Background: an optimization exercise with open tools, aiming at small area, a short achievable clock period and few clock cycles. Do not read the settings as production practice.
Where RTL was checked, it was by simulation tests only, not by an equivalence proof against the original.
The series may have gaps, and a smaller design here may also do less where the tests do not look.
Only the layout flow was run in runs 15 and 16; the RTL was not checked for function there.

**flow/config.mk**
```make
export PLATFORM = sky130hd
export DESIGN_NAME = fir_filter
export DESIGN_NICKNAME = fir_filter
export VERILOG_FILES = /design/flow/design.v
export SDC_FILE = /design/flow/constraint.sdc
export NUM_CORES = 4
export LEC_CHECK = 0
export CAP_MARGIN = 0
export CORE_MARGIN = 2
export CORE_UTILIZATION = 40
export GPL_TIMING_DRIVEN = 0
export PLACE_DENSITY = 0.6
export SLEW_MARGIN = 0
export SYNTH_HIERARCHICAL = 1
export SYNTH_MINIMUM_KEEP_SIZE = 0
```
**flow/constraint.sdc**
```tcl
create_clock -name core_clock -period 11.0 [get_ports {clk}]
set_input_delay 2.2000 -clock core_clock [delete_from_list [all_inputs] [get_ports {clk}]]
set_output_delay 2.2000 -clock core_clock [all_outputs]
set_load 0.01 [all_outputs]
```
**flow/design.v**
```verilog
module fir_filter #(
    parameter DATA_WIDTH = 16,
    parameter TAPS = 16
)(
    input wire clk,
    input wire reset,
    input wire start_fir,
    input wire [1:0] filter_mode,
    input wire [TAPS*DATA_WIDTH-1:0] input_buffer,
    output reg signed [DATA_WIDTH-1:0] fir_output,
    output reg fir_done
);
    wire m0 = filter_mode == 2'd0;
    wire m1 = filter_mode == 2'd1;
    wire m2 = filter_mode == 2'd2;
    wire m3 = filter_mode == 2'd3;
    wire [15:0] x0 = input_buffer[15:0];
    wire [15:0] x1 = input_buffer[31:16];
    wire [15:0] x2 = input_buffer[47:32];
    wire [15:0] x3 = input_buffer[63:48];
    wire [15:0] x4 = input_buffer[79:64];
    wire [15:0] x5 = input_buffer[95:80];
    wire [15:0] x6 = input_buffer[111:96];
    wire [15:0] x7 = input_buffer[127:112];
    wire [15:0] x8 = input_buffer[143:128];
    wire [15:0] x9 = input_buffer[159:144];
    wire [15:0] x10 = input_buffer[175:160];
    wire [15:0] x11 = input_buffer[191:176];
    wire [15:0] x12 = input_buffer[207:192];
    wire [15:0] x13 = input_buffer[223:208];
    wire [15:0] x14 = input_buffer[239:224];
    wire [15:0] x15 = input_buffer[255:240];
    wire g1;
    wire g2;
    wire g3;
    wire g4;
    wire g5;
    wire g6;
    wire g7;
    wire g8;
    wire g9;
    wire g10;
    wire g11;
    wire g12;
    wire g13;
    wire g14;
    wire g15;
    wire g16;
    wire g17;
    wire g18;
    wire g19;
    wire g20;
    wire g21;
    wire g22;
    wire g23;
    wire g24;
    wire g25;
    wire g26;
    wire g27;
    wire g28;
    wire g29;
    wire g30;
    wire g31;
    wire g32;
    wire g33;
    wire g34;
    wire g35;
    wire g36;
    wire g37;
    wire g38;
    wire g39;
    wire g40;
    wire g41;
    wire g42;
    wire g43;
    wire g44;
    wire g45;
    wire g46;
    wire g47;
    wire g48;
    wire g49;
    wire g50;
    wire g51;
    wire g52;
    wire g53;
    wire g54;
    wire g55;
    wire g56;
    wire g57;
    wire g58;
    wire g59;
    wire g60;
    wire g61;
    wire g62;
    wire g63;
    wire g64;
    wire g65;
    wire g66;
    wire g67;
    wire g68;
    wire g69;
    wire g70;
    wire g71;
    wire g72;
    wire g73;
    wire g74;
    wire g75;
    wire g76;
    wire g77;
    wire g78;
    wire g79;
    wire g80;
    wire g81;
    wire g82;
    wire g83;
    wire g84;
    wire g85;
    wire g86;
    wire g87;
    wire g88;
    wire g89;
    wire g90;
    wire g91;
    wire g92;
    wire g93;
    wire g94;
    wire g95;
    wire g96;
    wire g97;
    wire g98;
    wire g99;
    wire g100;
    wire g101;
    wire g102;
    wire g103;
    wire g104;
    wire g105;
    wire g106;
    wire g107;
    wire g108;
    wire g109;
    wire g110;
    wire g111;
    wire g112;
    wire g113;
    wire g114;
    wire g115;
    wire g116;
    wire g117;
    wire g118;
    wire g119;
    wire g120;
    wire g121;
    wire g122;
    wire g123;
    wire g124;
    wire g125;
    wire g126;
    wire g127;
    wire g128;
    wire g129;
    wire g130;
    wire g131;
    wire g132;
    wire g133;
    wire g134;
    wire g135;
    wire g136;
    wire g137;
    wire g138;
    wire g139;
    wire g140;
    wire g141;
    wire g142;
    wire g143;
    wire g144;
    wire g145;
    wire g146;
    wire g147;
    wire g148;
    wire g149;
    wire g150;
    wire g151;
    wire g152;
    wire g153;
    wire g154;
    wire g155;
    wire g156;
    wire g157;
    wire g158;
    wire g159;
    wire g160;
    wire g161;
    wire g162;
    wire g163;
    wire g164;
    wire g165;
    wire g166;
    wire g167;
    wire g168;
    wire g169;
    wire g170;
    wire g171;
    wire g172;
    wire g173;
    wire g174;
    wire g175;
    wire g176;
    wire g177;
    wire g178;
    wire g179;
    wire g180;
    wire g181;
    wire g182;
    wire g183;
    wire g184;
    wire g185;
    wire g186;
    wire g187;
    wire g188;
    wire g189;
    wire g190;
    wire g191;
    wire g192;
    wire g193;
    wire g194;
    wire g195;
    wire g196;
    wire g197;
    wire g198;
    wire g199;
    wire g200;
    wire g201;
    wire g202;
    wire g203;
    wire g204;
    wire g205;
    wire g206;
    wire g207;
    wire g208;
    wire g209;
    wire g210;
    wire g211;
    wire g212;
    wire g213;
    wire g214;
    wire g215;
    wire g216;
    wire g217;
    wire g218;
    wire g219;
    wire g220;
    wire g221;
    wire g222;
    wire g223;
    wire g224;
    wire g225;
    wire g226;
    wire g227;
    wire g228;
    wire g229;
    wire g230;
    wire g231;
    wire g232;
    wire g233;
    wire g234;
    wire g235;
    wire g236;
    wire g237;
    wire g238;
    wire g239;
    wire g240;
    wire g241;
    wire g242;
    wire g243;
    wire g244;
    wire g245;
    wire g246;
    wire g247;
    wire g248;
    wire g249;
    wire g250;
    wire g251;
    wire g252;
    wire g253;
    wire g254;
    wire g255;
    wire g256;
    wire g257;
    wire g258;
    wire g259;
    wire g260;
    wire g261;
    wire g262;
    wire g263;
    wire g264;
    wire g265;
    wire g266;
    wire g267;
    wire g268;
    wire g269;
    wire g270;
    wire g271;
    wire g272;
    wire g273;
    wire g274;
    wire g275;
    wire g276;
    wire g277;
    wire g278;
    wire g279;
    wire g280;
    wire g281;
    wire g282;
    wire g283;
    wire g284;
    wire g285;
    wire g286;
    wire g287;
    wire g288;
    wire g289;
    wire g290;
    wire g291;
    wire g292;
    wire g293;
    wire g294;
    wire g295;
    wire g296;
    wire g297;
    wire g298;
    wire g299;
    wire g300;
    wire g301;
    wire g302;
    wire g303;
    wire g304;
    wire g305;
    wire g306;
    wire g307;
    wire g308;
    wire g309;
    wire g310;
    wire g311;
    wire g312;
    wire g313;
    wire g314;
    wire g315;
    wire g316;
    wire g317;
    wire g318;
    wire g319;
    wire g320;
    wire g321;
    wire g322;
    wire g323;
    wire g324;
    wire g325;
    wire g326;
    wire g327;
    wire g328;
    wire g329;
    wire g330;
    wire g331;
    wire g332;
    wire g333;
    wire g334;
    wire g335;
    wire g336;
    wire g337;
    wire g338;
    wire g339;
    wire g340;
    wire g341;
    wire g342;
    wire g343;
    wire g344;
    wire g345;
    wire g346;
    wire g347;
    wire g348;
    wire g349;
    wire g350;
    wire g351;
    wire g352;
    wire g353;
    wire g354;
    wire g355;
    wire g356;
    wire g357;
    wire g358;
    wire g359;
    wire g360;
    wire g361;
    wire g362;
    wire g363;
    wire g364;
    wire g365;
    wire g366;
    wire g367;
    wire g368;
    wire g369;
    wire g370;
    wire g371;
    wire g372;
    wire g373;
    wire g374;
    wire g375;
    wire g376;
    wire g377;
    wire g378;
    wire g379;
    wire g380;
    wire g381;
    wire g382;
    wire g383;
    wire g384;
    wire g385;
    wire g386;
    wire g387;
    wire g388;
    wire g389;
    wire g390;
    wire g391;
    wire g392;
    wire g393;
    wire g394;
    wire g395;
    wire g396;
    wire g397;
    wire g398;
    wire k399;
    wire k400;
    wire k401;
    wire k402;
    wire bs403;
    wire bc404;
    wire bs405;
    wire bc406;
    wire bs407;
    wire bc408;
    wire bs409;
    wire bc410;
    wire bs411;
    wire bc412;
    wire bs413;
    wire bc414;
    wire bs415;
    wire bc416;
    wire bs417;
    wire bc418;
    wire bs419;
    wire bc420;
    wire bs421;
    wire bc422;
    wire bs423;
    wire bc424;
    wire bs425;
    wire bc426;
    wire bs427;
    wire bc428;
    wire bs429;
    wire bc430;
    wire bs431;
    wire bc432;
    wire bs433;
    wire bc434;
    wire bs435;
    wire bc436;
    wire bs437;
    wire bc438;
    wire bs439;
    wire bc440;
    wire bs441;
    wire bc442;
    wire bs443;
    wire bc444;
    wire bs445;
    wire bc446;
    wire bs447;
    wire bc448;
    wire bs449;
    wire bc450;
    wire bs451;
    wire bc452;
    wire bs453;
    wire bc454;
    wire bs455;
    wire bc456;
    wire bs457;
    wire bc458;
    wire bs459;
    wire bc460;
    wire bs461;
    wire bc462;
    wire bs463;
    wire bc464;
    wire bs465;
    wire bc466;
    wire bs467;
    wire bc468;
    wire bs469;
    wire bc470;
    wire bs471;
    wire bc472;
    wire bs473;
    wire bc474;
    wire bs475;
    wire bc476;
    wire bs477;
    wire bc478;
    wire bs479;
    wire bc480;
    wire bs481;
    wire bc482;
    wire bs483;
    wire bc484;
    wire bs485;
    wire bc486;
    wire bs487;
    wire bc488;
    wire bs489;
    wire bc490;
    wire bs491;
    wire bc492;
    wire bs493;
    wire bc494;
    wire bs495;
    wire bc496;
    wire bs497;
    wire bc498;
    wire bs499;
    wire bc500;
    wire bs501;
    wire bc502;
    wire bs503;
    wire bc504;
    wire bs505;
    wire bc506;
    wire bs507;
    wire bc508;
    wire bs509;
    wire bc510;
    wire bs511;
    wire bc512;
    wire bs513;
    wire bc514;
    wire bs515;
    wire bc516;
    wire bs517;
    wire bc518;
    wire bs519;
    wire bc520;
    wire bs521;
    wire bc522;
    wire bs523;
    wire bc524;
    wire bs525;
    wire bc526;
    wire bs527;
    wire bc528;
    wire bs529;
    wire bc530;
    wire bs531;
    wire bc532;
    wire bs533;
    wire bc534;
    wire bs535;
    wire bc536;
    wire bs537;
    wire bc538;
    wire bs539;
    wire bc540;
    wire bs541;
    wire bc542;
    wire bs543;
    wire bc544;
    wire bs545;
    wire bc546;
    wire bs547;
    wire bc548;
    wire bs549;
    wire bc550;
    wire bs551;
    wire bc552;
    wire bs553;
    wire bc554;
    wire bs555;
    wire bc556;
    wire bs557;
    wire bc558;
    wire bs559;
    wire bc560;
    wire bs561;
    wire bc562;
    wire bs563;
    wire bc564;
    wire bs565;
    wire bc566;
    wire bs567;
    wire bc568;
    wire bs569;
    wire bc570;
    wire bs571;
    wire bc572;
    wire bs573;
    wire bc574;
    wire bs575;
    wire bc576;
    wire bs577;
    wire bc578;
    wire bs579;
    wire bc580;
    wire bs581;
    wire bc582;
    wire bs583;
    wire bc584;
    wire bs585;
    wire bc586;
    wire bs587;
    wire bc588;
    wire bs589;
    wire bc590;
    wire bs591;
    wire bc592;
    wire bs593;
    wire bc594;
    wire bs595;
    wire bc596;
    wire bs597;
    wire bc598;
    wire bs599;
    wire bc600;
    wire bs601;
    wire bc602;
    wire bs603;
    wire bc604;
    wire bs605;
    wire bc606;
    wire bs607;
    wire bc608;
    wire bs609;
    wire bc610;
    wire bs611;
    wire bc612;
    wire bs613;
    wire bc614;
    wire bs615;
    wire bc616;
    wire bs617;
    wire bc618;
    wire bs619;
    wire bc620;
    wire bs621;
    wire bc622;
    wire bs623;
    wire bc624;
    wire bs625;
    wire bc626;
    wire bs627;
    wire bc628;
    wire bs629;
    wire bc630;
    wire bs631;
    wire bc632;
    wire bs633;
    wire bc634;
    wire bs635;
    wire bc636;
    wire bs637;
    wire bc638;
    wire bs639;
    wire bc640;
    wire bs641;
    wire bc642;
    wire bs643;
    wire bc644;
    wire bs645;
    wire bc646;
    wire bs647;
    wire bc648;
    wire bs649;
    wire bc650;
    wire bs651;
    wire bc652;
    wire bs653;
    wire bc654;
    wire bs655;
    wire bc656;
    wire bs657;
    wire bc658;
    wire bs659;
    wire bc660;
    wire bs661;
    wire bc662;
    wire bs663;
    wire bc664;
    wire bs665;
    wire bc666;
    wire bs667;
    wire bc668;
    wire bs669;
    wire bc670;
    wire bs671;
    wire bc672;
    wire bs673;
    wire bc674;
    wire bs675;
    wire bc676;
    wire bs677;
    wire bc678;
    wire bs679;
    wire bc680;
    wire bs681;
    wire bc682;
    wire bs683;
    wire bc684;
    wire bs685;
    wire bc686;
    wire bs687;
    wire bc688;
    wire bs689;
    wire bc690;
    wire bs691;
    wire bc692;
    wire bs693;
    wire bc694;
    wire bs695;
    wire bc696;
    wire bs697;
    wire bc698;
    wire bs699;
    wire bc700;
    wire bs701;
    wire bc702;
    wire bs703;
    wire bc704;
    wire bs705;
    wire bc706;
    wire bs707;
    wire bc708;
    wire bs709;
    wire bc710;
    wire bs711;
    wire bc712;
    wire bs713;
    wire bc714;
    wire bs715;
    wire bc716;
    wire bs717;
    wire bc718;
    wire bs719;
    wire bc720;
    wire bs721;
    wire bc722;
    wire bs723;
    wire bc724;
    wire bs725;
    wire bc726;
    wire bs727;
    wire bc728;
    wire bs729;
    wire bc730;
    wire bs731;
    wire bc732;
    wire bs733;
    wire bc734;
    wire bs735;
    wire bc736;
    wire bs737;
    wire bc738;
    wire bs739;
    wire bc740;
    wire bs741;
    wire bc742;
    wire bs743;
    wire bc744;
    wire bs745;
    wire bc746;
    wire bs747;
    wire bc748;
    wire bs749;
    wire bc750;
    wire bs751;
    wire bc752;
    wire bs753;
    wire bc754;
    wire bs755;
    wire bc756;
    wire bs757;
    wire bc758;
    wire bs759;
    wire bc760;
    wire bs761;
    wire bc762;
    wire bs763;
    wire bc764;
    wire bs765;
    wire bc766;
    wire bs767;
    wire bc768;
    wire bs769;
    wire bc770;
    wire bs771;
    wire bc772;
    wire bs773;
    wire bc774;
    wire bs775;
    wire bc776;
    wire bs777;
    wire bc778;
    wire bs779;
    wire bc780;
    wire bs781;
    wire bc782;
    wire bs783;
    wire bc784;
    wire bs785;
    wire bc786;
    wire bs787;
    wire bc788;
    wire bs789;
    wire bc790;
    wire bs791;
    wire bc792;
    wire bs793;
    wire bc794;
    wire bs795;
    wire bc796;
    wire bs797;
    wire bc798;
    wire bs799;
    wire bc800;
    wire bs801;
    wire bc802;
    wire bs803;
    wire bc804;
    wire bs805;
    wire bc806;
    wire bs807;
    wire bc808;
    wire bs809;
    wire bc810;
    wire bs811;
    wire bc812;
    wire bs813;
    wire bc814;
    wire bs815;
    wire bc816;
    wire bs817;
    wire bc818;
    wire bs819;
    wire bc820;
    wire bs821;
    wire bc822;
    wire bs823;
    wire bc824;
    wire bs825;
    wire bc826;
    wire bs827;
    wire bc828;
    wire bs829;
    wire bc830;
    wire bs831;
    wire bc832;
    wire bs833;
    wire bc834;
    wire bs835;
    wire bc836;
    wire bs837;
    wire bc838;
    wire bs839;
    wire bc840;
    wire bs841;
    wire bc842;
    wire bs843;
    wire bc844;
    wire bs845;
    wire bc846;
    wire bs847;
    wire bc848;
    wire bs849;
    wire bc850;
    wire bs851;
    wire bc852;
    wire bs853;
    wire bc854;
    wire bs855;
    wire bc856;
    wire bs857;
    wire bc858;
    wire bs859;
    wire bc860;
    wire bs861;
    wire bc862;
    wire bs863;
    wire bc864;
    wire bs865;
    wire bc866;
    wire bs867;
    wire bc868;
    wire bs869;
    wire bc870;
    wire bs871;
    wire bc872;
    wire bs873;
    wire bc874;
    wire bs875;
    wire bc876;
    wire bs877;
    wire bc878;
    wire bs879;
    wire bc880;
    wire bs881;
    wire bc882;
    wire bs883;
    wire bc884;
    wire bs885;
    wire bc886;
    wire bs887;
    wire bc888;
    wire bs889;
    wire bc890;
    wire bs891;
    wire bc892;
    wire bs893;
    wire bc894;
    wire bs895;
    wire bc896;
    wire bs897;
    wire bc898;
    wire bs899;
    wire bc900;
    wire bs901;
    wire bc902;
    wire bs903;
    wire bc904;
    wire bs905;
    wire bc906;
    wire bs907;
    wire bc908;
    wire bs909;
    wire bc910;
    wire bs911;
    wire bc912;
    wire bs913;
    wire bc914;
    wire bs915;
    wire bc916;
    wire bs917;
    wire bc918;
    wire bs919;
    wire bc920;
    wire bs921;
    wire bc922;
    wire bs923;
    wire bc924;
    wire bs925;
    wire bc926;
    wire bs927;
    wire bc928;
    wire bs929;
    wire bc930;
    wire bs931;
    wire bc932;
    wire bs933;
    wire bc934;
    wire bs935;
    wire bc936;
    wire bs937;
    wire bc938;
    wire bs939;
    wire bc940;
    wire bs941;
    wire bc942;
    wire bs943;
    wire bc944;
    wire bs945;
    wire bc946;
    wire bs947;
    wire bc948;
    wire bs949;
    wire bc950;
    wire bs951;
    wire bc952;
    wire bs953;
    wire bc954;
    wire bs955;
    wire bc956;
    wire bs957;
    wire bc958;
    wire bs959;
    wire bc960;
    wire bs961;
    wire bc962;
    wire bs963;
    wire bc964;
    wire bs965;
    wire bc966;
    wire bs967;
    wire bc968;
    wire bs969;
    wire bc970;
    wire bs971;
    wire bc972;
    wire bs973;
    wire bc974;
    wire bs975;
    wire bc976;
    wire bs977;
    wire bc978;
    wire bs979;
    wire bc980;
    wire bs981;
    wire bc982;
    wire bs983;
    wire bc984;
    wire bs985;
    wire bc986;
    wire bs987;
    wire bc988;
    wire bs989;
    wire bc990;
    wire bs991;
    wire bc992;
    wire bs993;
    wire bc994;
    wire bs995;
    wire bc996;
    wire bs997;
    wire bc998;
    wire bs999;
    wire bc1000;
    wire bs1001;
    wire bc1002;
    wire bs1003;
    wire bc1004;
    wire bs1005;
    wire bc1006;
    wire bs1007;
    wire bc1008;
    wire bs1009;
    wire bc1010;
    wire bs1011;
    wire bc1012;
    wire bs1013;
    wire bc1014;
    wire bs1015;
    wire bc1016;
    wire bs1017;
    wire bc1018;
    wire bs1019;
    wire bc1020;
    wire bs1021;
    wire bc1022;
    wire bs1023;
    wire bc1024;
    wire bs1025;
    wire bc1026;
    wire bs1027;
    wire bc1028;
    wire bs1029;
    wire bc1030;
    wire bs1031;
    wire bc1032;
    wire bs1033;
    wire bc1034;
    wire bs1035;
    wire bc1036;
    wire bs1037;
    wire bc1038;
    wire bs1039;
    wire bc1040;
    wire bs1041;
    wire bc1042;
    wire bs1043;
    wire bc1044;
    wire bs1045;
    wire bc1046;
    wire bs1047;
    wire bc1048;
    wire bs1049;
    wire bc1050;
    wire bs1051;
    wire bc1052;
    wire bs1053;
    wire bc1054;
    wire bs1055;
    wire bc1056;
    wire bs1057;
    wire bc1058;
    wire bs1059;
    wire bc1060;
    wire bs1061;
    wire bc1062;
    wire bs1063;
    wire bc1064;
    wire bs1065;
    wire bc1066;
    wire bs1067;
    wire bc1068;
    wire bs1069;
    wire bc1070;
    wire bs1071;
    wire bc1072;
    wire bs1073;
    wire bc1074;
    wire bs1075;
    wire bc1076;
    wire bs1077;
    wire bc1078;
    wire bs1079;
    wire bc1080;
    wire bs1081;
    wire bc1082;
    wire bs1083;
    wire bc1084;
    wire bs1085;
    wire bc1086;
    wire bs1087;
    wire bc1088;
    wire bs1089;
    wire bc1090;
    wire bs1091;
    wire bc1092;
    wire bs1093;
    wire bc1094;
    wire bs1095;
    wire bc1096;
    wire bs1097;
    wire bc1098;
    wire bs1099;
    wire bc1100;
    wire bs1101;
    wire bc1102;
    wire bs1103;
    wire bc1104;
    wire bs1105;
    wire bc1106;
    wire bs1107;
    wire bc1108;
    wire bs1109;
    wire bc1110;
    wire bs1111;
    wire bc1112;
    wire bs1113;
    wire bc1114;
    wire bs1115;
    wire bc1116;
    wire bs1117;
    wire bc1118;
    wire bs1119;
    wire bc1120;
    wire bs1121;
    wire bc1122;
    wire bs1123;
    wire bc1124;
    wire bs1125;
    wire bc1126;
    wire bs1127;
    wire bc1128;
    wire bs1129;
    wire bc1130;
    wire bs1131;
    wire bc1132;
    wire bs1133;
    wire bc1134;
    wire bs1135;
    wire bc1136;
    wire bs1137;
    wire bc1138;
    wire bs1139;
    wire bc1140;
    wire bs1141;
    wire bc1142;
    wire bs1143;
    wire bc1144;
    wire bs1145;
    wire bc1146;
    wire bs1147;
    wire bc1148;
    wire bs1149;
    wire bc1150;
    wire bs1151;
    wire bc1152;
    wire bs1153;
    wire bc1154;
    wire bs1155;
    wire bc1156;
    wire bs1157;
    wire bc1158;
    wire bs1159;
    wire bc1160;
    wire bs1161;
    wire bc1162;
    wire bs1163;
    wire bc1164;
    wire h1165;
    wire h1166;
    wire h1167;
    wire h1168;
    wire h1169;
    wire h1170;
    wire h1171;
    wire h1172;
    wire h1173;
    wire h1174;
    wire h1175;
    wire h1176;
    wire h1177;
    wire h1178;
    wire h1179;
    wire h1180;
    wire h1181;
    wire h1182;
    wire h1183;
    wire h1184;
    wire h1185;
    wire h1186;
    wire h1187;
    wire h1188;
    wire h1189;
    wire h1190;
    wire h1191;
    wire h1192;
    wire h1193;
    wire h1194;
    wire h1195;
    wire h1196;
    wire cs1197;
    wire cc1198;
    wire cs1199;
    wire cc1200;
    wire cs1201;
    wire cc1202;
    wire cs1203;
    wire cc1204;
    wire cs1205;
    wire cc1206;
    wire cs1207;
    wire cc1208;
    wire cs1209;
    wire cc1210;
    wire cs1211;
    wire cc1212;
    wire cs1213;
    wire cc1214;
    wire cs1215;
    wire cc1216;
    wire cs1217;
    wire cc1218;
    wire cs1219;
    wire cc1220;
    wire cs1221;
    wire cc1222;
    wire cs1223;
    wire cc1224;
    wire cs1225;
    wire cc1226;
    wire cs1227;
    wire cc1228;
    wire cs1229;
    wire cc1230;
    wire cs1231;
    wire cc1232;
    wire cs1233;
    wire cc1234;
    wire cs1235;
    wire cc1236;
    wire cs1237;
    wire cc1238;
    wire cs1239;
    wire cc1240;
    wire cs1241;
    wire cc1242;
    wire cs1243;
    wire cc1244;
    wire cs1245;
    wire cc1246;
    wire cs1247;
    wire cc1248;
    wire cs1249;
    wire cc1250;
    wire cs1251;
    wire cc1252;
    wire cs1253;
    wire cc1254;
    wire cs1255;
    wire cc1256;
    wire cs1257;
    wire cc1258;
    wire cs1259;
    wire cc1260;
    wire cs1261;
    wire cc1262;
    wire cs1263;
    wire cc1264;
    wire cs1265;
    wire cc1266;
    wire cs1267;
    wire cc1268;
    wire cs1269;
    wire cc1270;
    wire cs1271;
    wire cc1272;
    wire cs1273;
    wire cc1274;
    wire cs1275;
    wire cc1276;
    wire cs1277;
    wire cc1278;
    wire cs1279;
    wire cc1280;
    wire cs1281;
    wire cc1282;
    wire cs1283;
    wire cc1284;
    wire cs1285;
    wire cc1286;
    wire cs1287;
    wire cc1288;
    wire cs1289;
    wire cc1290;
    wire cs1291;
    wire cc1292;
    wire cs1293;
    wire cc1294;
    wire cs1295;
    wire cc1296;
    wire cs1297;
    wire cc1298;
    wire cs1299;
    wire cc1300;
    wire cs1301;
    wire cc1302;
    wire cs1303;
    wire cc1304;
    wire cs1305;
    wire cc1306;
    wire cs1307;
    wire cc1308;
    wire cs1309;
    wire cc1310;
    wire cs1311;
    wire cc1312;
    wire cs1313;
    wire cc1314;
    wire cs1315;
    wire cc1316;
    wire cs1317;
    wire cc1318;
    wire cs1319;
    wire cc1320;
    wire cs1321;
    wire cc1322;
    wire cs1323;
    wire cc1324;
    wire cs1325;
    wire cc1326;
    wire cs1327;
    wire cc1328;
    wire cs1329;
    wire cc1330;
    wire cs1331;
    wire cc1332;
    wire cs1333;
    wire cc1334;
    wire cs1335;
    wire cc1336;
    wire cs1337;
    wire cc1338;
    wire cs1339;
    wire cc1340;
    wire cs1341;
    wire cc1342;
    wire cs1343;
    wire cc1344;
    wire cs1345;
    wire cc1346;
    wire cs1347;
    wire cc1348;
    wire cs1349;
    wire cc1350;
    wire cs1351;
    wire cc1352;
    wire cs1353;
    wire cc1354;
    wire cs1355;
    wire cc1356;
    wire cs1357;
    wire cc1358;
    wire cs1359;
    wire cc1360;
    wire cs1361;
    wire cc1362;
    wire cs1363;
    wire cc1364;
    wire cs1365;
    wire cc1366;
    wire cs1367;
    wire cc1368;
    wire cs1369;
    wire cc1370;
    wire cs1371;
    wire cc1372;
    wire cs1373;
    wire cc1374;
    wire cs1375;
    wire cc1376;
    wire cs1377;
    wire cc1378;
    wire cs1379;
    wire cc1380;
    wire cs1381;
    wire cc1382;
    wire cs1383;
    wire cc1384;
    wire cs1385;
    wire cc1386;
    wire cs1387;
    wire cc1388;
    wire cs1389;
    wire cc1390;
    wire cs1391;
    wire cc1392;
    wire cs1393;
    wire cc1394;
    wire cs1395;
    wire cc1396;
    wire cs1397;
    wire cc1398;
    wire cs1399;
    wire cc1400;
    wire cs1401;
    wire cc1402;
    wire cs1403;
    wire cc1404;
    wire cs1405;
    wire cc1406;
    wire cs1407;
    wire cc1408;
    wire cs1409;
    wire cc1410;
    wire cs1411;
    wire cc1412;
    wire cs1413;
    wire cc1414;
    wire cs1415;
    wire cc1416;
    wire cs1417;
    wire cc1418;
    wire cs1419;
    wire cc1420;
    wire cs1421;
    wire cc1422;
    wire cs1423;
    wire cc1424;
    wire cs1425;
    wire cc1426;
    wire cs1427;
    wire cc1428;
    wire cs1429;
    wire cc1430;
    wire cs1431;
    wire cc1432;
    wire cs1433;
    wire cc1434;
    wire cs1435;
    wire cc1436;
    wire cs1437;
    wire cc1438;
    wire cs1439;
    wire cc1440;
    wire cs1441;
    wire cc1442;
    wire cs1443;
    wire cc1444;
    wire cs1445;
    wire cc1446;
    wire cs1447;
    wire cc1448;
    wire cs1449;
    wire cc1450;
    wire cs1451;
    wire cc1452;
    wire cs1453;
    wire cc1454;
    wire cs1455;
    wire cc1456;
    wire cs1457;
    wire cc1458;
    wire cs1459;
    wire cc1460;
    wire cs1461;
    wire cc1462;
    assign g1 = (m0 & x0[0]) | (m1 & ~x0[0]) | (m2 & x1[0]);
    assign g2 = (m0 & x0[1]) | (m1 & ~x0[1]) | (m2 & x1[1]);
    assign g3 = (m0 & x0[2]) | (m1 & ~x0[2]) | (m2 & x1[2]);
    assign g4 = (m0 & x0[3]) | (m1 & ~x0[3]) | (m2 & x1[3]);
    assign g5 = (m0 & x0[4]) | (m1 & ~x0[4]) | (m2 & x1[4]);
    assign g6 = (m0 & x0[5]) | (m1 & ~x0[5]) | (m2 & x1[5]);
    assign g7 = (m0 & x0[6]) | (m1 & ~x0[6]) | (m2 & x1[6]);
    assign g8 = (m0 & x0[7]) | (m1 & ~x0[7]) | (m2 & x1[7]);
    assign g9 = (m0 & x0[8]) | (m1 & ~x0[8]) | (m2 & x1[8]);
    assign g10 = (m0 & x0[9]) | (m1 & ~x0[9]) | (m2 & x1[9]);
    assign g11 = (m0 & x0[10]) | (m1 & ~x0[10]) | (m2 & x1[10]);
    assign g12 = (m0 & x0[11]) | (m1 & ~x0[11]) | (m2 & x1[11]);
    assign g13 = (m0 & x0[12]) | (m1 & ~x0[12]) | (m2 & x1[12]);
    assign g14 = (m0 & x0[13]) | (m1 & ~x0[13]) | (m2 & x1[13]);
    assign g15 = (m0 & x0[14]) | (m1 & ~x0[14]) | (m2 & x1[14]);
    assign g16 = ~((m0 & x0[15]) | (m1 & ~x0[15]) | (m2 & x1[15]));
    assign g17 = (m0 & x15[0]) | (m1 & ~x15[0]) | (m2 & x14[0]);
    assign g18 = (m0 & x15[1]) | (m1 & ~x15[1]) | (m2 & x14[1]);
    assign g19 = (m0 & x15[2]) | (m1 & ~x15[2]) | (m2 & x14[2]);
    assign g20 = (m0 & x15[3]) | (m1 & ~x15[3]) | (m2 & x14[3]);
    assign g21 = (m0 & x15[4]) | (m1 & ~x15[4]) | (m2 & x14[4]);
    assign g22 = (m0 & x15[5]) | (m1 & ~x15[5]) | (m2 & x14[5]);
    assign g23 = (m0 & x15[6]) | (m1 & ~x15[6]) | (m2 & x14[6]);
    assign g24 = (m0 & x15[7]) | (m1 & ~x15[7]) | (m2 & x14[7]);
    assign g25 = (m0 & x15[8]) | (m1 & ~x15[8]) | (m2 & x14[8]);
    assign g26 = (m0 & x15[9]) | (m1 & ~x15[9]) | (m2 & x14[9]);
    assign g27 = (m0 & x15[10]) | (m1 & ~x15[10]) | (m2 & x14[10]);
    assign g28 = (m0 & x15[11]) | (m1 & ~x15[11]) | (m2 & x14[11]);
    assign g29 = (m0 & x15[12]) | (m1 & ~x15[12]) | (m2 & x14[12]);
    assign g30 = (m0 & x15[13]) | (m1 & ~x15[13]) | (m2 & x14[13]);
    assign g31 = (m0 & x15[14]) | (m1 & ~x15[14]) | (m2 & x14[14]);
    assign g32 = ~((m0 & x15[15]) | (m1 & ~x15[15]) | (m2 & x14[15]));
    assign g33 = (m0 & x1[0]) | (m1 & ~x1[0]) | (m2 & x2[0]);
    assign g34 = (m0 & x1[1]) | (m1 & ~x1[1]) | (m2 & x2[1]);
    assign g35 = (m0 & x1[2]) | (m1 & ~x1[2]) | (m2 & x2[2]);
    assign g36 = (m0 & x1[3]) | (m1 & ~x1[3]) | (m2 & x2[3]);
    assign g37 = (m0 & x1[4]) | (m1 & ~x1[4]) | (m2 & x2[4]);
    assign g38 = (m0 & x1[5]) | (m1 & ~x1[5]) | (m2 & x2[5]);
    assign g39 = (m0 & x1[6]) | (m1 & ~x1[6]) | (m2 & x2[6]);
    assign g40 = (m0 & x1[7]) | (m1 & ~x1[7]) | (m2 & x2[7]);
    assign g41 = (m0 & x1[8]) | (m1 & ~x1[8]) | (m2 & x2[8]);
    assign g42 = (m0 & x1[9]) | (m1 & ~x1[9]) | (m2 & x2[9]);
    assign g43 = (m0 & x1[10]) | (m1 & ~x1[10]) | (m2 & x2[10]);
    assign g44 = (m0 & x1[11]) | (m1 & ~x1[11]) | (m2 & x2[11]);
    assign g45 = (m0 & x1[12]) | (m1 & ~x1[12]) | (m2 & x2[12]);
    assign g46 = (m0 & x1[13]) | (m1 & ~x1[13]) | (m2 & x2[13]);
    assign g47 = (m0 & x1[14]) | (m1 & ~x1[14]) | (m2 & x2[14]);
    assign g48 = ~((m0 & x1[15]) | (m1 & ~x1[15]) | (m2 & x2[15]));
    assign g49 = (m1 & x13[0]);
    assign g50 = (m0 & x3[0]) | (m1 & x13[1]) | (m2 & x6[0]);
    assign g51 = (m0 & x3[1]) | (m1 & x13[2]) | (m2 & x6[1]);
    assign g52 = (m0 & x3[2]) | (m1 & x13[3]) | (m2 & x6[2]);
    assign g53 = (m0 & x3[3]) | (m1 & x13[4]) | (m2 & x6[3]);
    assign g54 = (m0 & x3[4]) | (m1 & x13[5]) | (m2 & x6[4]);
    assign g55 = (m0 & x3[5]) | (m1 & x13[6]) | (m2 & x6[5]);
    assign g56 = (m0 & x3[6]) | (m1 & x13[7]) | (m2 & x6[6]);
    assign g57 = (m0 & x3[7]) | (m1 & x13[8]) | (m2 & x6[7]);
    assign g58 = (m0 & x3[8]) | (m1 & x13[9]) | (m2 & x6[8]);
    assign g59 = (m0 & x3[9]) | (m1 & x13[10]) | (m2 & x6[9]);
    assign g60 = (m0 & x3[10]) | (m1 & x13[11]) | (m2 & x6[10]);
    assign g61 = (m0 & x3[11]) | (m1 & x13[12]) | (m2 & x6[11]);
    assign g62 = (m0 & x3[12]) | (m1 & x13[13]) | (m2 & x6[12]);
    assign g63 = (m0 & x3[13]) | (m1 & x13[14]) | (m2 & x6[13]);
    assign g64 = (m0 & x3[14]) | (m1 & x13[15]) | (m2 & x6[14]);
    assign g65 = ~((m0 & x3[15]) | (m1 & x13[15]) | (m2 & x6[15]));
    assign g66 = (m0 & x5[0]) | (m1 & ~x5[0]) | (m2 & x4[0]);
    assign g67 = (m0 & x5[1]) | (m1 & ~x5[1]) | (m2 & x4[1]);
    assign g68 = (m0 & x5[2]) | (m1 & ~x5[2]) | (m2 & x4[2]);
    assign g69 = (m0 & x5[3]) | (m1 & ~x5[3]) | (m2 & x4[3]);
    assign g70 = (m0 & x5[4]) | (m1 & ~x5[4]) | (m2 & x4[4]);
    assign g71 = (m0 & x5[5]) | (m1 & ~x5[5]) | (m2 & x4[5]);
    assign g72 = (m0 & x5[6]) | (m1 & ~x5[6]) | (m2 & x4[6]);
    assign g73 = (m0 & x5[7]) | (m1 & ~x5[7]) | (m2 & x4[7]);
    assign g74 = (m0 & x5[8]) | (m1 & ~x5[8]) | (m2 & x4[8]);
    assign g75 = (m0 & x5[9]) | (m1 & ~x5[9]) | (m2 & x4[9]);
    assign g76 = (m0 & x5[10]) | (m1 & ~x5[10]) | (m2 & x4[10]);
    assign g77 = (m0 & x5[11]) | (m1 & ~x5[11]) | (m2 & x4[11]);
    assign g78 = (m0 & x5[12]) | (m1 & ~x5[12]) | (m2 & x4[12]);
    assign g79 = (m0 & x5[13]) | (m1 & ~x5[13]) | (m2 & x4[13]);
    assign g80 = (m0 & x5[14]) | (m1 & ~x5[14]) | (m2 & x4[14]);
    assign g81 = ~((m0 & x5[15]) | (m1 & ~x5[15]) | (m2 & x4[15]));
    assign g82 = (m1 & ~x4[0]);
    assign g83 = (m0 & ~x7[0]) | (m1 & ~x4[1]) | (m2 & x9[0]);
    assign g84 = (m0 & ~x7[1]) | (m1 & ~x4[2]) | (m2 & x9[1]);
    assign g85 = (m0 & ~x7[2]) | (m1 & ~x4[3]) | (m2 & x9[2]);
    assign g86 = (m0 & ~x7[3]) | (m1 & ~x4[4]) | (m2 & x9[3]);
    assign g87 = (m0 & ~x7[4]) | (m1 & ~x4[5]) | (m2 & x9[4]);
    assign g88 = (m0 & ~x7[5]) | (m1 & ~x4[6]) | (m2 & x9[5]);
    assign g89 = (m0 & ~x7[6]) | (m1 & ~x4[7]) | (m2 & x9[6]);
    assign g90 = (m0 & ~x7[7]) | (m1 & ~x4[8]) | (m2 & x9[7]);
    assign g91 = (m0 & ~x7[8]) | (m1 & ~x4[9]) | (m2 & x9[8]);
    assign g92 = (m0 & ~x7[9]) | (m1 & ~x4[10]) | (m2 & x9[9]);
    assign g93 = (m0 & ~x7[10]) | (m1 & ~x4[11]) | (m2 & x9[10]);
    assign g94 = (m0 & ~x7[11]) | (m1 & ~x4[12]) | (m2 & x9[11]);
    assign g95 = (m0 & ~x7[12]) | (m1 & ~x4[13]) | (m2 & x9[12]);
    assign g96 = (m0 & ~x7[13]) | (m1 & ~x4[14]) | (m2 & x9[13]);
    assign g97 = (m0 & ~x7[14]) | (m1 & ~x4[15]) | (m2 & x9[14]);
    assign g98 = ~((m0 & ~x7[15]) | (m1 & ~x4[15]) | (m2 & x9[15]));
    assign g99 = (m1 & ~x11[0]);
    assign g100 = (m0 & ~x8[0]) | (m1 & ~x11[1]);
    assign g101 = (m0 & ~x8[1]) | (m1 & ~x11[2]);
    assign g102 = (m0 & ~x8[2]) | (m1 & ~x11[3]);
    assign g103 = (m0 & ~x8[3]) | (m1 & ~x11[4]);
    assign g104 = (m0 & ~x8[4]) | (m1 & ~x11[5]);
    assign g105 = (m0 & ~x8[5]) | (m1 & ~x11[6]);
    assign g106 = (m0 & ~x8[6]) | (m1 & ~x11[7]);
    assign g107 = (m0 & ~x8[7]) | (m1 & ~x11[8]);
    assign g108 = (m0 & ~x8[8]) | (m1 & ~x11[9]);
    assign g109 = (m0 & ~x8[9]) | (m1 & ~x11[10]);
    assign g110 = (m0 & ~x8[10]) | (m1 & ~x11[11]);
    assign g111 = (m0 & ~x8[11]) | (m1 & ~x11[12]);
    assign g112 = (m0 & ~x8[12]) | (m1 & ~x11[13]);
    assign g113 = (m0 & ~x8[13]) | (m1 & ~x11[14]);
    assign g114 = (m0 & ~x8[14]) | (m1 & ~x11[15]);
    assign g115 = ~((m0 & ~x8[15]) | (m1 & ~x11[15]));
    assign g116 = (m0 & x10[0]) | (m1 & ~x10[0]) | (m2 & x13[0]);
    assign g117 = (m0 & x10[1]) | (m1 & ~x10[1]) | (m2 & x13[1]);
    assign g118 = (m0 & x10[2]) | (m1 & ~x10[2]) | (m2 & x13[2]);
    assign g119 = (m0 & x10[3]) | (m1 & ~x10[3]) | (m2 & x13[3]);
    assign g120 = (m0 & x10[4]) | (m1 & ~x10[4]) | (m2 & x13[4]);
    assign g121 = (m0 & x10[5]) | (m1 & ~x10[5]) | (m2 & x13[5]);
    assign g122 = (m0 & x10[6]) | (m1 & ~x10[6]) | (m2 & x13[6]);
    assign g123 = (m0 & x10[7]) | (m1 & ~x10[7]) | (m2 & x13[7]);
    assign g124 = (m0 & x10[8]) | (m1 & ~x10[8]) | (m2 & x13[8]);
    assign g125 = (m0 & x10[9]) | (m1 & ~x10[9]) | (m2 & x13[9]);
    assign g126 = (m0 & x10[10]) | (m1 & ~x10[10]) | (m2 & x13[10]);
    assign g127 = (m0 & x10[11]) | (m1 & ~x10[11]) | (m2 & x13[11]);
    assign g128 = (m0 & x10[12]) | (m1 & ~x10[12]) | (m2 & x13[12]);
    assign g129 = (m0 & x10[13]) | (m1 & ~x10[13]) | (m2 & x13[13]);
    assign g130 = (m0 & x10[14]) | (m1 & ~x10[14]) | (m2 & x13[14]);
    assign g131 = ~((m0 & x10[15]) | (m1 & ~x10[15]) | (m2 & x13[15]));
    assign g132 = (m1 & x2[0]);
    assign g133 = (m0 & x12[0]) | (m1 & x2[1]);
    assign g134 = (m0 & x12[1]) | (m1 & x2[2]);
    assign g135 = (m0 & x12[2]) | (m1 & x2[3]);
    assign g136 = (m0 & x12[3]) | (m1 & x2[4]);
    assign g137 = (m0 & x12[4]) | (m1 & x2[5]);
    assign g138 = (m0 & x12[5]) | (m1 & x2[6]);
    assign g139 = (m0 & x12[6]) | (m1 & x2[7]);
    assign g140 = (m0 & x12[7]) | (m1 & x2[8]);
    assign g141 = (m0 & x12[8]) | (m1 & x2[9]);
    assign g142 = (m0 & x12[9]) | (m1 & x2[10]);
    assign g143 = (m0 & x12[10]) | (m1 & x2[11]);
    assign g144 = (m0 & x12[11]) | (m1 & x2[12]);
    assign g145 = (m0 & x12[12]) | (m1 & x2[13]);
    assign g146 = (m0 & x12[13]) | (m1 & x2[14]);
    assign g147 = (m0 & x12[14]) | (m1 & x2[15]);
    assign g148 = ~((m0 & x12[15]) | (m1 & x2[15]));
    assign g149 = (m0 & x14[0]) | (m1 & ~x14[0]) | (m2 & x11[0]);
    assign g150 = (m0 & x14[1]) | (m1 & ~x14[1]) | (m2 & x11[1]);
    assign g151 = (m0 & x14[2]) | (m1 & ~x14[2]) | (m2 & x11[2]);
    assign g152 = (m0 & x14[3]) | (m1 & ~x14[3]) | (m2 & x11[3]);
    assign g153 = (m0 & x14[4]) | (m1 & ~x14[4]) | (m2 & x11[4]);
    assign g154 = (m0 & x14[5]) | (m1 & ~x14[5]) | (m2 & x11[5]);
    assign g155 = (m0 & x14[6]) | (m1 & ~x14[6]) | (m2 & x11[6]);
    assign g156 = (m0 & x14[7]) | (m1 & ~x14[7]) | (m2 & x11[7]);
    assign g157 = (m0 & x14[8]) | (m1 & ~x14[8]) | (m2 & x11[8]);
    assign g158 = (m0 & x14[9]) | (m1 & ~x14[9]) | (m2 & x11[9]);
    assign g159 = (m0 & x14[10]) | (m1 & ~x14[10]) | (m2 & x11[10]);
    assign g160 = (m0 & x14[11]) | (m1 & ~x14[11]) | (m2 & x11[11]);
    assign g161 = (m0 & x14[12]) | (m1 & ~x14[12]) | (m2 & x11[12]);
    assign g162 = (m0 & x14[13]) | (m1 & ~x14[13]) | (m2 & x11[13]);
    assign g163 = (m0 & x14[14]) | (m1 & ~x14[14]) | (m2 & x11[14]);
    assign g164 = ~((m0 & x14[15]) | (m1 & ~x14[15]) | (m2 & x11[15]));
    assign g165 = (m0 & x2[0]) | (m1 & ~x2[0]) | (m2 & x7[0]);
    assign g166 = (m0 & x2[1]) | (m1 & ~x2[1]) | (m2 & x7[1]);
    assign g167 = (m0 & x2[2]) | (m1 & ~x2[2]) | (m2 & x7[2]);
    assign g168 = (m0 & x2[3]) | (m1 & ~x2[3]) | (m2 & x7[3]);
    assign g169 = (m0 & x2[4]) | (m1 & ~x2[4]) | (m2 & x7[4]);
    assign g170 = (m0 & x2[5]) | (m1 & ~x2[5]) | (m2 & x7[5]);
    assign g171 = (m0 & x2[6]) | (m1 & ~x2[6]) | (m2 & x7[6]);
    assign g172 = (m0 & x2[7]) | (m1 & ~x2[7]) | (m2 & x7[7]);
    assign g173 = (m0 & x2[8]) | (m1 & ~x2[8]) | (m2 & x7[8]);
    assign g174 = (m0 & x2[9]) | (m1 & ~x2[9]) | (m2 & x7[9]);
    assign g175 = (m0 & x2[10]) | (m1 & ~x2[10]) | (m2 & x7[10]);
    assign g176 = (m0 & x2[11]) | (m1 & ~x2[11]) | (m2 & x7[11]);
    assign g177 = (m0 & x2[12]) | (m1 & ~x2[12]) | (m2 & x7[12]);
    assign g178 = (m0 & x2[13]) | (m1 & ~x2[13]) | (m2 & x7[13]);
    assign g179 = (m0 & x2[14]) | (m1 & ~x2[14]) | (m2 & x7[14]);
    assign g180 = ~((m0 & x2[15]) | (m1 & ~x2[15]) | (m2 & x7[15]));
    assign g181 = (m0 & x3[0]) | (m1 & ~x3[0]) | (m2 & x3[0]);
    assign g182 = (m0 & x3[1]) | (m1 & ~x3[1]) | (m2 & x3[1]);
    assign g183 = (m0 & x3[2]) | (m1 & ~x3[2]) | (m2 & x3[2]);
    assign g184 = (m0 & x3[3]) | (m1 & ~x3[3]) | (m2 & x3[3]);
    assign g185 = (m0 & x3[4]) | (m1 & ~x3[4]) | (m2 & x3[4]);
    assign g186 = (m0 & x3[5]) | (m1 & ~x3[5]) | (m2 & x3[5]);
    assign g187 = (m0 & x3[6]) | (m1 & ~x3[6]) | (m2 & x3[6]);
    assign g188 = (m0 & x3[7]) | (m1 & ~x3[7]) | (m2 & x3[7]);
    assign g189 = (m0 & x3[8]) | (m1 & ~x3[8]) | (m2 & x3[8]);
    assign g190 = (m0 & x3[9]) | (m1 & ~x3[9]) | (m2 & x3[9]);
    assign g191 = (m0 & x3[10]) | (m1 & ~x3[10]) | (m2 & x3[10]);
    assign g192 = (m0 & x3[11]) | (m1 & ~x3[11]) | (m2 & x3[11]);
    assign g193 = (m0 & x3[12]) | (m1 & ~x3[12]) | (m2 & x3[12]);
    assign g194 = (m0 & x3[13]) | (m1 & ~x3[13]) | (m2 & x3[13]);
    assign g195 = (m0 & x3[14]) | (m1 & ~x3[14]) | (m2 & x3[14]);
    assign g196 = ~((m0 & x3[15]) | (m1 & ~x3[15]) | (m2 & x3[15]));
    assign g197 = (m0 & x6[0]) | (m1 & ~x4[0]) | (m2 & x4[0]);
    assign g198 = (m0 & x6[1]) | (m1 & ~x4[1]) | (m2 & x4[1]);
    assign g199 = (m0 & x6[2]) | (m1 & ~x4[2]) | (m2 & x4[2]);
    assign g200 = (m0 & x6[3]) | (m1 & ~x4[3]) | (m2 & x4[3]);
    assign g201 = (m0 & x6[4]) | (m1 & ~x4[4]) | (m2 & x4[4]);
    assign g202 = (m0 & x6[5]) | (m1 & ~x4[5]) | (m2 & x4[5]);
    assign g203 = (m0 & x6[6]) | (m1 & ~x4[6]) | (m2 & x4[6]);
    assign g204 = (m0 & x6[7]) | (m1 & ~x4[7]) | (m2 & x4[7]);
    assign g205 = (m0 & x6[8]) | (m1 & ~x4[8]) | (m2 & x4[8]);
    assign g206 = (m0 & x6[9]) | (m1 & ~x4[9]) | (m2 & x4[9]);
    assign g207 = (m0 & x6[10]) | (m1 & ~x4[10]) | (m2 & x4[10]);
    assign g208 = (m0 & x6[11]) | (m1 & ~x4[11]) | (m2 & x4[11]);
    assign g209 = (m0 & x6[12]) | (m1 & ~x4[12]) | (m2 & x4[12]);
    assign g210 = (m0 & x6[13]) | (m1 & ~x4[13]) | (m2 & x4[13]);
    assign g211 = (m0 & x6[14]) | (m1 & ~x4[14]) | (m2 & x4[14]);
    assign g212 = ~((m0 & x6[15]) | (m1 & ~x4[15]) | (m2 & x4[15]));
    assign g213 = (m0 & x9[0]) | (m1 & ~x11[0]) | (m2 & x11[0]);
    assign g214 = (m0 & x9[1]) | (m1 & ~x11[1]) | (m2 & x11[1]);
    assign g215 = (m0 & x9[2]) | (m1 & ~x11[2]) | (m2 & x11[2]);
    assign g216 = (m0 & x9[3]) | (m1 & ~x11[3]) | (m2 & x11[3]);
    assign g217 = (m0 & x9[4]) | (m1 & ~x11[4]) | (m2 & x11[4]);
    assign g218 = (m0 & x9[5]) | (m1 & ~x11[5]) | (m2 & x11[5]);
    assign g219 = (m0 & x9[6]) | (m1 & ~x11[6]) | (m2 & x11[6]);
    assign g220 = (m0 & x9[7]) | (m1 & ~x11[7]) | (m2 & x11[7]);
    assign g221 = (m0 & x9[8]) | (m1 & ~x11[8]) | (m2 & x11[8]);
    assign g222 = (m0 & x9[9]) | (m1 & ~x11[9]) | (m2 & x11[9]);
    assign g223 = (m0 & x9[10]) | (m1 & ~x11[10]) | (m2 & x11[10]);
    assign g224 = (m0 & x9[11]) | (m1 & ~x11[11]) | (m2 & x11[11]);
    assign g225 = (m0 & x9[12]) | (m1 & ~x11[12]) | (m2 & x11[12]);
    assign g226 = (m0 & x9[13]) | (m1 & ~x11[13]) | (m2 & x11[13]);
    assign g227 = (m0 & x9[14]) | (m1 & ~x11[14]) | (m2 & x11[14]);
    assign g228 = ~((m0 & x9[15]) | (m1 & ~x11[15]) | (m2 & x11[15]));
    assign g229 = (m0 & x12[0]) | (m1 & ~x12[0]) | (m2 & x12[0]);
    assign g230 = (m0 & x12[1]) | (m1 & ~x12[1]) | (m2 & x12[1]);
    assign g231 = (m0 & x12[2]) | (m1 & ~x12[2]) | (m2 & x12[2]);
    assign g232 = (m0 & x12[3]) | (m1 & ~x12[3]) | (m2 & x12[3]);
    assign g233 = (m0 & x12[4]) | (m1 & ~x12[4]) | (m2 & x12[4]);
    assign g234 = (m0 & x12[5]) | (m1 & ~x12[5]) | (m2 & x12[5]);
    assign g235 = (m0 & x12[6]) | (m1 & ~x12[6]) | (m2 & x12[6]);
    assign g236 = (m0 & x12[7]) | (m1 & ~x12[7]) | (m2 & x12[7]);
    assign g237 = (m0 & x12[8]) | (m1 & ~x12[8]) | (m2 & x12[8]);
    assign g238 = (m0 & x12[9]) | (m1 & ~x12[9]) | (m2 & x12[9]);
    assign g239 = (m0 & x12[10]) | (m1 & ~x12[10]) | (m2 & x12[10]);
    assign g240 = (m0 & x12[11]) | (m1 & ~x12[11]) | (m2 & x12[11]);
    assign g241 = (m0 & x12[12]) | (m1 & ~x12[12]) | (m2 & x12[12]);
    assign g242 = (m0 & x12[13]) | (m1 & ~x12[13]) | (m2 & x12[13]);
    assign g243 = (m0 & x12[14]) | (m1 & ~x12[14]) | (m2 & x12[14]);
    assign g244 = ~((m0 & x12[15]) | (m1 & ~x12[15]) | (m2 & x12[15]));
    assign g245 = (m0 & x13[0]) | (m1 & ~x13[0]) | (m2 & x8[0]);
    assign g246 = (m0 & x13[1]) | (m1 & ~x13[1]) | (m2 & x8[1]);
    assign g247 = (m0 & x13[2]) | (m1 & ~x13[2]) | (m2 & x8[2]);
    assign g248 = (m0 & x13[3]) | (m1 & ~x13[3]) | (m2 & x8[3]);
    assign g249 = (m0 & x13[4]) | (m1 & ~x13[4]) | (m2 & x8[4]);
    assign g250 = (m0 & x13[5]) | (m1 & ~x13[5]) | (m2 & x8[5]);
    assign g251 = (m0 & x13[6]) | (m1 & ~x13[6]) | (m2 & x8[6]);
    assign g252 = (m0 & x13[7]) | (m1 & ~x13[7]) | (m2 & x8[7]);
    assign g253 = (m0 & x13[8]) | (m1 & ~x13[8]) | (m2 & x8[8]);
    assign g254 = (m0 & x13[9]) | (m1 & ~x13[9]) | (m2 & x8[9]);
    assign g255 = (m0 & x13[10]) | (m1 & ~x13[10]) | (m2 & x8[10]);
    assign g256 = (m0 & x13[11]) | (m1 & ~x13[11]) | (m2 & x8[11]);
    assign g257 = (m0 & x13[12]) | (m1 & ~x13[12]) | (m2 & x8[12]);
    assign g258 = (m0 & x13[13]) | (m1 & ~x13[13]) | (m2 & x8[13]);
    assign g259 = (m0 & x13[14]) | (m1 & ~x13[14]) | (m2 & x8[14]);
    assign g260 = ~((m0 & x13[15]) | (m1 & ~x13[15]) | (m2 & x8[15]));
    assign g261 = (m1 & x6[0]);
    assign g262 = (m1 & x6[1]);
    assign g263 = (m1 & x6[2]);
    assign g264 = (m0 & x4[0]) | (m1 & x6[3]);
    assign g265 = (m0 & x4[1]) | (m1 & x6[4]);
    assign g266 = (m0 & x4[2]) | (m1 & x6[5]);
    assign g267 = (m0 & x4[3]) | (m1 & x6[6]);
    assign g268 = (m0 & x4[4]) | (m1 & x6[7]);
    assign g269 = (m0 & x4[5]) | (m1 & x6[8]);
    assign g270 = (m0 & x4[6]) | (m1 & x6[9]);
    assign g271 = (m0 & x4[7]) | (m1 & x6[10]);
    assign g272 = (m0 & x4[8]) | (m1 & x6[11]);
    assign g273 = (m0 & x4[9]) | (m1 & x6[12]);
    assign g274 = (m0 & x4[10]) | (m1 & x6[13]);
    assign g275 = (m0 & x4[11]) | (m1 & x6[14]);
    assign g276 = (m0 & x4[12]) | (m1 & x6[15]);
    assign g277 = (m0 & x4[13]) | (m1 & x6[15]);
    assign g278 = (m0 & x4[14]) | (m1 & x6[15]);
    assign g279 = ~((m0 & x4[15]) | (m1 & x6[15]));
    assign g280 = (m1 & ~x5[0]);
    assign g281 = (m0 & x5[0]) | (m1 & ~x5[1]) | (m2 & x5[0]);
    assign g282 = (m0 & x5[1]) | (m1 & ~x5[2]) | (m2 & x5[1]);
    assign g283 = (m0 & x5[2]) | (m1 & ~x5[3]) | (m2 & x5[2]);
    assign g284 = (m0 & x5[3]) | (m1 & ~x5[4]) | (m2 & x5[3]);
    assign g285 = (m0 & x5[4]) | (m1 & ~x5[5]) | (m2 & x5[4]);
    assign g286 = (m0 & x5[5]) | (m1 & ~x5[6]) | (m2 & x5[5]);
    assign g287 = (m0 & x5[6]) | (m1 & ~x5[7]) | (m2 & x5[6]);
    assign g288 = (m0 & x5[7]) | (m1 & ~x5[8]) | (m2 & x5[7]);
    assign g289 = (m0 & x5[8]) | (m1 & ~x5[9]) | (m2 & x5[8]);
    assign g290 = (m0 & x5[9]) | (m1 & ~x5[10]) | (m2 & x5[9]);
    assign g291 = (m0 & x5[10]) | (m1 & ~x5[11]) | (m2 & x5[10]);
    assign g292 = (m0 & x5[11]) | (m1 & ~x5[12]) | (m2 & x5[11]);
    assign g293 = (m0 & x5[12]) | (m1 & ~x5[13]) | (m2 & x5[12]);
    assign g294 = (m0 & x5[13]) | (m1 & ~x5[14]) | (m2 & x5[13]);
    assign g295 = (m0 & x5[14]) | (m1 & ~x5[15]) | (m2 & x5[14]);
    assign g296 = ~((m0 & x5[15]) | (m1 & ~x5[15]) | (m2 & x5[15]));
    assign g297 = (m0 & x6[0]) | (m1 & ~x6[0]) | (m2 & x6[0]);
    assign g298 = (m0 & x6[1]) | (m1 & ~x6[1]) | (m2 & x6[1]);
    assign g299 = (m0 & x6[2]) | (m1 & ~x6[2]) | (m2 & x6[2]);
    assign g300 = (m0 & x6[3]) | (m1 & ~x6[3]) | (m2 & x6[3]);
    assign g301 = (m0 & x6[4]) | (m1 & ~x6[4]) | (m2 & x6[4]);
    assign g302 = (m0 & x6[5]) | (m1 & ~x6[5]) | (m2 & x6[5]);
    assign g303 = (m0 & x6[6]) | (m1 & ~x6[6]) | (m2 & x6[6]);
    assign g304 = (m0 & x6[7]) | (m1 & ~x6[7]) | (m2 & x6[7]);
    assign g305 = (m0 & x6[8]) | (m1 & ~x6[8]) | (m2 & x6[8]);
    assign g306 = (m0 & x6[9]) | (m1 & ~x6[9]) | (m2 & x6[9]);
    assign g307 = (m0 & x6[10]) | (m1 & ~x6[10]) | (m2 & x6[10]);
    assign g308 = (m0 & x6[11]) | (m1 & ~x6[11]) | (m2 & x6[11]);
    assign g309 = (m0 & x6[12]) | (m1 & ~x6[12]) | (m2 & x6[12]);
    assign g310 = (m0 & x6[13]) | (m1 & ~x6[13]) | (m2 & x6[13]);
    assign g311 = (m0 & x6[14]) | (m1 & ~x6[14]) | (m2 & x6[14]);
    assign g312 = ~((m0 & x6[15]) | (m1 & ~x6[15]) | (m2 & x6[15]));
    assign g313 = (m0 & x9[0]) | (m1 & ~x9[0]) | (m2 & x9[0]);
    assign g314 = (m0 & x9[1]) | (m1 & ~x9[1]) | (m2 & x9[1]);
    assign g315 = (m0 & x9[2]) | (m1 & ~x9[2]) | (m2 & x9[2]);
    assign g316 = (m0 & x9[3]) | (m1 & ~x9[3]) | (m2 & x9[3]);
    assign g317 = (m0 & x9[4]) | (m1 & ~x9[4]) | (m2 & x9[4]);
    assign g318 = (m0 & x9[5]) | (m1 & ~x9[5]) | (m2 & x9[5]);
    assign g319 = (m0 & x9[6]) | (m1 & ~x9[6]) | (m2 & x9[6]);
    assign g320 = (m0 & x9[7]) | (m1 & ~x9[7]) | (m2 & x9[7]);
    assign g321 = (m0 & x9[8]) | (m1 & ~x9[8]) | (m2 & x9[8]);
    assign g322 = (m0 & x9[9]) | (m1 & ~x9[9]) | (m2 & x9[9]);
    assign g323 = (m0 & x9[10]) | (m1 & ~x9[10]) | (m2 & x9[10]);
    assign g324 = (m0 & x9[11]) | (m1 & ~x9[11]) | (m2 & x9[11]);
    assign g325 = (m0 & x9[12]) | (m1 & ~x9[12]) | (m2 & x9[12]);
    assign g326 = (m0 & x9[13]) | (m1 & ~x9[13]) | (m2 & x9[13]);
    assign g327 = (m0 & x9[14]) | (m1 & ~x9[14]) | (m2 & x9[14]);
    assign g328 = ~((m0 & x9[15]) | (m1 & ~x9[15]) | (m2 & x9[15]));
    assign g329 = (m1 & ~x10[0]);
    assign g330 = (m0 & x10[0]) | (m1 & ~x10[1]) | (m2 & x10[0]);
    assign g331 = (m0 & x10[1]) | (m1 & ~x10[2]) | (m2 & x10[1]);
    assign g332 = (m0 & x10[2]) | (m1 & ~x10[3]) | (m2 & x10[2]);
    assign g333 = (m0 & x10[3]) | (m1 & ~x10[4]) | (m2 & x10[3]);
    assign g334 = (m0 & x10[4]) | (m1 & ~x10[5]) | (m2 & x10[4]);
    assign g335 = (m0 & x10[5]) | (m1 & ~x10[6]) | (m2 & x10[5]);
    assign g336 = (m0 & x10[6]) | (m1 & ~x10[7]) | (m2 & x10[6]);
    assign g337 = (m0 & x10[7]) | (m1 & ~x10[8]) | (m2 & x10[7]);
    assign g338 = (m0 & x10[8]) | (m1 & ~x10[9]) | (m2 & x10[8]);
    assign g339 = (m0 & x10[9]) | (m1 & ~x10[10]) | (m2 & x10[9]);
    assign g340 = (m0 & x10[10]) | (m1 & ~x10[11]) | (m2 & x10[10]);
    assign g341 = (m0 & x10[11]) | (m1 & ~x10[12]) | (m2 & x10[11]);
    assign g342 = (m0 & x10[12]) | (m1 & ~x10[13]) | (m2 & x10[12]);
    assign g343 = (m0 & x10[13]) | (m1 & ~x10[14]) | (m2 & x10[13]);
    assign g344 = (m0 & x10[14]) | (m1 & ~x10[15]) | (m2 & x10[14]);
    assign g345 = ~((m0 & x10[15]) | (m1 & ~x10[15]) | (m2 & x10[15]));
    assign g346 = (m0 & x11[0]) | (m1 & x7[0]);
    assign g347 = (m0 & x11[1]) | (m1 & x7[1]);
    assign g348 = (m0 & x11[2]) | (m1 & x7[2]);
    assign g349 = (m0 & x11[3]) | (m1 & x7[3]);
    assign g350 = (m0 & x11[4]) | (m1 & x7[4]);
    assign g351 = (m0 & x11[5]) | (m1 & x7[5]);
    assign g352 = (m0 & x11[6]) | (m1 & x7[6]);
    assign g353 = (m0 & x11[7]) | (m1 & x7[7]);
    assign g354 = (m0 & x11[8]) | (m1 & x7[8]);
    assign g355 = (m0 & x11[9]) | (m1 & x7[9]);
    assign g356 = (m0 & x11[10]) | (m1 & x7[10]);
    assign g357 = (m0 & x11[11]) | (m1 & x7[11]);
    assign g358 = (m0 & x11[12]) | (m1 & x7[12]);
    assign g359 = (m0 & x11[13]) | (m1 & x7[13]);
    assign g360 = (m0 & x11[14]) | (m1 & x7[14]);
    assign g361 = ~((m0 & x11[15]) | (m1 & x7[15]));
    assign g362 = (m1 & x8[0]);
    assign g363 = (m0 & x7[0]) | (m1 & x8[1]) | (m2 & ~x7[0]);
    assign g364 = (m0 & x7[1]) | (m1 & x8[2]) | (m2 & ~x7[1]);
    assign g365 = (m0 & x7[2]) | (m1 & x8[3]) | (m2 & ~x7[2]);
    assign g366 = (m0 & x7[3]) | (m1 & x8[4]) | (m2 & ~x7[3]);
    assign g367 = (m0 & x7[4]) | (m1 & x8[5]) | (m2 & ~x7[4]);
    assign g368 = (m0 & x7[5]) | (m1 & x8[6]) | (m2 & ~x7[5]);
    assign g369 = (m0 & x7[6]) | (m1 & x8[7]) | (m2 & ~x7[6]);
    assign g370 = (m0 & x7[7]) | (m1 & x8[8]) | (m2 & ~x7[7]);
    assign g371 = (m0 & x7[8]) | (m1 & x8[9]) | (m2 & ~x7[8]);
    assign g372 = (m0 & x7[9]) | (m1 & x8[10]) | (m2 & ~x7[9]);
    assign g373 = (m0 & x7[10]) | (m1 & x8[11]) | (m2 & ~x7[10]);
    assign g374 = (m0 & x7[11]) | (m1 & x8[12]) | (m2 & ~x7[11]);
    assign g375 = (m0 & x7[12]) | (m1 & x8[13]) | (m2 & ~x7[12]);
    assign g376 = (m0 & x7[13]) | (m1 & x8[14]) | (m2 & ~x7[13]);
    assign g377 = (m0 & x7[14]) | (m1 & x8[15]) | (m2 & ~x7[14]);
    assign g378 = ~((m0 & x7[15]) | (m1 & x8[15]) | (m2 & ~x7[15]));
    assign g379 = (m1 & x9[0]);
    assign g380 = (m1 & x9[1]);
    assign g381 = (m1 & x9[2]);
    assign g382 = (m1 & x9[3]);
    assign g383 = (m0 & x8[0]) | (m1 & x9[4]) | (m2 & ~x8[0]);
    assign g384 = (m0 & x8[1]) | (m1 & x9[5]) | (m2 & ~x8[1]);
    assign g385 = (m0 & x8[2]) | (m1 & x9[6]) | (m2 & ~x8[2]);
    assign g386 = (m0 & x8[3]) | (m1 & x9[7]) | (m2 & ~x8[3]);
    assign g387 = (m0 & x8[4]) | (m1 & x9[8]) | (m2 & ~x8[4]);
    assign g388 = (m0 & x8[5]) | (m1 & x9[9]) | (m2 & ~x8[5]);
    assign g389 = (m0 & x8[6]) | (m1 & x9[10]) | (m2 & ~x8[6]);
    assign g390 = (m0 & x8[7]) | (m1 & x9[11]) | (m2 & ~x8[7]);
    assign g391 = (m0 & x8[8]) | (m1 & x9[12]) | (m2 & ~x8[8]);
    assign g392 = (m0 & x8[9]) | (m1 & x9[13]) | (m2 & ~x8[9]);
    assign g393 = (m0 & x8[10]) | (m1 & x9[14]) | (m2 & ~x8[10]);
    assign g394 = (m0 & x8[11]) | (m1 & x9[15]) | (m2 & ~x8[11]);
    assign g395 = (m0 & x8[12]) | (m1 & x9[15]) | (m2 & ~x8[12]);
    assign g396 = (m0 & x8[13]) | (m1 & x9[15]) | (m2 & ~x8[13]);
    assign g397 = (m0 & x8[14]) | (m1 & x9[15]) | (m2 & ~x8[14]);
    assign g398 = ~((m0 & x8[15]) | (m1 & x9[15]) | (m2 & ~x8[15]));
    assign k399 = m0 | m1;
    assign k400 = m1;
    assign k401 = m1;
    assign k402 = m1 | m2;
    fir_fa u_bs403 (.a(g3), .b(g19), .c(g34), .s(bs403), .co(bc404));
    fir_fa u_bs405 (.a(g4), .b(g20), .c(g35), .s(bs405), .co(bc406));
    fir_fa u_bs407 (.a(g52), .b(g68), .c(g85), .s(bs407), .co(bc408));
    fir_fa u_bs409 (.a(g102), .b(g118), .c(g135), .s(bs409), .co(bc410));
    fir_ha u_bs411 (.a(g151), .b(g166), .s(bs411), .co(bc412));
    fir_fa u_bs413 (.a(g5), .b(g21), .c(g36), .s(bs413), .co(bc414));
    fir_fa u_bs415 (.a(g53), .b(g69), .c(g86), .s(bs415), .co(bc416));
    fir_fa u_bs417 (.a(g103), .b(g119), .c(g136), .s(bs417), .co(bc418));
    fir_fa u_bs419 (.a(g152), .b(g167), .c(g183), .s(bs419), .co(bc420));
    fir_fa u_bs421 (.a(g199), .b(g215), .c(g231), .s(bs421), .co(bc422));
    fir_fa u_bs423 (.a(g6), .b(g22), .c(g37), .s(bs423), .co(bc424));
    fir_fa u_bs425 (.a(g54), .b(g70), .c(g87), .s(bs425), .co(bc426));
    fir_fa u_bs427 (.a(g104), .b(g120), .c(g137), .s(bs427), .co(bc428));
    fir_fa u_bs429 (.a(g153), .b(g168), .c(g184), .s(bs429), .co(bc430));
    fir_fa u_bs431 (.a(g200), .b(g216), .c(g232), .s(bs431), .co(bc432));
    fir_ha u_bs433 (.a(g248), .b(g266), .s(bs433), .co(bc434));
    fir_fa u_bs435 (.a(g7), .b(g23), .c(g38), .s(bs435), .co(bc436));
    fir_fa u_bs437 (.a(g55), .b(g71), .c(g88), .s(bs437), .co(bc438));
    fir_fa u_bs439 (.a(g105), .b(g121), .c(g138), .s(bs439), .co(bc440));
    fir_fa u_bs441 (.a(g154), .b(g169), .c(g185), .s(bs441), .co(bc442));
    fir_fa u_bs443 (.a(g201), .b(g217), .c(g233), .s(bs443), .co(bc444));
    fir_ha u_bs445 (.a(g249), .b(g267), .s(bs445), .co(bc446));
    fir_fa u_bs447 (.a(g8), .b(g24), .c(g39), .s(bs447), .co(bc448));
    fir_fa u_bs449 (.a(g56), .b(g72), .c(g89), .s(bs449), .co(bc450));
    fir_fa u_bs451 (.a(g106), .b(g122), .c(g139), .s(bs451), .co(bc452));
    fir_fa u_bs453 (.a(g155), .b(g170), .c(g186), .s(bs453), .co(bc454));
    fir_fa u_bs455 (.a(g202), .b(g218), .c(g234), .s(bs455), .co(bc456));
    fir_ha u_bs457 (.a(g250), .b(g268), .s(bs457), .co(bc458));
    fir_fa u_bs459 (.a(g9), .b(g25), .c(g40), .s(bs459), .co(bc460));
    fir_fa u_bs461 (.a(g57), .b(g73), .c(g90), .s(bs461), .co(bc462));
    fir_fa u_bs463 (.a(g107), .b(g123), .c(g140), .s(bs463), .co(bc464));
    fir_fa u_bs465 (.a(g156), .b(g171), .c(g187), .s(bs465), .co(bc466));
    fir_fa u_bs467 (.a(g203), .b(g219), .c(g235), .s(bs467), .co(bc468));
    fir_ha u_bs469 (.a(g251), .b(g269), .s(bs469), .co(bc470));
    fir_fa u_bs471 (.a(g10), .b(g26), .c(g41), .s(bs471), .co(bc472));
    fir_fa u_bs473 (.a(g58), .b(g74), .c(g91), .s(bs473), .co(bc474));
    fir_fa u_bs475 (.a(g108), .b(g124), .c(g141), .s(bs475), .co(bc476));
    fir_fa u_bs477 (.a(g157), .b(g172), .c(g188), .s(bs477), .co(bc478));
    fir_fa u_bs479 (.a(g204), .b(g220), .c(g236), .s(bs479), .co(bc480));
    fir_ha u_bs481 (.a(g252), .b(g270), .s(bs481), .co(bc482));
    fir_fa u_bs483 (.a(g11), .b(g27), .c(g42), .s(bs483), .co(bc484));
    fir_fa u_bs485 (.a(g59), .b(g75), .c(g92), .s(bs485), .co(bc486));
    fir_fa u_bs487 (.a(g109), .b(g125), .c(g142), .s(bs487), .co(bc488));
    fir_fa u_bs489 (.a(g158), .b(g173), .c(g189), .s(bs489), .co(bc490));
    fir_fa u_bs491 (.a(g205), .b(g221), .c(g237), .s(bs491), .co(bc492));
    fir_ha u_bs493 (.a(g253), .b(g271), .s(bs493), .co(bc494));
    fir_fa u_bs495 (.a(g12), .b(g28), .c(g43), .s(bs495), .co(bc496));
    fir_fa u_bs497 (.a(g60), .b(g76), .c(g93), .s(bs497), .co(bc498));
    fir_fa u_bs499 (.a(g110), .b(g126), .c(g143), .s(bs499), .co(bc500));
    fir_fa u_bs501 (.a(g159), .b(g174), .c(g190), .s(bs501), .co(bc502));
    fir_fa u_bs503 (.a(g206), .b(g222), .c(g238), .s(bs503), .co(bc504));
    fir_ha u_bs505 (.a(g254), .b(g272), .s(bs505), .co(bc506));
    fir_fa u_bs507 (.a(g13), .b(g29), .c(g44), .s(bs507), .co(bc508));
    fir_fa u_bs509 (.a(g61), .b(g77), .c(g94), .s(bs509), .co(bc510));
    fir_fa u_bs511 (.a(g111), .b(g127), .c(g144), .s(bs511), .co(bc512));
    fir_fa u_bs513 (.a(g160), .b(g175), .c(g191), .s(bs513), .co(bc514));
    fir_fa u_bs515 (.a(g207), .b(g223), .c(g239), .s(bs515), .co(bc516));
    fir_ha u_bs517 (.a(g255), .b(g273), .s(bs517), .co(bc518));
    fir_fa u_bs519 (.a(g14), .b(g30), .c(g45), .s(bs519), .co(bc520));
    fir_fa u_bs521 (.a(g62), .b(g78), .c(g95), .s(bs521), .co(bc522));
    fir_fa u_bs523 (.a(g112), .b(g128), .c(g145), .s(bs523), .co(bc524));
    fir_fa u_bs525 (.a(g161), .b(g176), .c(g192), .s(bs525), .co(bc526));
    fir_fa u_bs527 (.a(g208), .b(g224), .c(g240), .s(bs527), .co(bc528));
    fir_ha u_bs529 (.a(g256), .b(g274), .s(bs529), .co(bc530));
    fir_fa u_bs531 (.a(g15), .b(g31), .c(g46), .s(bs531), .co(bc532));
    fir_fa u_bs533 (.a(g63), .b(g79), .c(g96), .s(bs533), .co(bc534));
    fir_fa u_bs535 (.a(g113), .b(g129), .c(g146), .s(bs535), .co(bc536));
    fir_fa u_bs537 (.a(g162), .b(g177), .c(g193), .s(bs537), .co(bc538));
    fir_fa u_bs539 (.a(g209), .b(g225), .c(g241), .s(bs539), .co(bc540));
    fir_ha u_bs541 (.a(g257), .b(g275), .s(bs541), .co(bc542));
    fir_fa u_bs543 (.a(g16), .b(g32), .c(g47), .s(bs543), .co(bc544));
    fir_fa u_bs545 (.a(g64), .b(g80), .c(g97), .s(bs545), .co(bc546));
    fir_fa u_bs547 (.a(g114), .b(g130), .c(g147), .s(bs547), .co(bc548));
    fir_fa u_bs549 (.a(g163), .b(g178), .c(g194), .s(bs549), .co(bc550));
    fir_fa u_bs551 (.a(g210), .b(g226), .c(g242), .s(bs551), .co(bc552));
    fir_ha u_bs553 (.a(g258), .b(g276), .s(bs553), .co(bc554));
    fir_fa u_bs555 (.a(g48), .b(g65), .c(g81), .s(bs555), .co(bc556));
    fir_fa u_bs557 (.a(g98), .b(g115), .c(g131), .s(bs557), .co(bc558));
    fir_fa u_bs559 (.a(g148), .b(g164), .c(g179), .s(bs559), .co(bc560));
    fir_fa u_bs561 (.a(g195), .b(g211), .c(g227), .s(bs561), .co(bc562));
    fir_fa u_bs563 (.a(g243), .b(g259), .c(g277), .s(bs563), .co(bc564));
    fir_ha u_bs565 (.a(g180), .b(g196), .s(bs565), .co(bc566));
    fir_fa u_bs567 (.a(g51), .b(g67), .c(g84), .s(bs567), .co(bc568));
    fir_fa u_bs569 (.a(g101), .b(g117), .c(g134), .s(bs569), .co(bc570));
    fir_fa u_bs571 (.a(g150), .b(g165), .c(g181), .s(bs571), .co(bc572));
    fir_fa u_bs573 (.a(g182), .b(g198), .c(g214), .s(bs573), .co(bc574));
    fir_fa u_bs575 (.a(g230), .b(g246), .c(g264), .s(bs575), .co(bc576));
    fir_fa u_bs577 (.a(g281), .b(g297), .c(g313), .s(bs577), .co(bc578));
    fir_fa u_bs579 (.a(g330), .b(g346), .c(g362), .s(bs579), .co(bc580));
    fir_ha u_bs581 (.a(g382), .b(k400), .s(bs581), .co(bc582));
    fir_fa u_bs583 (.a(g247), .b(g265), .c(g282), .s(bs583), .co(bc584));
    fir_fa u_bs585 (.a(g298), .b(g314), .c(g331), .s(bs585), .co(bc586));
    fir_fa u_bs587 (.a(g347), .b(g363), .c(g383), .s(bs587), .co(bc588));
    fir_fa u_bs589 (.a(k401), .b(bs413), .c(bs415), .s(bs589), .co(bc590));
    fir_fa u_bs591 (.a(bs417), .b(bs419), .c(bs421), .s(bs591), .co(bc592));
    fir_ha u_bs593 (.a(bc406), .b(bc408), .s(bs593), .co(bc594));
    fir_fa u_bs595 (.a(g283), .b(g299), .c(g315), .s(bs595), .co(bc596));
    fir_fa u_bs597 (.a(g332), .b(g348), .c(g364), .s(bs597), .co(bc598));
    fir_fa u_bs599 (.a(g384), .b(k402), .c(bs423), .s(bs599), .co(bc600));
    fir_fa u_bs601 (.a(bs425), .b(bs427), .c(bs429), .s(bs601), .co(bc602));
    fir_fa u_bs603 (.a(bs431), .b(bs433), .c(bc414), .s(bs603), .co(bc604));
    fir_fa u_bs605 (.a(bc416), .b(bc418), .c(bc420), .s(bs605), .co(bc606));
    fir_fa u_bs607 (.a(g284), .b(g300), .c(g316), .s(bs607), .co(bc608));
    fir_fa u_bs609 (.a(g333), .b(g349), .c(g365), .s(bs609), .co(bc610));
    fir_fa u_bs611 (.a(g385), .b(bs435), .c(bs437), .s(bs611), .co(bc612));
    fir_fa u_bs613 (.a(bs439), .b(bs441), .c(bs443), .s(bs613), .co(bc614));
    fir_fa u_bs615 (.a(bs445), .b(bc424), .c(bc426), .s(bs615), .co(bc616));
    fir_fa u_bs617 (.a(bc428), .b(bc430), .c(bc432), .s(bs617), .co(bc618));
    fir_fa u_bs619 (.a(g285), .b(g301), .c(g317), .s(bs619), .co(bc620));
    fir_fa u_bs621 (.a(g334), .b(g350), .c(g366), .s(bs621), .co(bc622));
    fir_fa u_bs623 (.a(g386), .b(bs447), .c(bs449), .s(bs623), .co(bc624));
    fir_fa u_bs625 (.a(bs451), .b(bs453), .c(bs455), .s(bs625), .co(bc626));
    fir_fa u_bs627 (.a(bs457), .b(bc436), .c(bc438), .s(bs627), .co(bc628));
    fir_fa u_bs629 (.a(bc440), .b(bc442), .c(bc444), .s(bs629), .co(bc630));
    fir_fa u_bs631 (.a(g286), .b(g302), .c(g318), .s(bs631), .co(bc632));
    fir_fa u_bs633 (.a(g335), .b(g351), .c(g367), .s(bs633), .co(bc634));
    fir_fa u_bs635 (.a(g387), .b(bs459), .c(bs461), .s(bs635), .co(bc636));
    fir_fa u_bs637 (.a(bs463), .b(bs465), .c(bs467), .s(bs637), .co(bc638));
    fir_fa u_bs639 (.a(bs469), .b(bc448), .c(bc450), .s(bs639), .co(bc640));
    fir_fa u_bs641 (.a(bc452), .b(bc454), .c(bc456), .s(bs641), .co(bc642));
    fir_fa u_bs643 (.a(g287), .b(g303), .c(g319), .s(bs643), .co(bc644));
    fir_fa u_bs645 (.a(g336), .b(g352), .c(g368), .s(bs645), .co(bc646));
    fir_fa u_bs647 (.a(g388), .b(bs471), .c(bs473), .s(bs647), .co(bc648));
    fir_fa u_bs649 (.a(bs475), .b(bs477), .c(bs479), .s(bs649), .co(bc650));
    fir_fa u_bs651 (.a(bs481), .b(bc460), .c(bc462), .s(bs651), .co(bc652));
    fir_fa u_bs653 (.a(bc464), .b(bc466), .c(bc468), .s(bs653), .co(bc654));
    fir_fa u_bs655 (.a(g288), .b(g304), .c(g320), .s(bs655), .co(bc656));
    fir_fa u_bs657 (.a(g337), .b(g353), .c(g369), .s(bs657), .co(bc658));
    fir_fa u_bs659 (.a(g389), .b(bs483), .c(bs485), .s(bs659), .co(bc660));
    fir_fa u_bs661 (.a(bs487), .b(bs489), .c(bs491), .s(bs661), .co(bc662));
    fir_fa u_bs663 (.a(bs493), .b(bc472), .c(bc474), .s(bs663), .co(bc664));
    fir_fa u_bs665 (.a(bc476), .b(bc478), .c(bc480), .s(bs665), .co(bc666));
    fir_fa u_bs667 (.a(g289), .b(g305), .c(g321), .s(bs667), .co(bc668));
    fir_fa u_bs669 (.a(g338), .b(g354), .c(g370), .s(bs669), .co(bc670));
    fir_fa u_bs671 (.a(g390), .b(bs495), .c(bs497), .s(bs671), .co(bc672));
    fir_fa u_bs673 (.a(bs499), .b(bs501), .c(bs503), .s(bs673), .co(bc674));
    fir_fa u_bs675 (.a(bs505), .b(bc484), .c(bc486), .s(bs675), .co(bc676));
    fir_fa u_bs677 (.a(bc488), .b(bc490), .c(bc492), .s(bs677), .co(bc678));
    fir_fa u_bs679 (.a(g290), .b(g306), .c(g322), .s(bs679), .co(bc680));
    fir_fa u_bs681 (.a(g339), .b(g355), .c(g371), .s(bs681), .co(bc682));
    fir_fa u_bs683 (.a(g391), .b(bs507), .c(bs509), .s(bs683), .co(bc684));
    fir_fa u_bs685 (.a(bs511), .b(bs513), .c(bs515), .s(bs685), .co(bc686));
    fir_fa u_bs687 (.a(bs517), .b(bc496), .c(bc498), .s(bs687), .co(bc688));
    fir_fa u_bs689 (.a(bc500), .b(bc502), .c(bc504), .s(bs689), .co(bc690));
    fir_fa u_bs691 (.a(g291), .b(g307), .c(g323), .s(bs691), .co(bc692));
    fir_fa u_bs693 (.a(g340), .b(g356), .c(g372), .s(bs693), .co(bc694));
    fir_fa u_bs695 (.a(g392), .b(bs519), .c(bs521), .s(bs695), .co(bc696));
    fir_fa u_bs697 (.a(bs523), .b(bs525), .c(bs527), .s(bs697), .co(bc698));
    fir_fa u_bs699 (.a(bs529), .b(bc508), .c(bc510), .s(bs699), .co(bc700));
    fir_fa u_bs701 (.a(bc512), .b(bc514), .c(bc516), .s(bs701), .co(bc702));
    fir_fa u_bs703 (.a(g292), .b(g308), .c(g324), .s(bs703), .co(bc704));
    fir_fa u_bs705 (.a(g341), .b(g357), .c(g373), .s(bs705), .co(bc706));
    fir_fa u_bs707 (.a(g393), .b(bs531), .c(bs533), .s(bs707), .co(bc708));
    fir_fa u_bs709 (.a(bs535), .b(bs537), .c(bs539), .s(bs709), .co(bc710));
    fir_fa u_bs711 (.a(bs541), .b(bc520), .c(bc522), .s(bs711), .co(bc712));
    fir_fa u_bs713 (.a(bc524), .b(bc526), .c(bc528), .s(bs713), .co(bc714));
    fir_fa u_bs715 (.a(g293), .b(g309), .c(g325), .s(bs715), .co(bc716));
    fir_fa u_bs717 (.a(g342), .b(g358), .c(g374), .s(bs717), .co(bc718));
    fir_fa u_bs719 (.a(g394), .b(bs543), .c(bs545), .s(bs719), .co(bc720));
    fir_fa u_bs721 (.a(bs547), .b(bs549), .c(bs551), .s(bs721), .co(bc722));
    fir_fa u_bs723 (.a(bs553), .b(bc532), .c(bc534), .s(bs723), .co(bc724));
    fir_fa u_bs725 (.a(bc536), .b(bc538), .c(bc540), .s(bs725), .co(bc726));
    fir_fa u_bs727 (.a(g294), .b(g310), .c(g326), .s(bs727), .co(bc728));
    fir_fa u_bs729 (.a(g343), .b(g359), .c(g375), .s(bs729), .co(bc730));
    fir_fa u_bs731 (.a(g395), .b(1'b1), .c(bs555), .s(bs731), .co(bc732));
    fir_fa u_bs733 (.a(bs557), .b(bs559), .c(bs561), .s(bs733), .co(bc734));
    fir_fa u_bs735 (.a(bs563), .b(bc544), .c(bc546), .s(bs735), .co(bc736));
    fir_fa u_bs737 (.a(bc548), .b(bc550), .c(bc552), .s(bs737), .co(bc738));
    fir_fa u_bs739 (.a(g212), .b(g228), .c(g244), .s(bs739), .co(bc740));
    fir_fa u_bs741 (.a(g260), .b(g278), .c(g295), .s(bs741), .co(bc742));
    fir_fa u_bs743 (.a(g311), .b(g327), .c(g344), .s(bs743), .co(bc744));
    fir_fa u_bs745 (.a(g360), .b(g376), .c(g396), .s(bs745), .co(bc746));
    fir_fa u_bs747 (.a(1'b1), .b(bs565), .c(bc556), .s(bs747), .co(bc748));
    fir_fa u_bs749 (.a(bc558), .b(bc560), .c(bc562), .s(bs749), .co(bc750));
    fir_fa u_bs751 (.a(g279), .b(g296), .c(g312), .s(bs751), .co(bc752));
    fir_fa u_bs753 (.a(g2), .b(g18), .c(g33), .s(bs753), .co(bc754));
    fir_ha u_bs755 (.a(g50), .b(g66), .s(bs755), .co(bc756));
    fir_fa u_bs757 (.a(g197), .b(g213), .c(g229), .s(bs757), .co(bc758));
    fir_fa u_bs759 (.a(g245), .b(g263), .c(g280), .s(bs759), .co(bc760));
    fir_fa u_bs761 (.a(g329), .b(g381), .c(k399), .s(bs761), .co(bc762));
    fir_fa u_bs763 (.a(bs405), .b(bs407), .c(bs409), .s(bs763), .co(bc764));
    fir_fa u_bs765 (.a(bs411), .b(bc404), .c(bs573), .s(bs765), .co(bc766));
    fir_fa u_bs767 (.a(bs575), .b(bs577), .c(bs579), .s(bs767), .co(bc768));
    fir_ha u_bs769 (.a(bs581), .b(bc568), .s(bs769), .co(bc770));
    fir_fa u_bs771 (.a(bc410), .b(bc412), .c(bs583), .s(bs771), .co(bc772));
    fir_fa u_bs773 (.a(bs585), .b(bs587), .c(bs589), .s(bs773), .co(bc774));
    fir_fa u_bs775 (.a(bs591), .b(bs593), .c(bc574), .s(bs775), .co(bc776));
    fir_fa u_bs777 (.a(bc576), .b(bc578), .c(bc580), .s(bs777), .co(bc778));
    fir_fa u_bs779 (.a(bc422), .b(bs595), .c(bs597), .s(bs779), .co(bc780));
    fir_fa u_bs781 (.a(bs599), .b(bs601), .c(bs603), .s(bs781), .co(bc782));
    fir_fa u_bs783 (.a(bs605), .b(bc584), .c(bc586), .s(bs783), .co(bc784));
    fir_fa u_bs785 (.a(bc588), .b(bc590), .c(bc592), .s(bs785), .co(bc786));
    fir_fa u_bs787 (.a(bc434), .b(bs607), .c(bs609), .s(bs787), .co(bc788));
    fir_fa u_bs789 (.a(bs611), .b(bs613), .c(bs615), .s(bs789), .co(bc790));
    fir_fa u_bs791 (.a(bs617), .b(bc596), .c(bc598), .s(bs791), .co(bc792));
    fir_fa u_bs793 (.a(bc600), .b(bc602), .c(bc604), .s(bs793), .co(bc794));
    fir_fa u_bs795 (.a(bc446), .b(bs619), .c(bs621), .s(bs795), .co(bc796));
    fir_fa u_bs797 (.a(bs623), .b(bs625), .c(bs627), .s(bs797), .co(bc798));
    fir_fa u_bs799 (.a(bs629), .b(bc608), .c(bc610), .s(bs799), .co(bc800));
    fir_fa u_bs801 (.a(bc612), .b(bc614), .c(bc616), .s(bs801), .co(bc802));
    fir_fa u_bs803 (.a(bc458), .b(bs631), .c(bs633), .s(bs803), .co(bc804));
    fir_fa u_bs805 (.a(bs635), .b(bs637), .c(bs639), .s(bs805), .co(bc806));
    fir_fa u_bs807 (.a(bs641), .b(bc620), .c(bc622), .s(bs807), .co(bc808));
    fir_fa u_bs809 (.a(bc624), .b(bc626), .c(bc628), .s(bs809), .co(bc810));
    fir_fa u_bs811 (.a(bc470), .b(bs643), .c(bs645), .s(bs811), .co(bc812));
    fir_fa u_bs813 (.a(bs647), .b(bs649), .c(bs651), .s(bs813), .co(bc814));
    fir_fa u_bs815 (.a(bs653), .b(bc632), .c(bc634), .s(bs815), .co(bc816));
    fir_fa u_bs817 (.a(bc636), .b(bc638), .c(bc640), .s(bs817), .co(bc818));
    fir_fa u_bs819 (.a(bc482), .b(bs655), .c(bs657), .s(bs819), .co(bc820));
    fir_fa u_bs821 (.a(bs659), .b(bs661), .c(bs663), .s(bs821), .co(bc822));
    fir_fa u_bs823 (.a(bs665), .b(bc644), .c(bc646), .s(bs823), .co(bc824));
    fir_fa u_bs825 (.a(bc648), .b(bc650), .c(bc652), .s(bs825), .co(bc826));
    fir_fa u_bs827 (.a(bc494), .b(bs667), .c(bs669), .s(bs827), .co(bc828));
    fir_fa u_bs829 (.a(bs671), .b(bs673), .c(bs675), .s(bs829), .co(bc830));
    fir_fa u_bs831 (.a(bs677), .b(bc656), .c(bc658), .s(bs831), .co(bc832));
    fir_fa u_bs833 (.a(bc660), .b(bc662), .c(bc664), .s(bs833), .co(bc834));
    fir_fa u_bs835 (.a(bc506), .b(bs679), .c(bs681), .s(bs835), .co(bc836));
    fir_fa u_bs837 (.a(bs683), .b(bs685), .c(bs687), .s(bs837), .co(bc838));
    fir_fa u_bs839 (.a(bs689), .b(bc668), .c(bc670), .s(bs839), .co(bc840));
    fir_fa u_bs841 (.a(bc672), .b(bc674), .c(bc676), .s(bs841), .co(bc842));
    fir_fa u_bs843 (.a(bc518), .b(bs691), .c(bs693), .s(bs843), .co(bc844));
    fir_fa u_bs845 (.a(bs695), .b(bs697), .c(bs699), .s(bs845), .co(bc846));
    fir_fa u_bs847 (.a(bs701), .b(bc680), .c(bc682), .s(bs847), .co(bc848));
    fir_fa u_bs849 (.a(bc684), .b(bc686), .c(bc688), .s(bs849), .co(bc850));
    fir_fa u_bs851 (.a(bc530), .b(bs703), .c(bs705), .s(bs851), .co(bc852));
    fir_fa u_bs853 (.a(bs707), .b(bs709), .c(bs711), .s(bs853), .co(bc854));
    fir_fa u_bs855 (.a(bs713), .b(bc692), .c(bc694), .s(bs855), .co(bc856));
    fir_fa u_bs857 (.a(bc696), .b(bc698), .c(bc700), .s(bs857), .co(bc858));
    fir_fa u_bs859 (.a(bc542), .b(bs715), .c(bs717), .s(bs859), .co(bc860));
    fir_fa u_bs861 (.a(bs719), .b(bs721), .c(bs723), .s(bs861), .co(bc862));
    fir_fa u_bs863 (.a(bs725), .b(bc704), .c(bc706), .s(bs863), .co(bc864));
    fir_fa u_bs865 (.a(bc708), .b(bc710), .c(bc712), .s(bs865), .co(bc866));
    fir_fa u_bs867 (.a(bc554), .b(bs727), .c(bs729), .s(bs867), .co(bc868));
    fir_fa u_bs869 (.a(bs731), .b(bs733), .c(bs735), .s(bs869), .co(bc870));
    fir_fa u_bs871 (.a(bs737), .b(bc716), .c(bc718), .s(bs871), .co(bc872));
    fir_fa u_bs873 (.a(bc720), .b(bc722), .c(bc724), .s(bs873), .co(bc874));
    fir_fa u_bs875 (.a(bc564), .b(bs739), .c(bs741), .s(bs875), .co(bc876));
    fir_fa u_bs877 (.a(bs743), .b(bs745), .c(bs747), .s(bs877), .co(bc878));
    fir_fa u_bs879 (.a(bs749), .b(bc728), .c(bc730), .s(bs879), .co(bc880));
    fir_fa u_bs881 (.a(bc732), .b(bc734), .c(bc736), .s(bs881), .co(bc882));
    fir_fa u_bs883 (.a(g328), .b(g345), .c(g361), .s(bs883), .co(bc884));
    fir_fa u_bs885 (.a(g377), .b(g397), .c(bc566), .s(bs885), .co(bc886));
    fir_fa u_bs887 (.a(bs751), .b(bc740), .c(bc742), .s(bs887), .co(bc888));
    fir_fa u_bs889 (.a(bc744), .b(bc746), .c(bc748), .s(bs889), .co(bc890));
    fir_fa u_bs891 (.a(g1), .b(g17), .c(g49), .s(bs891), .co(bc892));
    fir_fa u_bs893 (.a(g83), .b(g100), .c(g116), .s(bs893), .co(bc894));
    fir_fa u_bs895 (.a(g133), .b(g149), .c(g262), .s(bs895), .co(bc896));
    fir_fa u_bs897 (.a(bs403), .b(bs567), .c(bs569), .s(bs897), .co(bc898));
    fir_fa u_bs899 (.a(bs571), .b(bs757), .c(bs759), .s(bs899), .co(bc900));
    fir_ha u_bs901 (.a(bs761), .b(bc754), .s(bs901), .co(bc902));
    fir_fa u_bs903 (.a(bc570), .b(bc572), .c(bs763), .s(bs903), .co(bc904));
    fir_fa u_bs905 (.a(bs765), .b(bs767), .c(bs769), .s(bs905), .co(bc906));
    fir_fa u_bs907 (.a(bc758), .b(bc760), .c(bc762), .s(bs907), .co(bc908));
    fir_fa u_bs909 (.a(bc582), .b(bs771), .c(bs773), .s(bs909), .co(bc910));
    fir_fa u_bs911 (.a(bs775), .b(bs777), .c(bc764), .s(bs911), .co(bc912));
    fir_fa u_bs913 (.a(bc766), .b(bc768), .c(bc770), .s(bs913), .co(bc914));
    fir_fa u_bs915 (.a(bc594), .b(bs779), .c(bs781), .s(bs915), .co(bc916));
    fir_fa u_bs917 (.a(bs783), .b(bs785), .c(bc772), .s(bs917), .co(bc918));
    fir_fa u_bs919 (.a(bc774), .b(bc776), .c(bc778), .s(bs919), .co(bc920));
    fir_fa u_bs921 (.a(bc606), .b(bs787), .c(bs789), .s(bs921), .co(bc922));
    fir_fa u_bs923 (.a(bs791), .b(bs793), .c(bc780), .s(bs923), .co(bc924));
    fir_fa u_bs925 (.a(bc782), .b(bc784), .c(bc786), .s(bs925), .co(bc926));
    fir_fa u_bs927 (.a(bc618), .b(bs795), .c(bs797), .s(bs927), .co(bc928));
    fir_fa u_bs929 (.a(bs799), .b(bs801), .c(bc788), .s(bs929), .co(bc930));
    fir_fa u_bs931 (.a(bc790), .b(bc792), .c(bc794), .s(bs931), .co(bc932));
    fir_fa u_bs933 (.a(bc630), .b(bs803), .c(bs805), .s(bs933), .co(bc934));
    fir_fa u_bs935 (.a(bs807), .b(bs809), .c(bc796), .s(bs935), .co(bc936));
    fir_fa u_bs937 (.a(bc798), .b(bc800), .c(bc802), .s(bs937), .co(bc938));
    fir_fa u_bs939 (.a(bc642), .b(bs811), .c(bs813), .s(bs939), .co(bc940));
    fir_fa u_bs941 (.a(bs815), .b(bs817), .c(bc804), .s(bs941), .co(bc942));
    fir_fa u_bs943 (.a(bc806), .b(bc808), .c(bc810), .s(bs943), .co(bc944));
    fir_fa u_bs945 (.a(bc654), .b(bs819), .c(bs821), .s(bs945), .co(bc946));
    fir_fa u_bs947 (.a(bs823), .b(bs825), .c(bc812), .s(bs947), .co(bc948));
    fir_fa u_bs949 (.a(bc814), .b(bc816), .c(bc818), .s(bs949), .co(bc950));
    fir_fa u_bs951 (.a(bc666), .b(bs827), .c(bs829), .s(bs951), .co(bc952));
    fir_fa u_bs953 (.a(bs831), .b(bs833), .c(bc820), .s(bs953), .co(bc954));
    fir_fa u_bs955 (.a(bc822), .b(bc824), .c(bc826), .s(bs955), .co(bc956));
    fir_fa u_bs957 (.a(bc678), .b(bs835), .c(bs837), .s(bs957), .co(bc958));
    fir_fa u_bs959 (.a(bs839), .b(bs841), .c(bc828), .s(bs959), .co(bc960));
    fir_fa u_bs961 (.a(bc830), .b(bc832), .c(bc834), .s(bs961), .co(bc962));
    fir_fa u_bs963 (.a(bc690), .b(bs843), .c(bs845), .s(bs963), .co(bc964));
    fir_fa u_bs965 (.a(bs847), .b(bs849), .c(bc836), .s(bs965), .co(bc966));
    fir_fa u_bs967 (.a(bc838), .b(bc840), .c(bc842), .s(bs967), .co(bc968));
    fir_fa u_bs969 (.a(bc702), .b(bs851), .c(bs853), .s(bs969), .co(bc970));
    fir_fa u_bs971 (.a(bs855), .b(bs857), .c(bc844), .s(bs971), .co(bc972));
    fir_fa u_bs973 (.a(bc846), .b(bc848), .c(bc850), .s(bs973), .co(bc974));
    fir_fa u_bs975 (.a(bc714), .b(bs859), .c(bs861), .s(bs975), .co(bc976));
    fir_fa u_bs977 (.a(bs863), .b(bs865), .c(bc852), .s(bs977), .co(bc978));
    fir_fa u_bs979 (.a(bc854), .b(bc856), .c(bc858), .s(bs979), .co(bc980));
    fir_fa u_bs981 (.a(bc726), .b(bs867), .c(bs869), .s(bs981), .co(bc982));
    fir_fa u_bs983 (.a(bs871), .b(bs873), .c(bc860), .s(bs983), .co(bc984));
    fir_fa u_bs985 (.a(bc862), .b(bc864), .c(bc866), .s(bs985), .co(bc986));
    fir_fa u_bs987 (.a(bc738), .b(bs875), .c(bs877), .s(bs987), .co(bc988));
    fir_fa u_bs989 (.a(bs879), .b(bs881), .c(bc868), .s(bs989), .co(bc990));
    fir_fa u_bs991 (.a(bc870), .b(bc872), .c(bc874), .s(bs991), .co(bc992));
    fir_fa u_bs993 (.a(bc750), .b(bs883), .c(bs885), .s(bs993), .co(bc994));
    fir_fa u_bs995 (.a(bs887), .b(bs889), .c(bc876), .s(bs995), .co(bc996));
    fir_fa u_bs997 (.a(bc878), .b(bc880), .c(bc882), .s(bs997), .co(bc998));
    fir_fa u_bs999 (.a(g378), .b(g398), .c(bc752), .s(bs999), .co(bc1000));
    fir_fa u_bs1001 (.a(bc884), .b(bc886), .c(bc888), .s(bs1001), .co(bc1002));
    fir_fa u_bs1003 (.a(g82), .b(g99), .c(g132), .s(bs1003), .co(bc1004));
    fir_fa u_bs1005 (.a(g380), .b(bs753), .c(bs755), .s(bs1005), .co(bc1006));
    fir_ha u_bs1007 (.a(bs893), .b(bs895), .s(bs1007), .co(bc1008));
    fir_fa u_bs1009 (.a(bc756), .b(bs897), .c(bs899), .s(bs1009), .co(bc1010));
    fir_fa u_bs1011 (.a(bs901), .b(bc894), .c(bc896), .s(bs1011), .co(bc1012));
    fir_fa u_bs1013 (.a(bs903), .b(bs905), .c(bs907), .s(bs1013), .co(bc1014));
    fir_fa u_bs1015 (.a(bc898), .b(bc900), .c(bc902), .s(bs1015), .co(bc1016));
    fir_fa u_bs1017 (.a(bs909), .b(bs911), .c(bs913), .s(bs1017), .co(bc1018));
    fir_fa u_bs1019 (.a(bc904), .b(bc906), .c(bc908), .s(bs1019), .co(bc1020));
    fir_fa u_bs1021 (.a(bs915), .b(bs917), .c(bs919), .s(bs1021), .co(bc1022));
    fir_fa u_bs1023 (.a(bc910), .b(bc912), .c(bc914), .s(bs1023), .co(bc1024));
    fir_fa u_bs1025 (.a(bs921), .b(bs923), .c(bs925), .s(bs1025), .co(bc1026));
    fir_fa u_bs1027 (.a(bc916), .b(bc918), .c(bc920), .s(bs1027), .co(bc1028));
    fir_fa u_bs1029 (.a(bs927), .b(bs929), .c(bs931), .s(bs1029), .co(bc1030));
    fir_fa u_bs1031 (.a(bc922), .b(bc924), .c(bc926), .s(bs1031), .co(bc1032));
    fir_fa u_bs1033 (.a(bs933), .b(bs935), .c(bs937), .s(bs1033), .co(bc1034));
    fir_fa u_bs1035 (.a(bc928), .b(bc930), .c(bc932), .s(bs1035), .co(bc1036));
    fir_fa u_bs1037 (.a(bs939), .b(bs941), .c(bs943), .s(bs1037), .co(bc1038));
    fir_fa u_bs1039 (.a(bc934), .b(bc936), .c(bc938), .s(bs1039), .co(bc1040));
    fir_fa u_bs1041 (.a(bs945), .b(bs947), .c(bs949), .s(bs1041), .co(bc1042));
    fir_fa u_bs1043 (.a(bc940), .b(bc942), .c(bc944), .s(bs1043), .co(bc1044));
    fir_fa u_bs1045 (.a(bs951), .b(bs953), .c(bs955), .s(bs1045), .co(bc1046));
    fir_fa u_bs1047 (.a(bc946), .b(bc948), .c(bc950), .s(bs1047), .co(bc1048));
    fir_fa u_bs1049 (.a(bs957), .b(bs959), .c(bs961), .s(bs1049), .co(bc1050));
    fir_fa u_bs1051 (.a(bc952), .b(bc954), .c(bc956), .s(bs1051), .co(bc1052));
    fir_fa u_bs1053 (.a(bs963), .b(bs965), .c(bs967), .s(bs1053), .co(bc1054));
    fir_fa u_bs1055 (.a(bc958), .b(bc960), .c(bc962), .s(bs1055), .co(bc1056));
    fir_fa u_bs1057 (.a(bs969), .b(bs971), .c(bs973), .s(bs1057), .co(bc1058));
    fir_fa u_bs1059 (.a(bc964), .b(bc966), .c(bc968), .s(bs1059), .co(bc1060));
    fir_fa u_bs1061 (.a(bs975), .b(bs977), .c(bs979), .s(bs1061), .co(bc1062));
    fir_fa u_bs1063 (.a(bc970), .b(bc972), .c(bc974), .s(bs1063), .co(bc1064));
    fir_fa u_bs1065 (.a(bs981), .b(bs983), .c(bs985), .s(bs1065), .co(bc1066));
    fir_fa u_bs1067 (.a(bc976), .b(bc978), .c(bc980), .s(bs1067), .co(bc1068));
    fir_fa u_bs1069 (.a(bs987), .b(bs989), .c(bs991), .s(bs1069), .co(bc1070));
    fir_fa u_bs1071 (.a(bc982), .b(bc984), .c(bc986), .s(bs1071), .co(bc1072));
    fir_fa u_bs1073 (.a(bs993), .b(bs995), .c(bs997), .s(bs1073), .co(bc1074));
    fir_fa u_bs1075 (.a(bc988), .b(bc990), .c(bc992), .s(bs1075), .co(bc1076));
    fir_fa u_bs1077 (.a(bc890), .b(bs999), .c(bs1001), .s(bs1077), .co(bc1078));
    fir_fa u_bs1079 (.a(bc994), .b(bc996), .c(bc998), .s(bs1079), .co(bc1080));
    fir_ha u_bs1081 (.a(g261), .b(g379), .s(bs1081), .co(bc1082));
    fir_fa u_bs1083 (.a(bc892), .b(bs1005), .c(bs1007), .s(bs1083), .co(bc1084));
    fir_fa u_bs1085 (.a(bs1009), .b(bs1011), .c(bc1006), .s(bs1085), .co(bc1086));
    fir_fa u_bs1087 (.a(bs1013), .b(bs1015), .c(bc1010), .s(bs1087), .co(bc1088));
    fir_fa u_bs1089 (.a(bs1017), .b(bs1019), .c(bc1014), .s(bs1089), .co(bc1090));
    fir_fa u_bs1091 (.a(bs1021), .b(bs1023), .c(bc1018), .s(bs1091), .co(bc1092));
    fir_fa u_bs1093 (.a(bs1025), .b(bs1027), .c(bc1022), .s(bs1093), .co(bc1094));
    fir_fa u_bs1095 (.a(bs1029), .b(bs1031), .c(bc1026), .s(bs1095), .co(bc1096));
    fir_fa u_bs1097 (.a(bs1033), .b(bs1035), .c(bc1030), .s(bs1097), .co(bc1098));
    fir_fa u_bs1099 (.a(bs1037), .b(bs1039), .c(bc1034), .s(bs1099), .co(bc1100));
    fir_fa u_bs1101 (.a(bs1041), .b(bs1043), .c(bc1038), .s(bs1101), .co(bc1102));
    fir_fa u_bs1103 (.a(bs1045), .b(bs1047), .c(bc1042), .s(bs1103), .co(bc1104));
    fir_fa u_bs1105 (.a(bs1049), .b(bs1051), .c(bc1046), .s(bs1105), .co(bc1106));
    fir_fa u_bs1107 (.a(bs1053), .b(bs1055), .c(bc1050), .s(bs1107), .co(bc1108));
    fir_fa u_bs1109 (.a(bs1057), .b(bs1059), .c(bc1054), .s(bs1109), .co(bc1110));
    fir_fa u_bs1111 (.a(bs1061), .b(bs1063), .c(bc1058), .s(bs1111), .co(bc1112));
    fir_fa u_bs1113 (.a(bs1065), .b(bs1067), .c(bc1062), .s(bs1113), .co(bc1114));
    fir_fa u_bs1115 (.a(bs1069), .b(bs1071), .c(bc1066), .s(bs1115), .co(bc1116));
    fir_fa u_bs1117 (.a(bs1073), .b(bs1075), .c(bc1070), .s(bs1117), .co(bc1118));
    fir_fa u_bs1119 (.a(bs1077), .b(bs1079), .c(bc1074), .s(bs1119), .co(bc1120));
    fir_fa u_bs1121 (.a(bc1000), .b(bc1002), .c(bc1078), .s(bs1121), .co(bc1122));
    fir_ha u_bs1123 (.a(bs891), .b(bs1003), .s(bs1123), .co(bc1124));
    fir_fa u_bs1125 (.a(bc1004), .b(bs1083), .c(bc1082), .s(bs1125), .co(bc1126));
    fir_fa u_bs1127 (.a(bc1008), .b(bs1085), .c(bc1084), .s(bs1127), .co(bc1128));
    fir_fa u_bs1129 (.a(bc1012), .b(bs1087), .c(bc1086), .s(bs1129), .co(bc1130));
    fir_fa u_bs1131 (.a(bc1016), .b(bs1089), .c(bc1088), .s(bs1131), .co(bc1132));
    fir_fa u_bs1133 (.a(bc1020), .b(bs1091), .c(bc1090), .s(bs1133), .co(bc1134));
    fir_fa u_bs1135 (.a(bc1024), .b(bs1093), .c(bc1092), .s(bs1135), .co(bc1136));
    fir_fa u_bs1137 (.a(bc1028), .b(bs1095), .c(bc1094), .s(bs1137), .co(bc1138));
    fir_fa u_bs1139 (.a(bc1032), .b(bs1097), .c(bc1096), .s(bs1139), .co(bc1140));
    fir_fa u_bs1141 (.a(bc1036), .b(bs1099), .c(bc1098), .s(bs1141), .co(bc1142));
    fir_fa u_bs1143 (.a(bc1040), .b(bs1101), .c(bc1100), .s(bs1143), .co(bc1144));
    fir_fa u_bs1145 (.a(bc1044), .b(bs1103), .c(bc1102), .s(bs1145), .co(bc1146));
    fir_fa u_bs1147 (.a(bc1048), .b(bs1105), .c(bc1104), .s(bs1147), .co(bc1148));
    fir_fa u_bs1149 (.a(bc1052), .b(bs1107), .c(bc1106), .s(bs1149), .co(bc1150));
    fir_fa u_bs1151 (.a(bc1056), .b(bs1109), .c(bc1108), .s(bs1151), .co(bc1152));
    fir_fa u_bs1153 (.a(bc1060), .b(bs1111), .c(bc1110), .s(bs1153), .co(bc1154));
    fir_fa u_bs1155 (.a(bc1064), .b(bs1113), .c(bc1112), .s(bs1155), .co(bc1156));
    fir_fa u_bs1157 (.a(bc1068), .b(bs1115), .c(bc1114), .s(bs1157), .co(bc1158));
    fir_fa u_bs1159 (.a(bc1072), .b(bs1117), .c(bc1116), .s(bs1159), .co(bc1160));
    fir_fa u_bs1161 (.a(bc1076), .b(bs1119), .c(bc1118), .s(bs1161), .co(bc1162));
    fir_fa u_bs1163 (.a(bc1080), .b(bs1121), .c(bc1120), .s(bs1163), .co(bc1164));
    assign h1165 = (m1 & x7[0]);
    assign h1166 = (m1 & x7[1]);
    assign h1167 = (m1 & x7[2]);
    assign h1168 = (m1 & x7[3]);
    assign h1169 = (m1 & x7[4]);
    assign h1170 = (m1 & x7[5]);
    assign h1171 = (m1 & x7[6]);
    assign h1172 = (m1 & x7[7]);
    assign h1173 = (m1 & x7[8]);
    assign h1174 = (m1 & x7[9]);
    assign h1175 = (m1 & x7[10]);
    assign h1176 = (m1 & x7[11]);
    assign h1177 = (m1 & x7[12]);
    assign h1178 = (m1 & x7[13]);
    assign h1179 = (m1 & x7[14]);
    assign h1180 = ~(m1 & x7[15]);
    assign h1181 = (m1 & x8[0]);
    assign h1182 = (m1 & x8[1]);
    assign h1183 = (m1 & x8[2]);
    assign h1184 = (m1 & x8[3]);
    assign h1185 = (m1 & x8[4]);
    assign h1186 = (m1 & x8[5]);
    assign h1187 = (m1 & x8[6]);
    assign h1188 = (m1 & x8[7]);
    assign h1189 = (m1 & x8[8]);
    assign h1190 = (m1 & x8[9]);
    assign h1191 = (m1 & x8[10]);
    assign h1192 = (m1 & x8[11]);
    assign h1193 = (m1 & x8[12]);
    assign h1194 = (m1 & x8[13]);
    assign h1195 = (m1 & x8[14]);
    assign h1196 = ~(m1 & x8[15]);
    fir_fa u_cs1197 (.a(bs1131), .b(bs1125), .c(bs1081), .s(cs1197), .co(cc1198));
    fir_fa u_cs1199 (.a(bs1133), .b(bs1127), .c(bs1125), .s(cs1199), .co(cc1200));
    fir_ha u_cs1201 (.a(bc1132), .b(bc1126), .s(cs1201), .co(cc1202));
    fir_fa u_cs1203 (.a(bs1135), .b(bs1129), .c(bs1127), .s(cs1203), .co(cc1204));
    fir_fa u_cs1205 (.a(bc1134), .b(bc1128), .c(bc1126), .s(cs1205), .co(cc1206));
    fir_fa u_cs1207 (.a(bs1137), .b(bs1131), .c(bs1129), .s(cs1207), .co(cc1208));
    fir_fa u_cs1209 (.a(bc1136), .b(bc1130), .c(bc1128), .s(cs1209), .co(cc1210));
    fir_fa u_cs1211 (.a(bs1139), .b(bs1133), .c(bs1131), .s(cs1211), .co(cc1212));
    fir_fa u_cs1213 (.a(bc1138), .b(bc1132), .c(bc1130), .s(cs1213), .co(cc1214));
    fir_fa u_cs1215 (.a(bs1141), .b(bs1135), .c(bs1133), .s(cs1215), .co(cc1216));
    fir_fa u_cs1217 (.a(bc1140), .b(bc1134), .c(bc1132), .s(cs1217), .co(cc1218));
    fir_fa u_cs1219 (.a(bs1143), .b(bs1137), .c(bs1135), .s(cs1219), .co(cc1220));
    fir_fa u_cs1221 (.a(bc1142), .b(bc1136), .c(bc1134), .s(cs1221), .co(cc1222));
    fir_fa u_cs1223 (.a(bs1145), .b(bs1139), .c(bs1137), .s(cs1223), .co(cc1224));
    fir_fa u_cs1225 (.a(bc1144), .b(bc1138), .c(bc1136), .s(cs1225), .co(cc1226));
    fir_fa u_cs1227 (.a(bs1147), .b(bs1141), .c(bs1139), .s(cs1227), .co(cc1228));
    fir_fa u_cs1229 (.a(bc1146), .b(bc1140), .c(bc1138), .s(cs1229), .co(cc1230));
    fir_fa u_cs1231 (.a(bs1149), .b(bs1143), .c(bs1141), .s(cs1231), .co(cc1232));
    fir_fa u_cs1233 (.a(bc1148), .b(bc1142), .c(bc1140), .s(cs1233), .co(cc1234));
    fir_fa u_cs1235 (.a(bs1151), .b(bs1145), .c(bs1143), .s(cs1235), .co(cc1236));
    fir_fa u_cs1237 (.a(bc1150), .b(bc1144), .c(bc1142), .s(cs1237), .co(cc1238));
    fir_fa u_cs1239 (.a(bs1153), .b(bs1147), .c(bs1145), .s(cs1239), .co(cc1240));
    fir_fa u_cs1241 (.a(bc1152), .b(bc1146), .c(bc1144), .s(cs1241), .co(cc1242));
    fir_fa u_cs1243 (.a(bs1155), .b(bs1149), .c(bs1147), .s(cs1243), .co(cc1244));
    fir_fa u_cs1245 (.a(bc1154), .b(bc1148), .c(bc1146), .s(cs1245), .co(cc1246));
    fir_fa u_cs1247 (.a(bs1157), .b(bs1151), .c(bs1149), .s(cs1247), .co(cc1248));
    fir_ha u_cs1249 (.a(bc1156), .b(bc1150), .s(cs1249), .co(cc1250));
    fir_fa u_cs1251 (.a(bs1159), .b(bs1153), .c(bs1151), .s(cs1251), .co(cc1252));
    fir_ha u_cs1253 (.a(bc1158), .b(bc1152), .s(cs1253), .co(cc1254));
    fir_fa u_cs1255 (.a(bs1161), .b(bs1155), .c(bs1153), .s(cs1255), .co(cc1256));
    fir_ha u_cs1257 (.a(bc1160), .b(bc1154), .s(cs1257), .co(cc1258));
    fir_fa u_cs1259 (.a(bs1163), .b(bs1157), .c(bs1155), .s(cs1259), .co(cc1260));
    fir_ha u_cs1261 (.a(bc1162), .b(bc1156), .s(cs1261), .co(cc1262));
    fir_fa u_cs1263 (.a(bc1122), .b(bs1159), .c(bs1157), .s(cs1263), .co(cc1264));
    fir_ha u_cs1265 (.a(bc1164), .b(bc1158), .s(cs1265), .co(cc1266));
    fir_fa u_cs1267 (.a(1'b1), .b(bs1161), .c(bs1159), .s(cs1267), .co(cc1268));
    fir_ha u_cs1269 (.a(1'b1), .b(bs1163), .s(cs1269), .co(cc1270));
    fir_ha u_cs1271 (.a(1'b1), .b(bc1122), .s(cs1271), .co(cc1272));
    fir_fa u_cs1273 (.a(bs1129), .b(bs1081), .c(bc1128), .s(cs1273), .co(cc1274));
    fir_fa u_cs1275 (.a(bc1130), .b(bc1124), .c(bs1123), .s(cs1275), .co(cc1276));
    fir_ha u_cs1277 (.a(h1168), .b(h1184), .s(cs1277), .co(cc1278));
    fir_fa u_cs1279 (.a(bc1124), .b(h1169), .c(h1185), .s(cs1279), .co(cc1280));
    fir_fa u_cs1281 (.a(cs1199), .b(cs1201), .c(cc1198), .s(cs1281), .co(cc1282));
    fir_fa u_cs1283 (.a(h1170), .b(h1186), .c(cs1203), .s(cs1283), .co(cc1284));
    fir_fa u_cs1285 (.a(cs1205), .b(cc1200), .c(cc1202), .s(cs1285), .co(cc1286));
    fir_fa u_cs1287 (.a(h1171), .b(h1187), .c(cs1207), .s(cs1287), .co(cc1288));
    fir_fa u_cs1289 (.a(cs1209), .b(cc1204), .c(cc1206), .s(cs1289), .co(cc1290));
    fir_fa u_cs1291 (.a(h1172), .b(h1188), .c(cs1211), .s(cs1291), .co(cc1292));
    fir_fa u_cs1293 (.a(cs1213), .b(cc1208), .c(cc1210), .s(cs1293), .co(cc1294));
    fir_fa u_cs1295 (.a(h1173), .b(h1189), .c(cs1215), .s(cs1295), .co(cc1296));
    fir_fa u_cs1297 (.a(cs1217), .b(cc1212), .c(cc1214), .s(cs1297), .co(cc1298));
    fir_fa u_cs1299 (.a(h1174), .b(h1190), .c(cs1219), .s(cs1299), .co(cc1300));
    fir_fa u_cs1301 (.a(cs1221), .b(cc1216), .c(cc1218), .s(cs1301), .co(cc1302));
    fir_fa u_cs1303 (.a(h1175), .b(h1191), .c(cs1223), .s(cs1303), .co(cc1304));
    fir_fa u_cs1305 (.a(cs1225), .b(cc1220), .c(cc1222), .s(cs1305), .co(cc1306));
    fir_fa u_cs1307 (.a(h1176), .b(h1192), .c(cs1227), .s(cs1307), .co(cc1308));
    fir_fa u_cs1309 (.a(cs1229), .b(cc1224), .c(cc1226), .s(cs1309), .co(cc1310));
    fir_fa u_cs1311 (.a(h1177), .b(h1193), .c(cs1231), .s(cs1311), .co(cc1312));
    fir_fa u_cs1313 (.a(cs1233), .b(cc1228), .c(cc1230), .s(cs1313), .co(cc1314));
    fir_fa u_cs1315 (.a(h1178), .b(h1194), .c(cs1235), .s(cs1315), .co(cc1316));
    fir_fa u_cs1317 (.a(cs1237), .b(cc1232), .c(cc1234), .s(cs1317), .co(cc1318));
    fir_fa u_cs1319 (.a(h1179), .b(h1195), .c(cs1239), .s(cs1319), .co(cc1320));
    fir_fa u_cs1321 (.a(cs1241), .b(cc1236), .c(cc1238), .s(cs1321), .co(cc1322));
    fir_fa u_cs1323 (.a(h1180), .b(h1196), .c(cs1243), .s(cs1323), .co(cc1324));
    fir_fa u_cs1325 (.a(cs1245), .b(cc1240), .c(cc1242), .s(cs1325), .co(cc1326));
    fir_fa u_cs1327 (.a(bc1148), .b(1'b1), .c(cs1247), .s(cs1327), .co(cc1328));
    fir_fa u_cs1329 (.a(cs1249), .b(cc1244), .c(cc1246), .s(cs1329), .co(cc1330));
    fir_fa u_cs1331 (.a(bc1150), .b(1'b1), .c(cs1251), .s(cs1331), .co(cc1332));
    fir_fa u_cs1333 (.a(cs1253), .b(cc1248), .c(cc1250), .s(cs1333), .co(cc1334));
    fir_fa u_cs1335 (.a(bc1152), .b(1'b1), .c(cs1255), .s(cs1335), .co(cc1336));
    fir_fa u_cs1337 (.a(cs1257), .b(cc1252), .c(cc1254), .s(cs1337), .co(cc1338));
    fir_fa u_cs1339 (.a(bc1154), .b(1'b1), .c(cs1259), .s(cs1339), .co(cc1340));
    fir_fa u_cs1341 (.a(cs1261), .b(cc1256), .c(cc1258), .s(cs1341), .co(cc1342));
    fir_fa u_cs1343 (.a(bc1156), .b(1'b1), .c(cs1263), .s(cs1343), .co(cc1344));
    fir_fa u_cs1345 (.a(cs1265), .b(cc1260), .c(cc1262), .s(cs1345), .co(cc1346));
    fir_fa u_cs1347 (.a(bc1160), .b(bc1158), .c(1'b1), .s(cs1347), .co(cc1348));
    fir_fa u_cs1349 (.a(cs1267), .b(cc1264), .c(cc1266), .s(cs1349), .co(cc1350));
    fir_fa u_cs1351 (.a(bs1161), .b(bc1162), .c(bc1160), .s(cs1351), .co(cc1352));
    fir_fa u_cs1353 (.a(1'b1), .b(cs1269), .c(cc1268), .s(cs1353), .co(cc1354));
    fir_fa u_cs1355 (.a(bs1163), .b(bc1164), .c(bc1162), .s(cs1355), .co(cc1356));
    fir_fa u_cs1357 (.a(1'b1), .b(cs1271), .c(cc1270), .s(cs1357), .co(cc1358));
    fir_fa u_cs1359 (.a(1'b1), .b(1'b1), .c(bc1122), .s(cs1359), .co(cc1360));
    fir_fa u_cs1361 (.a(bc1164), .b(1'b1), .c(cc1272), .s(cs1361), .co(cc1362));
    fir_ha u_cs1363 (.a(bs1125), .b(bc1124), .s(cs1363), .co(cc1364));
    fir_fa u_cs1365 (.a(bs1127), .b(bc1126), .c(h1166), .s(cs1365), .co(cc1366));
    fir_fa u_cs1367 (.a(bs1123), .b(h1167), .c(h1183), .s(cs1367), .co(cc1368));
    fir_fa u_cs1369 (.a(cs1197), .b(cs1275), .c(cs1277), .s(cs1369), .co(cc1370));
    fir_fa u_cs1371 (.a(cs1279), .b(cs1281), .c(cc1276), .s(cs1371), .co(cc1372));
    fir_fa u_cs1373 (.a(cs1283), .b(cs1285), .c(cc1280), .s(cs1373), .co(cc1374));
    fir_fa u_cs1375 (.a(cs1287), .b(cs1289), .c(cc1284), .s(cs1375), .co(cc1376));
    fir_fa u_cs1377 (.a(cs1291), .b(cs1293), .c(cc1288), .s(cs1377), .co(cc1378));
    fir_fa u_cs1379 (.a(cs1295), .b(cs1297), .c(cc1292), .s(cs1379), .co(cc1380));
    fir_fa u_cs1381 (.a(cs1299), .b(cs1301), .c(cc1296), .s(cs1381), .co(cc1382));
    fir_fa u_cs1383 (.a(cs1303), .b(cs1305), .c(cc1300), .s(cs1383), .co(cc1384));
    fir_fa u_cs1385 (.a(cs1307), .b(cs1309), .c(cc1304), .s(cs1385), .co(cc1386));
    fir_fa u_cs1387 (.a(cs1311), .b(cs1313), .c(cc1308), .s(cs1387), .co(cc1388));
    fir_fa u_cs1389 (.a(cs1315), .b(cs1317), .c(cc1312), .s(cs1389), .co(cc1390));
    fir_fa u_cs1391 (.a(cs1319), .b(cs1321), .c(cc1316), .s(cs1391), .co(cc1392));
    fir_fa u_cs1393 (.a(cs1323), .b(cs1325), .c(cc1320), .s(cs1393), .co(cc1394));
    fir_fa u_cs1395 (.a(cs1327), .b(cs1329), .c(cc1324), .s(cs1395), .co(cc1396));
    fir_fa u_cs1397 (.a(cs1331), .b(cs1333), .c(cc1328), .s(cs1397), .co(cc1398));
    fir_fa u_cs1399 (.a(cs1335), .b(cs1337), .c(cc1332), .s(cs1399), .co(cc1400));
    fir_fa u_cs1401 (.a(cs1339), .b(cs1341), .c(cc1336), .s(cs1401), .co(cc1402));
    fir_fa u_cs1403 (.a(cs1343), .b(cs1345), .c(cc1340), .s(cs1403), .co(cc1404));
    fir_fa u_cs1405 (.a(cs1347), .b(cs1349), .c(cc1344), .s(cs1405), .co(cc1406));
    fir_fa u_cs1407 (.a(cs1351), .b(cs1353), .c(cc1348), .s(cs1407), .co(cc1408));
    fir_fa u_cs1409 (.a(cs1355), .b(cs1357), .c(cc1352), .s(cs1409), .co(cc1410));
    fir_fa u_cs1411 (.a(cs1359), .b(cs1361), .c(cc1356), .s(cs1411), .co(cc1412));
    fir_ha u_cs1413 (.a(h1165), .b(h1181), .s(cs1413), .co(cc1414));
    fir_fa u_cs1415 (.a(h1182), .b(cs1365), .c(cc1364), .s(cs1415), .co(cc1416));
    fir_fa u_cs1417 (.a(cs1273), .b(cs1367), .c(cc1366), .s(cs1417), .co(cc1418));
    fir_fa u_cs1419 (.a(cc1274), .b(cs1369), .c(cc1368), .s(cs1419), .co(cc1420));
    fir_fa u_cs1421 (.a(cc1278), .b(cs1371), .c(cc1370), .s(cs1421), .co(cc1422));
    fir_fa u_cs1423 (.a(cc1282), .b(cs1373), .c(cc1372), .s(cs1423), .co(cc1424));
    fir_fa u_cs1425 (.a(cc1286), .b(cs1375), .c(cc1374), .s(cs1425), .co(cc1426));
    fir_fa u_cs1427 (.a(cc1290), .b(cs1377), .c(cc1376), .s(cs1427), .co(cc1428));
    fir_fa u_cs1429 (.a(cc1294), .b(cs1379), .c(cc1378), .s(cs1429), .co(cc1430));
    fir_fa u_cs1431 (.a(cc1298), .b(cs1381), .c(cc1380), .s(cs1431), .co(cc1432));
    fir_fa u_cs1433 (.a(cc1302), .b(cs1383), .c(cc1382), .s(cs1433), .co(cc1434));
    fir_fa u_cs1435 (.a(cc1306), .b(cs1385), .c(cc1384), .s(cs1435), .co(cc1436));
    fir_fa u_cs1437 (.a(cc1310), .b(cs1387), .c(cc1386), .s(cs1437), .co(cc1438));
    fir_fa u_cs1439 (.a(cc1314), .b(cs1389), .c(cc1388), .s(cs1439), .co(cc1440));
    fir_fa u_cs1441 (.a(cc1318), .b(cs1391), .c(cc1390), .s(cs1441), .co(cc1442));
    fir_fa u_cs1443 (.a(cc1322), .b(cs1393), .c(cc1392), .s(cs1443), .co(cc1444));
    fir_fa u_cs1445 (.a(cc1326), .b(cs1395), .c(cc1394), .s(cs1445), .co(cc1446));
    fir_fa u_cs1447 (.a(cc1330), .b(cs1397), .c(cc1396), .s(cs1447), .co(cc1448));
    fir_fa u_cs1449 (.a(cc1334), .b(cs1399), .c(cc1398), .s(cs1449), .co(cc1450));
    fir_fa u_cs1451 (.a(cc1338), .b(cs1401), .c(cc1400), .s(cs1451), .co(cc1452));
    fir_fa u_cs1453 (.a(cc1342), .b(cs1403), .c(cc1402), .s(cs1453), .co(cc1454));
    fir_fa u_cs1455 (.a(cc1346), .b(cs1405), .c(cc1404), .s(cs1455), .co(cc1456));
    fir_fa u_cs1457 (.a(cc1350), .b(cs1407), .c(cc1406), .s(cs1457), .co(cc1458));
    fir_fa u_cs1459 (.a(cc1354), .b(cs1409), .c(cc1408), .s(cs1459), .co(cc1460));
    fir_fa u_cs1461 (.a(cc1358), .b(cs1411), .c(cc1410), .s(cs1461), .co(cc1462));
    wire [25:0] z = {cs1461, cs1459, cs1457, cs1455, cs1453, cs1451, cs1449, cs1447, cs1445, cs1443, cs1441, cs1439, cs1437, cs1435, cs1433, cs1431, cs1429, cs1427, cs1425, cs1423, cs1421, cs1419, cs1417, cs1415, cs1363, bs1081} + {cc1460, cc1458, cc1456, cc1454, cc1452, cc1450, cc1448, cc1446, cc1444, cc1442, cc1440, cc1438, cc1436, cc1434, cc1432, cc1430, cc1428, cc1426, cc1424, cc1422, cc1420, cc1418, cc1416, cc1414, cs1413, bs1123};
    always @(posedge clk or posedge reset) begin
        if (reset) fir_done <= 1'b0;
        else fir_done <= start_fir;
    end
    always @(posedge clk) fir_output <= z[25:10];
endmodule
module fir_fa (input wire a, input wire b, input wire c, output wire s, output wire co);
    assign s = a ^ b ^ c;
    assign co = (a & b) | (a & c) | (b & c);
endmodule
module fir_ha (input wire a, input wire b, output wire s, output wire co);
    assign s = a ^ b;
    assign co = a & b;
endmodule
```
**flow/run.sh**
```bash
#!/bin/bash
# synth_recipe.tcl (not shown) runs the flow's synth.tcl, then flattens the netlist and writes it again
# the make line also repeats each setting of config.mk as NAME=value (left out here)
make -C /OpenROAD-flow-scripts/flow DESIGN_CONFIG=/design/flow/config.mk WORK_HOME=/design/flow/orfs CLKGATE_MAP_FILE= SYNTH_SCRIPT=/design/flow/synth_recipe.tcl finish
```
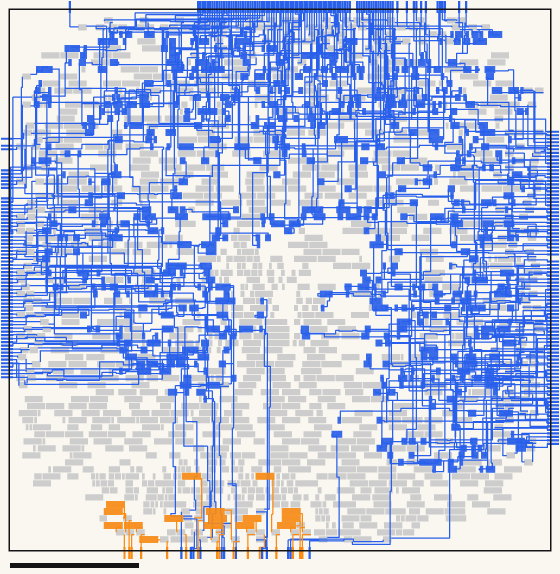
Fig. 1. Port wiring (run 1).
Scale bar: 50 um.
[input_buffer] blue | bits: 256 | direction: input | edge: 94 north, 89 east, 61 west, 12 south | end cells: 808 | buffers: 256 | wire: 21.5 mm
[fir_output] orange | bits: 16 | direction: output | edge: south | end cells: 16 | buffers: 16 | wire: 247 um

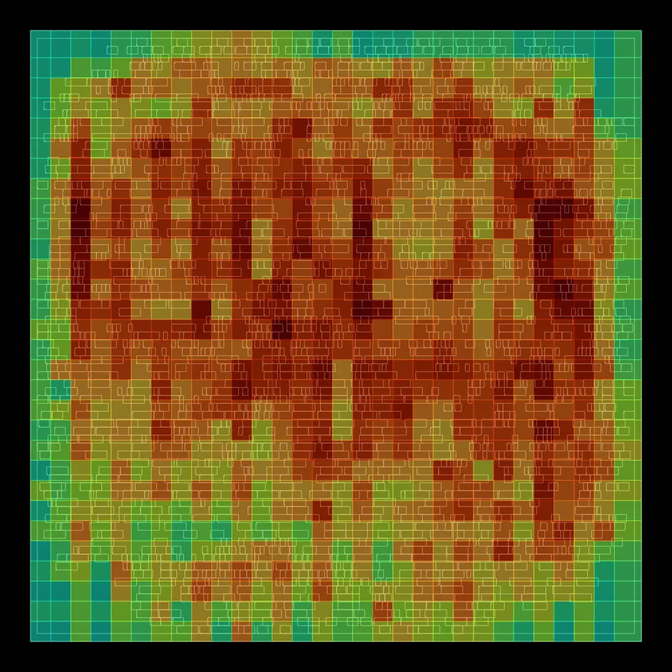
Fig. 2. Routing congestion map (run 1).
total track usage: 38.9%
met1 Usage GRT: 51.2%
met3 usage: 11.8%
routed len/inst: 32.9 um

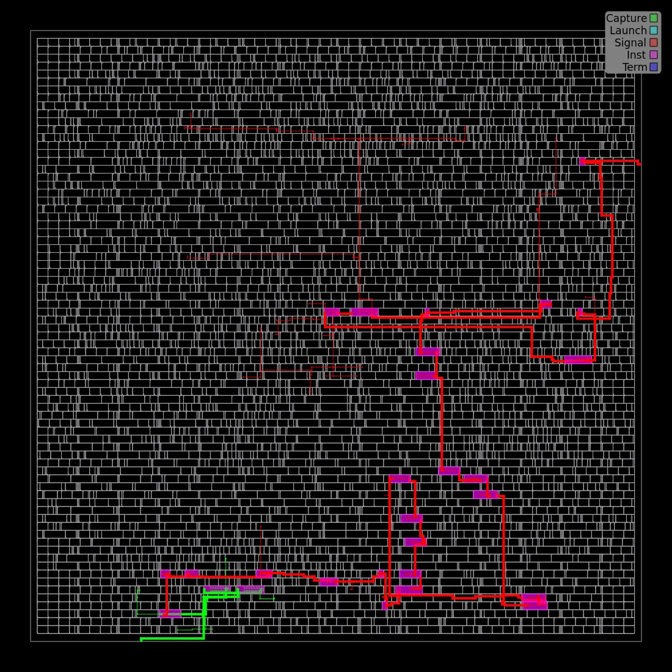
Fig. 3. The worst timing path (run 1).
post-layout min period: 10,750 ps
Finished Layout Cells: 2,557
post-route worst setup slack: 247 ps

==> results.yml, run 1 <==
clock_network:
  cts_tree: "done"
  clock_sink_count: 17
  post-cts-setup-buffers: 6
  h-tree-depth: 1
  cts_resized: 262
  clk_pin_slew_ps: 50
  clock_path_buffers: 2
  cts_buffers: 3
  ctsHoldBuffers: 0
  root_buffer: "clkbuf_16"
synthesis:
  ys_ff_latch: 17
  synth_area_leaders: "fa_1 57%, nand2_1 8.0%, o211ai_1 4.5%, ha_1 4.4%, a21oi_1 2.4%"
  ys.flop_type: "dfxtp_1"
  ys_seq_area_share_pct: 2.05
  synth_edf_count: 0
  yosys.area_share.simple_pct: 17.0
  syn_area_per_cell_um2: 9.85
  synth_top_family_by_area: "adder cells"
  yosysMostFrequentCell: "fa_1"
  synth_mux_area_share_pct: 0.356
  synthCells: 1713
  yosys_warnings: 7
  synth-xor-area-share_pct: 0.831
  netlist_area_um2: 16900
  synth_top_area_share_pct: 57.2
  async_flop_share_pct: 5.88
  yosys.area.top_type: "fa_1"
  synth_commonest_cells: "482 x fa_1, 361 x nand2_1, 102 x o211ai_1"
  synth_fa_ha_area_share_pct: 61.6
final_layout:
  final_layout_size_suffix_gt1_share_pct: 8.73
  top_register: "fir_output"
  stdcell_area_um2: 21400
  area_growth_pct: 26.7
  multiInputGateArea_um2: 16400
  multi_input_area_share_pct: 76.5
  non_clock_inverter_count: 26
  multi_input_cells: 1581
  sh_seq_area_pct: 1.62
  antenna_cells: 2
  layout.cells.largest_class: "multi-input gates"
  seqCellArea_um2: 345
  reg.largest.list: "fir_output: 16 flops, fir_done: 1 flops"
  final_core_utilization_pct: 51.2
  fillers: 3833
  final_common_cell: "fa_1"
  largest_reg_flops: 16
  n_sequential_cell: 17
  most-common-layout-cells: "455 x fa_1, 361 x nand2_1, 275 x clkdlybuf4s50_1, 102 x o211ai_1, 83 x nor2_1"
  n_clock_buffer: 4
  buf_share_pct: 17.8
  signal_buffers: 388
routing:
  met3_wirelength_um: 10700
  antenna_left: 0
  maxUsedRoutingLayer: "met4"
  num_vias: 15925
  dr.pass1.iters: 8
  routed_wl_um: 84100
  drt_iter0_drc: 2152
  drc_errors: 0
  met1_length_um: 31500
place:
  dpl.hpwl_um: 69600
  place_congestion: 0.987
  dp_worst_setup_slack_ps: -1860
  dpl-instance-area_um2: 20400
  placed_cells: 2544
  port_buffers: 277
critical_path:
  cp_top_family: "adder cells"
  crit_arrival_ps: 10880
  endpoint_kind: "register"
  cp.required_ps: 11130
  startpoint_type: "primary input"
  cpMostUsedCell: "fa_1"
  crit_fanout: 10
  slowest_stage: "fa_1"
  crit_start: "filter_mode[0]"
  worst-path-stages: 25
  cpPeakStageDelay_ps: 610
  worstSetupPathType: "in2reg"
floorplan:
  die_h_um: 209
  die_area_um2: 43800
  die_w_um: 209
  num_rows: 75
  start_util_pct: 40.4
  tap_cells: 539
  coreArea_um2: 41800
  ios: 278
sta:
  min_period_over_period_pct: 97.8
  finalSetupViolCount: 0
  fin_setup_tns_ps: 0
  fmax_ghz: 0.0930
  timing.hold.ws_ps: 2090
  slew_headroom_pct: 39.1
  finalHoldViolations: 0
  worst_pin_slew_ps: 913
  maxSlewViolCount: 0
grt:
  grt_pass1_vias: 16814
  gr-usage-met2_pct: 59.1
  grt_remaining_overflow: 0
  antenna_found_initial: 0
  grt_pass1_wl_um: 119000
  grt_max_degree: 11
  top_usage_layer: "met2"
flow_run:
  maxCapViolCount: 0
worst_hold_path:
  hold_class: "in2async"
status:
  status: "finished clean"
Testbench counts for the RTL of run 1, summed over its fixed seeds: cycles 1,032.
--- run 2 (diff from run 1) ---
==> flow/config.mk (replaced) <==
export PLATFORM = sky130hd
export DESIGN_NAME = fir_filter
export DESIGN_NICKNAME = fir_filter
export VERILOG_FILES = /design/flow/design.v
export SDC_FILE = /design/flow/constraint.sdc
export NUM_CORES = 4
export LEC_CHECK = 0
export CAP_MARGIN = 20
export CORE_MARGIN = 2
export CORE_UTILIZATION = 40
export PLACE_DENSITY = 0.6
export SLEW_MARGIN = 20
export SYNTH_HIERARCHICAL = 1
export SYNTH_MINIMUM_KEEP_SIZE = 0
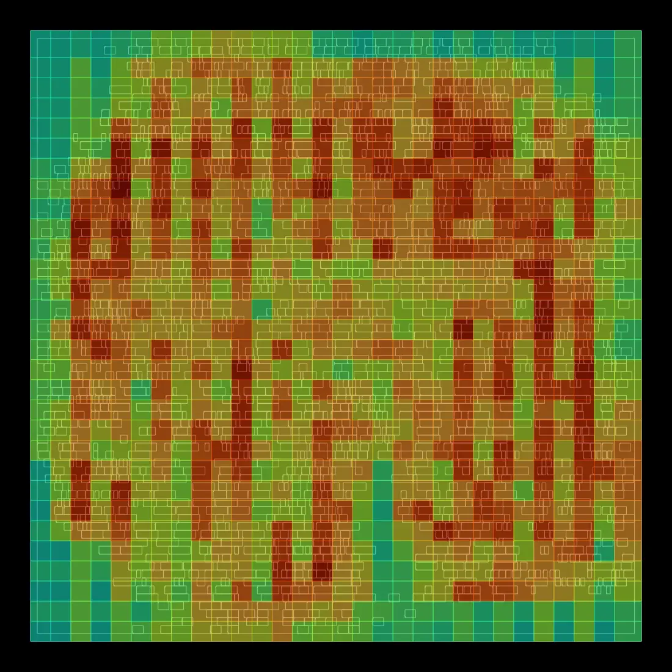
Fig. 4. Routing congestion map (run 2).
met2 Use GR: 50.9%
routed len/inst: 23.4 um
met3 usage: 3.79%
Most Used Layer, Global Route: met2

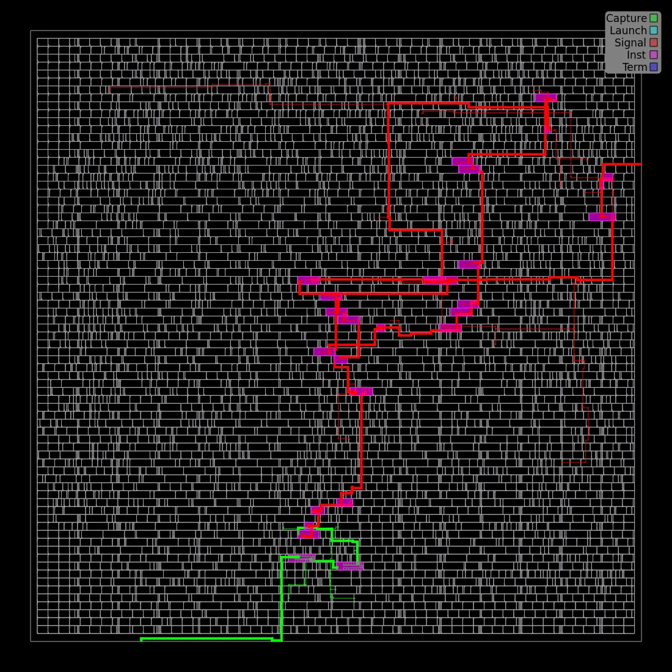
Fig. 5. The worst timing path (run 2).
setup_tns: 0 ps
post-layout min period: 10,760 ps
Util after Layout: 53.3%
post-route worst setup slack: 240 ps
Finished Layout Cells: 2,670

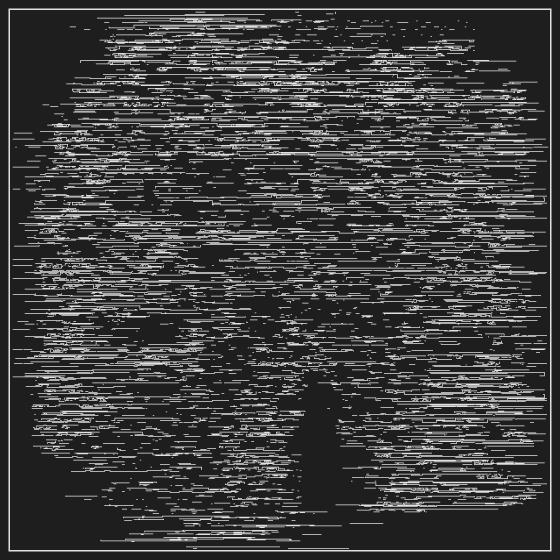
Fig. 6. M1 wires (run 2).
main direction: horizontal
share of all routed wire: 39%
wire length on this layer: 24.5 mm

==> run 2 against run 1 <==
  * Routed wire length down 26%
  * Via count shrank 5.9%
  * Sequential share of layout area shrank 0.065 points
  * Hold slack improved by 15 ps
  * Flip-flop and latch count stayed put
  * First-iteration DRC count down 39%
  * Final area grew 4.2%
  * Clock-buffer cell count fell by 1
  * Critical path depth is the same
  * Largest cell class unchanged
==> results.yml, run 2 <==
status:
  status: "finished clean"
synthesis:
  synthCells: 1713
  synth_area_leaders: "fa_1 57%, nand2_1 8.0%, o211ai_1 4.5%, ha_1 4.4%, a21oi_1 2.4%"
  synth_fa_ha_area_share_pct: 61.6
  synth_top_family_by_area: "adder cells"
  synth-xor-area-share_pct: 0.831
  synth_mux_area_share_pct: 0.356
  synth_commonest_cells: "482 x fa_1, 361 x nand2_1, 102 x o211ai_1"
  synth_edf_count: 0
  yosys.area.top_type: "fa_1"
  netlist_area_um2: 16900
  yosysMostFrequentCell: "fa_1"
  ys_seq_area_share_pct: 2.05
final_layout:
  fillers: 3784
  most-common-layout-cells: "472 x fa_1, 361 x nand2_1, 276 x clkdlybuf4s50_1, 205 x buf_4, 102 x o211ai_1"
  stdcell_area_um2: 22300
  final_layout_size_suffix_gt1_share_pct: 13.5
  n_clock_buffer: 3
  largest_reg_flops: 16
  seqCellArea_um2: 345
  final_common_cell: "fa_1"
  multi_input_area_share_pct: 73.4
  antenna_cells: 0
  multiInputGateArea_um2: 16400
routing:
  drc_errors: 0
  met1_length_um: 24500
  dr.pass1.iters: 9
  antenna_left: 0
  drt_iter0_drc: 1319
  num_vias: 14986
floorplan:
  tap_cells: 539
  coreArea_um2: 41800
  start_util_pct: 40.4
  ios: 278
  die_h_um: 209
  die_area_um2: 43800
critical_path:
  slowest_stage: "fa_1"
  crit_start: "filter_mode[0]"
  cp_top_family: "adder cells"
  worstSetupPathType: "in2reg"
  endpoint_kind: "register"
  crit_arrival_ps: 10900
  cpPeakStageDelay_ps: 580
  worst-path-stages: 25
  cp.required_ps: 11140
  startpoint_type: "primary input"
  cpMostUsedCell: "fa_1"
clock_network:
  clock_sink_count: 17
  post-cts-setup-buffers: 0
  ctsHoldBuffers: 0
  clk_pin_slew_ps: 50
  cts_resized: 8
  h-tree-depth: 1
grt:
  grt_max_degree: 35
  grt_remaining_overflow: 0
sta:
  fmax_ghz: 0.0929
  min_period_over_period_pct: 97.8
  finalSetupViolCount: 0
flow_run:
  maxCapViolCount: 0
place:
  dpl.hpwl_um: 55300
  dpl-instance-area_um2: 21900
  port_buffers: 277
  dp_worst_setup_slack_ps: -388
--- run 3 (diff from run 2) ---
==> flow/flow/run.sh (new file) <==
#!/bin/bash
# The standard layout (standard.sh), with smaller port buffers and power
# recovery (downsizing of gates off the critical paths) after global routing.
set -uo pipefail
bash standard.sh "BUFFER_PORTS_ARGS=-buffer_cell sky130_fd_sc_hd__buf_1" RECOVER_POWER=100 finish > standard_make.log 2>&1
==> flow/standard.sh (new file) <==
#!/bin/bash
# synth_recipe.tcl (not shown) runs the flow's synth.tcl, then flattens the netlist and writes it again
# the make line also repeats each setting of config.mk as NAME=value (left out here)
make -C /OpenROAD-flow-scripts/flow DESIGN_CONFIG=/design/flow/config.mk WORK_HOME=/design/flow/orfs CLKGATE_MAP_FILE= SYNTH_SCRIPT=/design/flow/synth_recipe.tcl "${@:-finish}"
--- a/flow/config.mk
+++ b/flow/config.mk
@@ -5,10 +5,11 @@
 export SDC_FILE = /design/flow/constraint.sdc
 export NUM_CORES = 4
 export LEC_CHECK = 0
-export CAP_MARGIN = 20
+export CAP_MARGIN = 0
 export CORE_MARGIN = 2
 export CORE_UTILIZATION = 40
+export GPL_TIMING_DRIVEN = 0
 export PLACE_DENSITY = 0.6
-export SLEW_MARGIN = 20
+export SLEW_MARGIN = 0
 export SYNTH_HIERARCHICAL = 1
 export SYNTH_MINIMUM_KEEP_SIZE = 0
removed: flow/run.sh
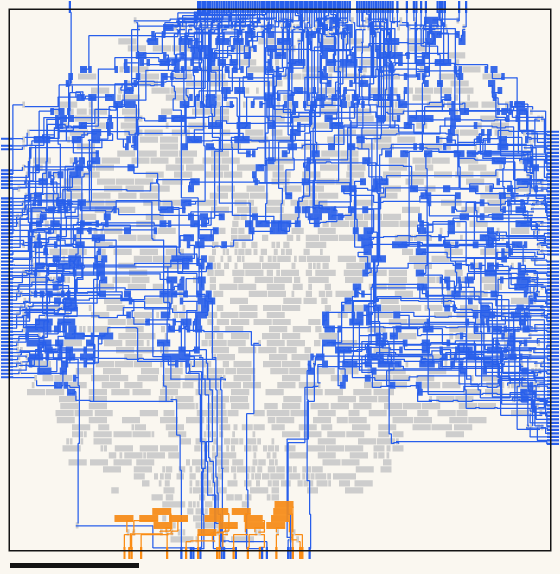
Fig. 7. Port wiring (run 3).
Scale bar: 50 um.
[fir_output] orange | bits: 16 | direction: output | edge: south | end cells: 16 | buffers: 16 | wire: 285 um
[input_buffer] blue | bits: 256 | direction: input | edge: 94 north, 89 east, 61 west, 12 south | end cells: 808 | buffers: 256 | wire: 19,500 um

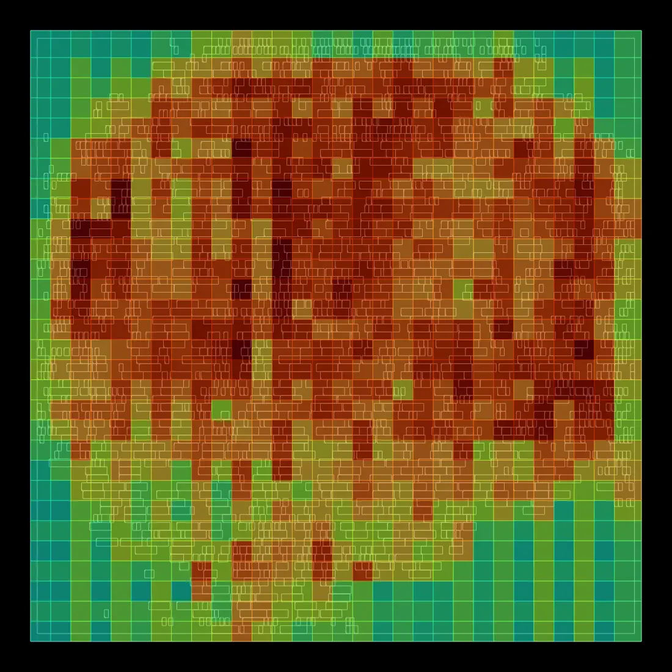
Fig. 8. Routing congestion map (run 3).
total track usage: 36.5%
met2 Use GR: 55.5%
met3 usage: 12.8%
Util after Layout: 46.3%
routed len/inst: 31.2 um

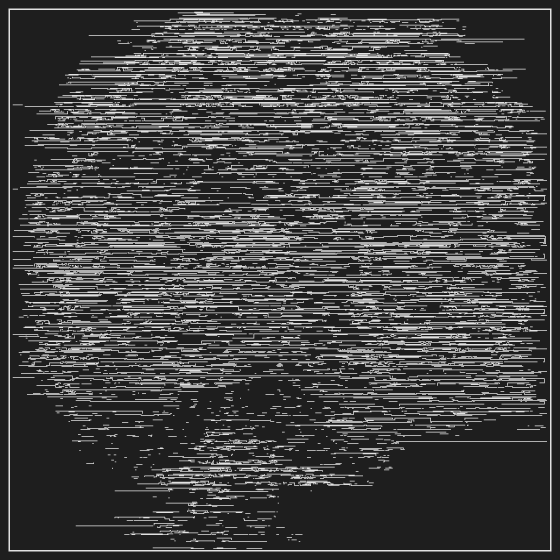
Fig. 9. M1 wires (run 3).
wire length on this layer: 28.6 mm
longest straight run: 116 um

==> run 3 against run 2 <==
  * Utilization decreased by 7.0 points
  * Critical path type unchanged
  * Routed wire length increased by 27%
  * Critical path depth unchanged
  * Via count increased by 6.7%
  * Fmax decreased by 0.52%
  * Hold slack got worse by 350 ps
  * Synthesized cell count unchanged
==> results.yml, run 3 <==
final_layout:
  antenna_cells: 0
  final_layout_size_suffix_gt1_share_pct: 8.01
  fillers: 4084
  stdcell_area_um2: 19300
  seqCellArea_um2: 345
  fin_cells: 2548
  largest_reg_flops: 16
  n_clock_buffer: 3
  multiInputGateArea_um2: 16300
  final_common_cell: "fa_1"
  multi_input_area_share_pct: 84.5
  most-common-layout-cells: "466 x fa_1, 361 x nand2_1, 275 x buf_1, 102 x o211ai_1, 84 x nor2_1"
floorplan:
  die_area_um2: 43800
  tap_cells: 539
  ios: 278
  die_h_um: 209
sta:
  setup_ws_ps: 184
  finalSetupViolCount: 0
  fin_setup_tns_ps: 0
  fmax_ghz: 0.0925
  fin_crit_ps: 10820
grt:
  top_usage_layer: "met2"
  grt_max_degree: 20
  grt_remaining_overflow: 0
critical_path:
  worst-path-stages: 25
  crit_start: "filter_mode[0]"
  slowest_stage: "fa_1"
  endpoint_kind: "register"
  cp.required_ps: 11170
  cpMostUsedCell: "fa_1"
  crit_arrival_ps: 10990
  worstSetupPathType: "in2reg"
  startpoint_type: "primary input"
  cp_top_family: "adder cells"
synthesis:
  synth_commonest_cells: "482 x fa_1, 361 x nand2_1, 102 x o211ai_1"
  synth-xor-area-share_pct: 0.831
  netlist_area_um2: 16900
  synth_mux_area_share_pct: 0.356
  synth_area_leaders: "fa_1 57%, nand2_1 8.0%, o211ai_1 4.5%, ha_1 4.4%, a21oi_1 2.4%"
  yosysMostFrequentCell: "fa_1"
  synth_fa_ha_area_share_pct: 61.6
  yosys.area.top_type: "fa_1"
  synth_top_family_by_area: "adder cells"
  ys_seq_area_share_pct: 2.05
  synth_edf_count: 0
  synthCells: 1713
status:
  status: "finished clean"
place:
  dpl-instance-area_um2: 18600
  port_buffers: 277
  dp_worst_setup_slack_ps: -1480
clock_network:
  ctsHoldBuffers: 0
  cts_resized: 186
  post-cts-setup-buffers: 2
  clk_pin_slew_ps: 50
routing:
  drc_errors: 0
  antenna_left: 0
  dr.pass1.iters: 8
  drt_iter0_drc: 2141
  num_vias: 15992
flow_run:
  maxCapViolCount: 0
--- run 4: outline of the changes from run 3 ---
flow/design.v: 2457 -> 2595 lines; modules unchanged: 2
  fir_filter: edited, 2449 -> 2587 lines
==> flow/flow/run.sh (replaced) <==
#!/bin/bash
# The standard layout (standard.sh) with smaller port buffers (buf_1).
set -uo pipefail
bash standard.sh "BUFFER_PORTS_ARGS=-buffer_cell sky130_fd_sc_hd__buf_1" finish > standard_make.log 2>&1
--- a/flow/config.mk
+++ b/flow/config.mk
@@ -6,10 +6,11 @@
 export NUM_CORES = 4
 export LEC_CHECK = 0
-export CAP_MARGIN = 0
+export CAP_MARGIN = 20
 export CORE_MARGIN = 2
 export CORE_UTILIZATION = 40
 export GPL_TIMING_DRIVEN = 0
 export PLACE_DENSITY = 0.6
-export SLEW_MARGIN = 0
+export SETUP_SLACK_MARGIN = 4.0
+export SLEW_MARGIN = 20
 export SYNTH_HIERARCHICAL = 1
 export SYNTH_MINIMUM_KEEP_SIZE = 0
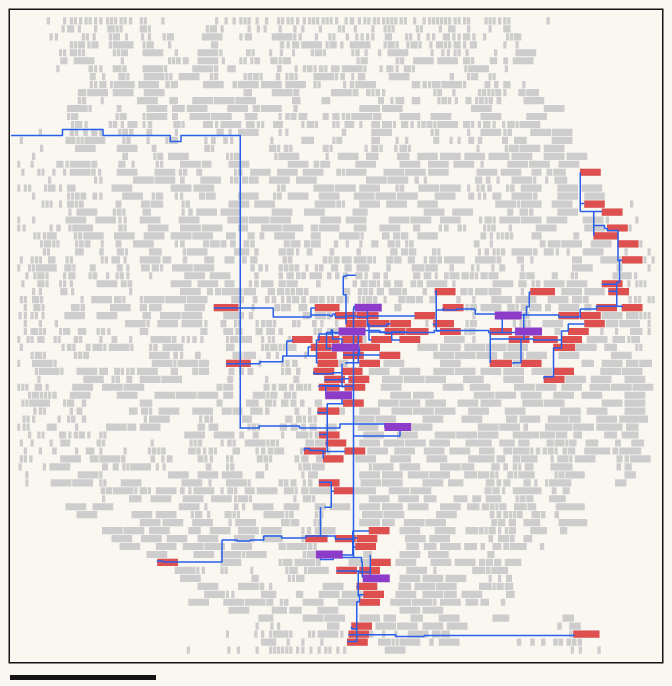
Fig. 10. Clock distribution (run 4).
Scale bar: 50 um.
[clock wires] blue | length: 1,320 um
[flip-flops] red | count: 83
[clock-net drivers] purple | count: 9
routed clock nets: 10

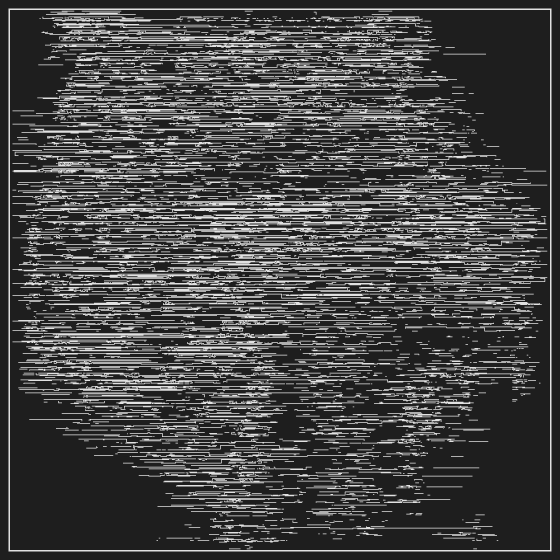
Fig. 11. M1 wires (run 4).
wire length on this layer: 33.0 mm
main direction: horizontal

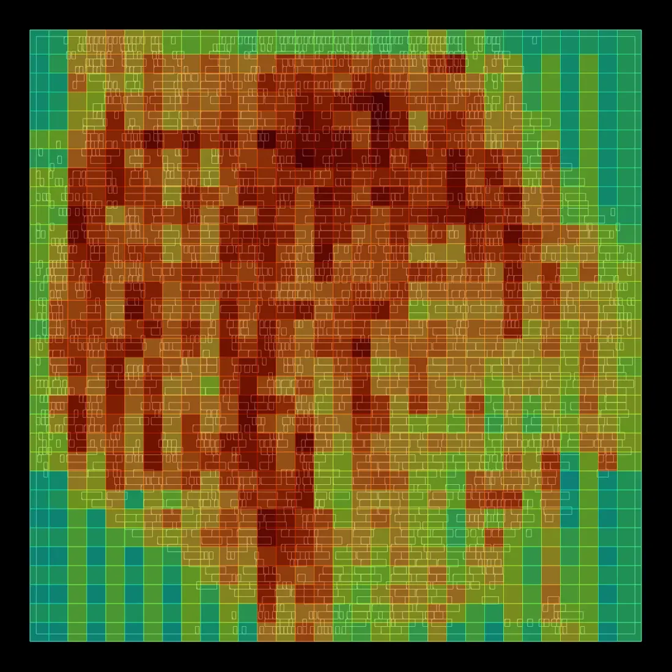
Fig. 12. Routing congestion map (run 4).
total track usage: 35.2%
routed len/inst: 31.1 um
met2 Use GR: 54.7%
met1 Usage GRT: 46.3%

==> run 4 against run 3 <==
  * Sequential share of layout area increased by 5.9 points
  * Synthesized area increased by 13%
  * Final area increased by 14%
  * Global-route usage decreased by 1.3 points
  * Flip-flop and latch count increased by 66
==> results.yml, run 4 <==
critical_path:
  worst-path-stages: 15
  crit_fanout: 3
  worstSetupPathType: "reg2out"
  path_buf_inv: 2
  cp_top_family: "adder cells"
  crit_chain: "fa_1 -> fa_1 -> fa_1 -> fa_1 -> fa_1 -> ha_4 -> nand4_1 -> or3_4 -> nand4_4 -> buf_6 -> a221oi_4 -> o31a_1 -> o21ai_2 -> xor2_2 -> buf_2"
  cp.required_ps: 8800
  startpoint_type: "register"
  slowest_stage: "fa_1"
  endpoint_kind: "output pin"
  crit_arrival_ps: 5070
  crit_start: "r0_2"
  cpPeakStageDelay_ps: 560
  crit_end: "fir_output[9]"
  cpMostUsedCell: "fa_1"
synthesis:
  synth_mux_area_share_pct: 0.419
  synth_area_leaders: "fa_1 53%, dfxtp_1 8.6%, nand2_1 7.3%, ha_1 5.1%, o211ai_1 4.0%"
  async_flop_share_pct: 1.20
  ys.flop_type: "dfxtp_1"
  syn_area_per_cell_um2: 10.2
  ys_ff_latch: 83
  ys_seq_area_share_pct: 8.71
  synth_top_family_by_area: "adder cells"
  netlist_area_um2: 19100
  yosys_warnings: 7
  yosys.area_share.simple_pct: 14.8
  synth_top_area_share_pct: 52.5
  synth_commonest_cells: "502 x fa_1, 371 x nand2_1, 103 x o211ai_1"
  synth-xor-area-share_pct: 0.961
  synth_edf_count: 0
  synth_compound_area_share_pct: 14.7
  synth.distinct_cells: 54
  yosys.area.top_type: "fa_1"
  yosysMostFrequentCell: "fa_1"
  synth_fa_ha_area_share_pct: 57.6
  synthCells: 1873
flow_run:
  maxCapViolCount: 0
clock_network:
  cts_tree: "done"
  clock_path_buffers: 2
  h-tree-depth: 3
  clock_sink_count: 83
  cts_buffers: 9
  root_buffer: "clkbuf_16"
  post-cts-setup-buffers: 11
  clk_pin_slew_ps: 70
  ctsHoldBuffers: 0
  cts_resized: 207
final_layout:
  n_clock_buffer: 9
  final_core_utilization_pct: 46.5
  multiInputGateArea_um2: 17300
  n_sequential_cell: 83
  non_clock_inverter_count: 33
  top_register: "r_eg"
  final_layout_size_suffix_gt1_share_pct: 9.18
  largest_reg_flops: 17
  stdcell_area_um2: 22000
  seqCellArea_um2: 1700
  clock_area_share_pct: 1.32
  buf_share_pct: 8.22
  antenna_cells: 1
  final_nets: 3025
  fin_cells: 2805
  fillers: 4594
  most-common-layout-cells: "502 x fa_1, 370 x nand2_1, 263 x buf_1, 103 x o211ai_1, 97 x nor2_1"
  signal_buffers: 396
  layout.cells.largest_class: "multi-input gates"
  area_growth_pct: 15.3
  sh_seq_area_pct: 7.72
  multi_input_area_share_pct: 78.7
  multi_input_cells: 1661
  final_common_cell: "fa_1"
sta:
  slew_headroom_pct: 27.0
  fin_setup_tns_ps: 0
  timing.hold.ws_ps: 1640
  maxSlewViolCount: 0
  min_period_over_period_pct: 66.1
  finalHoldViolations: 0
  worst_pin_slew_ps: 1090
  setup_ws_ps: 3730
  finalSetupViolCount: 0
  fin_crit_ps: 7270
  fmax_ghz: 0.138
  rsz0062_at_grt: "true"
floorplan:
  ios: 278
  num_rows: 80
  die_w_um: 223
  start_util_pct: 40.3
  coreArea_um2: 47400
  tap_cells: 615
  die_h_um: 223
  die_area_um2: 49600
grt:
  grt_pass1_vias: 18083
  grt_pass1_wl_um: 123000
  antenna_found_initial: 3
  grt_remaining_overflow: 0
  grt_max_degree: 18
  top_usage_layer: "met2"
  met3_usage_pct: 8.27
routing:
  maxUsedRoutingLayer: "met5"
  drc_errors: 0
  avgViaCountPerCell: 6.23
  antenna_left: 0
  drt_iter0_drc: 2557
  wl_met2_um: 39200
  routed_wl_um: 87100
  dr.pass1.iters: 8
  met3_wirelength_um: 9750
  met1_length_um: 33000
  num_vias: 17486
place:
  dpl-instance-area_um2: 21000
  placed_cells: 2774
  dpl.hpwl_um: 72000
  place_congestion: 0.993
  dp_worst_setup_slack_ps: 2840
  port_buffers: 277
worst_hold_path:
  hold_class: "in2async"
status:
  status: "finished clean"
Testbench counts for the RTL of run 4, summed over its fixed seeds: cycles 1,032.
--- run 5 (diff from run 4) ---
==> flow/flow/run.sh (replaced) <==
#!/bin/bash
# The standard layout (standard.sh), with smaller port buffers and power
# recovery (downsizing of gates off the critical paths) after global routing.
set -uo pipefail
bash standard.sh "BUFFER_PORTS_ARGS=-buffer_cell sky130_fd_sc_hd__buf_1" RECOVER_POWER=100 finish > standard_make.log 2>&1
==> flow/config.mk (replaced) <==
export PLATFORM = sky130hd
export DESIGN_NAME = fir_filter
export DESIGN_NICKNAME = fir_filter
export VERILOG_FILES = /design/flow/design.v
export SDC_FILE = /design/flow/constraint.sdc
export NUM_CORES = 4
export LEC_CHECK = 0
export CAP_MARGIN = 0
export CORE_MARGIN = 2
export CORE_UTILIZATION = 40
export GPL_TIMING_DRIVEN = 0
export PLACE_DENSITY = 0.6
export SLEW_MARGIN = 0
export SYNTH_HIERARCHICAL = 1
export SYNTH_MINIMUM_KEEP_SIZE = 0
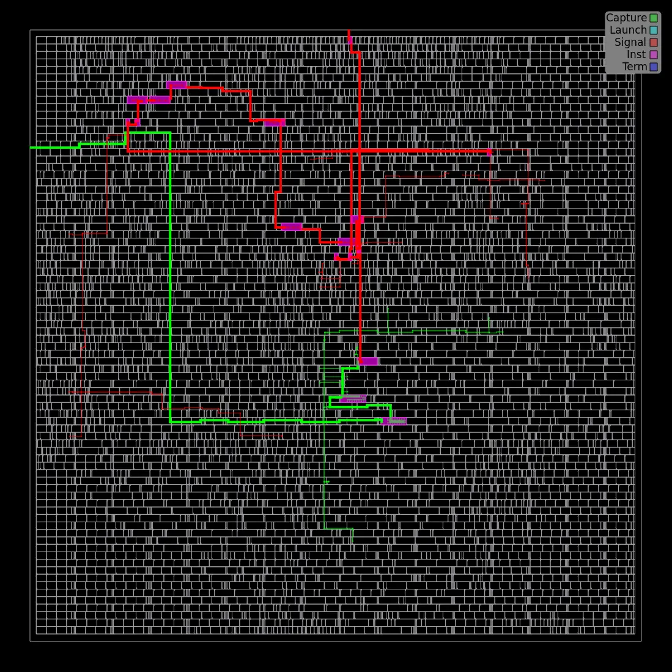
Fig. 13. The worst timing path (run 5).
Util after Layout: 44.8%
Finished Layout Cells: 2,789
post-route worst setup slack: 3050 ps
post-layout min period: 7950 ps

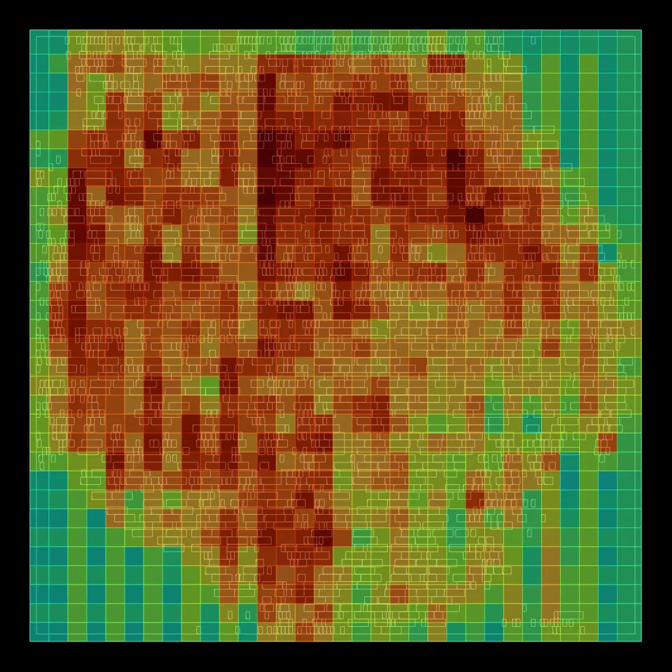
Fig. 14. Routing congestion map (run 5).
met3 usage: 9.02%
met2 Use GR: 53.9%
routed len/inst: 30.9 um

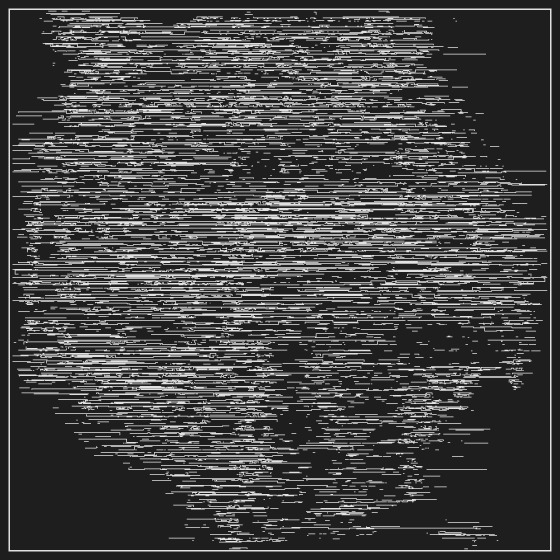
Fig. 15. M1 wires (run 5).
wire length on this layer: 32.3 mm
longest straight run: 114 um

==> run 5 against run 4 <==
  * Flip-flop and latch count unchanged
  * Setup slack got worse by 680 ps
  * Non-clock buffer count decreased by 15
  * Synthesized area unchanged
  * Still clean on timing, DRC and antenna
  * Hold slack got worse by 13 ps
  * Die area unchanged
  * Via count decreased by 1.5%
  * Critical path depth decreased by 1
  * Clock-buffer cell count unchanged
==> results.yml, run 5 <==
synthesis:
  synth_mux_area_share_pct: 0.419
  synth_top_family_by_area: "adder cells"
  ys.flop_type: "dfxtp_1"
  synth_edf_count: 0
  synth-xor-area-share_pct: 0.961
  netlist_area_um2: 19100
  ys_seq_area_share_pct: 8.71
  synthCells: 1873
  synth_top_area_share_pct: 52.5
  synth_fa_ha_area_share_pct: 57.6
  synth_compound_area_share_pct: 14.7
  synth_commonest_cells: "502 x fa_1, 371 x nand2_1, 103 x o211ai_1"
  async_flop_share_pct: 1.20
  yosys.area_share.simple_pct: 14.8
routing:
  dr.pass1.iters: 8
  routed_wl_um: 86100
  num_vias: 17217
  antenna_left: 0
  met1_length_um: 32300
  drc_errors: 0
  met3_wirelength_um: 9920
  drt_iter0_drc: 2300
final_layout:
  antenna_cells: 0
  seqCellArea_um2: 1670
  buf_share_pct: 6.82
  area_growth_pct: 11.0
  layout.cells.largest_class: "multi-input gates"
  stdcell_area_um2: 21200
  most-common-layout-cells: "502 x fa_1, 371 x nand2_1, 283 x buf_1, 103 x o211ai_1, 98 x nor2_1"
  clock_area_share_pct: 1.39
  multi_input_area_share_pct: 79.7
  largest_reg_flops: 17
  sh_seq_area_pct: 7.85
  non_clock_inverter_count: 33
  multiInputGateArea_um2: 16900
floorplan:
  num_rows: 80
  die_w_um: 223
  die_area_um2: 49600
  start_util_pct: 40.3
  ios: 278
clock_network:
  cts_buffers: 9
  cts_tree: "done"
  root_buffer: "clkbuf_16"
  ctsHoldBuffers: 0
  clock_sink_count: 83
  h-tree-depth: 3
  clk_pin_slew_ps: 80
critical_path:
  path_buf_inv: 5
  slowest_stage: "clkbuf_1"
  endpoint_kind: "register"
  worst-path-stages: 14
  crit_end: "r1_9"
  cpPeakStageDelay_ps: 1020
  cp.required_ps: 11210
  crit_arrival_ps: 8160
  startpoint_type: "primary input"
place:
  place_congestion: 0.993
  port_buffers: 277
  dpl.hpwl_um: 71800
  dpl-instance-area_um2: 21000
grt:
  top_usage_layer: "met2"
  grt_pass1_wl_um: 121000
  grt_pass1_vias: 17757
  antenna_found_initial: 1
  grt_remaining_overflow: 0
worst_hold_path:
  hold_class: "in2async"
sta:
  fin_setup_tns_ps: 0
  min_period_over_period_pct: 72.3
  finalHoldViolations: 0
  slew_headroom_pct: 5.41
  maxSlewViolCount: 0
  rsz0062_at_grt: "false"
  timing.hold.ws_ps: 1630
status:
  status: "finished clean"
flow_run:
  maxCapViolCount: 0
--- run 6: outline of the changes from run 5 ---
flow/design.v: 2595 -> 2429 lines; modules unchanged: 2
  fir_filter: edited, 2587 -> 2421 lines
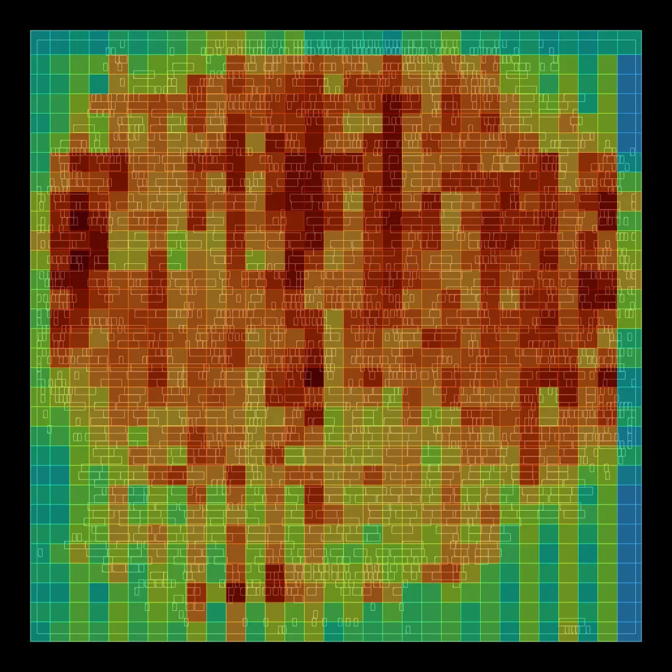
Fig. 16. Routing congestion map (run 6).
total track usage: 35.4%
met1 Usage GRT: 46.6%

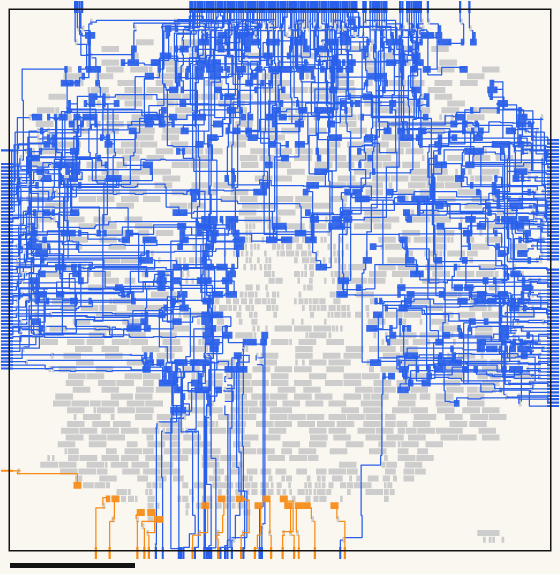
Fig. 17. Port wiring (run 6).
Scale bar: 50 um.
[fir_output] orange | bits: 16 | direction: output | edge: 15 south, 1 west | end cells: 16 | buffers: 16 | wire: 336 um
[input_buffer] blue | bits: 256 | direction: input | edge: 99 north, 77 east, 62 west, 18 south | end cells: 792 | buffers: 256 | wire: 20.5 mm

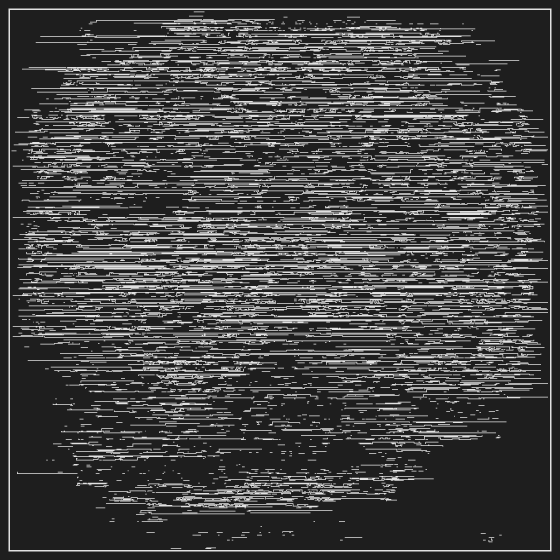
Fig. 18. M1 wires (run 6).
main direction: horizontal
nets with wire on the layer: 2,566
wire length on this layer: 30.3 mm
share of all routed wire: 37%

==> run 6 against run 5 <==
  * Flip-flop and latch count down 20
  * Hold slack improved by 34 ps
  * Global-route usage up 0.60 points
  * The layout now fails its checks (capacitance limit, slew limit)
  * Non-clock buffer count is the same
  * Synthesized cell count down 3.3%
  * Via count shrank 2.7%
  * Synthesized area is 6.5% lower
  * Routed wire length decreased by 5.6%
==> results.yml, run 6 <==
grt:
  grt_pass1_wl_um: 117000
  grt_remaining_overflow: 0
  antenna_found_initial: 5
  gr-usage-met2_pct: 54.3
  top_usage_layer: "met2"
  met3_usage_pct: 9.42
  grt_pass1_vias: 17507
final_layout:
  seqCellArea_um2: 1270
  multi_input_area_share_pct: 80.4
  layout.cells.largest_class: "multi-input gates"
  stdcell_area_um2: 20000
  top_register: "r_eg"
  antenna_cells: 6
  fin_cells: 2708
  signal_buffers: 381
  buf_share_pct: 7.24
  sh_seq_area_pct: 6.33
  multiInputGateArea_um2: 16100
  most-common-layout-cells: "460 x fa_1, 371 x nand2_1, 285 x buf_1, 103 x o211ai_1, 98 x nor2_1"
  final_nets: 2904
  clock_area_share_pct: 1.63
  largest_reg_flops: 17
  final_core_utilization_pct: 45.2
  non_clock_inverter_count: 33
  area_growth_pct: 11.8
floorplan:
  num_rows: 77
  die_area_um2: 46400
  tap_cells: 592
  start_util_pct: 40.5
  die_h_um: 215
  die_w_um: 215
  ios: 278
routing:
  num_vias: 16748
  wl_per_cell_um: 30.0
  drt_iter0_drc: 2243
  met3_wirelength_um: 10100
  routed_wl_um: 81300
  drc_errors: 0
  met1_length_um: 30300
  dr.pass1.iters: 7
  antenna_left: 0
  avgViaCountPerCell: 6.18
sta:
  slew_headroom_pct: -3.00
  setup_ws_ps: 2410
  finalHoldViolations: 0
  timing.hold.ws_ps: 1660
  maxSlewViolCount: 13
  fin_setup_tns_ps: 0
  worst_pin_slew_ps: 1540
  fin_crit_ps: 8590
  rsz0062_at_grt: "false"
  min_period_over_period_pct: 78.1
critical_path:
  worst-path-stages: 16
  crit_end: "r0_13"
  cpMostUsedCell: "fa_1"
  slowest_stage: "clkbuf_1"
  crit_chain: "buf_1 -> inv_1 -> ha_1 -> clkbuf_1 -> clkbuf_1 -> clkbuf_1 -> clkbuf_1 -> nand2_1 -> nand3_1 -> fa_1 -> fa_1 -> fa_1 -> fa_1 -> fa_1 -> fa_1 -> fa_1"
  cpPeakStageDelay_ps: 1010
  startpoint_type: "primary input"
  path_buf_inv: 6
  endpoint_kind: "register"
  cp.required_ps: 11180
  crit_start: "filter_mode[0]"
  crit_arrival_ps: 8770
clock_network:
  root_buffer: "clkbuf_16"
  clock_sink_count: 63
  clk_pin_slew_ps: 60
  cts_tree: "done"
  ctsHoldBuffers: 0
  clock_path_buffers: 2
  h-tree-depth: 3
  post-cts-setup-buffers: 0
  cts_buffers: 9
  cts_resized: 0
synthesis:
  synthCells: 1811
  synth_edf_count: 0
  synth_mux_area_share_pct: 0.448
  yosys_warnings: 7
  synth_top_area_share_pct: 51.5
  synth_top_family_by_area: "adder cells"
  yosys.area.top_type: "fa_1"
  ys_seq_area_share_pct: 7.08
  synth_compound_area_share_pct: 15.7
  synth_fa_ha_area_share_pct: 56.9
  synth_commonest_cells: "460 x fa_1, 371 x nand2_1, 103 x o211ai_1"
  async_flop_share_pct: 1.59
  netlist_area_um2: 17900
  ys_ff_latch: 63
  ys.flop_type: "dfxtp_1"
  yosys.area_share.simple_pct: 15.8
  synth-xor-area-share_pct: 1.03
place:
  dpl-instance-area_um2: 19700
  dp_worst_setup_slack_ps: 2300
  port_buffers: 277
  place_congestion: 1.02
  dpl.hpwl_um: 66600
status:
  status: "complete, but fails checks"
  so.violations: "capacitance limit, slew limit"
worst_hold_path:
  hold_class: "in2async"
flow_run:
  maxCapViolCount: 1
Testbench counts for the RTL of run 6, summed over its fixed seeds: cycles 1,032.
--- run 7 (diff from run 6) ---
--- a/flow/config.mk
+++ b/flow/config.mk
@@ -5,11 +5,12 @@
 export SDC_FILE = /design/flow/constraint.sdc
 export NUM_CORES = 4
 export LEC_CHECK = 0
-export CAP_MARGIN = 0
+export CAP_MARGIN = 20
 export CORE_MARGIN = 2
 export CORE_UTILIZATION = 40
 export GPL_TIMING_DRIVEN = 0
 export PLACE_DENSITY = 0.6
-export SLEW_MARGIN = 0
+export SETUP_SLACK_MARGIN = 4.0
+export SLEW_MARGIN = 20
 export SYNTH_HIERARCHICAL = 1
 export SYNTH_MINIMUM_KEEP_SIZE = 0
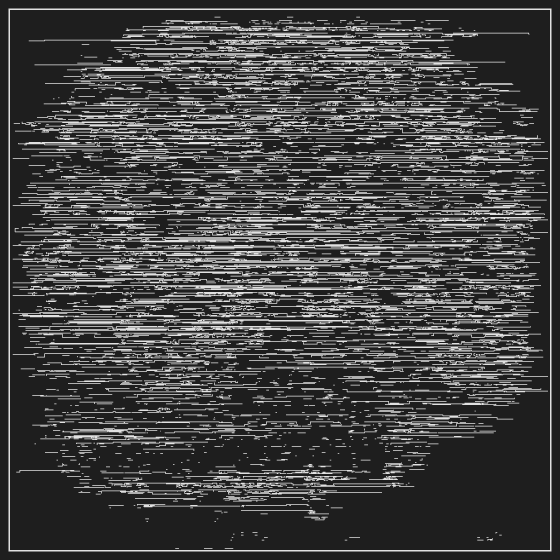
Fig. 19. M1 wires (run 7).
share of all routed wire: 37%
longest straight run: 128 um
wire length on this layer: 29.8 mm
nets with wire on the layer: 2,590
main direction: horizontal

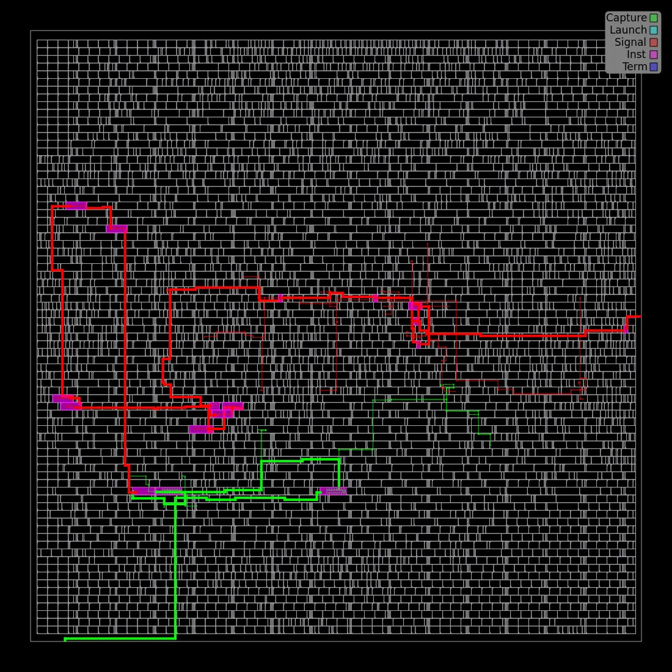
Fig. 20. The worst timing path (run 7).
Finished Layout Cells: 2,715
post-layout min period: 8560 ps
post-route worst setup slack: 2440 ps

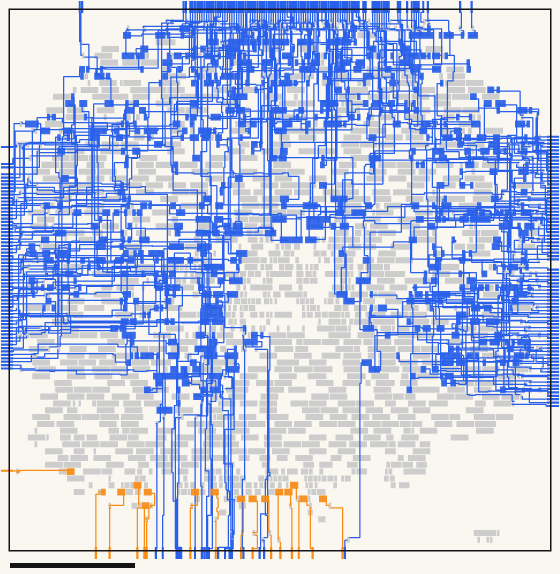
Fig. 21. Port wiring (run 7).
Scale bar: 50 um.
[fir_output] orange | bits: 16 | direction: output | edge: 15 south, 1 west | end cells: 16 | buffers: 16 | wire: 375 um
[input_buffer] blue | bits: 256 | direction: input | edge: 99 north, 78 east, 61 west, 18 south | end cells: 792 | buffers: 256 | wire: 20.3 mm

==> run 7 against run 6 <==
  * Now clean on timing, DRC and antenna
  * Via count increased by 0.90%
  * Setup slack better by 30 ps
  * Synthesized area is the same
  * Critical endpoint is now r0_16
==> results.yml, run 7 <==
synthesis:
  synthCells: 1811
  synth_area_leaders: "fa_1 51%, nand2_1 7.8%, dfxtp_1 6.9%, ha_1 5.5%, o211ai_1 4.3%"
  yosys.area_share.simple_pct: 15.8
  netlist_area_um2: 17900
  yosys.area.top_type: "fa_1"
  synth.distinct_cells: 54
  synth_top_area_share_pct: 51.5
  synth_edf_count: 0
  synth_commonest_cells: "460 x fa_1, 371 x nand2_1, 103 x o211ai_1"
  ys_seq_area_share_pct: 7.08
  yosys_warnings: 7
  syn_area_per_cell_um2: 9.88
  ys.flop_type: "dfxtp_1"
  synth_compound_area_share_pct: 15.7
  synth_top_family_by_area: "adder cells"
  synth_fa_ha_area_share_pct: 56.9
  synth-xor-area-share_pct: 1.03
  synth_mux_area_share_pct: 0.448
  async_flop_share_pct: 1.59
  ys_ff_latch: 63
  yosysMostFrequentCell: "fa_1"
final_layout:
  stdcell_area_um2: 20900
  sh_seq_area_pct: 6.17
  multi_input_area_share_pct: 77.7
  top_register: "r_eg"
  final_core_utilization_pct: 47.3
  signal_buffers: 388
  final_nets: 2911
  n_sequential_cell: 63
  final_layout_size_suffix_gt1_share_pct: 7.89
  multi_input_cells: 1617
  largest_reg_flops: 17
  area_growth_pct: 16.9
  n_clock_buffer: 9
  non_clock_inverter_count: 33
  final_common_cell: "fa_1"
  clock_area_share_pct: 1.45
  layout.cells.largest_class: "multi-input gates"
  fillers: 4262
  antenna_cells: 6
  multiInputGateArea_um2: 16300
  seqCellArea_um2: 1290
  most-common-layout-cells: "448 x fa_1, 371 x nand2_1, 272 x buf_1, 103 x o211ai_1, 97 x nor2_1"
  buf_share_pct: 10.4
clock_network:
  cts_resized: 269
  h-tree-depth: 3
  cts_buffers: 9
  clock_sink_count: 63
  post-cts-setup-buffers: 0
  clock_path_buffers: 2
  clk_pin_slew_ps: 60
  root_buffer: "clkbuf_16"
  cts_tree: "done"
  ctsHoldBuffers: 0
grt:
  grt_pass1_wl_um: 117000
  met3_usage_pct: 11.7
  grt_remaining_overflow: 0
  top_usage_layer: "met2"
  grt_max_degree: 14
  grt_use_total_pct: 35.2
  antenna_found_initial: 3
  grt_use_met1_pct: 45.9
  gr-usage-met2_pct: 53.2
  grt_pass1_vias: 17685
routing:
  dr.pass1.iters: 8
  wl_per_cell_um: 29.9
  maxUsedRoutingLayer: "met4"
  antenna_left: 0
  drc_errors: 0
  met1_length_um: 29800
  routed_wl_um: 81300
  avgViaCountPerCell: 6.22
  met3_wirelength_um: 11100
  wl_met2_um: 35700
  num_vias: 16898
  drt_iter0_drc: 2479
sta:
  worst_pin_slew_ps: 1110
  maxSlewViolCount: 0
  rsz0062_at_grt: "true"
  fin_setup_tns_ps: 0
  finalHoldViolations: 0
  min_period_over_period_pct: 77.8
  slew_headroom_pct: 26.1
  fmax_ghz: 0.117
  timing.hold.ws_ps: 1650
  finalSetupViolCount: 0
critical_path:
  cp_top_family: "adder cells"
  worst-path-stages: 14
  crit_chain: "clkbuf_1 -> clkinvlp_2 -> ha_1 -> clkbuf_1 -> clkbuf_1 -> clkbuf_1 -> a222oi_1 -> fa_1 -> fa_1 -> fa_2 -> fa_1 -> fa_1 -> fa_1 -> fa_1"
  path_buf_inv: 5
  slowest_stage: "clkbuf_1"
  cp.required_ps: 11170
  crit_fanout: 10
  worstSetupPathType: "in2reg"
  crit_start: "filter_mode[1]"
  crit_arrival_ps: 8730
  cpMostUsedCell: "fa_1"
  startpoint_type: "primary input"
  cpPeakStageDelay_ps: 790
  crit_end: "r0_16"
  endpoint_kind: "register"
place:
  dpl.hpwl_um: 66400
  dp_worst_setup_slack_ps: 2410
  place_congestion: 0.971
  placed_cells: 2686
  dpl-instance-area_um2: 19700
  port_buffers: 277
floorplan:
  die_h_um: 215
  num_rows: 77
  die_area_um2: 46400
  die_w_um: 215
  start_util_pct: 40.5
  coreArea_um2: 44200
  ios: 278
  tap_cells: 592
worst_hold_path:
  hold_class: "in2async"
flow_run:
  maxCapViolCount: 0
status:
  status: "finished clean"
--- run 8 (diff from run 7) ---
==> flow/flow/run.sh (replaced) <==
#!/bin/bash
# The standard layout (standard.sh) with smaller port buffers (buf_1).
set -uo pipefail
bash standard.sh "BUFFER_PORTS_ARGS=-buffer_cell sky130_fd_sc_hd__buf_1" finish > standard_make.log 2>&1
--- a/flow/config.mk
+++ b/flow/config.mk
@@ -10,7 +10,7 @@
 export CORE_UTILIZATION = 40
 export GPL_TIMING_DRIVEN = 0
 export PLACE_DENSITY = 0.6
-export SETUP_SLACK_MARGIN = 4.0
+export SETUP_SLACK_MARGIN = 4.6
 export SLEW_MARGIN = 20
 export SYNTH_HIERARCHICAL = 1
 export SYNTH_MINIMUM_KEEP_SIZE = 0
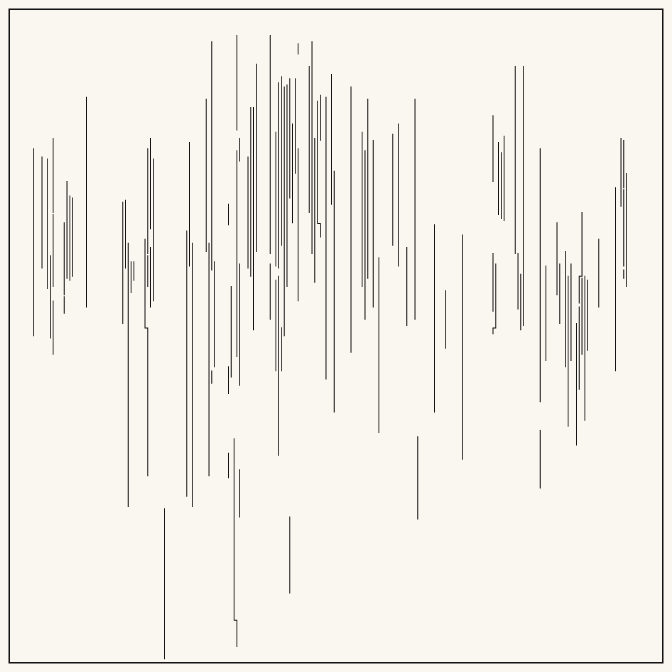
Fig. 22. Met4 routing (run 8).
longest straight run: 93.2 um
main direction: vertical
share of all routed wire: 5.7%
wire length on this layer: 4,690 um

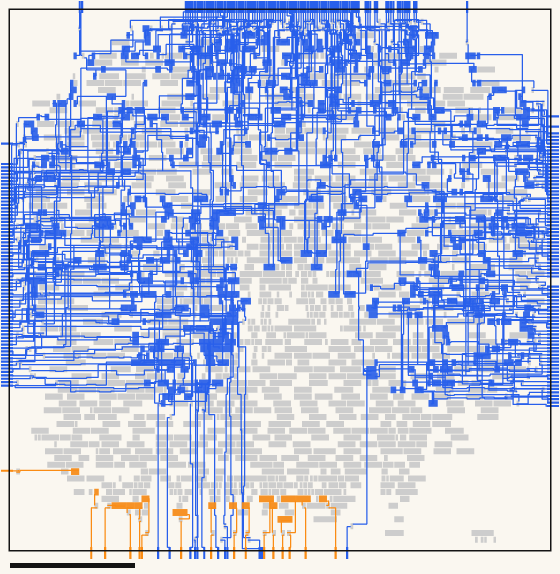
Fig. 23. Port wiring (run 8).
Scale bar: 50 um.
[input_buffer] blue | bits: 256 | direction: input | edge: 96 north, 81 east, 67 west, 12 south | end cells: 792 | buffers: 256 | wire: 20.9 mm
[fir_output] orange | bits: 16 | direction: output | edge: 15 south, 1 west | end cells: 16 | buffers: 16 | wire: 330 um

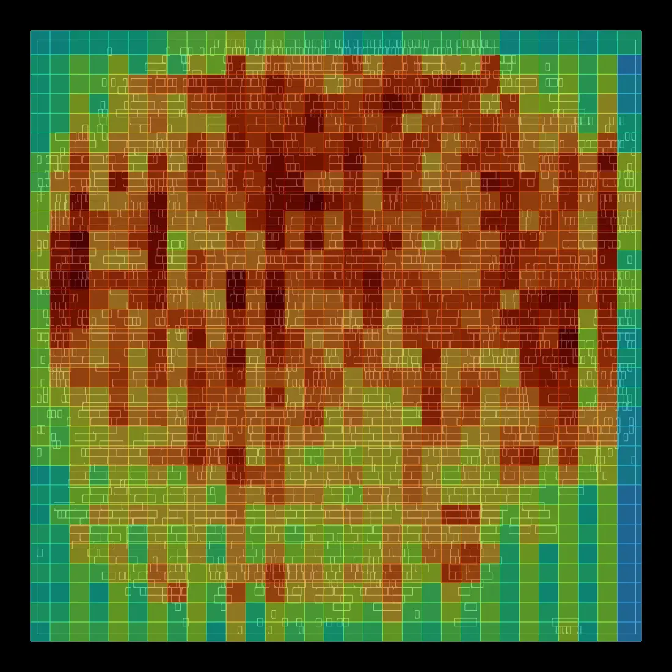
Fig. 24. Routing congestion map (run 8).
total track usage: 35.7%
met3 usage: 11.3%

==> run 8 against run 7 <==
  * Still clean
  * Sequential share of layout area fell by 0.39 points
  * Global-route usage is 0.51 points higher
  * Clock-buffer cell count rose by 2
  * Non-clock buffer count rose by 35
  * Via count up 0.38%
  * Hold slack gained 6.5 ps
  * Highest routed layer unchanged
==> results.yml, run 8 <==
final_layout:
  n_clock_buffer: 11
  stdcell_area_um2: 22400
  fin_cells: 2745
  multi_input_cells: 1617
  final_nets: 2946
  sh_seq_area_pct: 5.77
  clock_area_share_pct: 1.41
  largest_reg_flops: 17
  final_layout_size_suffix_gt1_share_pct: 16.2
  area_growth_pct: 25.2
  layout.cells.largest_class: "multi-input gates"
  most-common-layout-cells: "375 x fa_1, 371 x nand2_1, 261 x buf_1, 103 x o211ai_1, 97 x nor2_1"
floorplan:
  die_w_um: 215
  start_util_pct: 40.5
  die_area_um2: 46400
  tap_cells: 592
  num_rows: 77
sta:
  fin_crit_ps: 6870
  maxSlewViolCount: 0
  finalHoldViolations: 0
  min_period_over_period_pct: 62.4
  worst_pin_slew_ps: 909
status:
  status: "finished clean"
routing:
  avgViaCountPerCell: 6.18
  wl_per_cell_um: 30.1
  routed_wl_um: 82500
  antenna_left: 0
  drt_iter0_drc: 2177
  wl_met2_um: 36400
  maxUsedRoutingLayer: "met4"
  drc_errors: 0
grt:
  antenna_found_initial: 0
  grt_pass1_wl_um: 119000
  grt_remaining_overflow: 0
  gr-usage-met2_pct: 54.5
synthesis:
  synth.distinct_cells: 54
  synth_compound_area_share_pct: 15.7
  netlist_area_um2: 17900
  synthCells: 1811
  yosys_warnings: 7
  ys_seq_area_share_pct: 7.08
  synth_mux_area_share_pct: 0.448
  yosys.area.top_type: "fa_1"
  ys.flop_type: "dfxtp_1"
  synth_fa_ha_area_share_pct: 56.9
  synth-xor-area-share_pct: 1.03
  async_flop_share_pct: 1.59
  synth_top_family_by_area: "adder cells"
  ys_ff_latch: 63
place:
  placed_cells: 2686
  dp_worst_setup_slack_ps: 3030
  port_buffers: 277
  place_congestion: 1.01
critical_path:
  startpoint_type: "primary input"
  crit_arrival_ps: 7070
  crit_chain: "buf_12 -> inv_8 -> ha_4 -> clkbuf_16 -> clkinv_2 -> clkbuf_4 -> o211ai_1 -> fa_2 -> fa_2 -> fa_2 -> fa_2 -> fa_2 -> fa_2 -> fa_2"
  crit_fanout: 10
  worstSetupPathType: "in2reg"
  cp.required_ps: 11200
  path_buf_inv: 5
  endpoint_kind: "register"
  crit_start: "filter_mode[0]"
  cpMostUsedCell: "fa_2"
clock_network:
  ctsHoldBuffers: 0
  clock_path_buffers: 2
  cts_buffers: 9
  cts_tree: "done"
  root_buffer: "clkbuf_16"
flow_run:
  maxCapViolCount: 0
--- run 9 (diff from run 8) ---
--- a/flow/config.mk
+++ b/flow/config.mk
@@ -10,7 +10,7 @@
 export CORE_UTILIZATION = 40
 export GPL_TIMING_DRIVEN = 0
 export PLACE_DENSITY = 0.6
-export SETUP_SLACK_MARGIN = 4.6
+export SETUP_SLACK_MARGIN = 3.5
 export SLEW_MARGIN = 20
 export SYNTH_HIERARCHICAL = 1
 export SYNTH_MINIMUM_KEEP_SIZE = 0
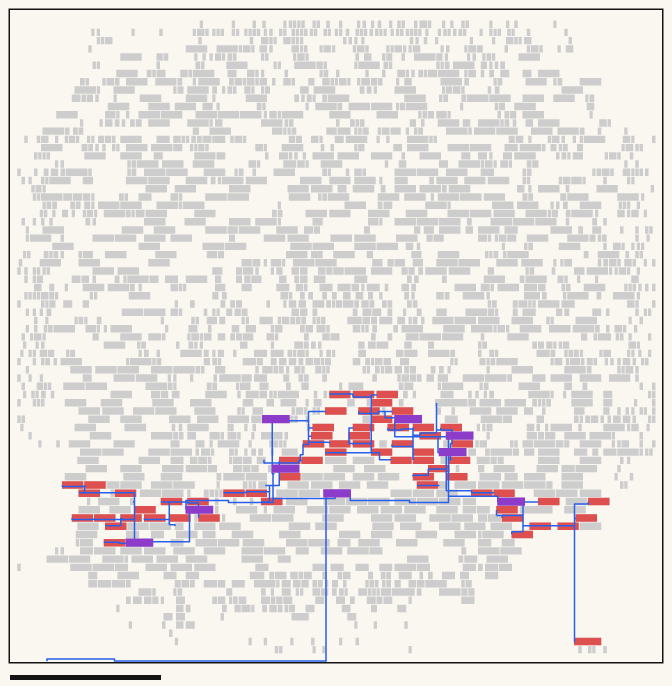
Fig. 25. Clock distribution (run 9).
Scale bar: 50 um.
[flip-flops] red | count: 63
[clock wires] blue | length: 917 um
[clock-net drivers] purple | count: 9
routed clock nets: 10

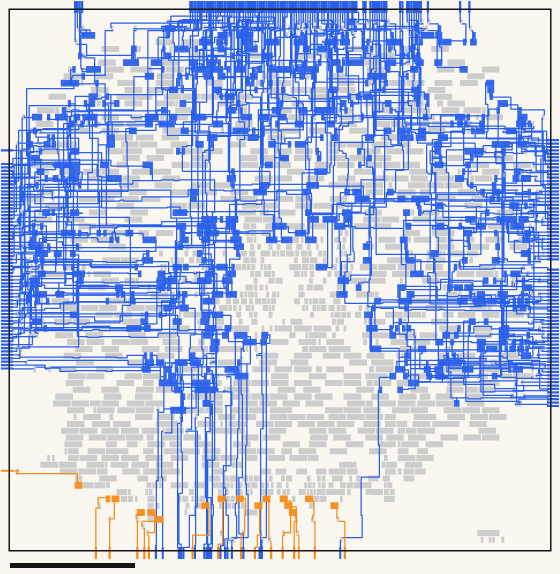
Fig. 26. Port wiring (run 9).
Scale bar: 50 um.
[input_buffer] blue | bits: 256 | direction: input | edge: 99 north, 77 east, 62 west, 18 south | end cells: 792 | buffers: 256 | wire: 20.5 mm
[fir_output] orange | bits: 16 | direction: output | edge: 15 south, 1 west | end cells: 16 | buffers: 16 | wire: 335 um

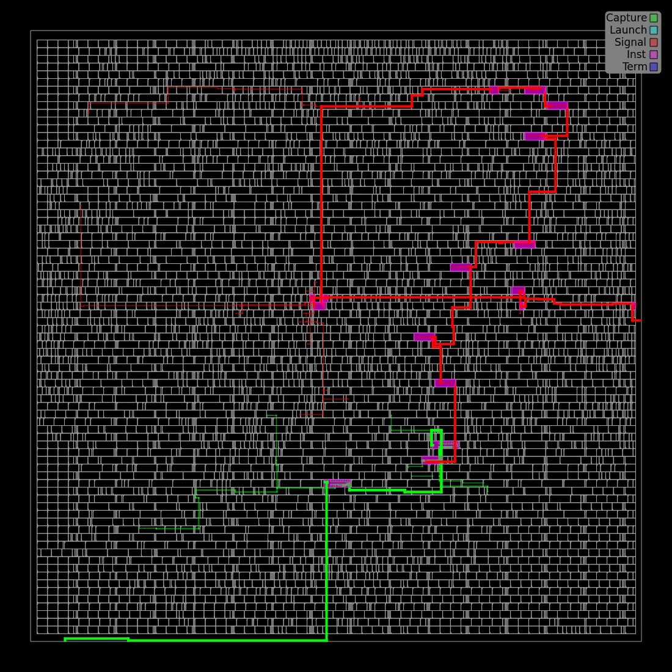
Fig. 27. The worst timing path (run 9).
post-layout min period: 7430 ps
post-route worst setup slack: 3570 ps
Util after Layout: 45.8%
Finished Layout Cells: 2,706

==> run 9 against run 8 <==
  * Flip-flop and latch count stayed put
  * Global-route usage is 0.34 points lower
  * Synthesized cell count stayed put
  * Routed wire length is 1.5% lower
  * Utilization is 4.8 points lower
  * Critical endpoint unchanged
  * Synthesized area stayed put
  * Die area stayed put
  * First-iteration DRC count is 3.1% lower
  * Final cell count is 1.4% lower
  * Setup slack worse by 570 ps
==> results.yml, run 9 <==
routing:
  drc_errors: 0
  met1_length_um: 29800
  avgViaCountPerCell: 6.21
  dr.pass1.iters: 9
  wl_per_cell_um: 30.0
  routed_wl_um: 81300
  met3_wirelength_um: 10200
  wl_met2_um: 36300
  maxUsedRoutingLayer: "met4"
  num_vias: 16812
  antenna_left: 0
  drt_iter0_drc: 2109
critical_path:
  crit_arrival_ps: 7630
  cp.required_ps: 11200
  path_buf_inv: 5
  slowest_stage: "fa_1"
  cp_top_family: "adder cells"
  crit_start: "filter_mode[0]"
  crit_chain: "buf_1 -> inv_1 -> ha_1 -> clkbuf_2 -> buf_2 -> clkdlybuf4s15_2 -> a22o_1 -> fa_1 -> fa_1 -> fa_1 -> fa_1 -> fa_1 -> fa_1 -> fa_1"
  startpoint_type: "primary input"
  endpoint_kind: "register"
  crit_fanout: 10
  crit_end: "r0_6"
  cpPeakStageDelay_ps: 610
  worstSetupPathType: "in2reg"
  cpMostUsedCell: "fa_1"
sta:
  rsz0062_at_grt: "true"
  min_period_over_period_pct: 67.6
  fin_setup_tns_ps: 0
  finalSetupViolCount: 0
  finalHoldViolations: 0
  maxSlewViolCount: 0
  timing.hold.ws_ps: 1660
  slew_headroom_pct: 30.1
  fmax_ghz: 0.135
  worst_pin_slew_ps: 1050
synthesis:
  synth_commonest_cells: "460 x fa_1, 371 x nand2_1, 103 x o211ai_1"
  syn_area_per_cell_um2: 9.88
  synth_edf_count: 0
  synth_mux_area_share_pct: 0.448
  ys_seq_area_share_pct: 7.08
  ys.flop_type: "dfxtp_1"
  yosys.area.top_type: "fa_1"
  yosys.area_share.simple_pct: 15.8
  synthCells: 1811
  synth_compound_area_share_pct: 15.7
  synth_area_leaders: "fa_1 51%, nand2_1 7.8%, dfxtp_1 6.9%, ha_1 5.5%, o211ai_1 4.3%"
  ys_ff_latch: 63
  synth.distinct_cells: 54
  async_flop_share_pct: 1.59
  yosys_warnings: 7
  netlist_area_um2: 17900
  synth_fa_ha_area_share_pct: 56.9
  yosysMostFrequentCell: "fa_1"
  synth-xor-area-share_pct: 1.03
  synth_top_family_by_area: "adder cells"
floorplan:
  die_h_um: 215
  die_w_um: 215
  tap_cells: 592
  start_util_pct: 40.5
  die_area_um2: 46400
  ios: 278
  num_rows: 77
final_layout:
  buf_share_pct: 8.23
  sh_seq_area_pct: 6.25
  clock_area_share_pct: 1.61
  signal_buffers: 381
  largest_reg_flops: 17
  fillers: 4299
  multiInputGateArea_um2: 16100
  most-common-layout-cells: "460 x fa_1, 371 x nand2_1, 280 x buf_1, 103 x o211ai_1, 97 x nor2_1"
  seqCellArea_um2: 1270
  final_nets: 2904
  n_sequential_cell: 63
  multi_input_cells: 1617
  final_common_cell: "fa_1"
  multi_input_area_share_pct: 79.6
  layout.cells.largest_class: "multi-input gates"
  final_layout_size_suffix_gt1_share_pct: 5.26
  area_growth_pct: 13.3
  stdcell_area_um2: 20300
  n_clock_buffer: 9
  top_register: "r_eg"
clock_network:
  ctsHoldBuffers: 0
  post-cts-setup-buffers: 0
  cts_buffers: 9
  clk_pin_slew_ps: 60
  clock_sink_count: 63
  root_buffer: "clkbuf_16"
  cts_tree: "done"
  clock_path_buffers: 2
  h-tree-depth: 3
  cts_resized: 122
grt:
  grt_use_met1_pct: 45.5
  gr-usage-met2_pct: 54.5
  met3_usage_pct: 9.96
  grt_pass1_wl_um: 117000
  grt_use_total_pct: 35.4
  grt_max_degree: 14
  grt_remaining_overflow: 0
  grt_pass1_vias: 17668
  antenna_found_initial: 3
flow_run:
  maxCapViolCount: 0
place:
  place_congestion: 1.02
  placed_cells: 2686
  dpl-instance-area_um2: 19700
  dp_worst_setup_slack_ps: 2300
  dpl.hpwl_um: 66600
  port_buffers: 277
status:
  status: "finished clean"
worst_hold_path:
  hold_class: "in2async"
--- run 10 (diff from run 9) ---
--- a/flow/config.mk
+++ b/flow/config.mk
@@ -10,7 +10,7 @@
 export CORE_UTILIZATION = 40
 export GPL_TIMING_DRIVEN = 0
 export PLACE_DENSITY = 0.6
-export SETUP_SLACK_MARGIN = 3.5
+export SETUP_SLACK_MARGIN = 4.0
 export SLEW_MARGIN = 20
 export SYNTH_HIERARCHICAL = 1
 export SYNTH_MINIMUM_KEEP_SIZE = 0
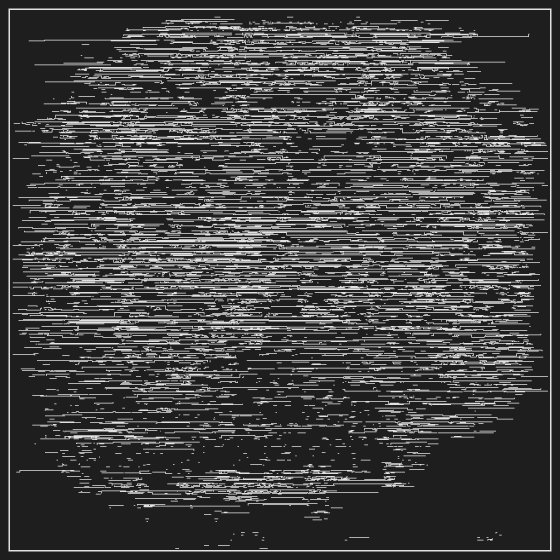
Fig. 28. M1 wires (run 10).
wire length on this layer: 29.1 mm
nets with wire on the layer: 2,581
main direction: horizontal

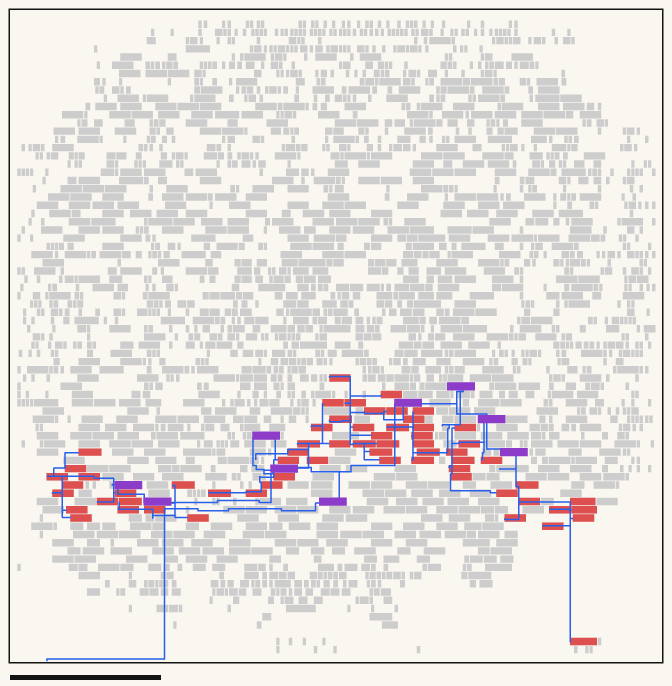
Fig. 29. Clock distribution (run 10).
Scale bar: 50 um.
[clock wires] blue | length: 966 um
[clock-net drivers] purple | count: 9
[flip-flops] red | count: 63
routed clock nets: 10

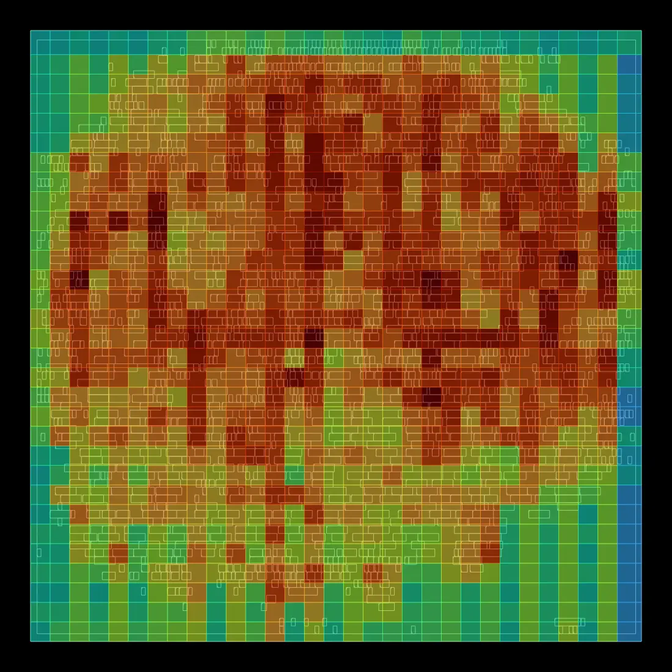
Fig. 30. Routing congestion map (run 10).
met3 usage: 11.7%
met1 Usage GRT: 45.9%
Util after Layout: 47.7%
met2 Use GR: 53.2%
total track usage: 35.2%

==> run 10 against run 9 <==
  * Utilization up 1.9 points
  * Sequential share of layout area down 0.13 points
  * Critical path depth unchanged
  * Non-clock buffer count up 7
  * Clock-buffer cell count unchanged
  * Routed wire length about the same
  * Critical path type unchanged
==> results.yml, run 10 <==
clock_network:
  h-tree-depth: 3
  clock_sink_count: 63
  ctsHoldBuffers: 0
  post-cts-setup-buffers: 0
  cts_tree: "done"
  cts_resized: 269
  clock_path_buffers: 2
  cts_buffers: 9
sta:
  rsz0062_at_grt: "true"
  finalHoldViolations: 0
  setup_ws_ps: 4060
  finalSetupViolCount: 0
  fmax_ghz: 0.144
  maxSlewViolCount: 0
  worst_pin_slew_ps: 877
  timing.hold.ws_ps: 1650
  fin_crit_ps: 6940
routing:
  num_vias: 16941
  routed_wl_um: 81300
  drt_iter0_drc: 2445
  maxUsedRoutingLayer: "met4"
  antenna_left: 0
  wl_per_cell_um: 30.0
synthesis:
  synth_area_leaders: "fa_1 51%, nand2_1 7.8%, dfxtp_1 6.9%, ha_1 5.5%, o211ai_1 4.3%"
  synthCells: 1811
  synth_top_family_by_area: "adder cells"
  ys_ff_latch: 63
  synth_edf_count: 0
  yosys.area.top_type: "fa_1"
  ys.flop_type: "dfxtp_1"
  netlist_area_um2: 17900
  synth_commonest_cells: "460 x fa_1, 371 x nand2_1, 103 x o211ai_1"
  synth.distinct_cells: 54
  synth_compound_area_share_pct: 15.7
  yosys_warnings: 7
  ys_seq_area_share_pct: 7.08
  syn_area_per_cell_um2: 9.88
  async_flop_share_pct: 1.59
  synth_fa_ha_area_share_pct: 56.9
  yosysMostFrequentCell: "fa_1"
floorplan:
  die_w_um: 215
  start_util_pct: 40.5
  die_area_um2: 46400
  tap_cells: 592
  die_h_um: 215
  num_rows: 77
  ios: 278
final_layout:
  final_nets: 2911
  stdcell_area_um2: 21100
  layout.cells.largest_class: "multi-input gates"
  final_layout_size_suffix_gt1_share_pct: 9.21
  top_register: "r_eg"
  fillers: 4227
  largest_reg_flops: 17
  area_growth_pct: 17.9
  n_sequential_cell: 63
  multiInputGateArea_um2: 16400
  n_clock_buffer: 9
  buf_share_pct: 10.6
  seqCellArea_um2: 1290
  most-common-layout-cells: "439 x fa_1, 371 x nand2_1, 277 x buf_1, 103 x o211ai_1, 97 x nor2_1"
place:
  dp_worst_setup_slack_ps: 2410
  port_buffers: 277
  dpl-instance-area_um2: 19700
critical_path:
  crit_chain: "buf_6 -> inv_2 -> ha_4 -> clkbuf_8 -> clkinv_2 -> clkbuf_2 -> o211ai_1 -> fa_1 -> fa_1 -> fa_2 -> fa_1 -> fa_1 -> fa_1 -> fa_1"
  crit_end: "r0_6"
  worstSetupPathType: "in2reg"
  crit_arrival_ps: 7140
  cp.required_ps: 11200
  cpPeakStageDelay_ps: 590
  path_buf_inv: 5
  crit_fanout: 10
  crit_start: "filter_mode[0]"
  startpoint_type: "primary input"
grt:
  grt_pass1_wl_um: 117000
  grt_remaining_overflow: 0
status:
  status: "finished clean"
flow_run:
  maxCapViolCount: 0
--- run 11 (diff from run 10) ---
--- a/flow/config.mk
+++ b/flow/config.mk
@@ -9,7 +9,7 @@
 export CORE_MARGIN = 2
 export CORE_UTILIZATION = 40
 export GPL_TIMING_DRIVEN = 0
-export PLACE_DENSITY = 0.6
+export PLACE_DENSITY = 0.75
 export SETUP_SLACK_MARGIN = 4.0
 export SLEW_MARGIN = 20
 export SYNTH_HIERARCHICAL = 1
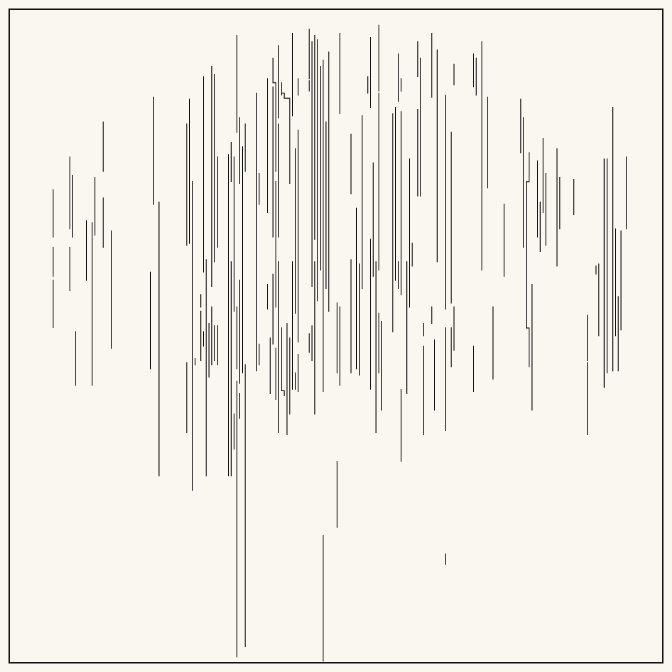
Fig. 31. Met4 routing (run 11).
main direction: vertical
wire length on this layer: 5,490 um
longest straight run: 110 um
share of all routed wire: 6.7%

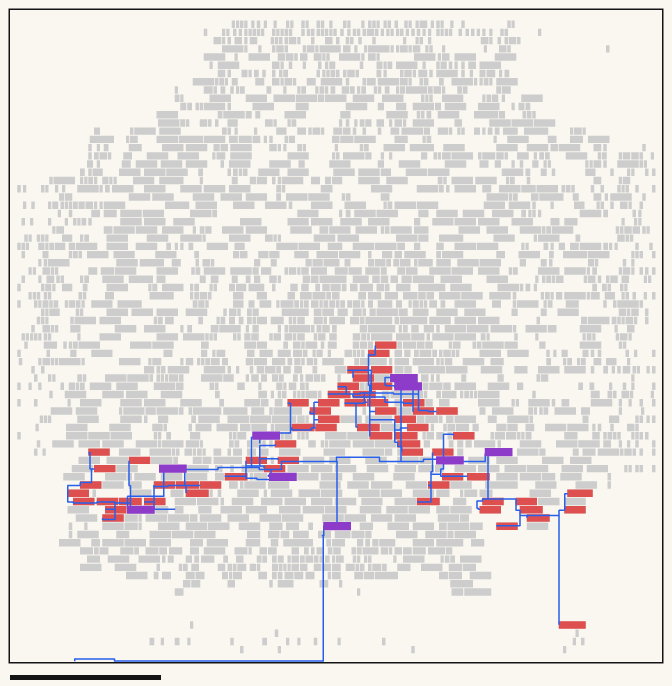
Fig. 32. Clock distribution (run 11).
Scale bar: 50 um.
[clock wires] blue | length: 919 um
[flip-flops] red | count: 63
[clock-net drivers] purple | count: 9
routed clock nets: 10

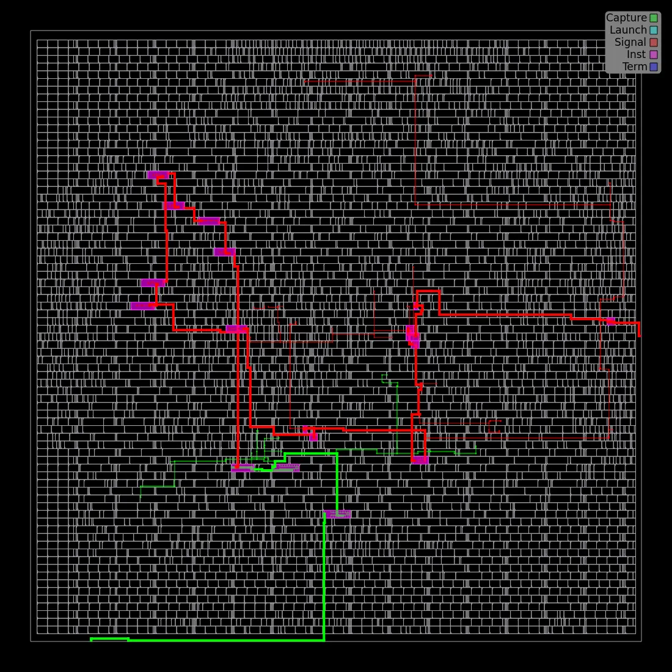
Fig. 33. The worst timing path (run 11).
Finished Layout Cells: 2,717
post-layout min period: 7010 ps
post-route worst setup slack: 3990 ps
Util after Layout: 47.7%

==> run 11 against run 10 <==
  * Still clean on timing, DRC and antenna
  * Synthesized area did not move
  * Final area rose by 0.11%
  * Critical path depth rose by 1
  * Die area did not move
  * Critical path type unchanged
  * Critical endpoint is now r0_14
  * Highest routed layer is now met5
==> results.yml, run 11 <==
status:
  status: "finished clean"
synthesis:
  synth_fa_ha_area_share_pct: 56.9
  synth_top_area_share_pct: 51.5
  yosysMostFrequentCell: "fa_1"
  synthCells: 1811
  yosys.area_share.simple_pct: 15.8
  synth_compound_area_share_pct: 15.7
  synth_top_family_by_area: "adder cells"
  synth_edf_count: 0
  netlist_area_um2: 17900
  synth_area_leaders: "fa_1 51%, nand2_1 7.8%, dfxtp_1 6.9%, ha_1 5.5%, o211ai_1 4.3%"
  async_flop_share_pct: 1.59
  syn_area_per_cell_um2: 9.88
  synth_mux_area_share_pct: 0.448
  ys_ff_latch: 63
  synth_commonest_cells: "460 x fa_1, 371 x nand2_1, 103 x o211ai_1"
  yosys_warnings: 7
  ys.flop_type: "dfxtp_1"
  synth.distinct_cells: 54
  ys_seq_area_share_pct: 7.08
  synth-xor-area-share_pct: 1.03
  yosys.area.top_type: "fa_1"
critical_path:
  endpoint_kind: "register"
  crit_chain: "buf_4 -> inv_2 -> ha_1 -> clkbuf_4 -> buf_4 -> buf_8 -> nand2_1 -> o211ai_1 -> fa_1 -> fa_2 -> fa_2 -> fa_1 -> fa_1 -> fa_1 -> fa_1"
  crit_fanout: 10
  path_buf_inv: 5
  cpMostUsedCell: "fa_1"
  crit_start: "filter_mode[0]"
  cp_top_family: "adder cells"
  crit_arrival_ps: 7190
  crit_end: "r0_14"
  slowest_stage: "fa_1"
  cpPeakStageDelay_ps: 680
  startpoint_type: "primary input"
  worstSetupPathType: "in2reg"
  cp.required_ps: 11180
  worst-path-stages: 15
clock_network:
  clk_pin_slew_ps: 60
  h-tree-depth: 3
  clock_path_buffers: 2
  clock_sink_count: 63
  cts_buffers: 9
  root_buffer: "clkbuf_16"
  cts_resized: 253
  ctsHoldBuffers: 0
  cts_tree: "done"
  post-cts-setup-buffers: 1
final_layout:
  final_nets: 2915
  buf_share_pct: 10.6
  signal_buffers: 392
  n_sequential_cell: 63
  fillers: 4184
  final_common_cell: "fa_1"
  multi_input_area_share_pct: 77.6
  multiInputGateArea_um2: 16400
  antenna_cells: 4
  seqCellArea_um2: 1290
  top_register: "r_eg"
  multi_input_cells: 1617
  clock_area_share_pct: 1.54
  largest_reg_flops: 17
  layout.cells.largest_class: "multi-input gates"
  n_clock_buffer: 9
  sh_seq_area_pct: 6.11
  non_clock_inverter_count: 33
  area_growth_pct: 18.0
  most-common-layout-cells: "444 x fa_1, 370 x nand2_1, 273 x buf_1, 103 x o211ai_1, 97 x nor2_1"
  stdcell_area_um2: 21100
  final_layout_size_suffix_gt1_share_pct: 9.29
grt:
  grt_max_degree: 14
  grt_use_total_pct: 35.4
  grt_pass1_wl_um: 118000
  met3_usage_pct: 14.9
  gr-usage-met2_pct: 51.6
  grt_use_met1_pct: 44.0
  antenna_found_initial: 5
  grt_remaining_overflow: 0
  grt_pass1_vias: 18070
  top_usage_layer: "met2"
routing:
  drc_errors: 0
  routed_wl_um: 82000
  met3_wirelength_um: 12900
  drt_iter0_drc: 2435
  met1_length_um: 28500
  wl_met2_um: 35100
  maxUsedRoutingLayer: "met5"
  wl_per_cell_um: 30.2
  avgViaCountPerCell: 6.32
  num_vias: 17167
  antenna_left: 0
  dr.pass1.iters: 7
place:
  placed_cells: 2686
  dp_worst_setup_slack_ps: 2470
  dpl.hpwl_um: 66300
  port_buffers: 277
  place_congestion: 1.03
  dpl-instance-area_um2: 19700
floorplan:
  die_w_um: 215
  tap_cells: 592
  ios: 278
  start_util_pct: 40.5
  die_area_um2: 46400
  num_rows: 77
  coreArea_um2: 44200
  die_h_um: 215
sta:
  fmax_ghz: 0.143
  fin_setup_tns_ps: 0
  worst_pin_slew_ps: 1010
  rsz0062_at_grt: "true"
  min_period_over_period_pct: 63.7
  maxSlewViolCount: 0
  timing.hold.ws_ps: 1650
  finalHoldViolations: 0
  finalSetupViolCount: 0
  slew_headroom_pct: 32.8
worst_hold_path:
  hold_class: "in2async"
flow_run:
  maxCapViolCount: 0
--- run 12 (diff from run 11) ---
--- a/flow/config.mk
+++ b/flow/config.mk
@@ -7,9 +7,9 @@
 export LEC_CHECK = 0
 export CAP_MARGIN = 20
 export CORE_MARGIN = 2
-export CORE_UTILIZATION = 40
+export CORE_UTILIZATION = 50
 export GPL_TIMING_DRIVEN = 0
-export PLACE_DENSITY = 0.75
+export PLACE_DENSITY = 0.65
 export SETUP_SLACK_MARGIN = 4.0
 export SLEW_MARGIN = 20
 export SYNTH_HIERARCHICAL = 1
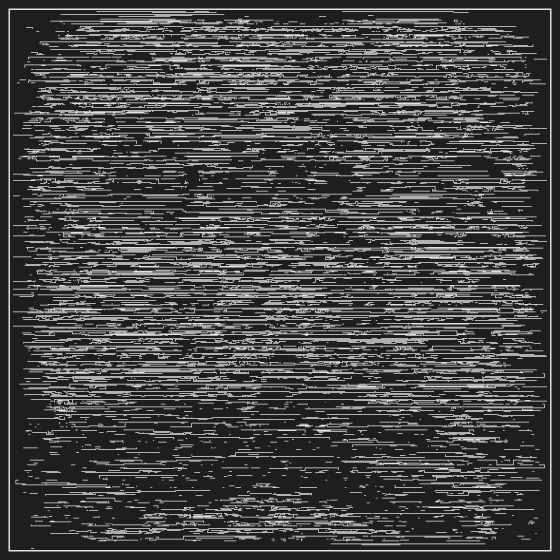
Fig. 34. M1 wires (run 12).
longest straight run: 86.5 um
main direction: horizontal

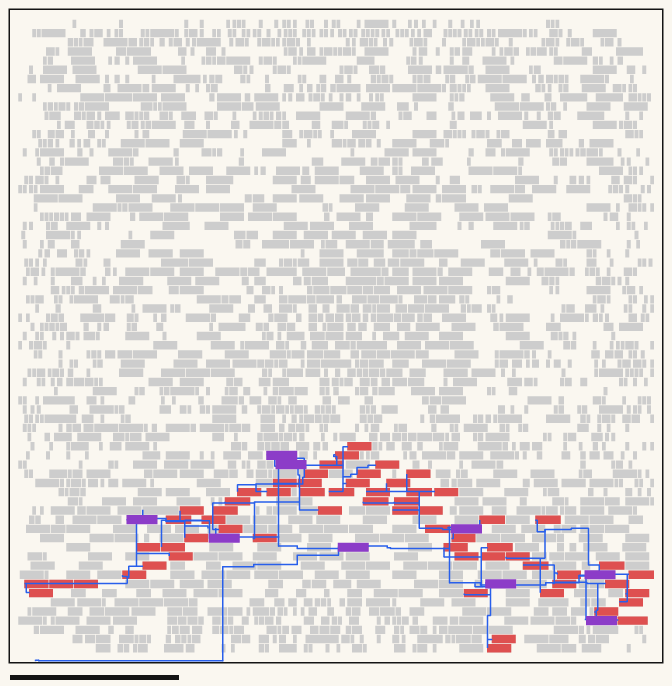
Fig. 35. Clock distribution (run 12).
Scale bar: 50 um.
[clock wires] blue | length: 907 um
[flip-flops] red | count: 63
[clock-net drivers] purple | count: 9
routed clock nets: 10

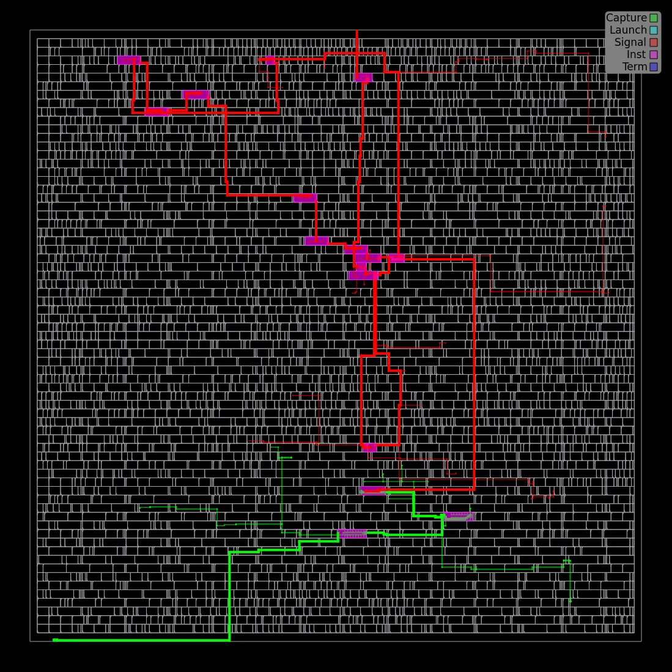
Fig. 36. The worst timing path (run 12).
Util after Layout: 59.1%
post-layout min period: 7090 ps
post-route worst setup slack: 3910 ps
Finished Layout Cells: 2,585

==> run 12 against run 11 <==
  * Final area down 0.97%
  * Largest cell class unchanged
  * Routed wire length fell by 0.12%
  * Global-route usage rose by 9.3 points
  * Critical path type unchanged
  * Still clean
  * Critical endpoint is now r0_11
  * Final cell count is 4.9% lower
==> results.yml, run 12 <==
place:
  placed_cells: 2555
  dp_worst_setup_slack_ps: 2360
  port_buffers: 277
  dpl-instance-area_um2: 19500
  place_congestion: 1.01
  dpl.hpwl_um: 65300
critical_path:
  cpMostUsedCell: "fa_1"
  worstSetupPathType: "in2reg"
  startpoint_type: "primary input"
  crit_arrival_ps: 7340
  endpoint_kind: "register"
  slowest_stage: "fa_2"
  crit_fanout: 10
  crit_chain: "buf_8 -> inv_6 -> ha_4 -> inv_1 -> clkbuf_4 -> clkbuf_8 -> o211ai_1 -> fa_1 -> fa_1 -> fa_2 -> fa_1 -> fa_1 -> fa_1 -> fa_2"
  cp_top_family: "adder cells"
  cpPeakStageDelay_ps: 650
  worst-path-stages: 14
  crit_end: "r0_11"
  cp.required_ps: 11250
  crit_start: "filter_mode[1]"
  path_buf_inv: 5
final_layout:
  most-common-layout-cells: "445 x fa_1, 371 x nand2_1, 272 x buf_1, 103 x o211ai_1, 97 x nor2_1"
  multi_input_cells: 1617
  seqCellArea_um2: 1290
  buf_share_pct: 10.5
  n_sequential_cell: 63
  non_clock_inverter_count: 33
  layout.cells.largest_class: "multi-input gates"
  largest_reg_flops: 17
  stdcell_area_um2: 20900
  fillers: 3151
  n_clock_buffer: 10
  area_growth_pct: 16.9
  final_nets: 2913
  multiInputGateArea_um2: 16400
  final_common_cell: "fa_1"
  signal_buffers: 390
  final_layout_size_suffix_gt1_share_pct: 9.16
  clock_area_share_pct: 1.59
  multi_input_area_share_pct: 78.3
  top_register: "r_eg"
  sh_seq_area_pct: 6.15
  antenna_cells: 5
routing:
  dr.pass1.iters: 6
  drc_errors: 0
  avgViaCountPerCell: 6.60
  antenna_left: 0
  met1_length_um: 29300
  drt_iter0_drc: 2131
  wl_met2_um: 34900
  routed_wl_um: 81900
  maxUsedRoutingLayer: "met5"
  num_vias: 17065
  met3_wirelength_um: 12700
  wl_per_cell_um: 31.7
worst_hold_path:
  hold_class: "in2async"
synthesis:
  synth-xor-area-share_pct: 1.03
  synth_compound_area_share_pct: 15.7
  synth.distinct_cells: 54
  ys_ff_latch: 63
  synth_top_area_share_pct: 51.5
  yosysMostFrequentCell: "fa_1"
  synth_commonest_cells: "460 x fa_1, 371 x nand2_1, 103 x o211ai_1"
  ys_seq_area_share_pct: 7.08
  synthCells: 1811
  synth_area_leaders: "fa_1 51%, nand2_1 7.8%, dfxtp_1 6.9%, ha_1 5.5%, o211ai_1 4.3%"
  ys.flop_type: "dfxtp_1"
  netlist_area_um2: 17900
  synth_top_family_by_area: "adder cells"
  yosys.area.top_type: "fa_1"
  syn_area_per_cell_um2: 9.88
  synth_fa_ha_area_share_pct: 56.9
  yosys_warnings: 7
  async_flop_share_pct: 1.59
  yosys.area_share.simple_pct: 15.8
  synth_edf_count: 0
clock_network:
  post-cts-setup-buffers: 0
  h-tree-depth: 3
  clock_path_buffers: 2
  root_buffer: "clkbuf_16"
  cts_resized: 262
  clk_pin_slew_ps: 60
  cts_tree: "done"
  clock_sink_count: 63
  ctsHoldBuffers: 0
  cts_buffers: 9
grt:
  grt_pass1_wl_um: 115000
  grt_max_degree: 13
  grt_pass1_vias: 17431
  antenna_found_initial: 4
  grt_use_met1_pct: 57.6
  grt_remaining_overflow: 0
  grt_use_total_pct: 44.6
  gr-usage-met2_pct: 63.7
  met3_usage_pct: 19.4
  top_usage_layer: "met2"
sta:
  fmax_ghz: 0.141
  rsz0062_at_grt: "true"
  slew_headroom_pct: 34.1
  maxSlewViolCount: 0
  worst_pin_slew_ps: 988
  finalSetupViolCount: 0
  min_period_over_period_pct: 64.5
  fin_setup_tns_ps: 0
  finalHoldViolations: 0
  timing.hold.ws_ps: 1660
status:
  status: "finished clean"
floorplan:
  coreArea_um2: 35400
  tap_cells: 461
  ios: 278
  num_rows: 69
  die_h_um: 193
  die_area_um2: 37300
  die_w_um: 193
  start_util_pct: 50.5
flow_run:
  maxCapViolCount: 0
--- run 13 (diff from run 12) ---
--- a/flow/config.mk
+++ b/flow/config.mk
@@ -7,9 +7,9 @@
 export LEC_CHECK = 0
 export CAP_MARGIN = 20
 export CORE_MARGIN = 2
-export CORE_UTILIZATION = 50
-export GPL_TIMING_DRIVEN = 0
-export PLACE_DENSITY = 0.65
+export CORE_UTILIZATION = 40
+export GPL_TIMING_DRIVEN = 1
+export PLACE_DENSITY = 0.6
 export SETUP_SLACK_MARGIN = 4.0
 export SLEW_MARGIN = 20
 export SYNTH_HIERARCHICAL = 1
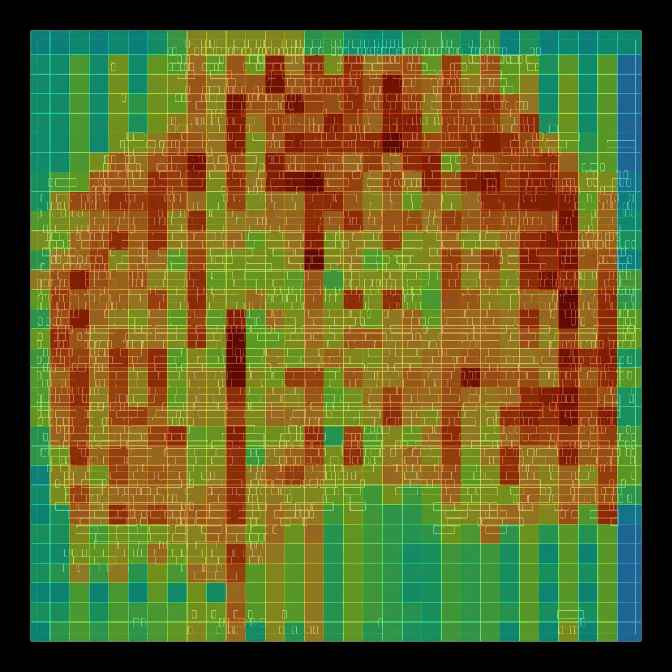
Fig. 37. Routing congestion map (run 13).
Util after Layout: 46.2%
met3 usage: 3.40%
met2 Use GR: 45.6%
routed len/inst: 24.1 um
met1 Usage GRT: 35.4%

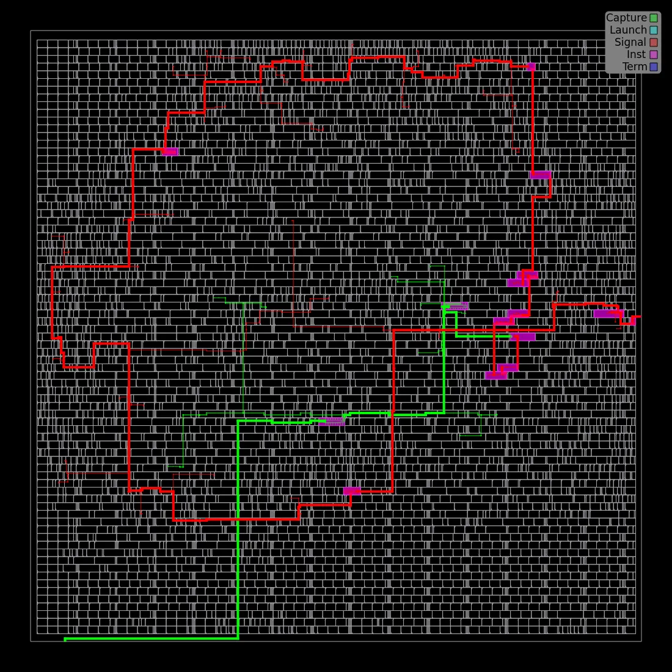
Fig. 38. The worst timing path (run 13).
post-layout min period: 6920 ps
Finished Layout Cells: 2,633

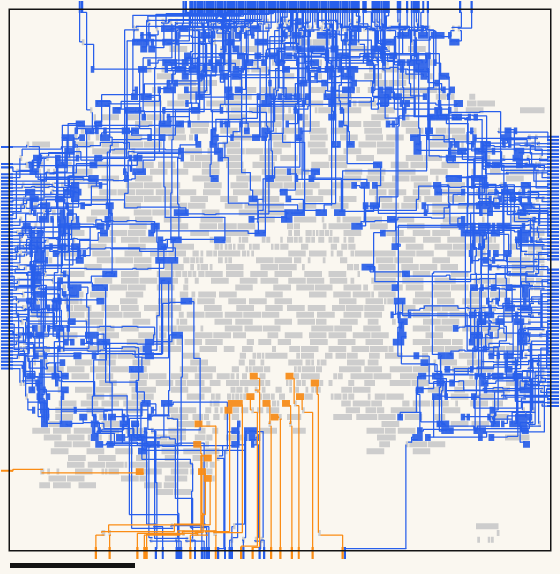
Fig. 39. Port wiring (run 13).
Scale bar: 50 um.
[fir_output] orange | bits: 16 | direction: output | edge: 15 south, 1 west | end cells: 16 | buffers: 16 | wire: 1,060 um
[input_buffer] blue | bits: 256 | direction: input | edge: 99 north, 78 east, 61 west, 18 south | end cells: 792 | buffers: 256 | wire: 18,400 um

==> run 13 against run 12 <==
  * Critical path depth decreased by 1
  * Sequential share of layout area increased by 0.20 points
  * Setup slack improved by 180 ps
  * Flip-flop and latch count unchanged
  * Critical endpoint is now r0_5
  * Non-clock buffer count decreased by 78
  * Hold slack got worse by 29 ps
  * First-iteration DRC count decreased by 24%
  * Final cell count increased by 1.9%
  * Largest cell class unchanged
  * Via count decreased by 8.5%
  * Global-route usage decreased by 18 points
==> results.yml, run 13 <==
clock_network:
  clock_path_buffers: 2
  ctsHoldBuffers: 0
  cts_tree: "done"
  root_buffer: "clkbuf_16"
  clk_pin_slew_ps: 70
  h-tree-depth: 3
critical_path:
  cpMostUsedCell: "fa_1"
  worst-path-stages: 13
  crit_chain: "clkbuf_2 -> inv_2 -> ha_4 -> inv_12 -> buf_8 -> o211ai_1 -> fa_1 -> fa_1 -> fa_1 -> fa_1 -> fa_1 -> fa_1 -> fa_1"
  crit_arrival_ps: 7140
  crit_start: "filter_mode[1]"
  crit_fanout: 40
  cp_top_family: "adder cells"
place:
  port_buffers: 277
  placed_cells: 2591
  place_congestion: 0.892
synthesis:
  synthCells: 1811
  yosys.area.top_type: "fa_1"
  synth-xor-area-share_pct: 1.03
  yosysMostFrequentCell: "fa_1"
  synth_edf_count: 0
  ys_seq_area_share_pct: 7.08
  async_flop_share_pct: 1.59
  ys_ff_latch: 63
  yosys_warnings: 7
  syn_area_per_cell_um2: 9.88
final_layout:
  stdcell_area_um2: 20400
  n_clock_buffer: 9
  final_layout_size_suffix_gt1_share_pct: 5.49
  non_clock_inverter_count: 33
  antenna_cells: 0
  layout.cells.largest_class: "multi-input gates"
  buf_share_pct: 7.85
  multi_input_area_share_pct: 79.9
  area_growth_pct: 14.1
  final_common_cell: "fa_1"
  multiInputGateArea_um2: 16300
routing:
  maxUsedRoutingLayer: "met4"
  num_vias: 15612
  met3_wirelength_um: 5530
  routed_wl_um: 63500
  dr.pass1.iters: 7
floorplan:
  die_w_um: 215
  tap_cells: 592
  start_util_pct: 40.5
  die_h_um: 215
sta:
  fmax_ghz: 0.145
  slew_headroom_pct: 58.1
  fin_setup_tns_ps: 0
  maxSlewViolCount: 0
  min_period_over_period_pct: 62.9
grt:
  grt_pass1_vias: 16129
  grt_pass1_wl_um: 94900
  grt_max_degree: 79
  grt_use_total_pct: 26.6
  grt_remaining_overflow: 0
status:
  status: "finished clean"
worst_hold_path:
  hold_class: "in2async"
--- run 14 (diff from run 13) ---
--- a/flow/config.mk
+++ b/flow/config.mk
@@ -10,7 +10,7 @@
 export CORE_UTILIZATION = 40
 export GPL_TIMING_DRIVEN = 1
 export PLACE_DENSITY = 0.6
-export SETUP_SLACK_MARGIN = 4.0
+export SETUP_SLACK_MARGIN = 4.3
 export SLEW_MARGIN = 20
 export SYNTH_HIERARCHICAL = 1
 export SYNTH_MINIMUM_KEEP_SIZE = 0
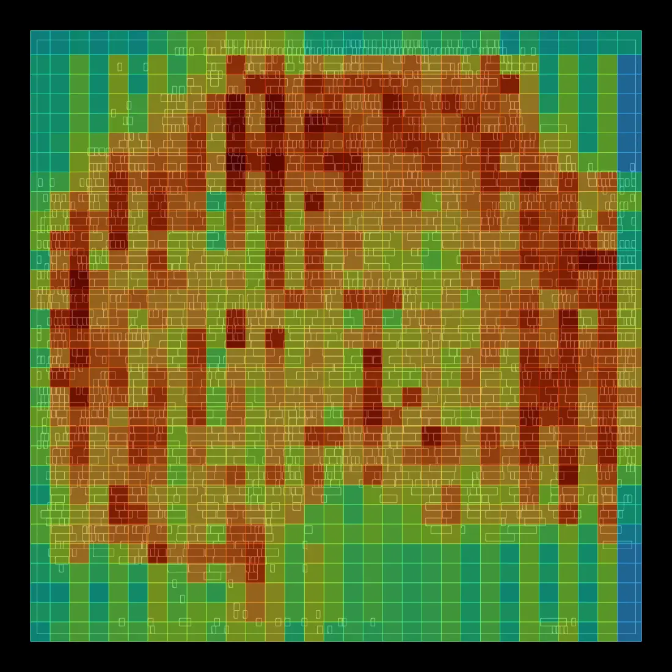
Fig. 40. Routing congestion map (run 14).
met1 Usage GRT: 38.3%
total track usage: 29.0%
met2 Use GR: 47.8%
Util after Layout: 49.3%

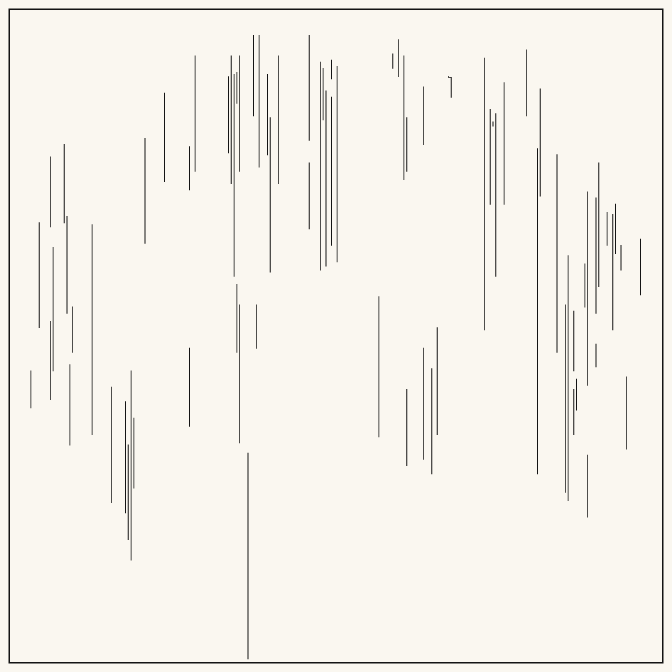
Fig. 41. Met4 routing (run 14).
main direction: vertical
share of all routed wire: 3.9%
nets with wire on the layer: 63
longest straight run: 107 um
wire length on this layer: 2,700 um

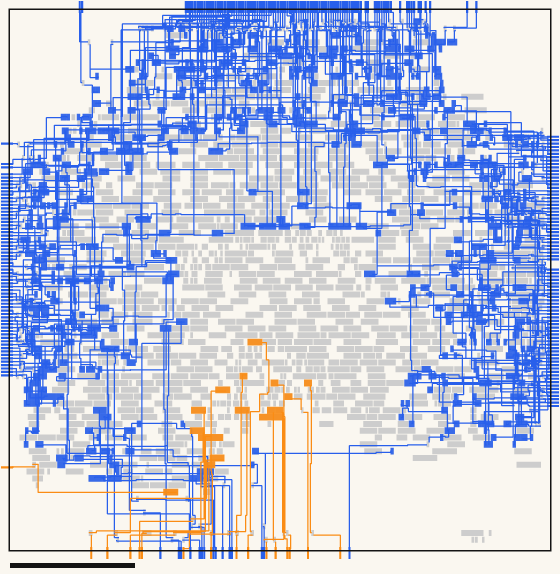
Fig. 42. Port wiring (run 14).
Scale bar: 50 um.
[input_buffer] blue | bits: 256 | direction: input | edge: 100 north, 78 east, 63 west, 15 south | end cells: 792 | buffers: 256 | wire: 18,500 um
[fir_output] orange | bits: 16 | direction: output | edge: 15 south, 1 west | end cells: 16 | buffers: 16 | wire: 1,170 um

==> run 14 against run 13 <==
  * Still clean on timing, DRC and antenna
  * Final area grew 6.8%
  * Fmax increased by 1.6%
  * Via count is 2.8% higher
  * Utilization grew 3.2 points
  * Critical endpoint is now fir_output[14]
  * Largest cell class unchanged
  * Highest routed layer unchanged
==> results.yml, run 14 <==
final_layout:
  multi_input_cells: 1617
  multiInputGateArea_um2: 16700
  final_common_cell: "fa_1"
  fin_cells: 2699
  stdcell_area_um2: 21800
  fillers: 4054
  n_clock_buffer: 11
  seqCellArea_um2: 1300
  multi_input_area_share_pct: 76.6
  n_sequential_cell: 63
  most-common-layout-cells: "422 x fa_1, 369 x nand2_1, 265 x buf_1, 103 x o211ai_1, 96 x nor2_1"
  buf_share_pct: 11.8
  sh_seq_area_pct: 5.95
  antenna_cells: 0
  area_growth_pct: 21.9
  layout.cells.largest_class: "multi-input gates"
  non_clock_inverter_count: 35
  signal_buffers: 376
  final_layout_size_suffix_gt1_share_pct: 12.1
  final_nets: 2901
routing:
  dr.pass1.iters: 6
  met3_wirelength_um: 7400
  routed_wl_um: 69800
  wl_per_cell_um: 25.9
  met1_length_um: 26400
  num_vias: 16048
  maxUsedRoutingLayer: "met4"
  avgViaCountPerCell: 5.95
  antenna_left: 0
floorplan:
  coreArea_um2: 44200
  ios: 278
  num_rows: 77
  die_w_um: 215
  tap_cells: 592
  start_util_pct: 40.5
  die_h_um: 215
clock_network:
  cts_resized: 99
  clock_path_buffers: 2
  clk_pin_slew_ps: 60
  ctsHoldBuffers: 0
  h-tree-depth: 3
  root_buffer: "clkbuf_16"
  cts_tree: "done"
  clock_sink_count: 63
place:
  dpl-instance-area_um2: 19500
  dp_worst_setup_slack_ps: 2930
  port_buffers: 277
  placed_cells: 2591
  place_congestion: 0.875
critical_path:
  crit_arrival_ps: 4610
  crit_chain: "fa_1 -> fa_1 -> fa_1 -> fa_1 -> ha_4 -> nand4_1 -> or3_4 -> nand4_4 -> a31oi_4 -> o41ai_4 -> a41oi_2 -> a21oi_2 -> buf_2"
  endpoint_kind: "output pin"
  worst-path-stages: 13
  worstSetupPathType: "reg2out"
  crit_start: "r0_1"
  path_buf_inv: 1
  cpMostUsedCell: "fa_1"
  crit_fanout: 4
  cpPeakStageDelay_ps: 570
  cp.required_ps: 8800
  cp_top_family: "adder cells"
sta:
  slew_headroom_pct: 57.9
  fin_setup_tns_ps: 0
  min_period_over_period_pct: 61.9
  maxSlewViolCount: 0
  finalSetupViolCount: 0
  fmax_ghz: 0.147
  fin_crit_ps: 6810
  setup_ws_ps: 4190
  timing.hold.ws_ps: 1650
synthesis:
  yosys.area_share.simple_pct: 15.8
  synth_edf_count: 0
  synth-xor-area-share_pct: 1.03
  syn_area_per_cell_um2: 9.88
  synth_top_area_share_pct: 51.5
  yosysMostFrequentCell: "fa_1"
  synthCells: 1811
  yosys_warnings: 7
  async_flop_share_pct: 1.59
  ys_seq_area_share_pct: 7.08
  synth.distinct_cells: 54
  ys_ff_latch: 63
  yosys.area.top_type: "fa_1"
  netlist_area_um2: 17900
grt:
  grt_max_degree: 103
  grt_pass1_wl_um: 102000
  antenna_found_initial: 1
  grt_pass1_vias: 16765
  met3_usage_pct: 5.64
  grt_remaining_overflow: 0
flow_run:
  maxCapViolCount: 0
worst_hold_path:
  hold_class: "in2async"
status:
  status: "finished clean"
==> run 15: too many edits to list; what changed since run 14 <==
flow/design.v: 2429 -> 2450 lines; modules unchanged: 2
  fir_filter: edited, 2421 -> 2437 lines
  fir_dec: new, 5 lines
==> module fir_dec as of run 15 <==
module fir_dec (input wire [1:0] mode, output wire m0, output wire m1, output wire m2);
    assign m0 = mode == 2'd0;
    assign m1 = mode == 2'd1;
    assign m2 = mode == 2'd2;
endmodule
--- a/flow/config.mk
+++ b/flow/config.mk
@@ -11,5 +11,5 @@
 export GPL_TIMING_DRIVEN = 1
 export PLACE_DENSITY = 0.6
-export SETUP_SLACK_MARGIN = 4.3
+export SETUP_SLACK_MARGIN = 4.0
 export SLEW_MARGIN = 20
 export SYNTH_HIERARCHICAL = 1
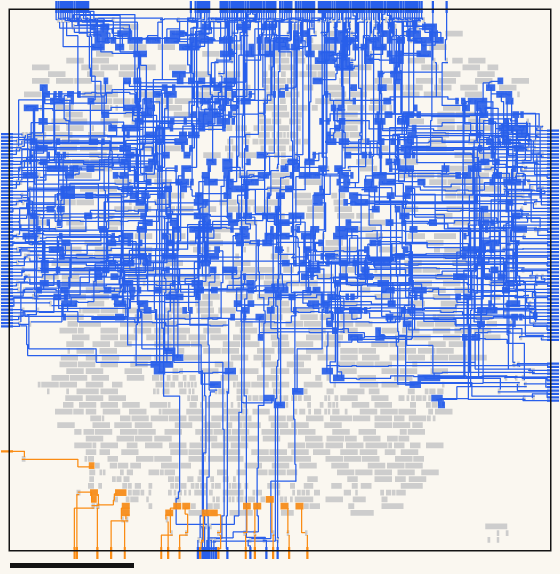
Fig. 43. Port wiring (run 15).
Scale bar: 50 um.
[input_buffer] blue | bits: 256 | direction: input | edge: 111 north, 75 east, 58 west, 12 south | end cells: 789 | buffers: 256 | wire: 26.3 mm
[fir_output] orange | bits: 16 | direction: output | edge: 15 south, 1 west | end cells: 16 | buffers: 16 | wire: 360 um

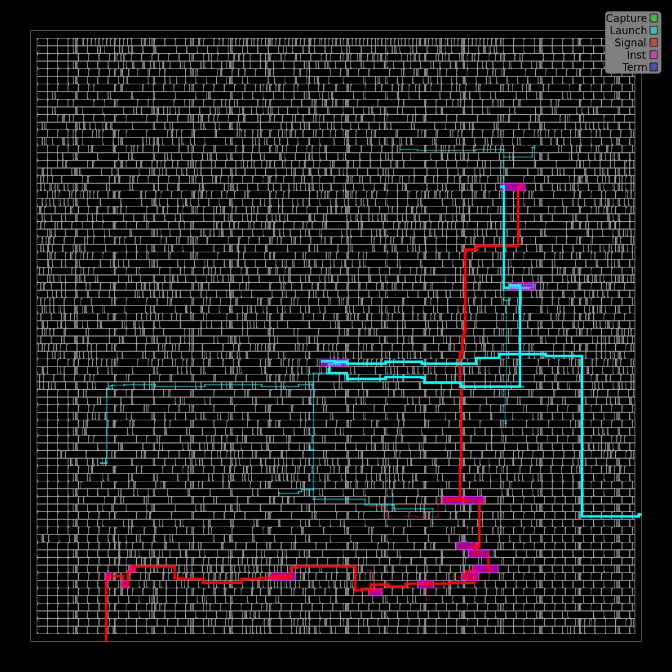
Fig. 44. The worst timing path (run 15).
Util after Layout: 45.7%
post-layout min period: 6920 ps
Finished Layout Cells: 2,600
post-route worst setup slack: 4080 ps

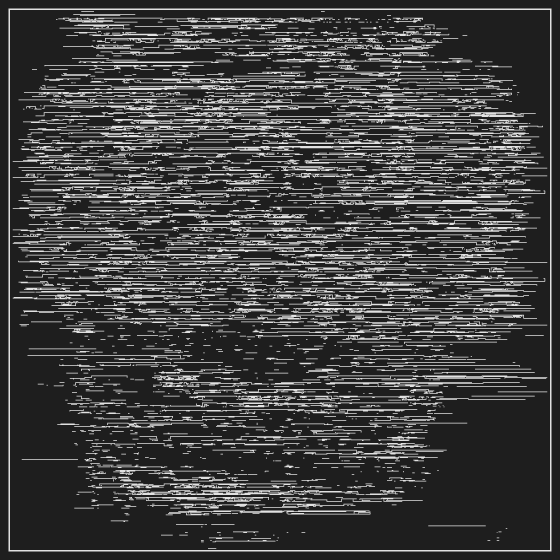
Fig. 45. M1 wires (run 15).
nets with wire on the layer: 2,391
longest straight run: 62.6 um
wire length on this layer: 27.8 mm
share of all routed wire: 36%
main direction: horizontal

==> run 15 against run 14 <==
  * Synthesized area increased by 2.0%
  * Critical path depth unchanged
  * Synthesized cell count decreased by 2.7%
  * Via count increased by 2.4%
  * Setup slack got worse by 120 ps
  * Clock-buffer cell count unchanged
  * Critical path type unchanged
  * Critical endpoint unchanged
  * Largest cell class unchanged
  * Highest routed layer is now met5
==> results.yml, run 15 <==
floorplan:
  num_rows: 78
  start_util_pct: 40.4
  die_h_um: 218
  die_w_um: 218
final_layout:
  fillers: 4329
  area_growth_pct: 13.1
  n_clock_buffer: 11
  most-common-layout-cells: "460 x fa_1, 271 x buf_1, 220 x nand2_1, 112 x nor2b_1, 101 x a221o_1"
  n_sequential_cell: 63
  stdcell_area_um2: 20600
  sh_seq_area_pct: 6.25
  non_clock_inverter_count: 40
  antenna_cells: 3
  seqCellArea_um2: 1290
  multiInputGateArea_um2: 16700
  final_layout_size_suffix_gt1_share_pct: 6.71
  multi_input_cells: 1559
  multi_input_area_share_pct: 80.9
  layout.cells.largest_class: "multi-input gates"
  final_common_cell: "fa_1"
critical_path:
  worstSetupPathType: "reg2out"
  cp.required_ps: 8800
  worst-path-stages: 13
  endpoint_kind: "output pin"
  crit_fanout: 3
  path_buf_inv: 1
  cpPeakStageDelay_ps: 570
clock_network:
  clock_path_buffers: 2
  h-tree-depth: 3
  cts_resized: 41
  clock_sink_count: 63
  cts_tree: "done"
place:
  port_buffers: 277
  place_congestion: 1.10
  dp_worst_setup_slack_ps: 2380
  placed_cells: 2555
synthesis:
  yosys.area.top_type: "fa_1"
  yosys_warnings: 7
  synth.distinct_cells: 58
  netlist_area_um2: 18300
  synthCells: 1763
  yosys.area_share.simple_pct: 12.8
  ys_seq_area_share_pct: 6.94
  ys_ff_latch: 63
  yosysMostFrequentCell: "fa_1"
sta:
  maxSlewViolCount: 0
  timing.hold.ws_ps: 1630
  finalSetupViolCount: 0
routing:
  antenna_left: 0
  met1_length_um: 27800
  maxUsedRoutingLayer: "met5"
  routed_wl_um: 77600
  avgViaCountPerCell: 6.32
  wl_per_cell_um: 29.8
status:
  status: "finished clean"
worst_hold_path:
  hold_class: "in2async"
grt:
  antenna_found_initial: 6
  grt_pass1_wl_um: 111000
  grt_use_total_pct: 32.9
flow_run:
  maxCapViolCount: 0
--- run 16: outline of the changes from run 15 ---
flow/design.v: 2450 -> 1436 lines; modules unchanged: 2
  fir_filter: edited, 2437 -> 1428 lines
  removed: fir_dec
==> flow/run.sh (new file) <==
#!/bin/bash
# synth_recipe.tcl (not shown) runs the flow's synth.tcl, then flattens the netlist and writes it again
# the make line also repeats each setting of config.mk as NAME=value (left out here)
make -C /OpenROAD-flow-scripts/flow DESIGN_CONFIG=/design/flow/config.mk WORK_HOME=/design/flow/orfs CLKGATE_MAP_FILE= SYNTH_SCRIPT=/design/flow/synth_recipe.tcl finish
--- a/flow/config.mk
+++ b/flow/config.mk
@@ -9,7 +9,5 @@
 export CORE_MARGIN = 2
 export CORE_UTILIZATION = 40
-export GPL_TIMING_DRIVEN = 1
 export PLACE_DENSITY = 0.6
-export SETUP_SLACK_MARGIN = 4.0
 export SLEW_MARGIN = 20
 export SYNTH_HIERARCHICAL = 1
removed: flow/flow/run.sh
removed: flow/standard.sh
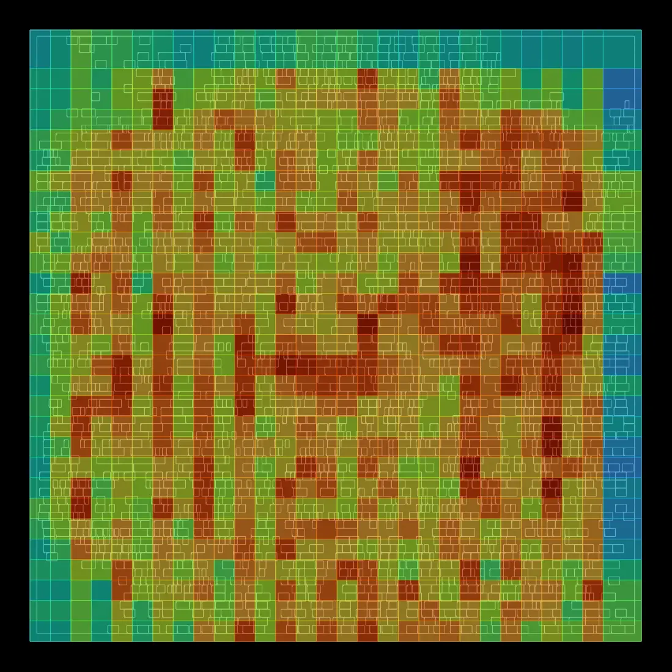
Fig. 46. Routing congestion map (run 16).
total track usage: 27.9%
met1 Usage GRT: 36.2%

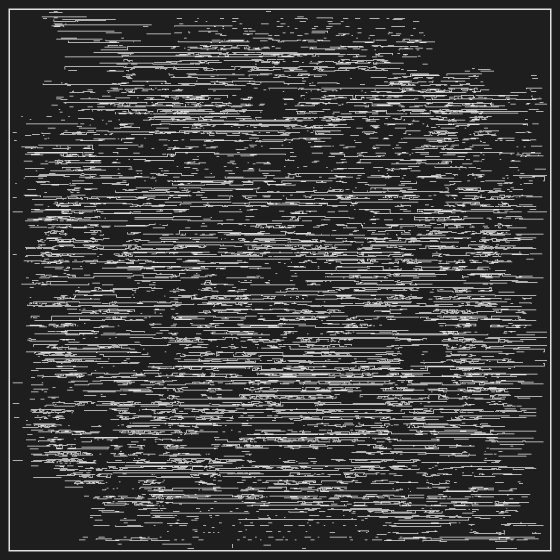
Fig. 47. M1 wires (run 16).
nets with wire on the layer: 2,860
longest straight run: 61.6 um

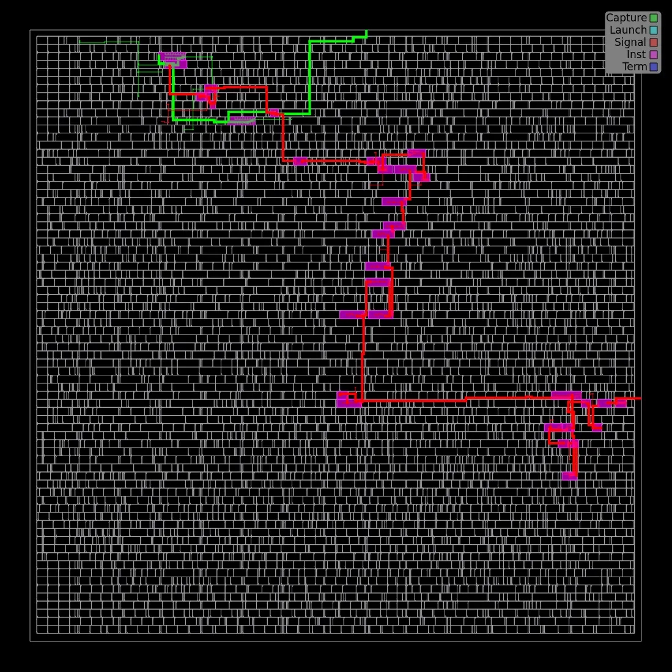
Fig. 48. The worst timing path (run 16).
Finished Layout Cells: 2,962
post-route worst setup slack: 193 ps
post-layout min period: 10,810 ps
Util after Layout: 58.2%

==> run 16 against run 15 <==
  * Hold slack gained 460 ps
  * First-iteration DRC count is 54% lower
  * Highest routed layer is now met4
  * Largest cell class unchanged
  * Clock-buffer cell count fell by 7
==> results.yml, run 16 <==
status:
  status: "finished clean"
grt:
  grt_pass1_vias: 16941
  grt_pass1_wl_um: 91900
  grt_remaining_overflow: 0
  antenna_found_initial: 0
  gr-usage-met2_pct: 50.1
  top_usage_layer: "met2"
  met3_usage_pct: 2.73
  grt_max_degree: 95
clock_network:
  cts_tree: "done"
  h-tree-depth: 1
  cts_resized: 45
  ctsHoldBuffers: 0
  post-cts-setup-buffers: 5
  root_buffer: "clkbuf_16"
  clk_pin_slew_ps: 50
  cts_buffers: 3
  clock_sink_count: 17
  clock_path_buffers: 2
routing:
  maxUsedRoutingLayer: "met4"
  wl_per_cell_um: 19.9
  dr.pass1.iters: 6
  num_vias: 16335
  drt_iter0_drc: 884
  avgViaCountPerCell: 5.51
  antenna_left: 0
  routed_wl_um: 59000
  met3_wirelength_um: 2920
  wl_met2_um: 29500
  met1_length_um: 24800
  drc_errors: 0
critical_path:
  crit_start: "input_buffer[50]"
  crit_end: "fir_output[10]"
  crit_arrival_ps: 10980
  path_buf_inv: 4
  cpMostUsedCell: "fa_2"
  slowest_stage: "fa_2"
  crit_fanout: 3
  worstSetupPathType: "in2reg"
  startpoint_type: "primary input"
  cp_top_family: "adder cells"
  cpPeakStageDelay_ps: 590
  cp.required_ps: 11170
  worst-path-stages: 31
  endpoint_kind: "register"
sta:
  fmax_ghz: 0.0925
  finalHoldViolations: 0
  finalSetupViolCount: 0
  min_period_over_period_pct: 98.2
  fin_setup_tns_ps: 0
  maxSlewViolCount: 0
  worst_pin_slew_ps: 671
  slew_headroom_pct: 55.0
  timing.hold.ws_ps: 2090
final_layout:
  multi_input_area_share_pct: 69.5
  stdcell_area_um2: 23600
  final_layout_size_suffix_gt1_share_pct: 23.8
  n_clock_buffer: 4
  layout.cells.largest_class: "multi-input gates"
  multiInputGateArea_um2: 16400
  fillers: 3693
  top_register: "fir_output"
  non_clock_inverter_count: 83
  antenna_cells: 0
  largest_reg_flops: 16
  final_nets: 3166
  seqCellArea_um2: 345
  buf_share_pct: 24.6
  multi_input_cells: 1664
  area_growth_pct: 44.5
  most-common-layout-cells: "373 x buf_4, 257 x clkdlybuf4s50_1, 250 x fa_1, 178 x nand2_1, 162 x ha_1"
  signal_buffers: 662
  n_sequential_cell: 17
  final_common_cell: "buf_4"
  reg.largest.list: "fir_output: 16 flops, fir_done: 1 flops"
  clock_area_share_pct: 0.334
  sh_seq_area_pct: 1.46
place:
  placed_cells: 2928
  place_congestion: 0.921
  port_buffers: 277
  dpl-instance-area_um2: 22300
  dpl.hpwl_um: 50900
  dp_worst_setup_slack_ps: -551
floorplan:
  coreArea_um2: 40600
  start_util_pct: 40.3
  tap_cells: 532
  num_rows: 74
  die_h_um: 206
  ios: 278
  die_area_um2: 42500
  die_w_um: 206
synthesis:
  synth_top_family_by_area: "adder cells"
  ys.flop_type: "dfxtp_1"
  ys_ff_latch: 17
  synth_edf_count: 0
  synth_fa_ha_area_share_pct: 49.5
  async_flop_share_pct: 5.88
  synth_top_area_share_pct: 35.3
  netlist_area_um2: 16300
  synth_commonest_cells: "288 x fa_1, 186 x ha_1, 180 x nand2_1"
  yosys.area_share.simple_pct: 14.3
  synth_mux_area_share_pct: 0.796
  synth_compound_area_share_pct: 24.0
  yosysMostFrequentCell: "fa_1"
  yosys.area.top_type: "fa_1"
  yosys_warnings: 7
  ys_seq_area_share_pct: 2.11
  synthCells: 1818
  synth.distinct_cells: 86
  synth-xor-area-share_pct: 5.68
  syn_area_per_cell_um2: 8.99
  synth_area_leaders: "fa_1 35%, ha_1 14%, nand2_1 4.1%, xnor2_1 3.7%, a21oi_1 3.2%"
flow_run:
  maxCapViolCount: 0
worst_hold_path:
  hold_class: "in2async"
## Run 17: large edit since run 16, in outline
flow/design.v: 1436 -> 1495 lines; modules unchanged: 2
  fir_filter: edited, 1428 -> 1487 lines
==> flow/flow/run.sh (new file) <==
#!/bin/bash
# The standard layout (standard.sh) with smaller port buffers (buf_1).
set -uo pipefail
bash standard.sh "BUFFER_PORTS_ARGS=-buffer_cell sky130_fd_sc_hd__buf_1" finish > standard_make.log 2>&1
==> flow/standard.sh (new file) <==
#!/bin/bash
# synth_recipe.tcl (not shown) runs the flow's synth.tcl, then flattens the netlist and writes it again
# the make line also repeats each setting of config.mk as NAME=value (left out here)
make -C /OpenROAD-flow-scripts/flow DESIGN_CONFIG=/design/flow/config.mk WORK_HOME=/design/flow/orfs CLKGATE_MAP_FILE= SYNTH_SCRIPT=/design/flow/synth_recipe.tcl "${@:-finish}"
--- a/flow/config.mk
+++ b/flow/config.mk
@@ -9,5 +9,7 @@
 export CORE_MARGIN = 2
 export CORE_UTILIZATION = 40
+export GPL_TIMING_DRIVEN = 1
 export PLACE_DENSITY = 0.6
+export SETUP_SLACK_MARGIN = 4.3
 export SLEW_MARGIN = 20
 export SYNTH_HIERARCHICAL = 1
removed: flow/run.sh
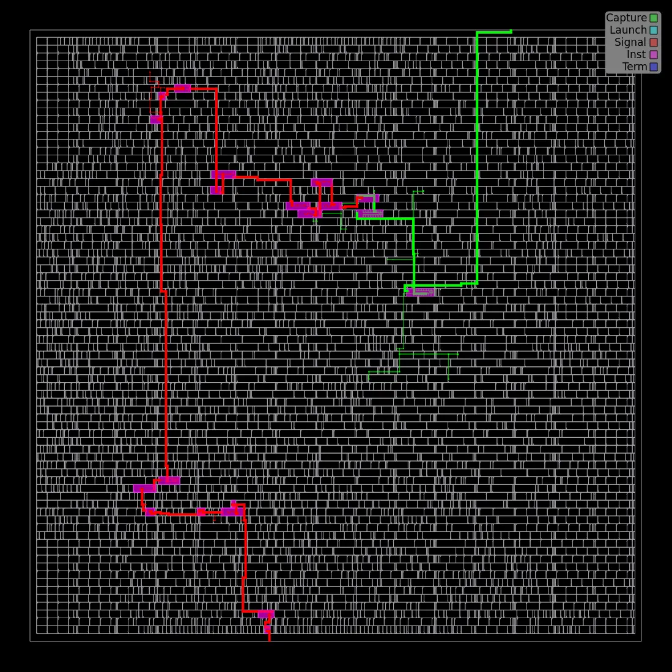
Fig. 49. The worst timing path (run 17).
post-layout min period: 6890 ps
post-route worst setup slack: 4110 ps
Finished Layout Cells: 2,762

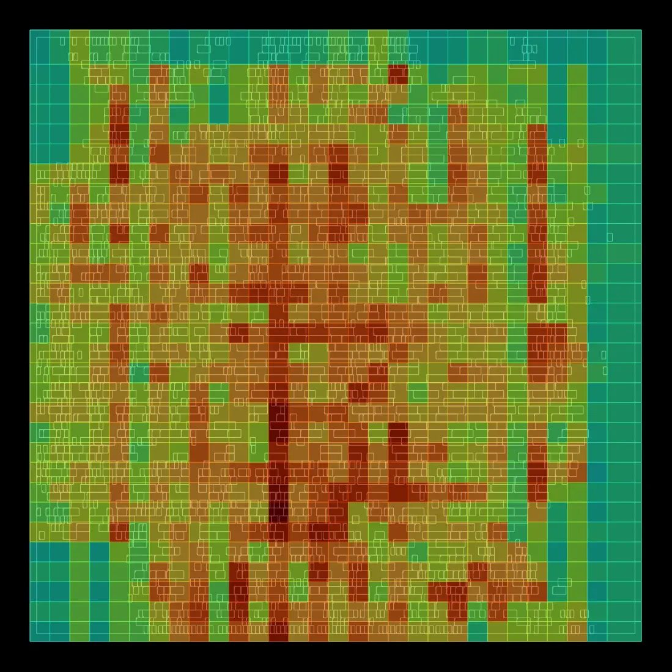
Fig. 50. Routing congestion map (run 17).
met1 Usage GRT: 34.4%
routed len/inst: 21.2 um

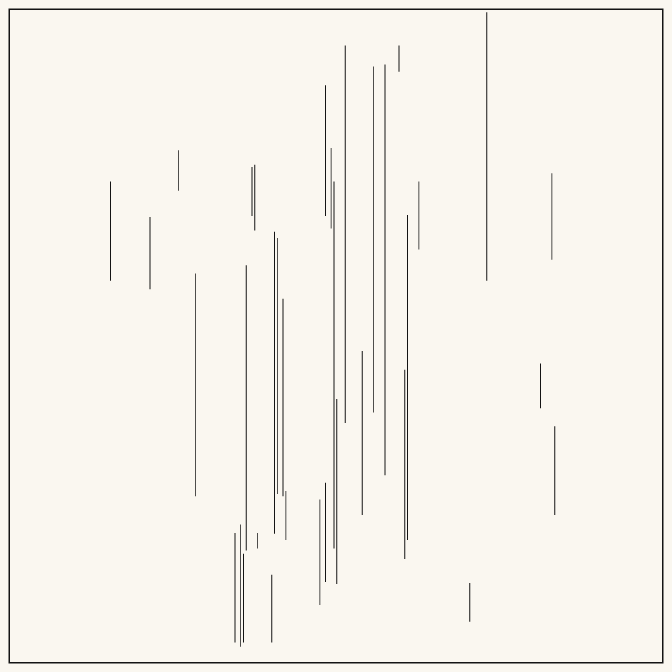
Fig. 51. Met4 routing (run 17).
wire length on this layer: 1,760 um
main direction: vertical

==> run 17 against run 16 <==
  * Utilization down 9.0 points
  * Still clean
  * Final cell count decreased by 6.8%
  * Largest cell class unchanged
  * Synthesized area grew 5.9%
  * Setup slack improved by 3900 ps
  * Clock-buffer cell count rose by 5
==> results.yml, run 17 <==
final_layout:
  non_clock_inverter_count: 59
  signal_buffers: 341
  multiInputGateArea_um2: 16900
  sh_seq_area_pct: 6.14
  most-common-layout-cells: "264 x buf_1, 246 x fa_1, 170 x nand2_1, 167 x ha_1, 134 x nor2_1"
  multi_input_area_share_pct: 80.1
  layout.cells.largest_class: "multi-input gates"
  multi_input_cells: 1698
  n_clock_buffer: 9
  fillers: 4021
  final_layout_size_suffix_gt1_share_pct: 15.1
  area_growth_pct: 22.1
  final_common_cell: "buf_1"
  buf_share_pct: 7.52
  largest_reg_flops: 17
  final_nets: 2901
  clock_area_share_pct: 1.66
  stdcell_area_um2: 21100
  n_sequential_cell: 63
  seqCellArea_um2: 1300
  antenna_cells: 0
  top_register: "r_eg"
routing:
  num_vias: 15982
  avgViaCountPerCell: 5.79
  maxUsedRoutingLayer: "met4"
  met1_length_um: 24900
  drt_iter0_drc: 1311
  met3_wirelength_um: 4240
  dr.pass1.iters: 6
  routed_wl_um: 58600
  wl_met2_um: 27700
  antenna_left: 0
  drc_errors: 0
critical_path:
  crit_end: "r0_15"
  startpoint_type: "primary input"
  worst-path-stages: 17
  cpMostUsedCell: "fa_2"
  crit_start: "input_buffer[48]"
  path_buf_inv: 3
  crit_arrival_ps: 7080
  worstSetupPathType: "in2reg"
  endpoint_kind: "register"
  cp.required_ps: 11200
  crit_fanout: 3
  slowest_stage: "fa_1"
  cp_top_family: "adder cells"
  cpPeakStageDelay_ps: 570
sta:
  finalSetupViolCount: 0
  worst_pin_slew_ps: 1030
  slew_headroom_pct: 31.1
  timing.hold.ws_ps: 1670
  fin_setup_tns_ps: 0
  fmax_ghz: 0.145
  finalHoldViolations: 0
  maxSlewViolCount: 0
synthesis:
  yosys.area.top_type: "fa_1"
  synth_compound_area_share_pct: 23.2
  synth.distinct_cells: 90
  syn_area_per_cell_um2: 9.21
  ys_ff_latch: 63
  async_flop_share_pct: 1.59
  synth_edf_count: 0
  synth_commonest_cells: "280 x fa_1, 188 x ha_1, 173 x nand2_1"
  synth_top_family_by_area: "adder cells"
  yosysMostFrequentCell: "fa_1"
  ys.flop_type: "dfxtp_1"
  yosys_warnings: 7
  ys_seq_area_share_pct: 7.32
  synthCells: 1879
  synth-xor-area-share_pct: 4.66
  synth_mux_area_share_pct: 1.34
  synth_fa_ha_area_share_pct: 46.0
  yosys.area_share.simple_pct: 14.5
  synth_top_area_share_pct: 32.4
  netlist_area_um2: 17300
  synth_area_leaders: "fa_1 32%, ha_1 14%, dfxtp_1 7.2%, nand2_1 3.8%, a21oi_1 3.6%"
clock_network:
  cts_resized: 139
  h-tree-depth: 3
  cts_tree: "done"
  root_buffer: "clkbuf_16"
  post-cts-setup-buffers: 27
  clk_pin_slew_ps: 60
  clock_sink_count: 63
  ctsHoldBuffers: 0
  clock_path_buffers: 2
  cts_buffers: 9
place:
  dpl-instance-area_um2: 18900
  placed_cells: 2693
  dpl.hpwl_um: 48000
  place_congestion: 0.966
  port_buffers: 277
  dp_worst_setup_slack_ps: 3340
floorplan:
  num_rows: 76
  die_w_um: 212
  ios: 278
  die_area_um2: 44900
  start_util_pct: 40.3
  coreArea_um2: 42900
  die_h_um: 212
  tap_cells: 585
grt:
  grt_pass1_vias: 15865
  grt_max_degree: 87
  grt_remaining_overflow: 0
  grt_pass1_wl_um: 88900
  antenna_found_initial: 0
  grt_use_total_pct: 25.7
  gr-usage-met2_pct: 42.2
  top_usage_layer: "met2"
flow_run:
  maxCapViolCount: 0
status:
  status: "finished clean"
worst_hold_path:
  hold_class: "in2async"
Testbench counts for the RTL of run 17, summed over its fixed seeds: cycles 1,032.
--- run 18 (diff from run 17) ---
--- a/flow/config.mk
+++ b/flow/config.mk
@@ -10,7 +10,7 @@
 export CORE_UTILIZATION = 40
 export GPL_TIMING_DRIVEN = 1
 export PLACE_DENSITY = 0.6
-export SETUP_SLACK_MARGIN = 4.3
+export SETUP_SLACK_MARGIN = 3.8
 export SLEW_MARGIN = 20
 export SYNTH_HIERARCHICAL = 1
 export SYNTH_MINIMUM_KEEP_SIZE = 0
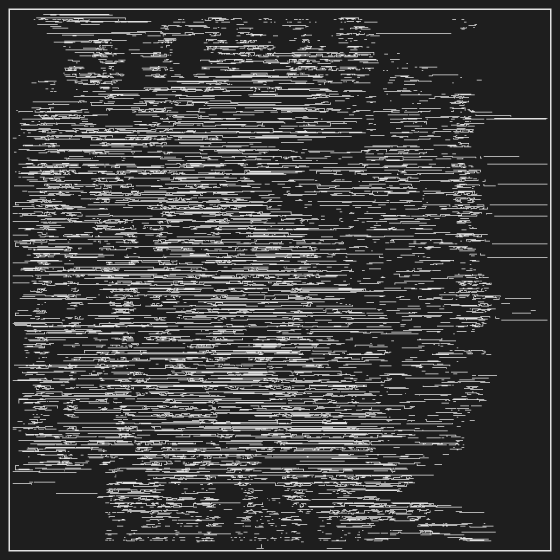
Fig. 52. M1 wires (run 18).
main direction: horizontal
share of all routed wire: 45%
longest straight run: 65.3 um
nets with wire on the layer: 2,600

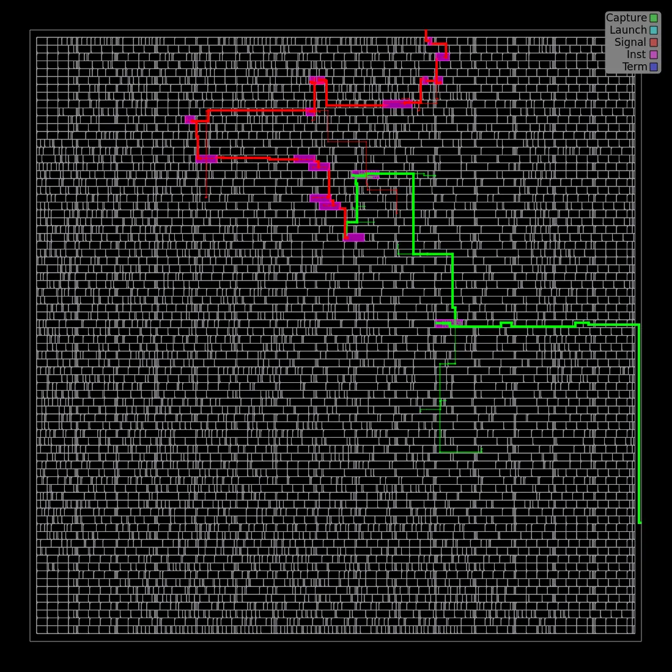
Fig. 53. The worst timing path (run 18).
Util after Layout: 45.3%
post-route worst setup slack: 3940 ps
post-layout min period: 7060 ps

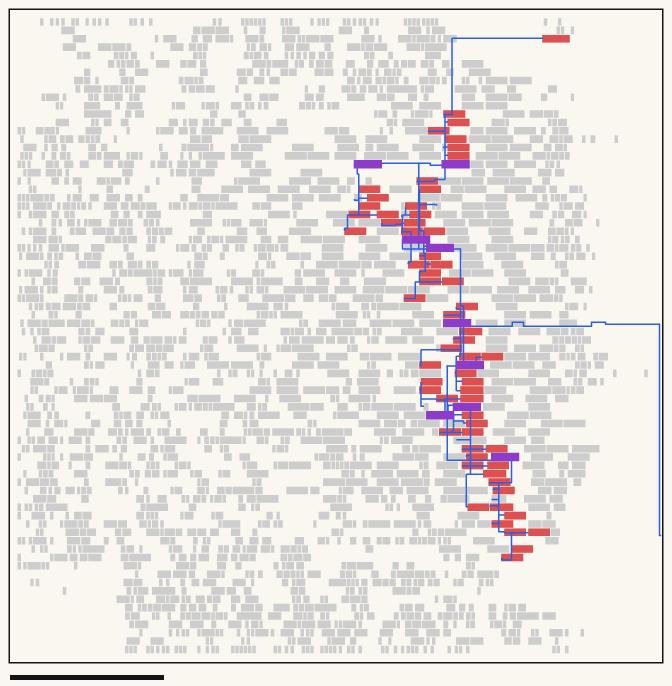
Fig. 54. Clock distribution (run 18).
Scale bar: 50 um.
[clock-net drivers] purple | count: 9
[clock wires] blue | length: 831 um
[flip-flops] red | count: 63
routed clock nets: 10

==> run 18 against run 17 <==
  * Flip-flop and latch count unchanged
  * First-iteration DRC count shrank 13%
  * Critical path type unchanged
  * Die area is the same
  * Final cell count fell by 1.8%
  * Global-route usage about the same
  * Fmax fell by 2.5%
  * Still clean on timing, DRC and antenna
==> results.yml, run 18 <==
routing:
  maxUsedRoutingLayer: "met4"
  wl_per_cell_um: 21.2
  wl_met2_um: 26500
  dr.pass1.iters: 6
  avgViaCountPerCell: 5.79
  num_vias: 15704
  antenna_left: 0
  met1_length_um: 26200
  drc_errors: 0
  routed_wl_um: 57600
grt:
  grt_use_total_pct: 25.7
  grt_max_degree: 100
  grt_pass1_wl_um: 88800
  gr-usage-met2_pct: 42.5
  antenna_found_initial: 0
  top_usage_layer: "met2"
  grt_pass1_vias: 15675
  grt_remaining_overflow: 0
final_layout:
  multiInputGateArea_um2: 15800
  multi_input_area_share_pct: 81.1
  n_sequential_cell: 63
  final_layout_size_suffix_gt1_share_pct: 4.42
  signal_buffers: 292
  seqCellArea_um2: 1270
  sh_seq_area_pct: 6.55
  area_growth_pct: 12.3
  multi_input_cells: 1698
  buf_share_pct: 5.94
  n_clock_buffer: 10
  antenna_cells: 0
  largest_reg_flops: 17
  final_common_cell: "fa_1"
  clock_area_share_pct: 1.54
  non_clock_inverter_count: 59
  layout.cells.largest_class: "multi-input gates"
  fillers: 4212
critical_path:
  cp.required_ps: 11200
  worstSetupPathType: "in2reg"
  worst-path-stages: 14
  cpPeakStageDelay_ps: 640
  crit_start: "input_buffer[115]"
  crit_fanout: 5
  startpoint_type: "primary input"
  crit_end: "r0_17"
  slowest_stage: "xnor2_1"
  cpMostUsedCell: "fa_1"
  path_buf_inv: 1
floorplan:
  coreArea_um2: 42900
  tap_cells: 585
  die_area_um2: 44900
  die_w_um: 212
  num_rows: 76
  start_util_pct: 40.3
  die_h_um: 212
clock_network:
  cts_tree: "done"
  clk_pin_slew_ps: 50
  clock_path_buffers: 2
  cts_buffers: 9
  post-cts-setup-buffers: 0
  h-tree-depth: 3
  clock_sink_count: 63
  ctsHoldBuffers: 0
place:
  placed_cells: 2694
  place_congestion: 0.941
  dp_worst_setup_slack_ps: 3150
  dpl-instance-area_um2: 18900
  port_buffers: 277
synthesis:
  ys_ff_latch: 63
  synth_top_family_by_area: "adder cells"
  synth_mux_area_share_pct: 1.34
  synth_top_area_share_pct: 32.4
  synthCells: 1879
  ys.flop_type: "dfxtp_1"
  netlist_area_um2: 17300
  syn_area_per_cell_um2: 9.21
  yosysMostFrequentCell: "fa_1"
  synth_commonest_cells: "280 x fa_1, 188 x ha_1, 173 x nand2_1"
  synth_compound_area_share_pct: 23.2
  synth_fa_ha_area_share_pct: 46.0
  synth-xor-area-share_pct: 4.66
  synth_area_leaders: "fa_1 32%, ha_1 14%, dfxtp_1 7.2%, nand2_1 3.8%, a21oi_1 3.6%"
sta:
  maxSlewViolCount: 0
  fin_setup_tns_ps: 0
  slew_headroom_pct: 27.4
  finalSetupViolCount: 0
  timing.hold.ws_ps: 1670
  fmax_ghz: 0.142
  worst_pin_slew_ps: 1090
worst_hold_path:
  hold_class: "in2async"
status:
  status: "finished clean"

-- afterwards: timing with drivers on the ports --
The flow's constraints put no driver on any port. The routed layouts listed below were extracted and timed again, unchanged, in two steps.
Step 1: set_driving_cell puts a clkbuf_16 on clk and a buf_2 on each other input, an assumption about the parent block.
Step 2 times the ports against the registers' clock, not the clock port: input delays grow and output delays shrink by t, the midpoint of the rising clock arrivals with the driver on.
a / b / c = ideal ports / drivers / drivers and shift; a / b = the first two.
run | shift t [ns] | setup slack, ns | worst setup path at the end | clock arrival spread, ns | cell pins on the clock port's net
run 1 | 0.271 | 0.247 / 0.241 / -0.030 | input to register | 0.001 / 0.001 | 1
run 2 | 0.280 | 0.240 / 0.242 / -0.038 | input to register | 0.003 / 0.003 | 1
run 3 | 0.272 | 0.184 / 0.184 / -0.087 | input to register | 0.000 / 0.001 | 1
run 4 | 0.418 | 3.728 / 3.660 / 3.695 | input to register | 0.017 / 0.017 | 1
run 5 | 0.422 | 3.045 / 2.983 / 2.674 | input to register | 0.021 / 0.020 | 1
run 6 | 0.374 | 2.412 / 2.435 / 2.060 | input to register | 0.008 / 0.007 | 1
run 7 | 0.379 | 2.442 / 2.465 / 2.086 | input to register | 0.011 / 0.012 | 1
run 8 | 0.373 | 4.135 / 4.120 / 3.747 | input to register | 0.007 / 0.007 | 1
run 9 | 0.376 | 3.568 / 3.588 / 3.212 | input to register | 0.010 / 0.010 | 1
run 10 | 0.380 | 4.059 / 4.063 / 3.683 | input to register | 0.012 / 0.011 | 1
run 11 | 0.375 | 3.989 / 3.992 / 3.617 | input to register | 0.010 / 0.010 | 1
run 12 | 0.373 | 3.908 / 3.904 / 3.531 | input to register | 0.007 / 0.006 | 1
run 13 | 0.398 | 4.084 / 4.062 / 3.712 | input to register | 0.014 / 0.014 | 1
run 14 | 0.389 | 4.193 / 4.144 / 3.887 | input to register | 0.011 / 0.011 | 1
run 15 | 0.418 | 4.076 / 4.022 / 3.657 | input to register | 0.014 / 0.013 | 1
run 16 | 0.286 | 0.193 / 0.202 / -0.085 | input to register | 0.003 / 0.003 | 1
run 17 | 0.367 | 4.113 / 4.134 / 3.766 | input to register | 0.013 / 0.013 | 1
run 18 | 0.367 | 3.936 / 3.953 / 3.593 | input to register | 0.007 / 0.007 | 1
With both steps, setup timing fails in run 1, run 2, run 3 and run 16, where it was met with ideal ports. For run 15, which loses most, drivers alone change the setup slack by -0.054 ns; drivers and shift together by -0.419 ns.
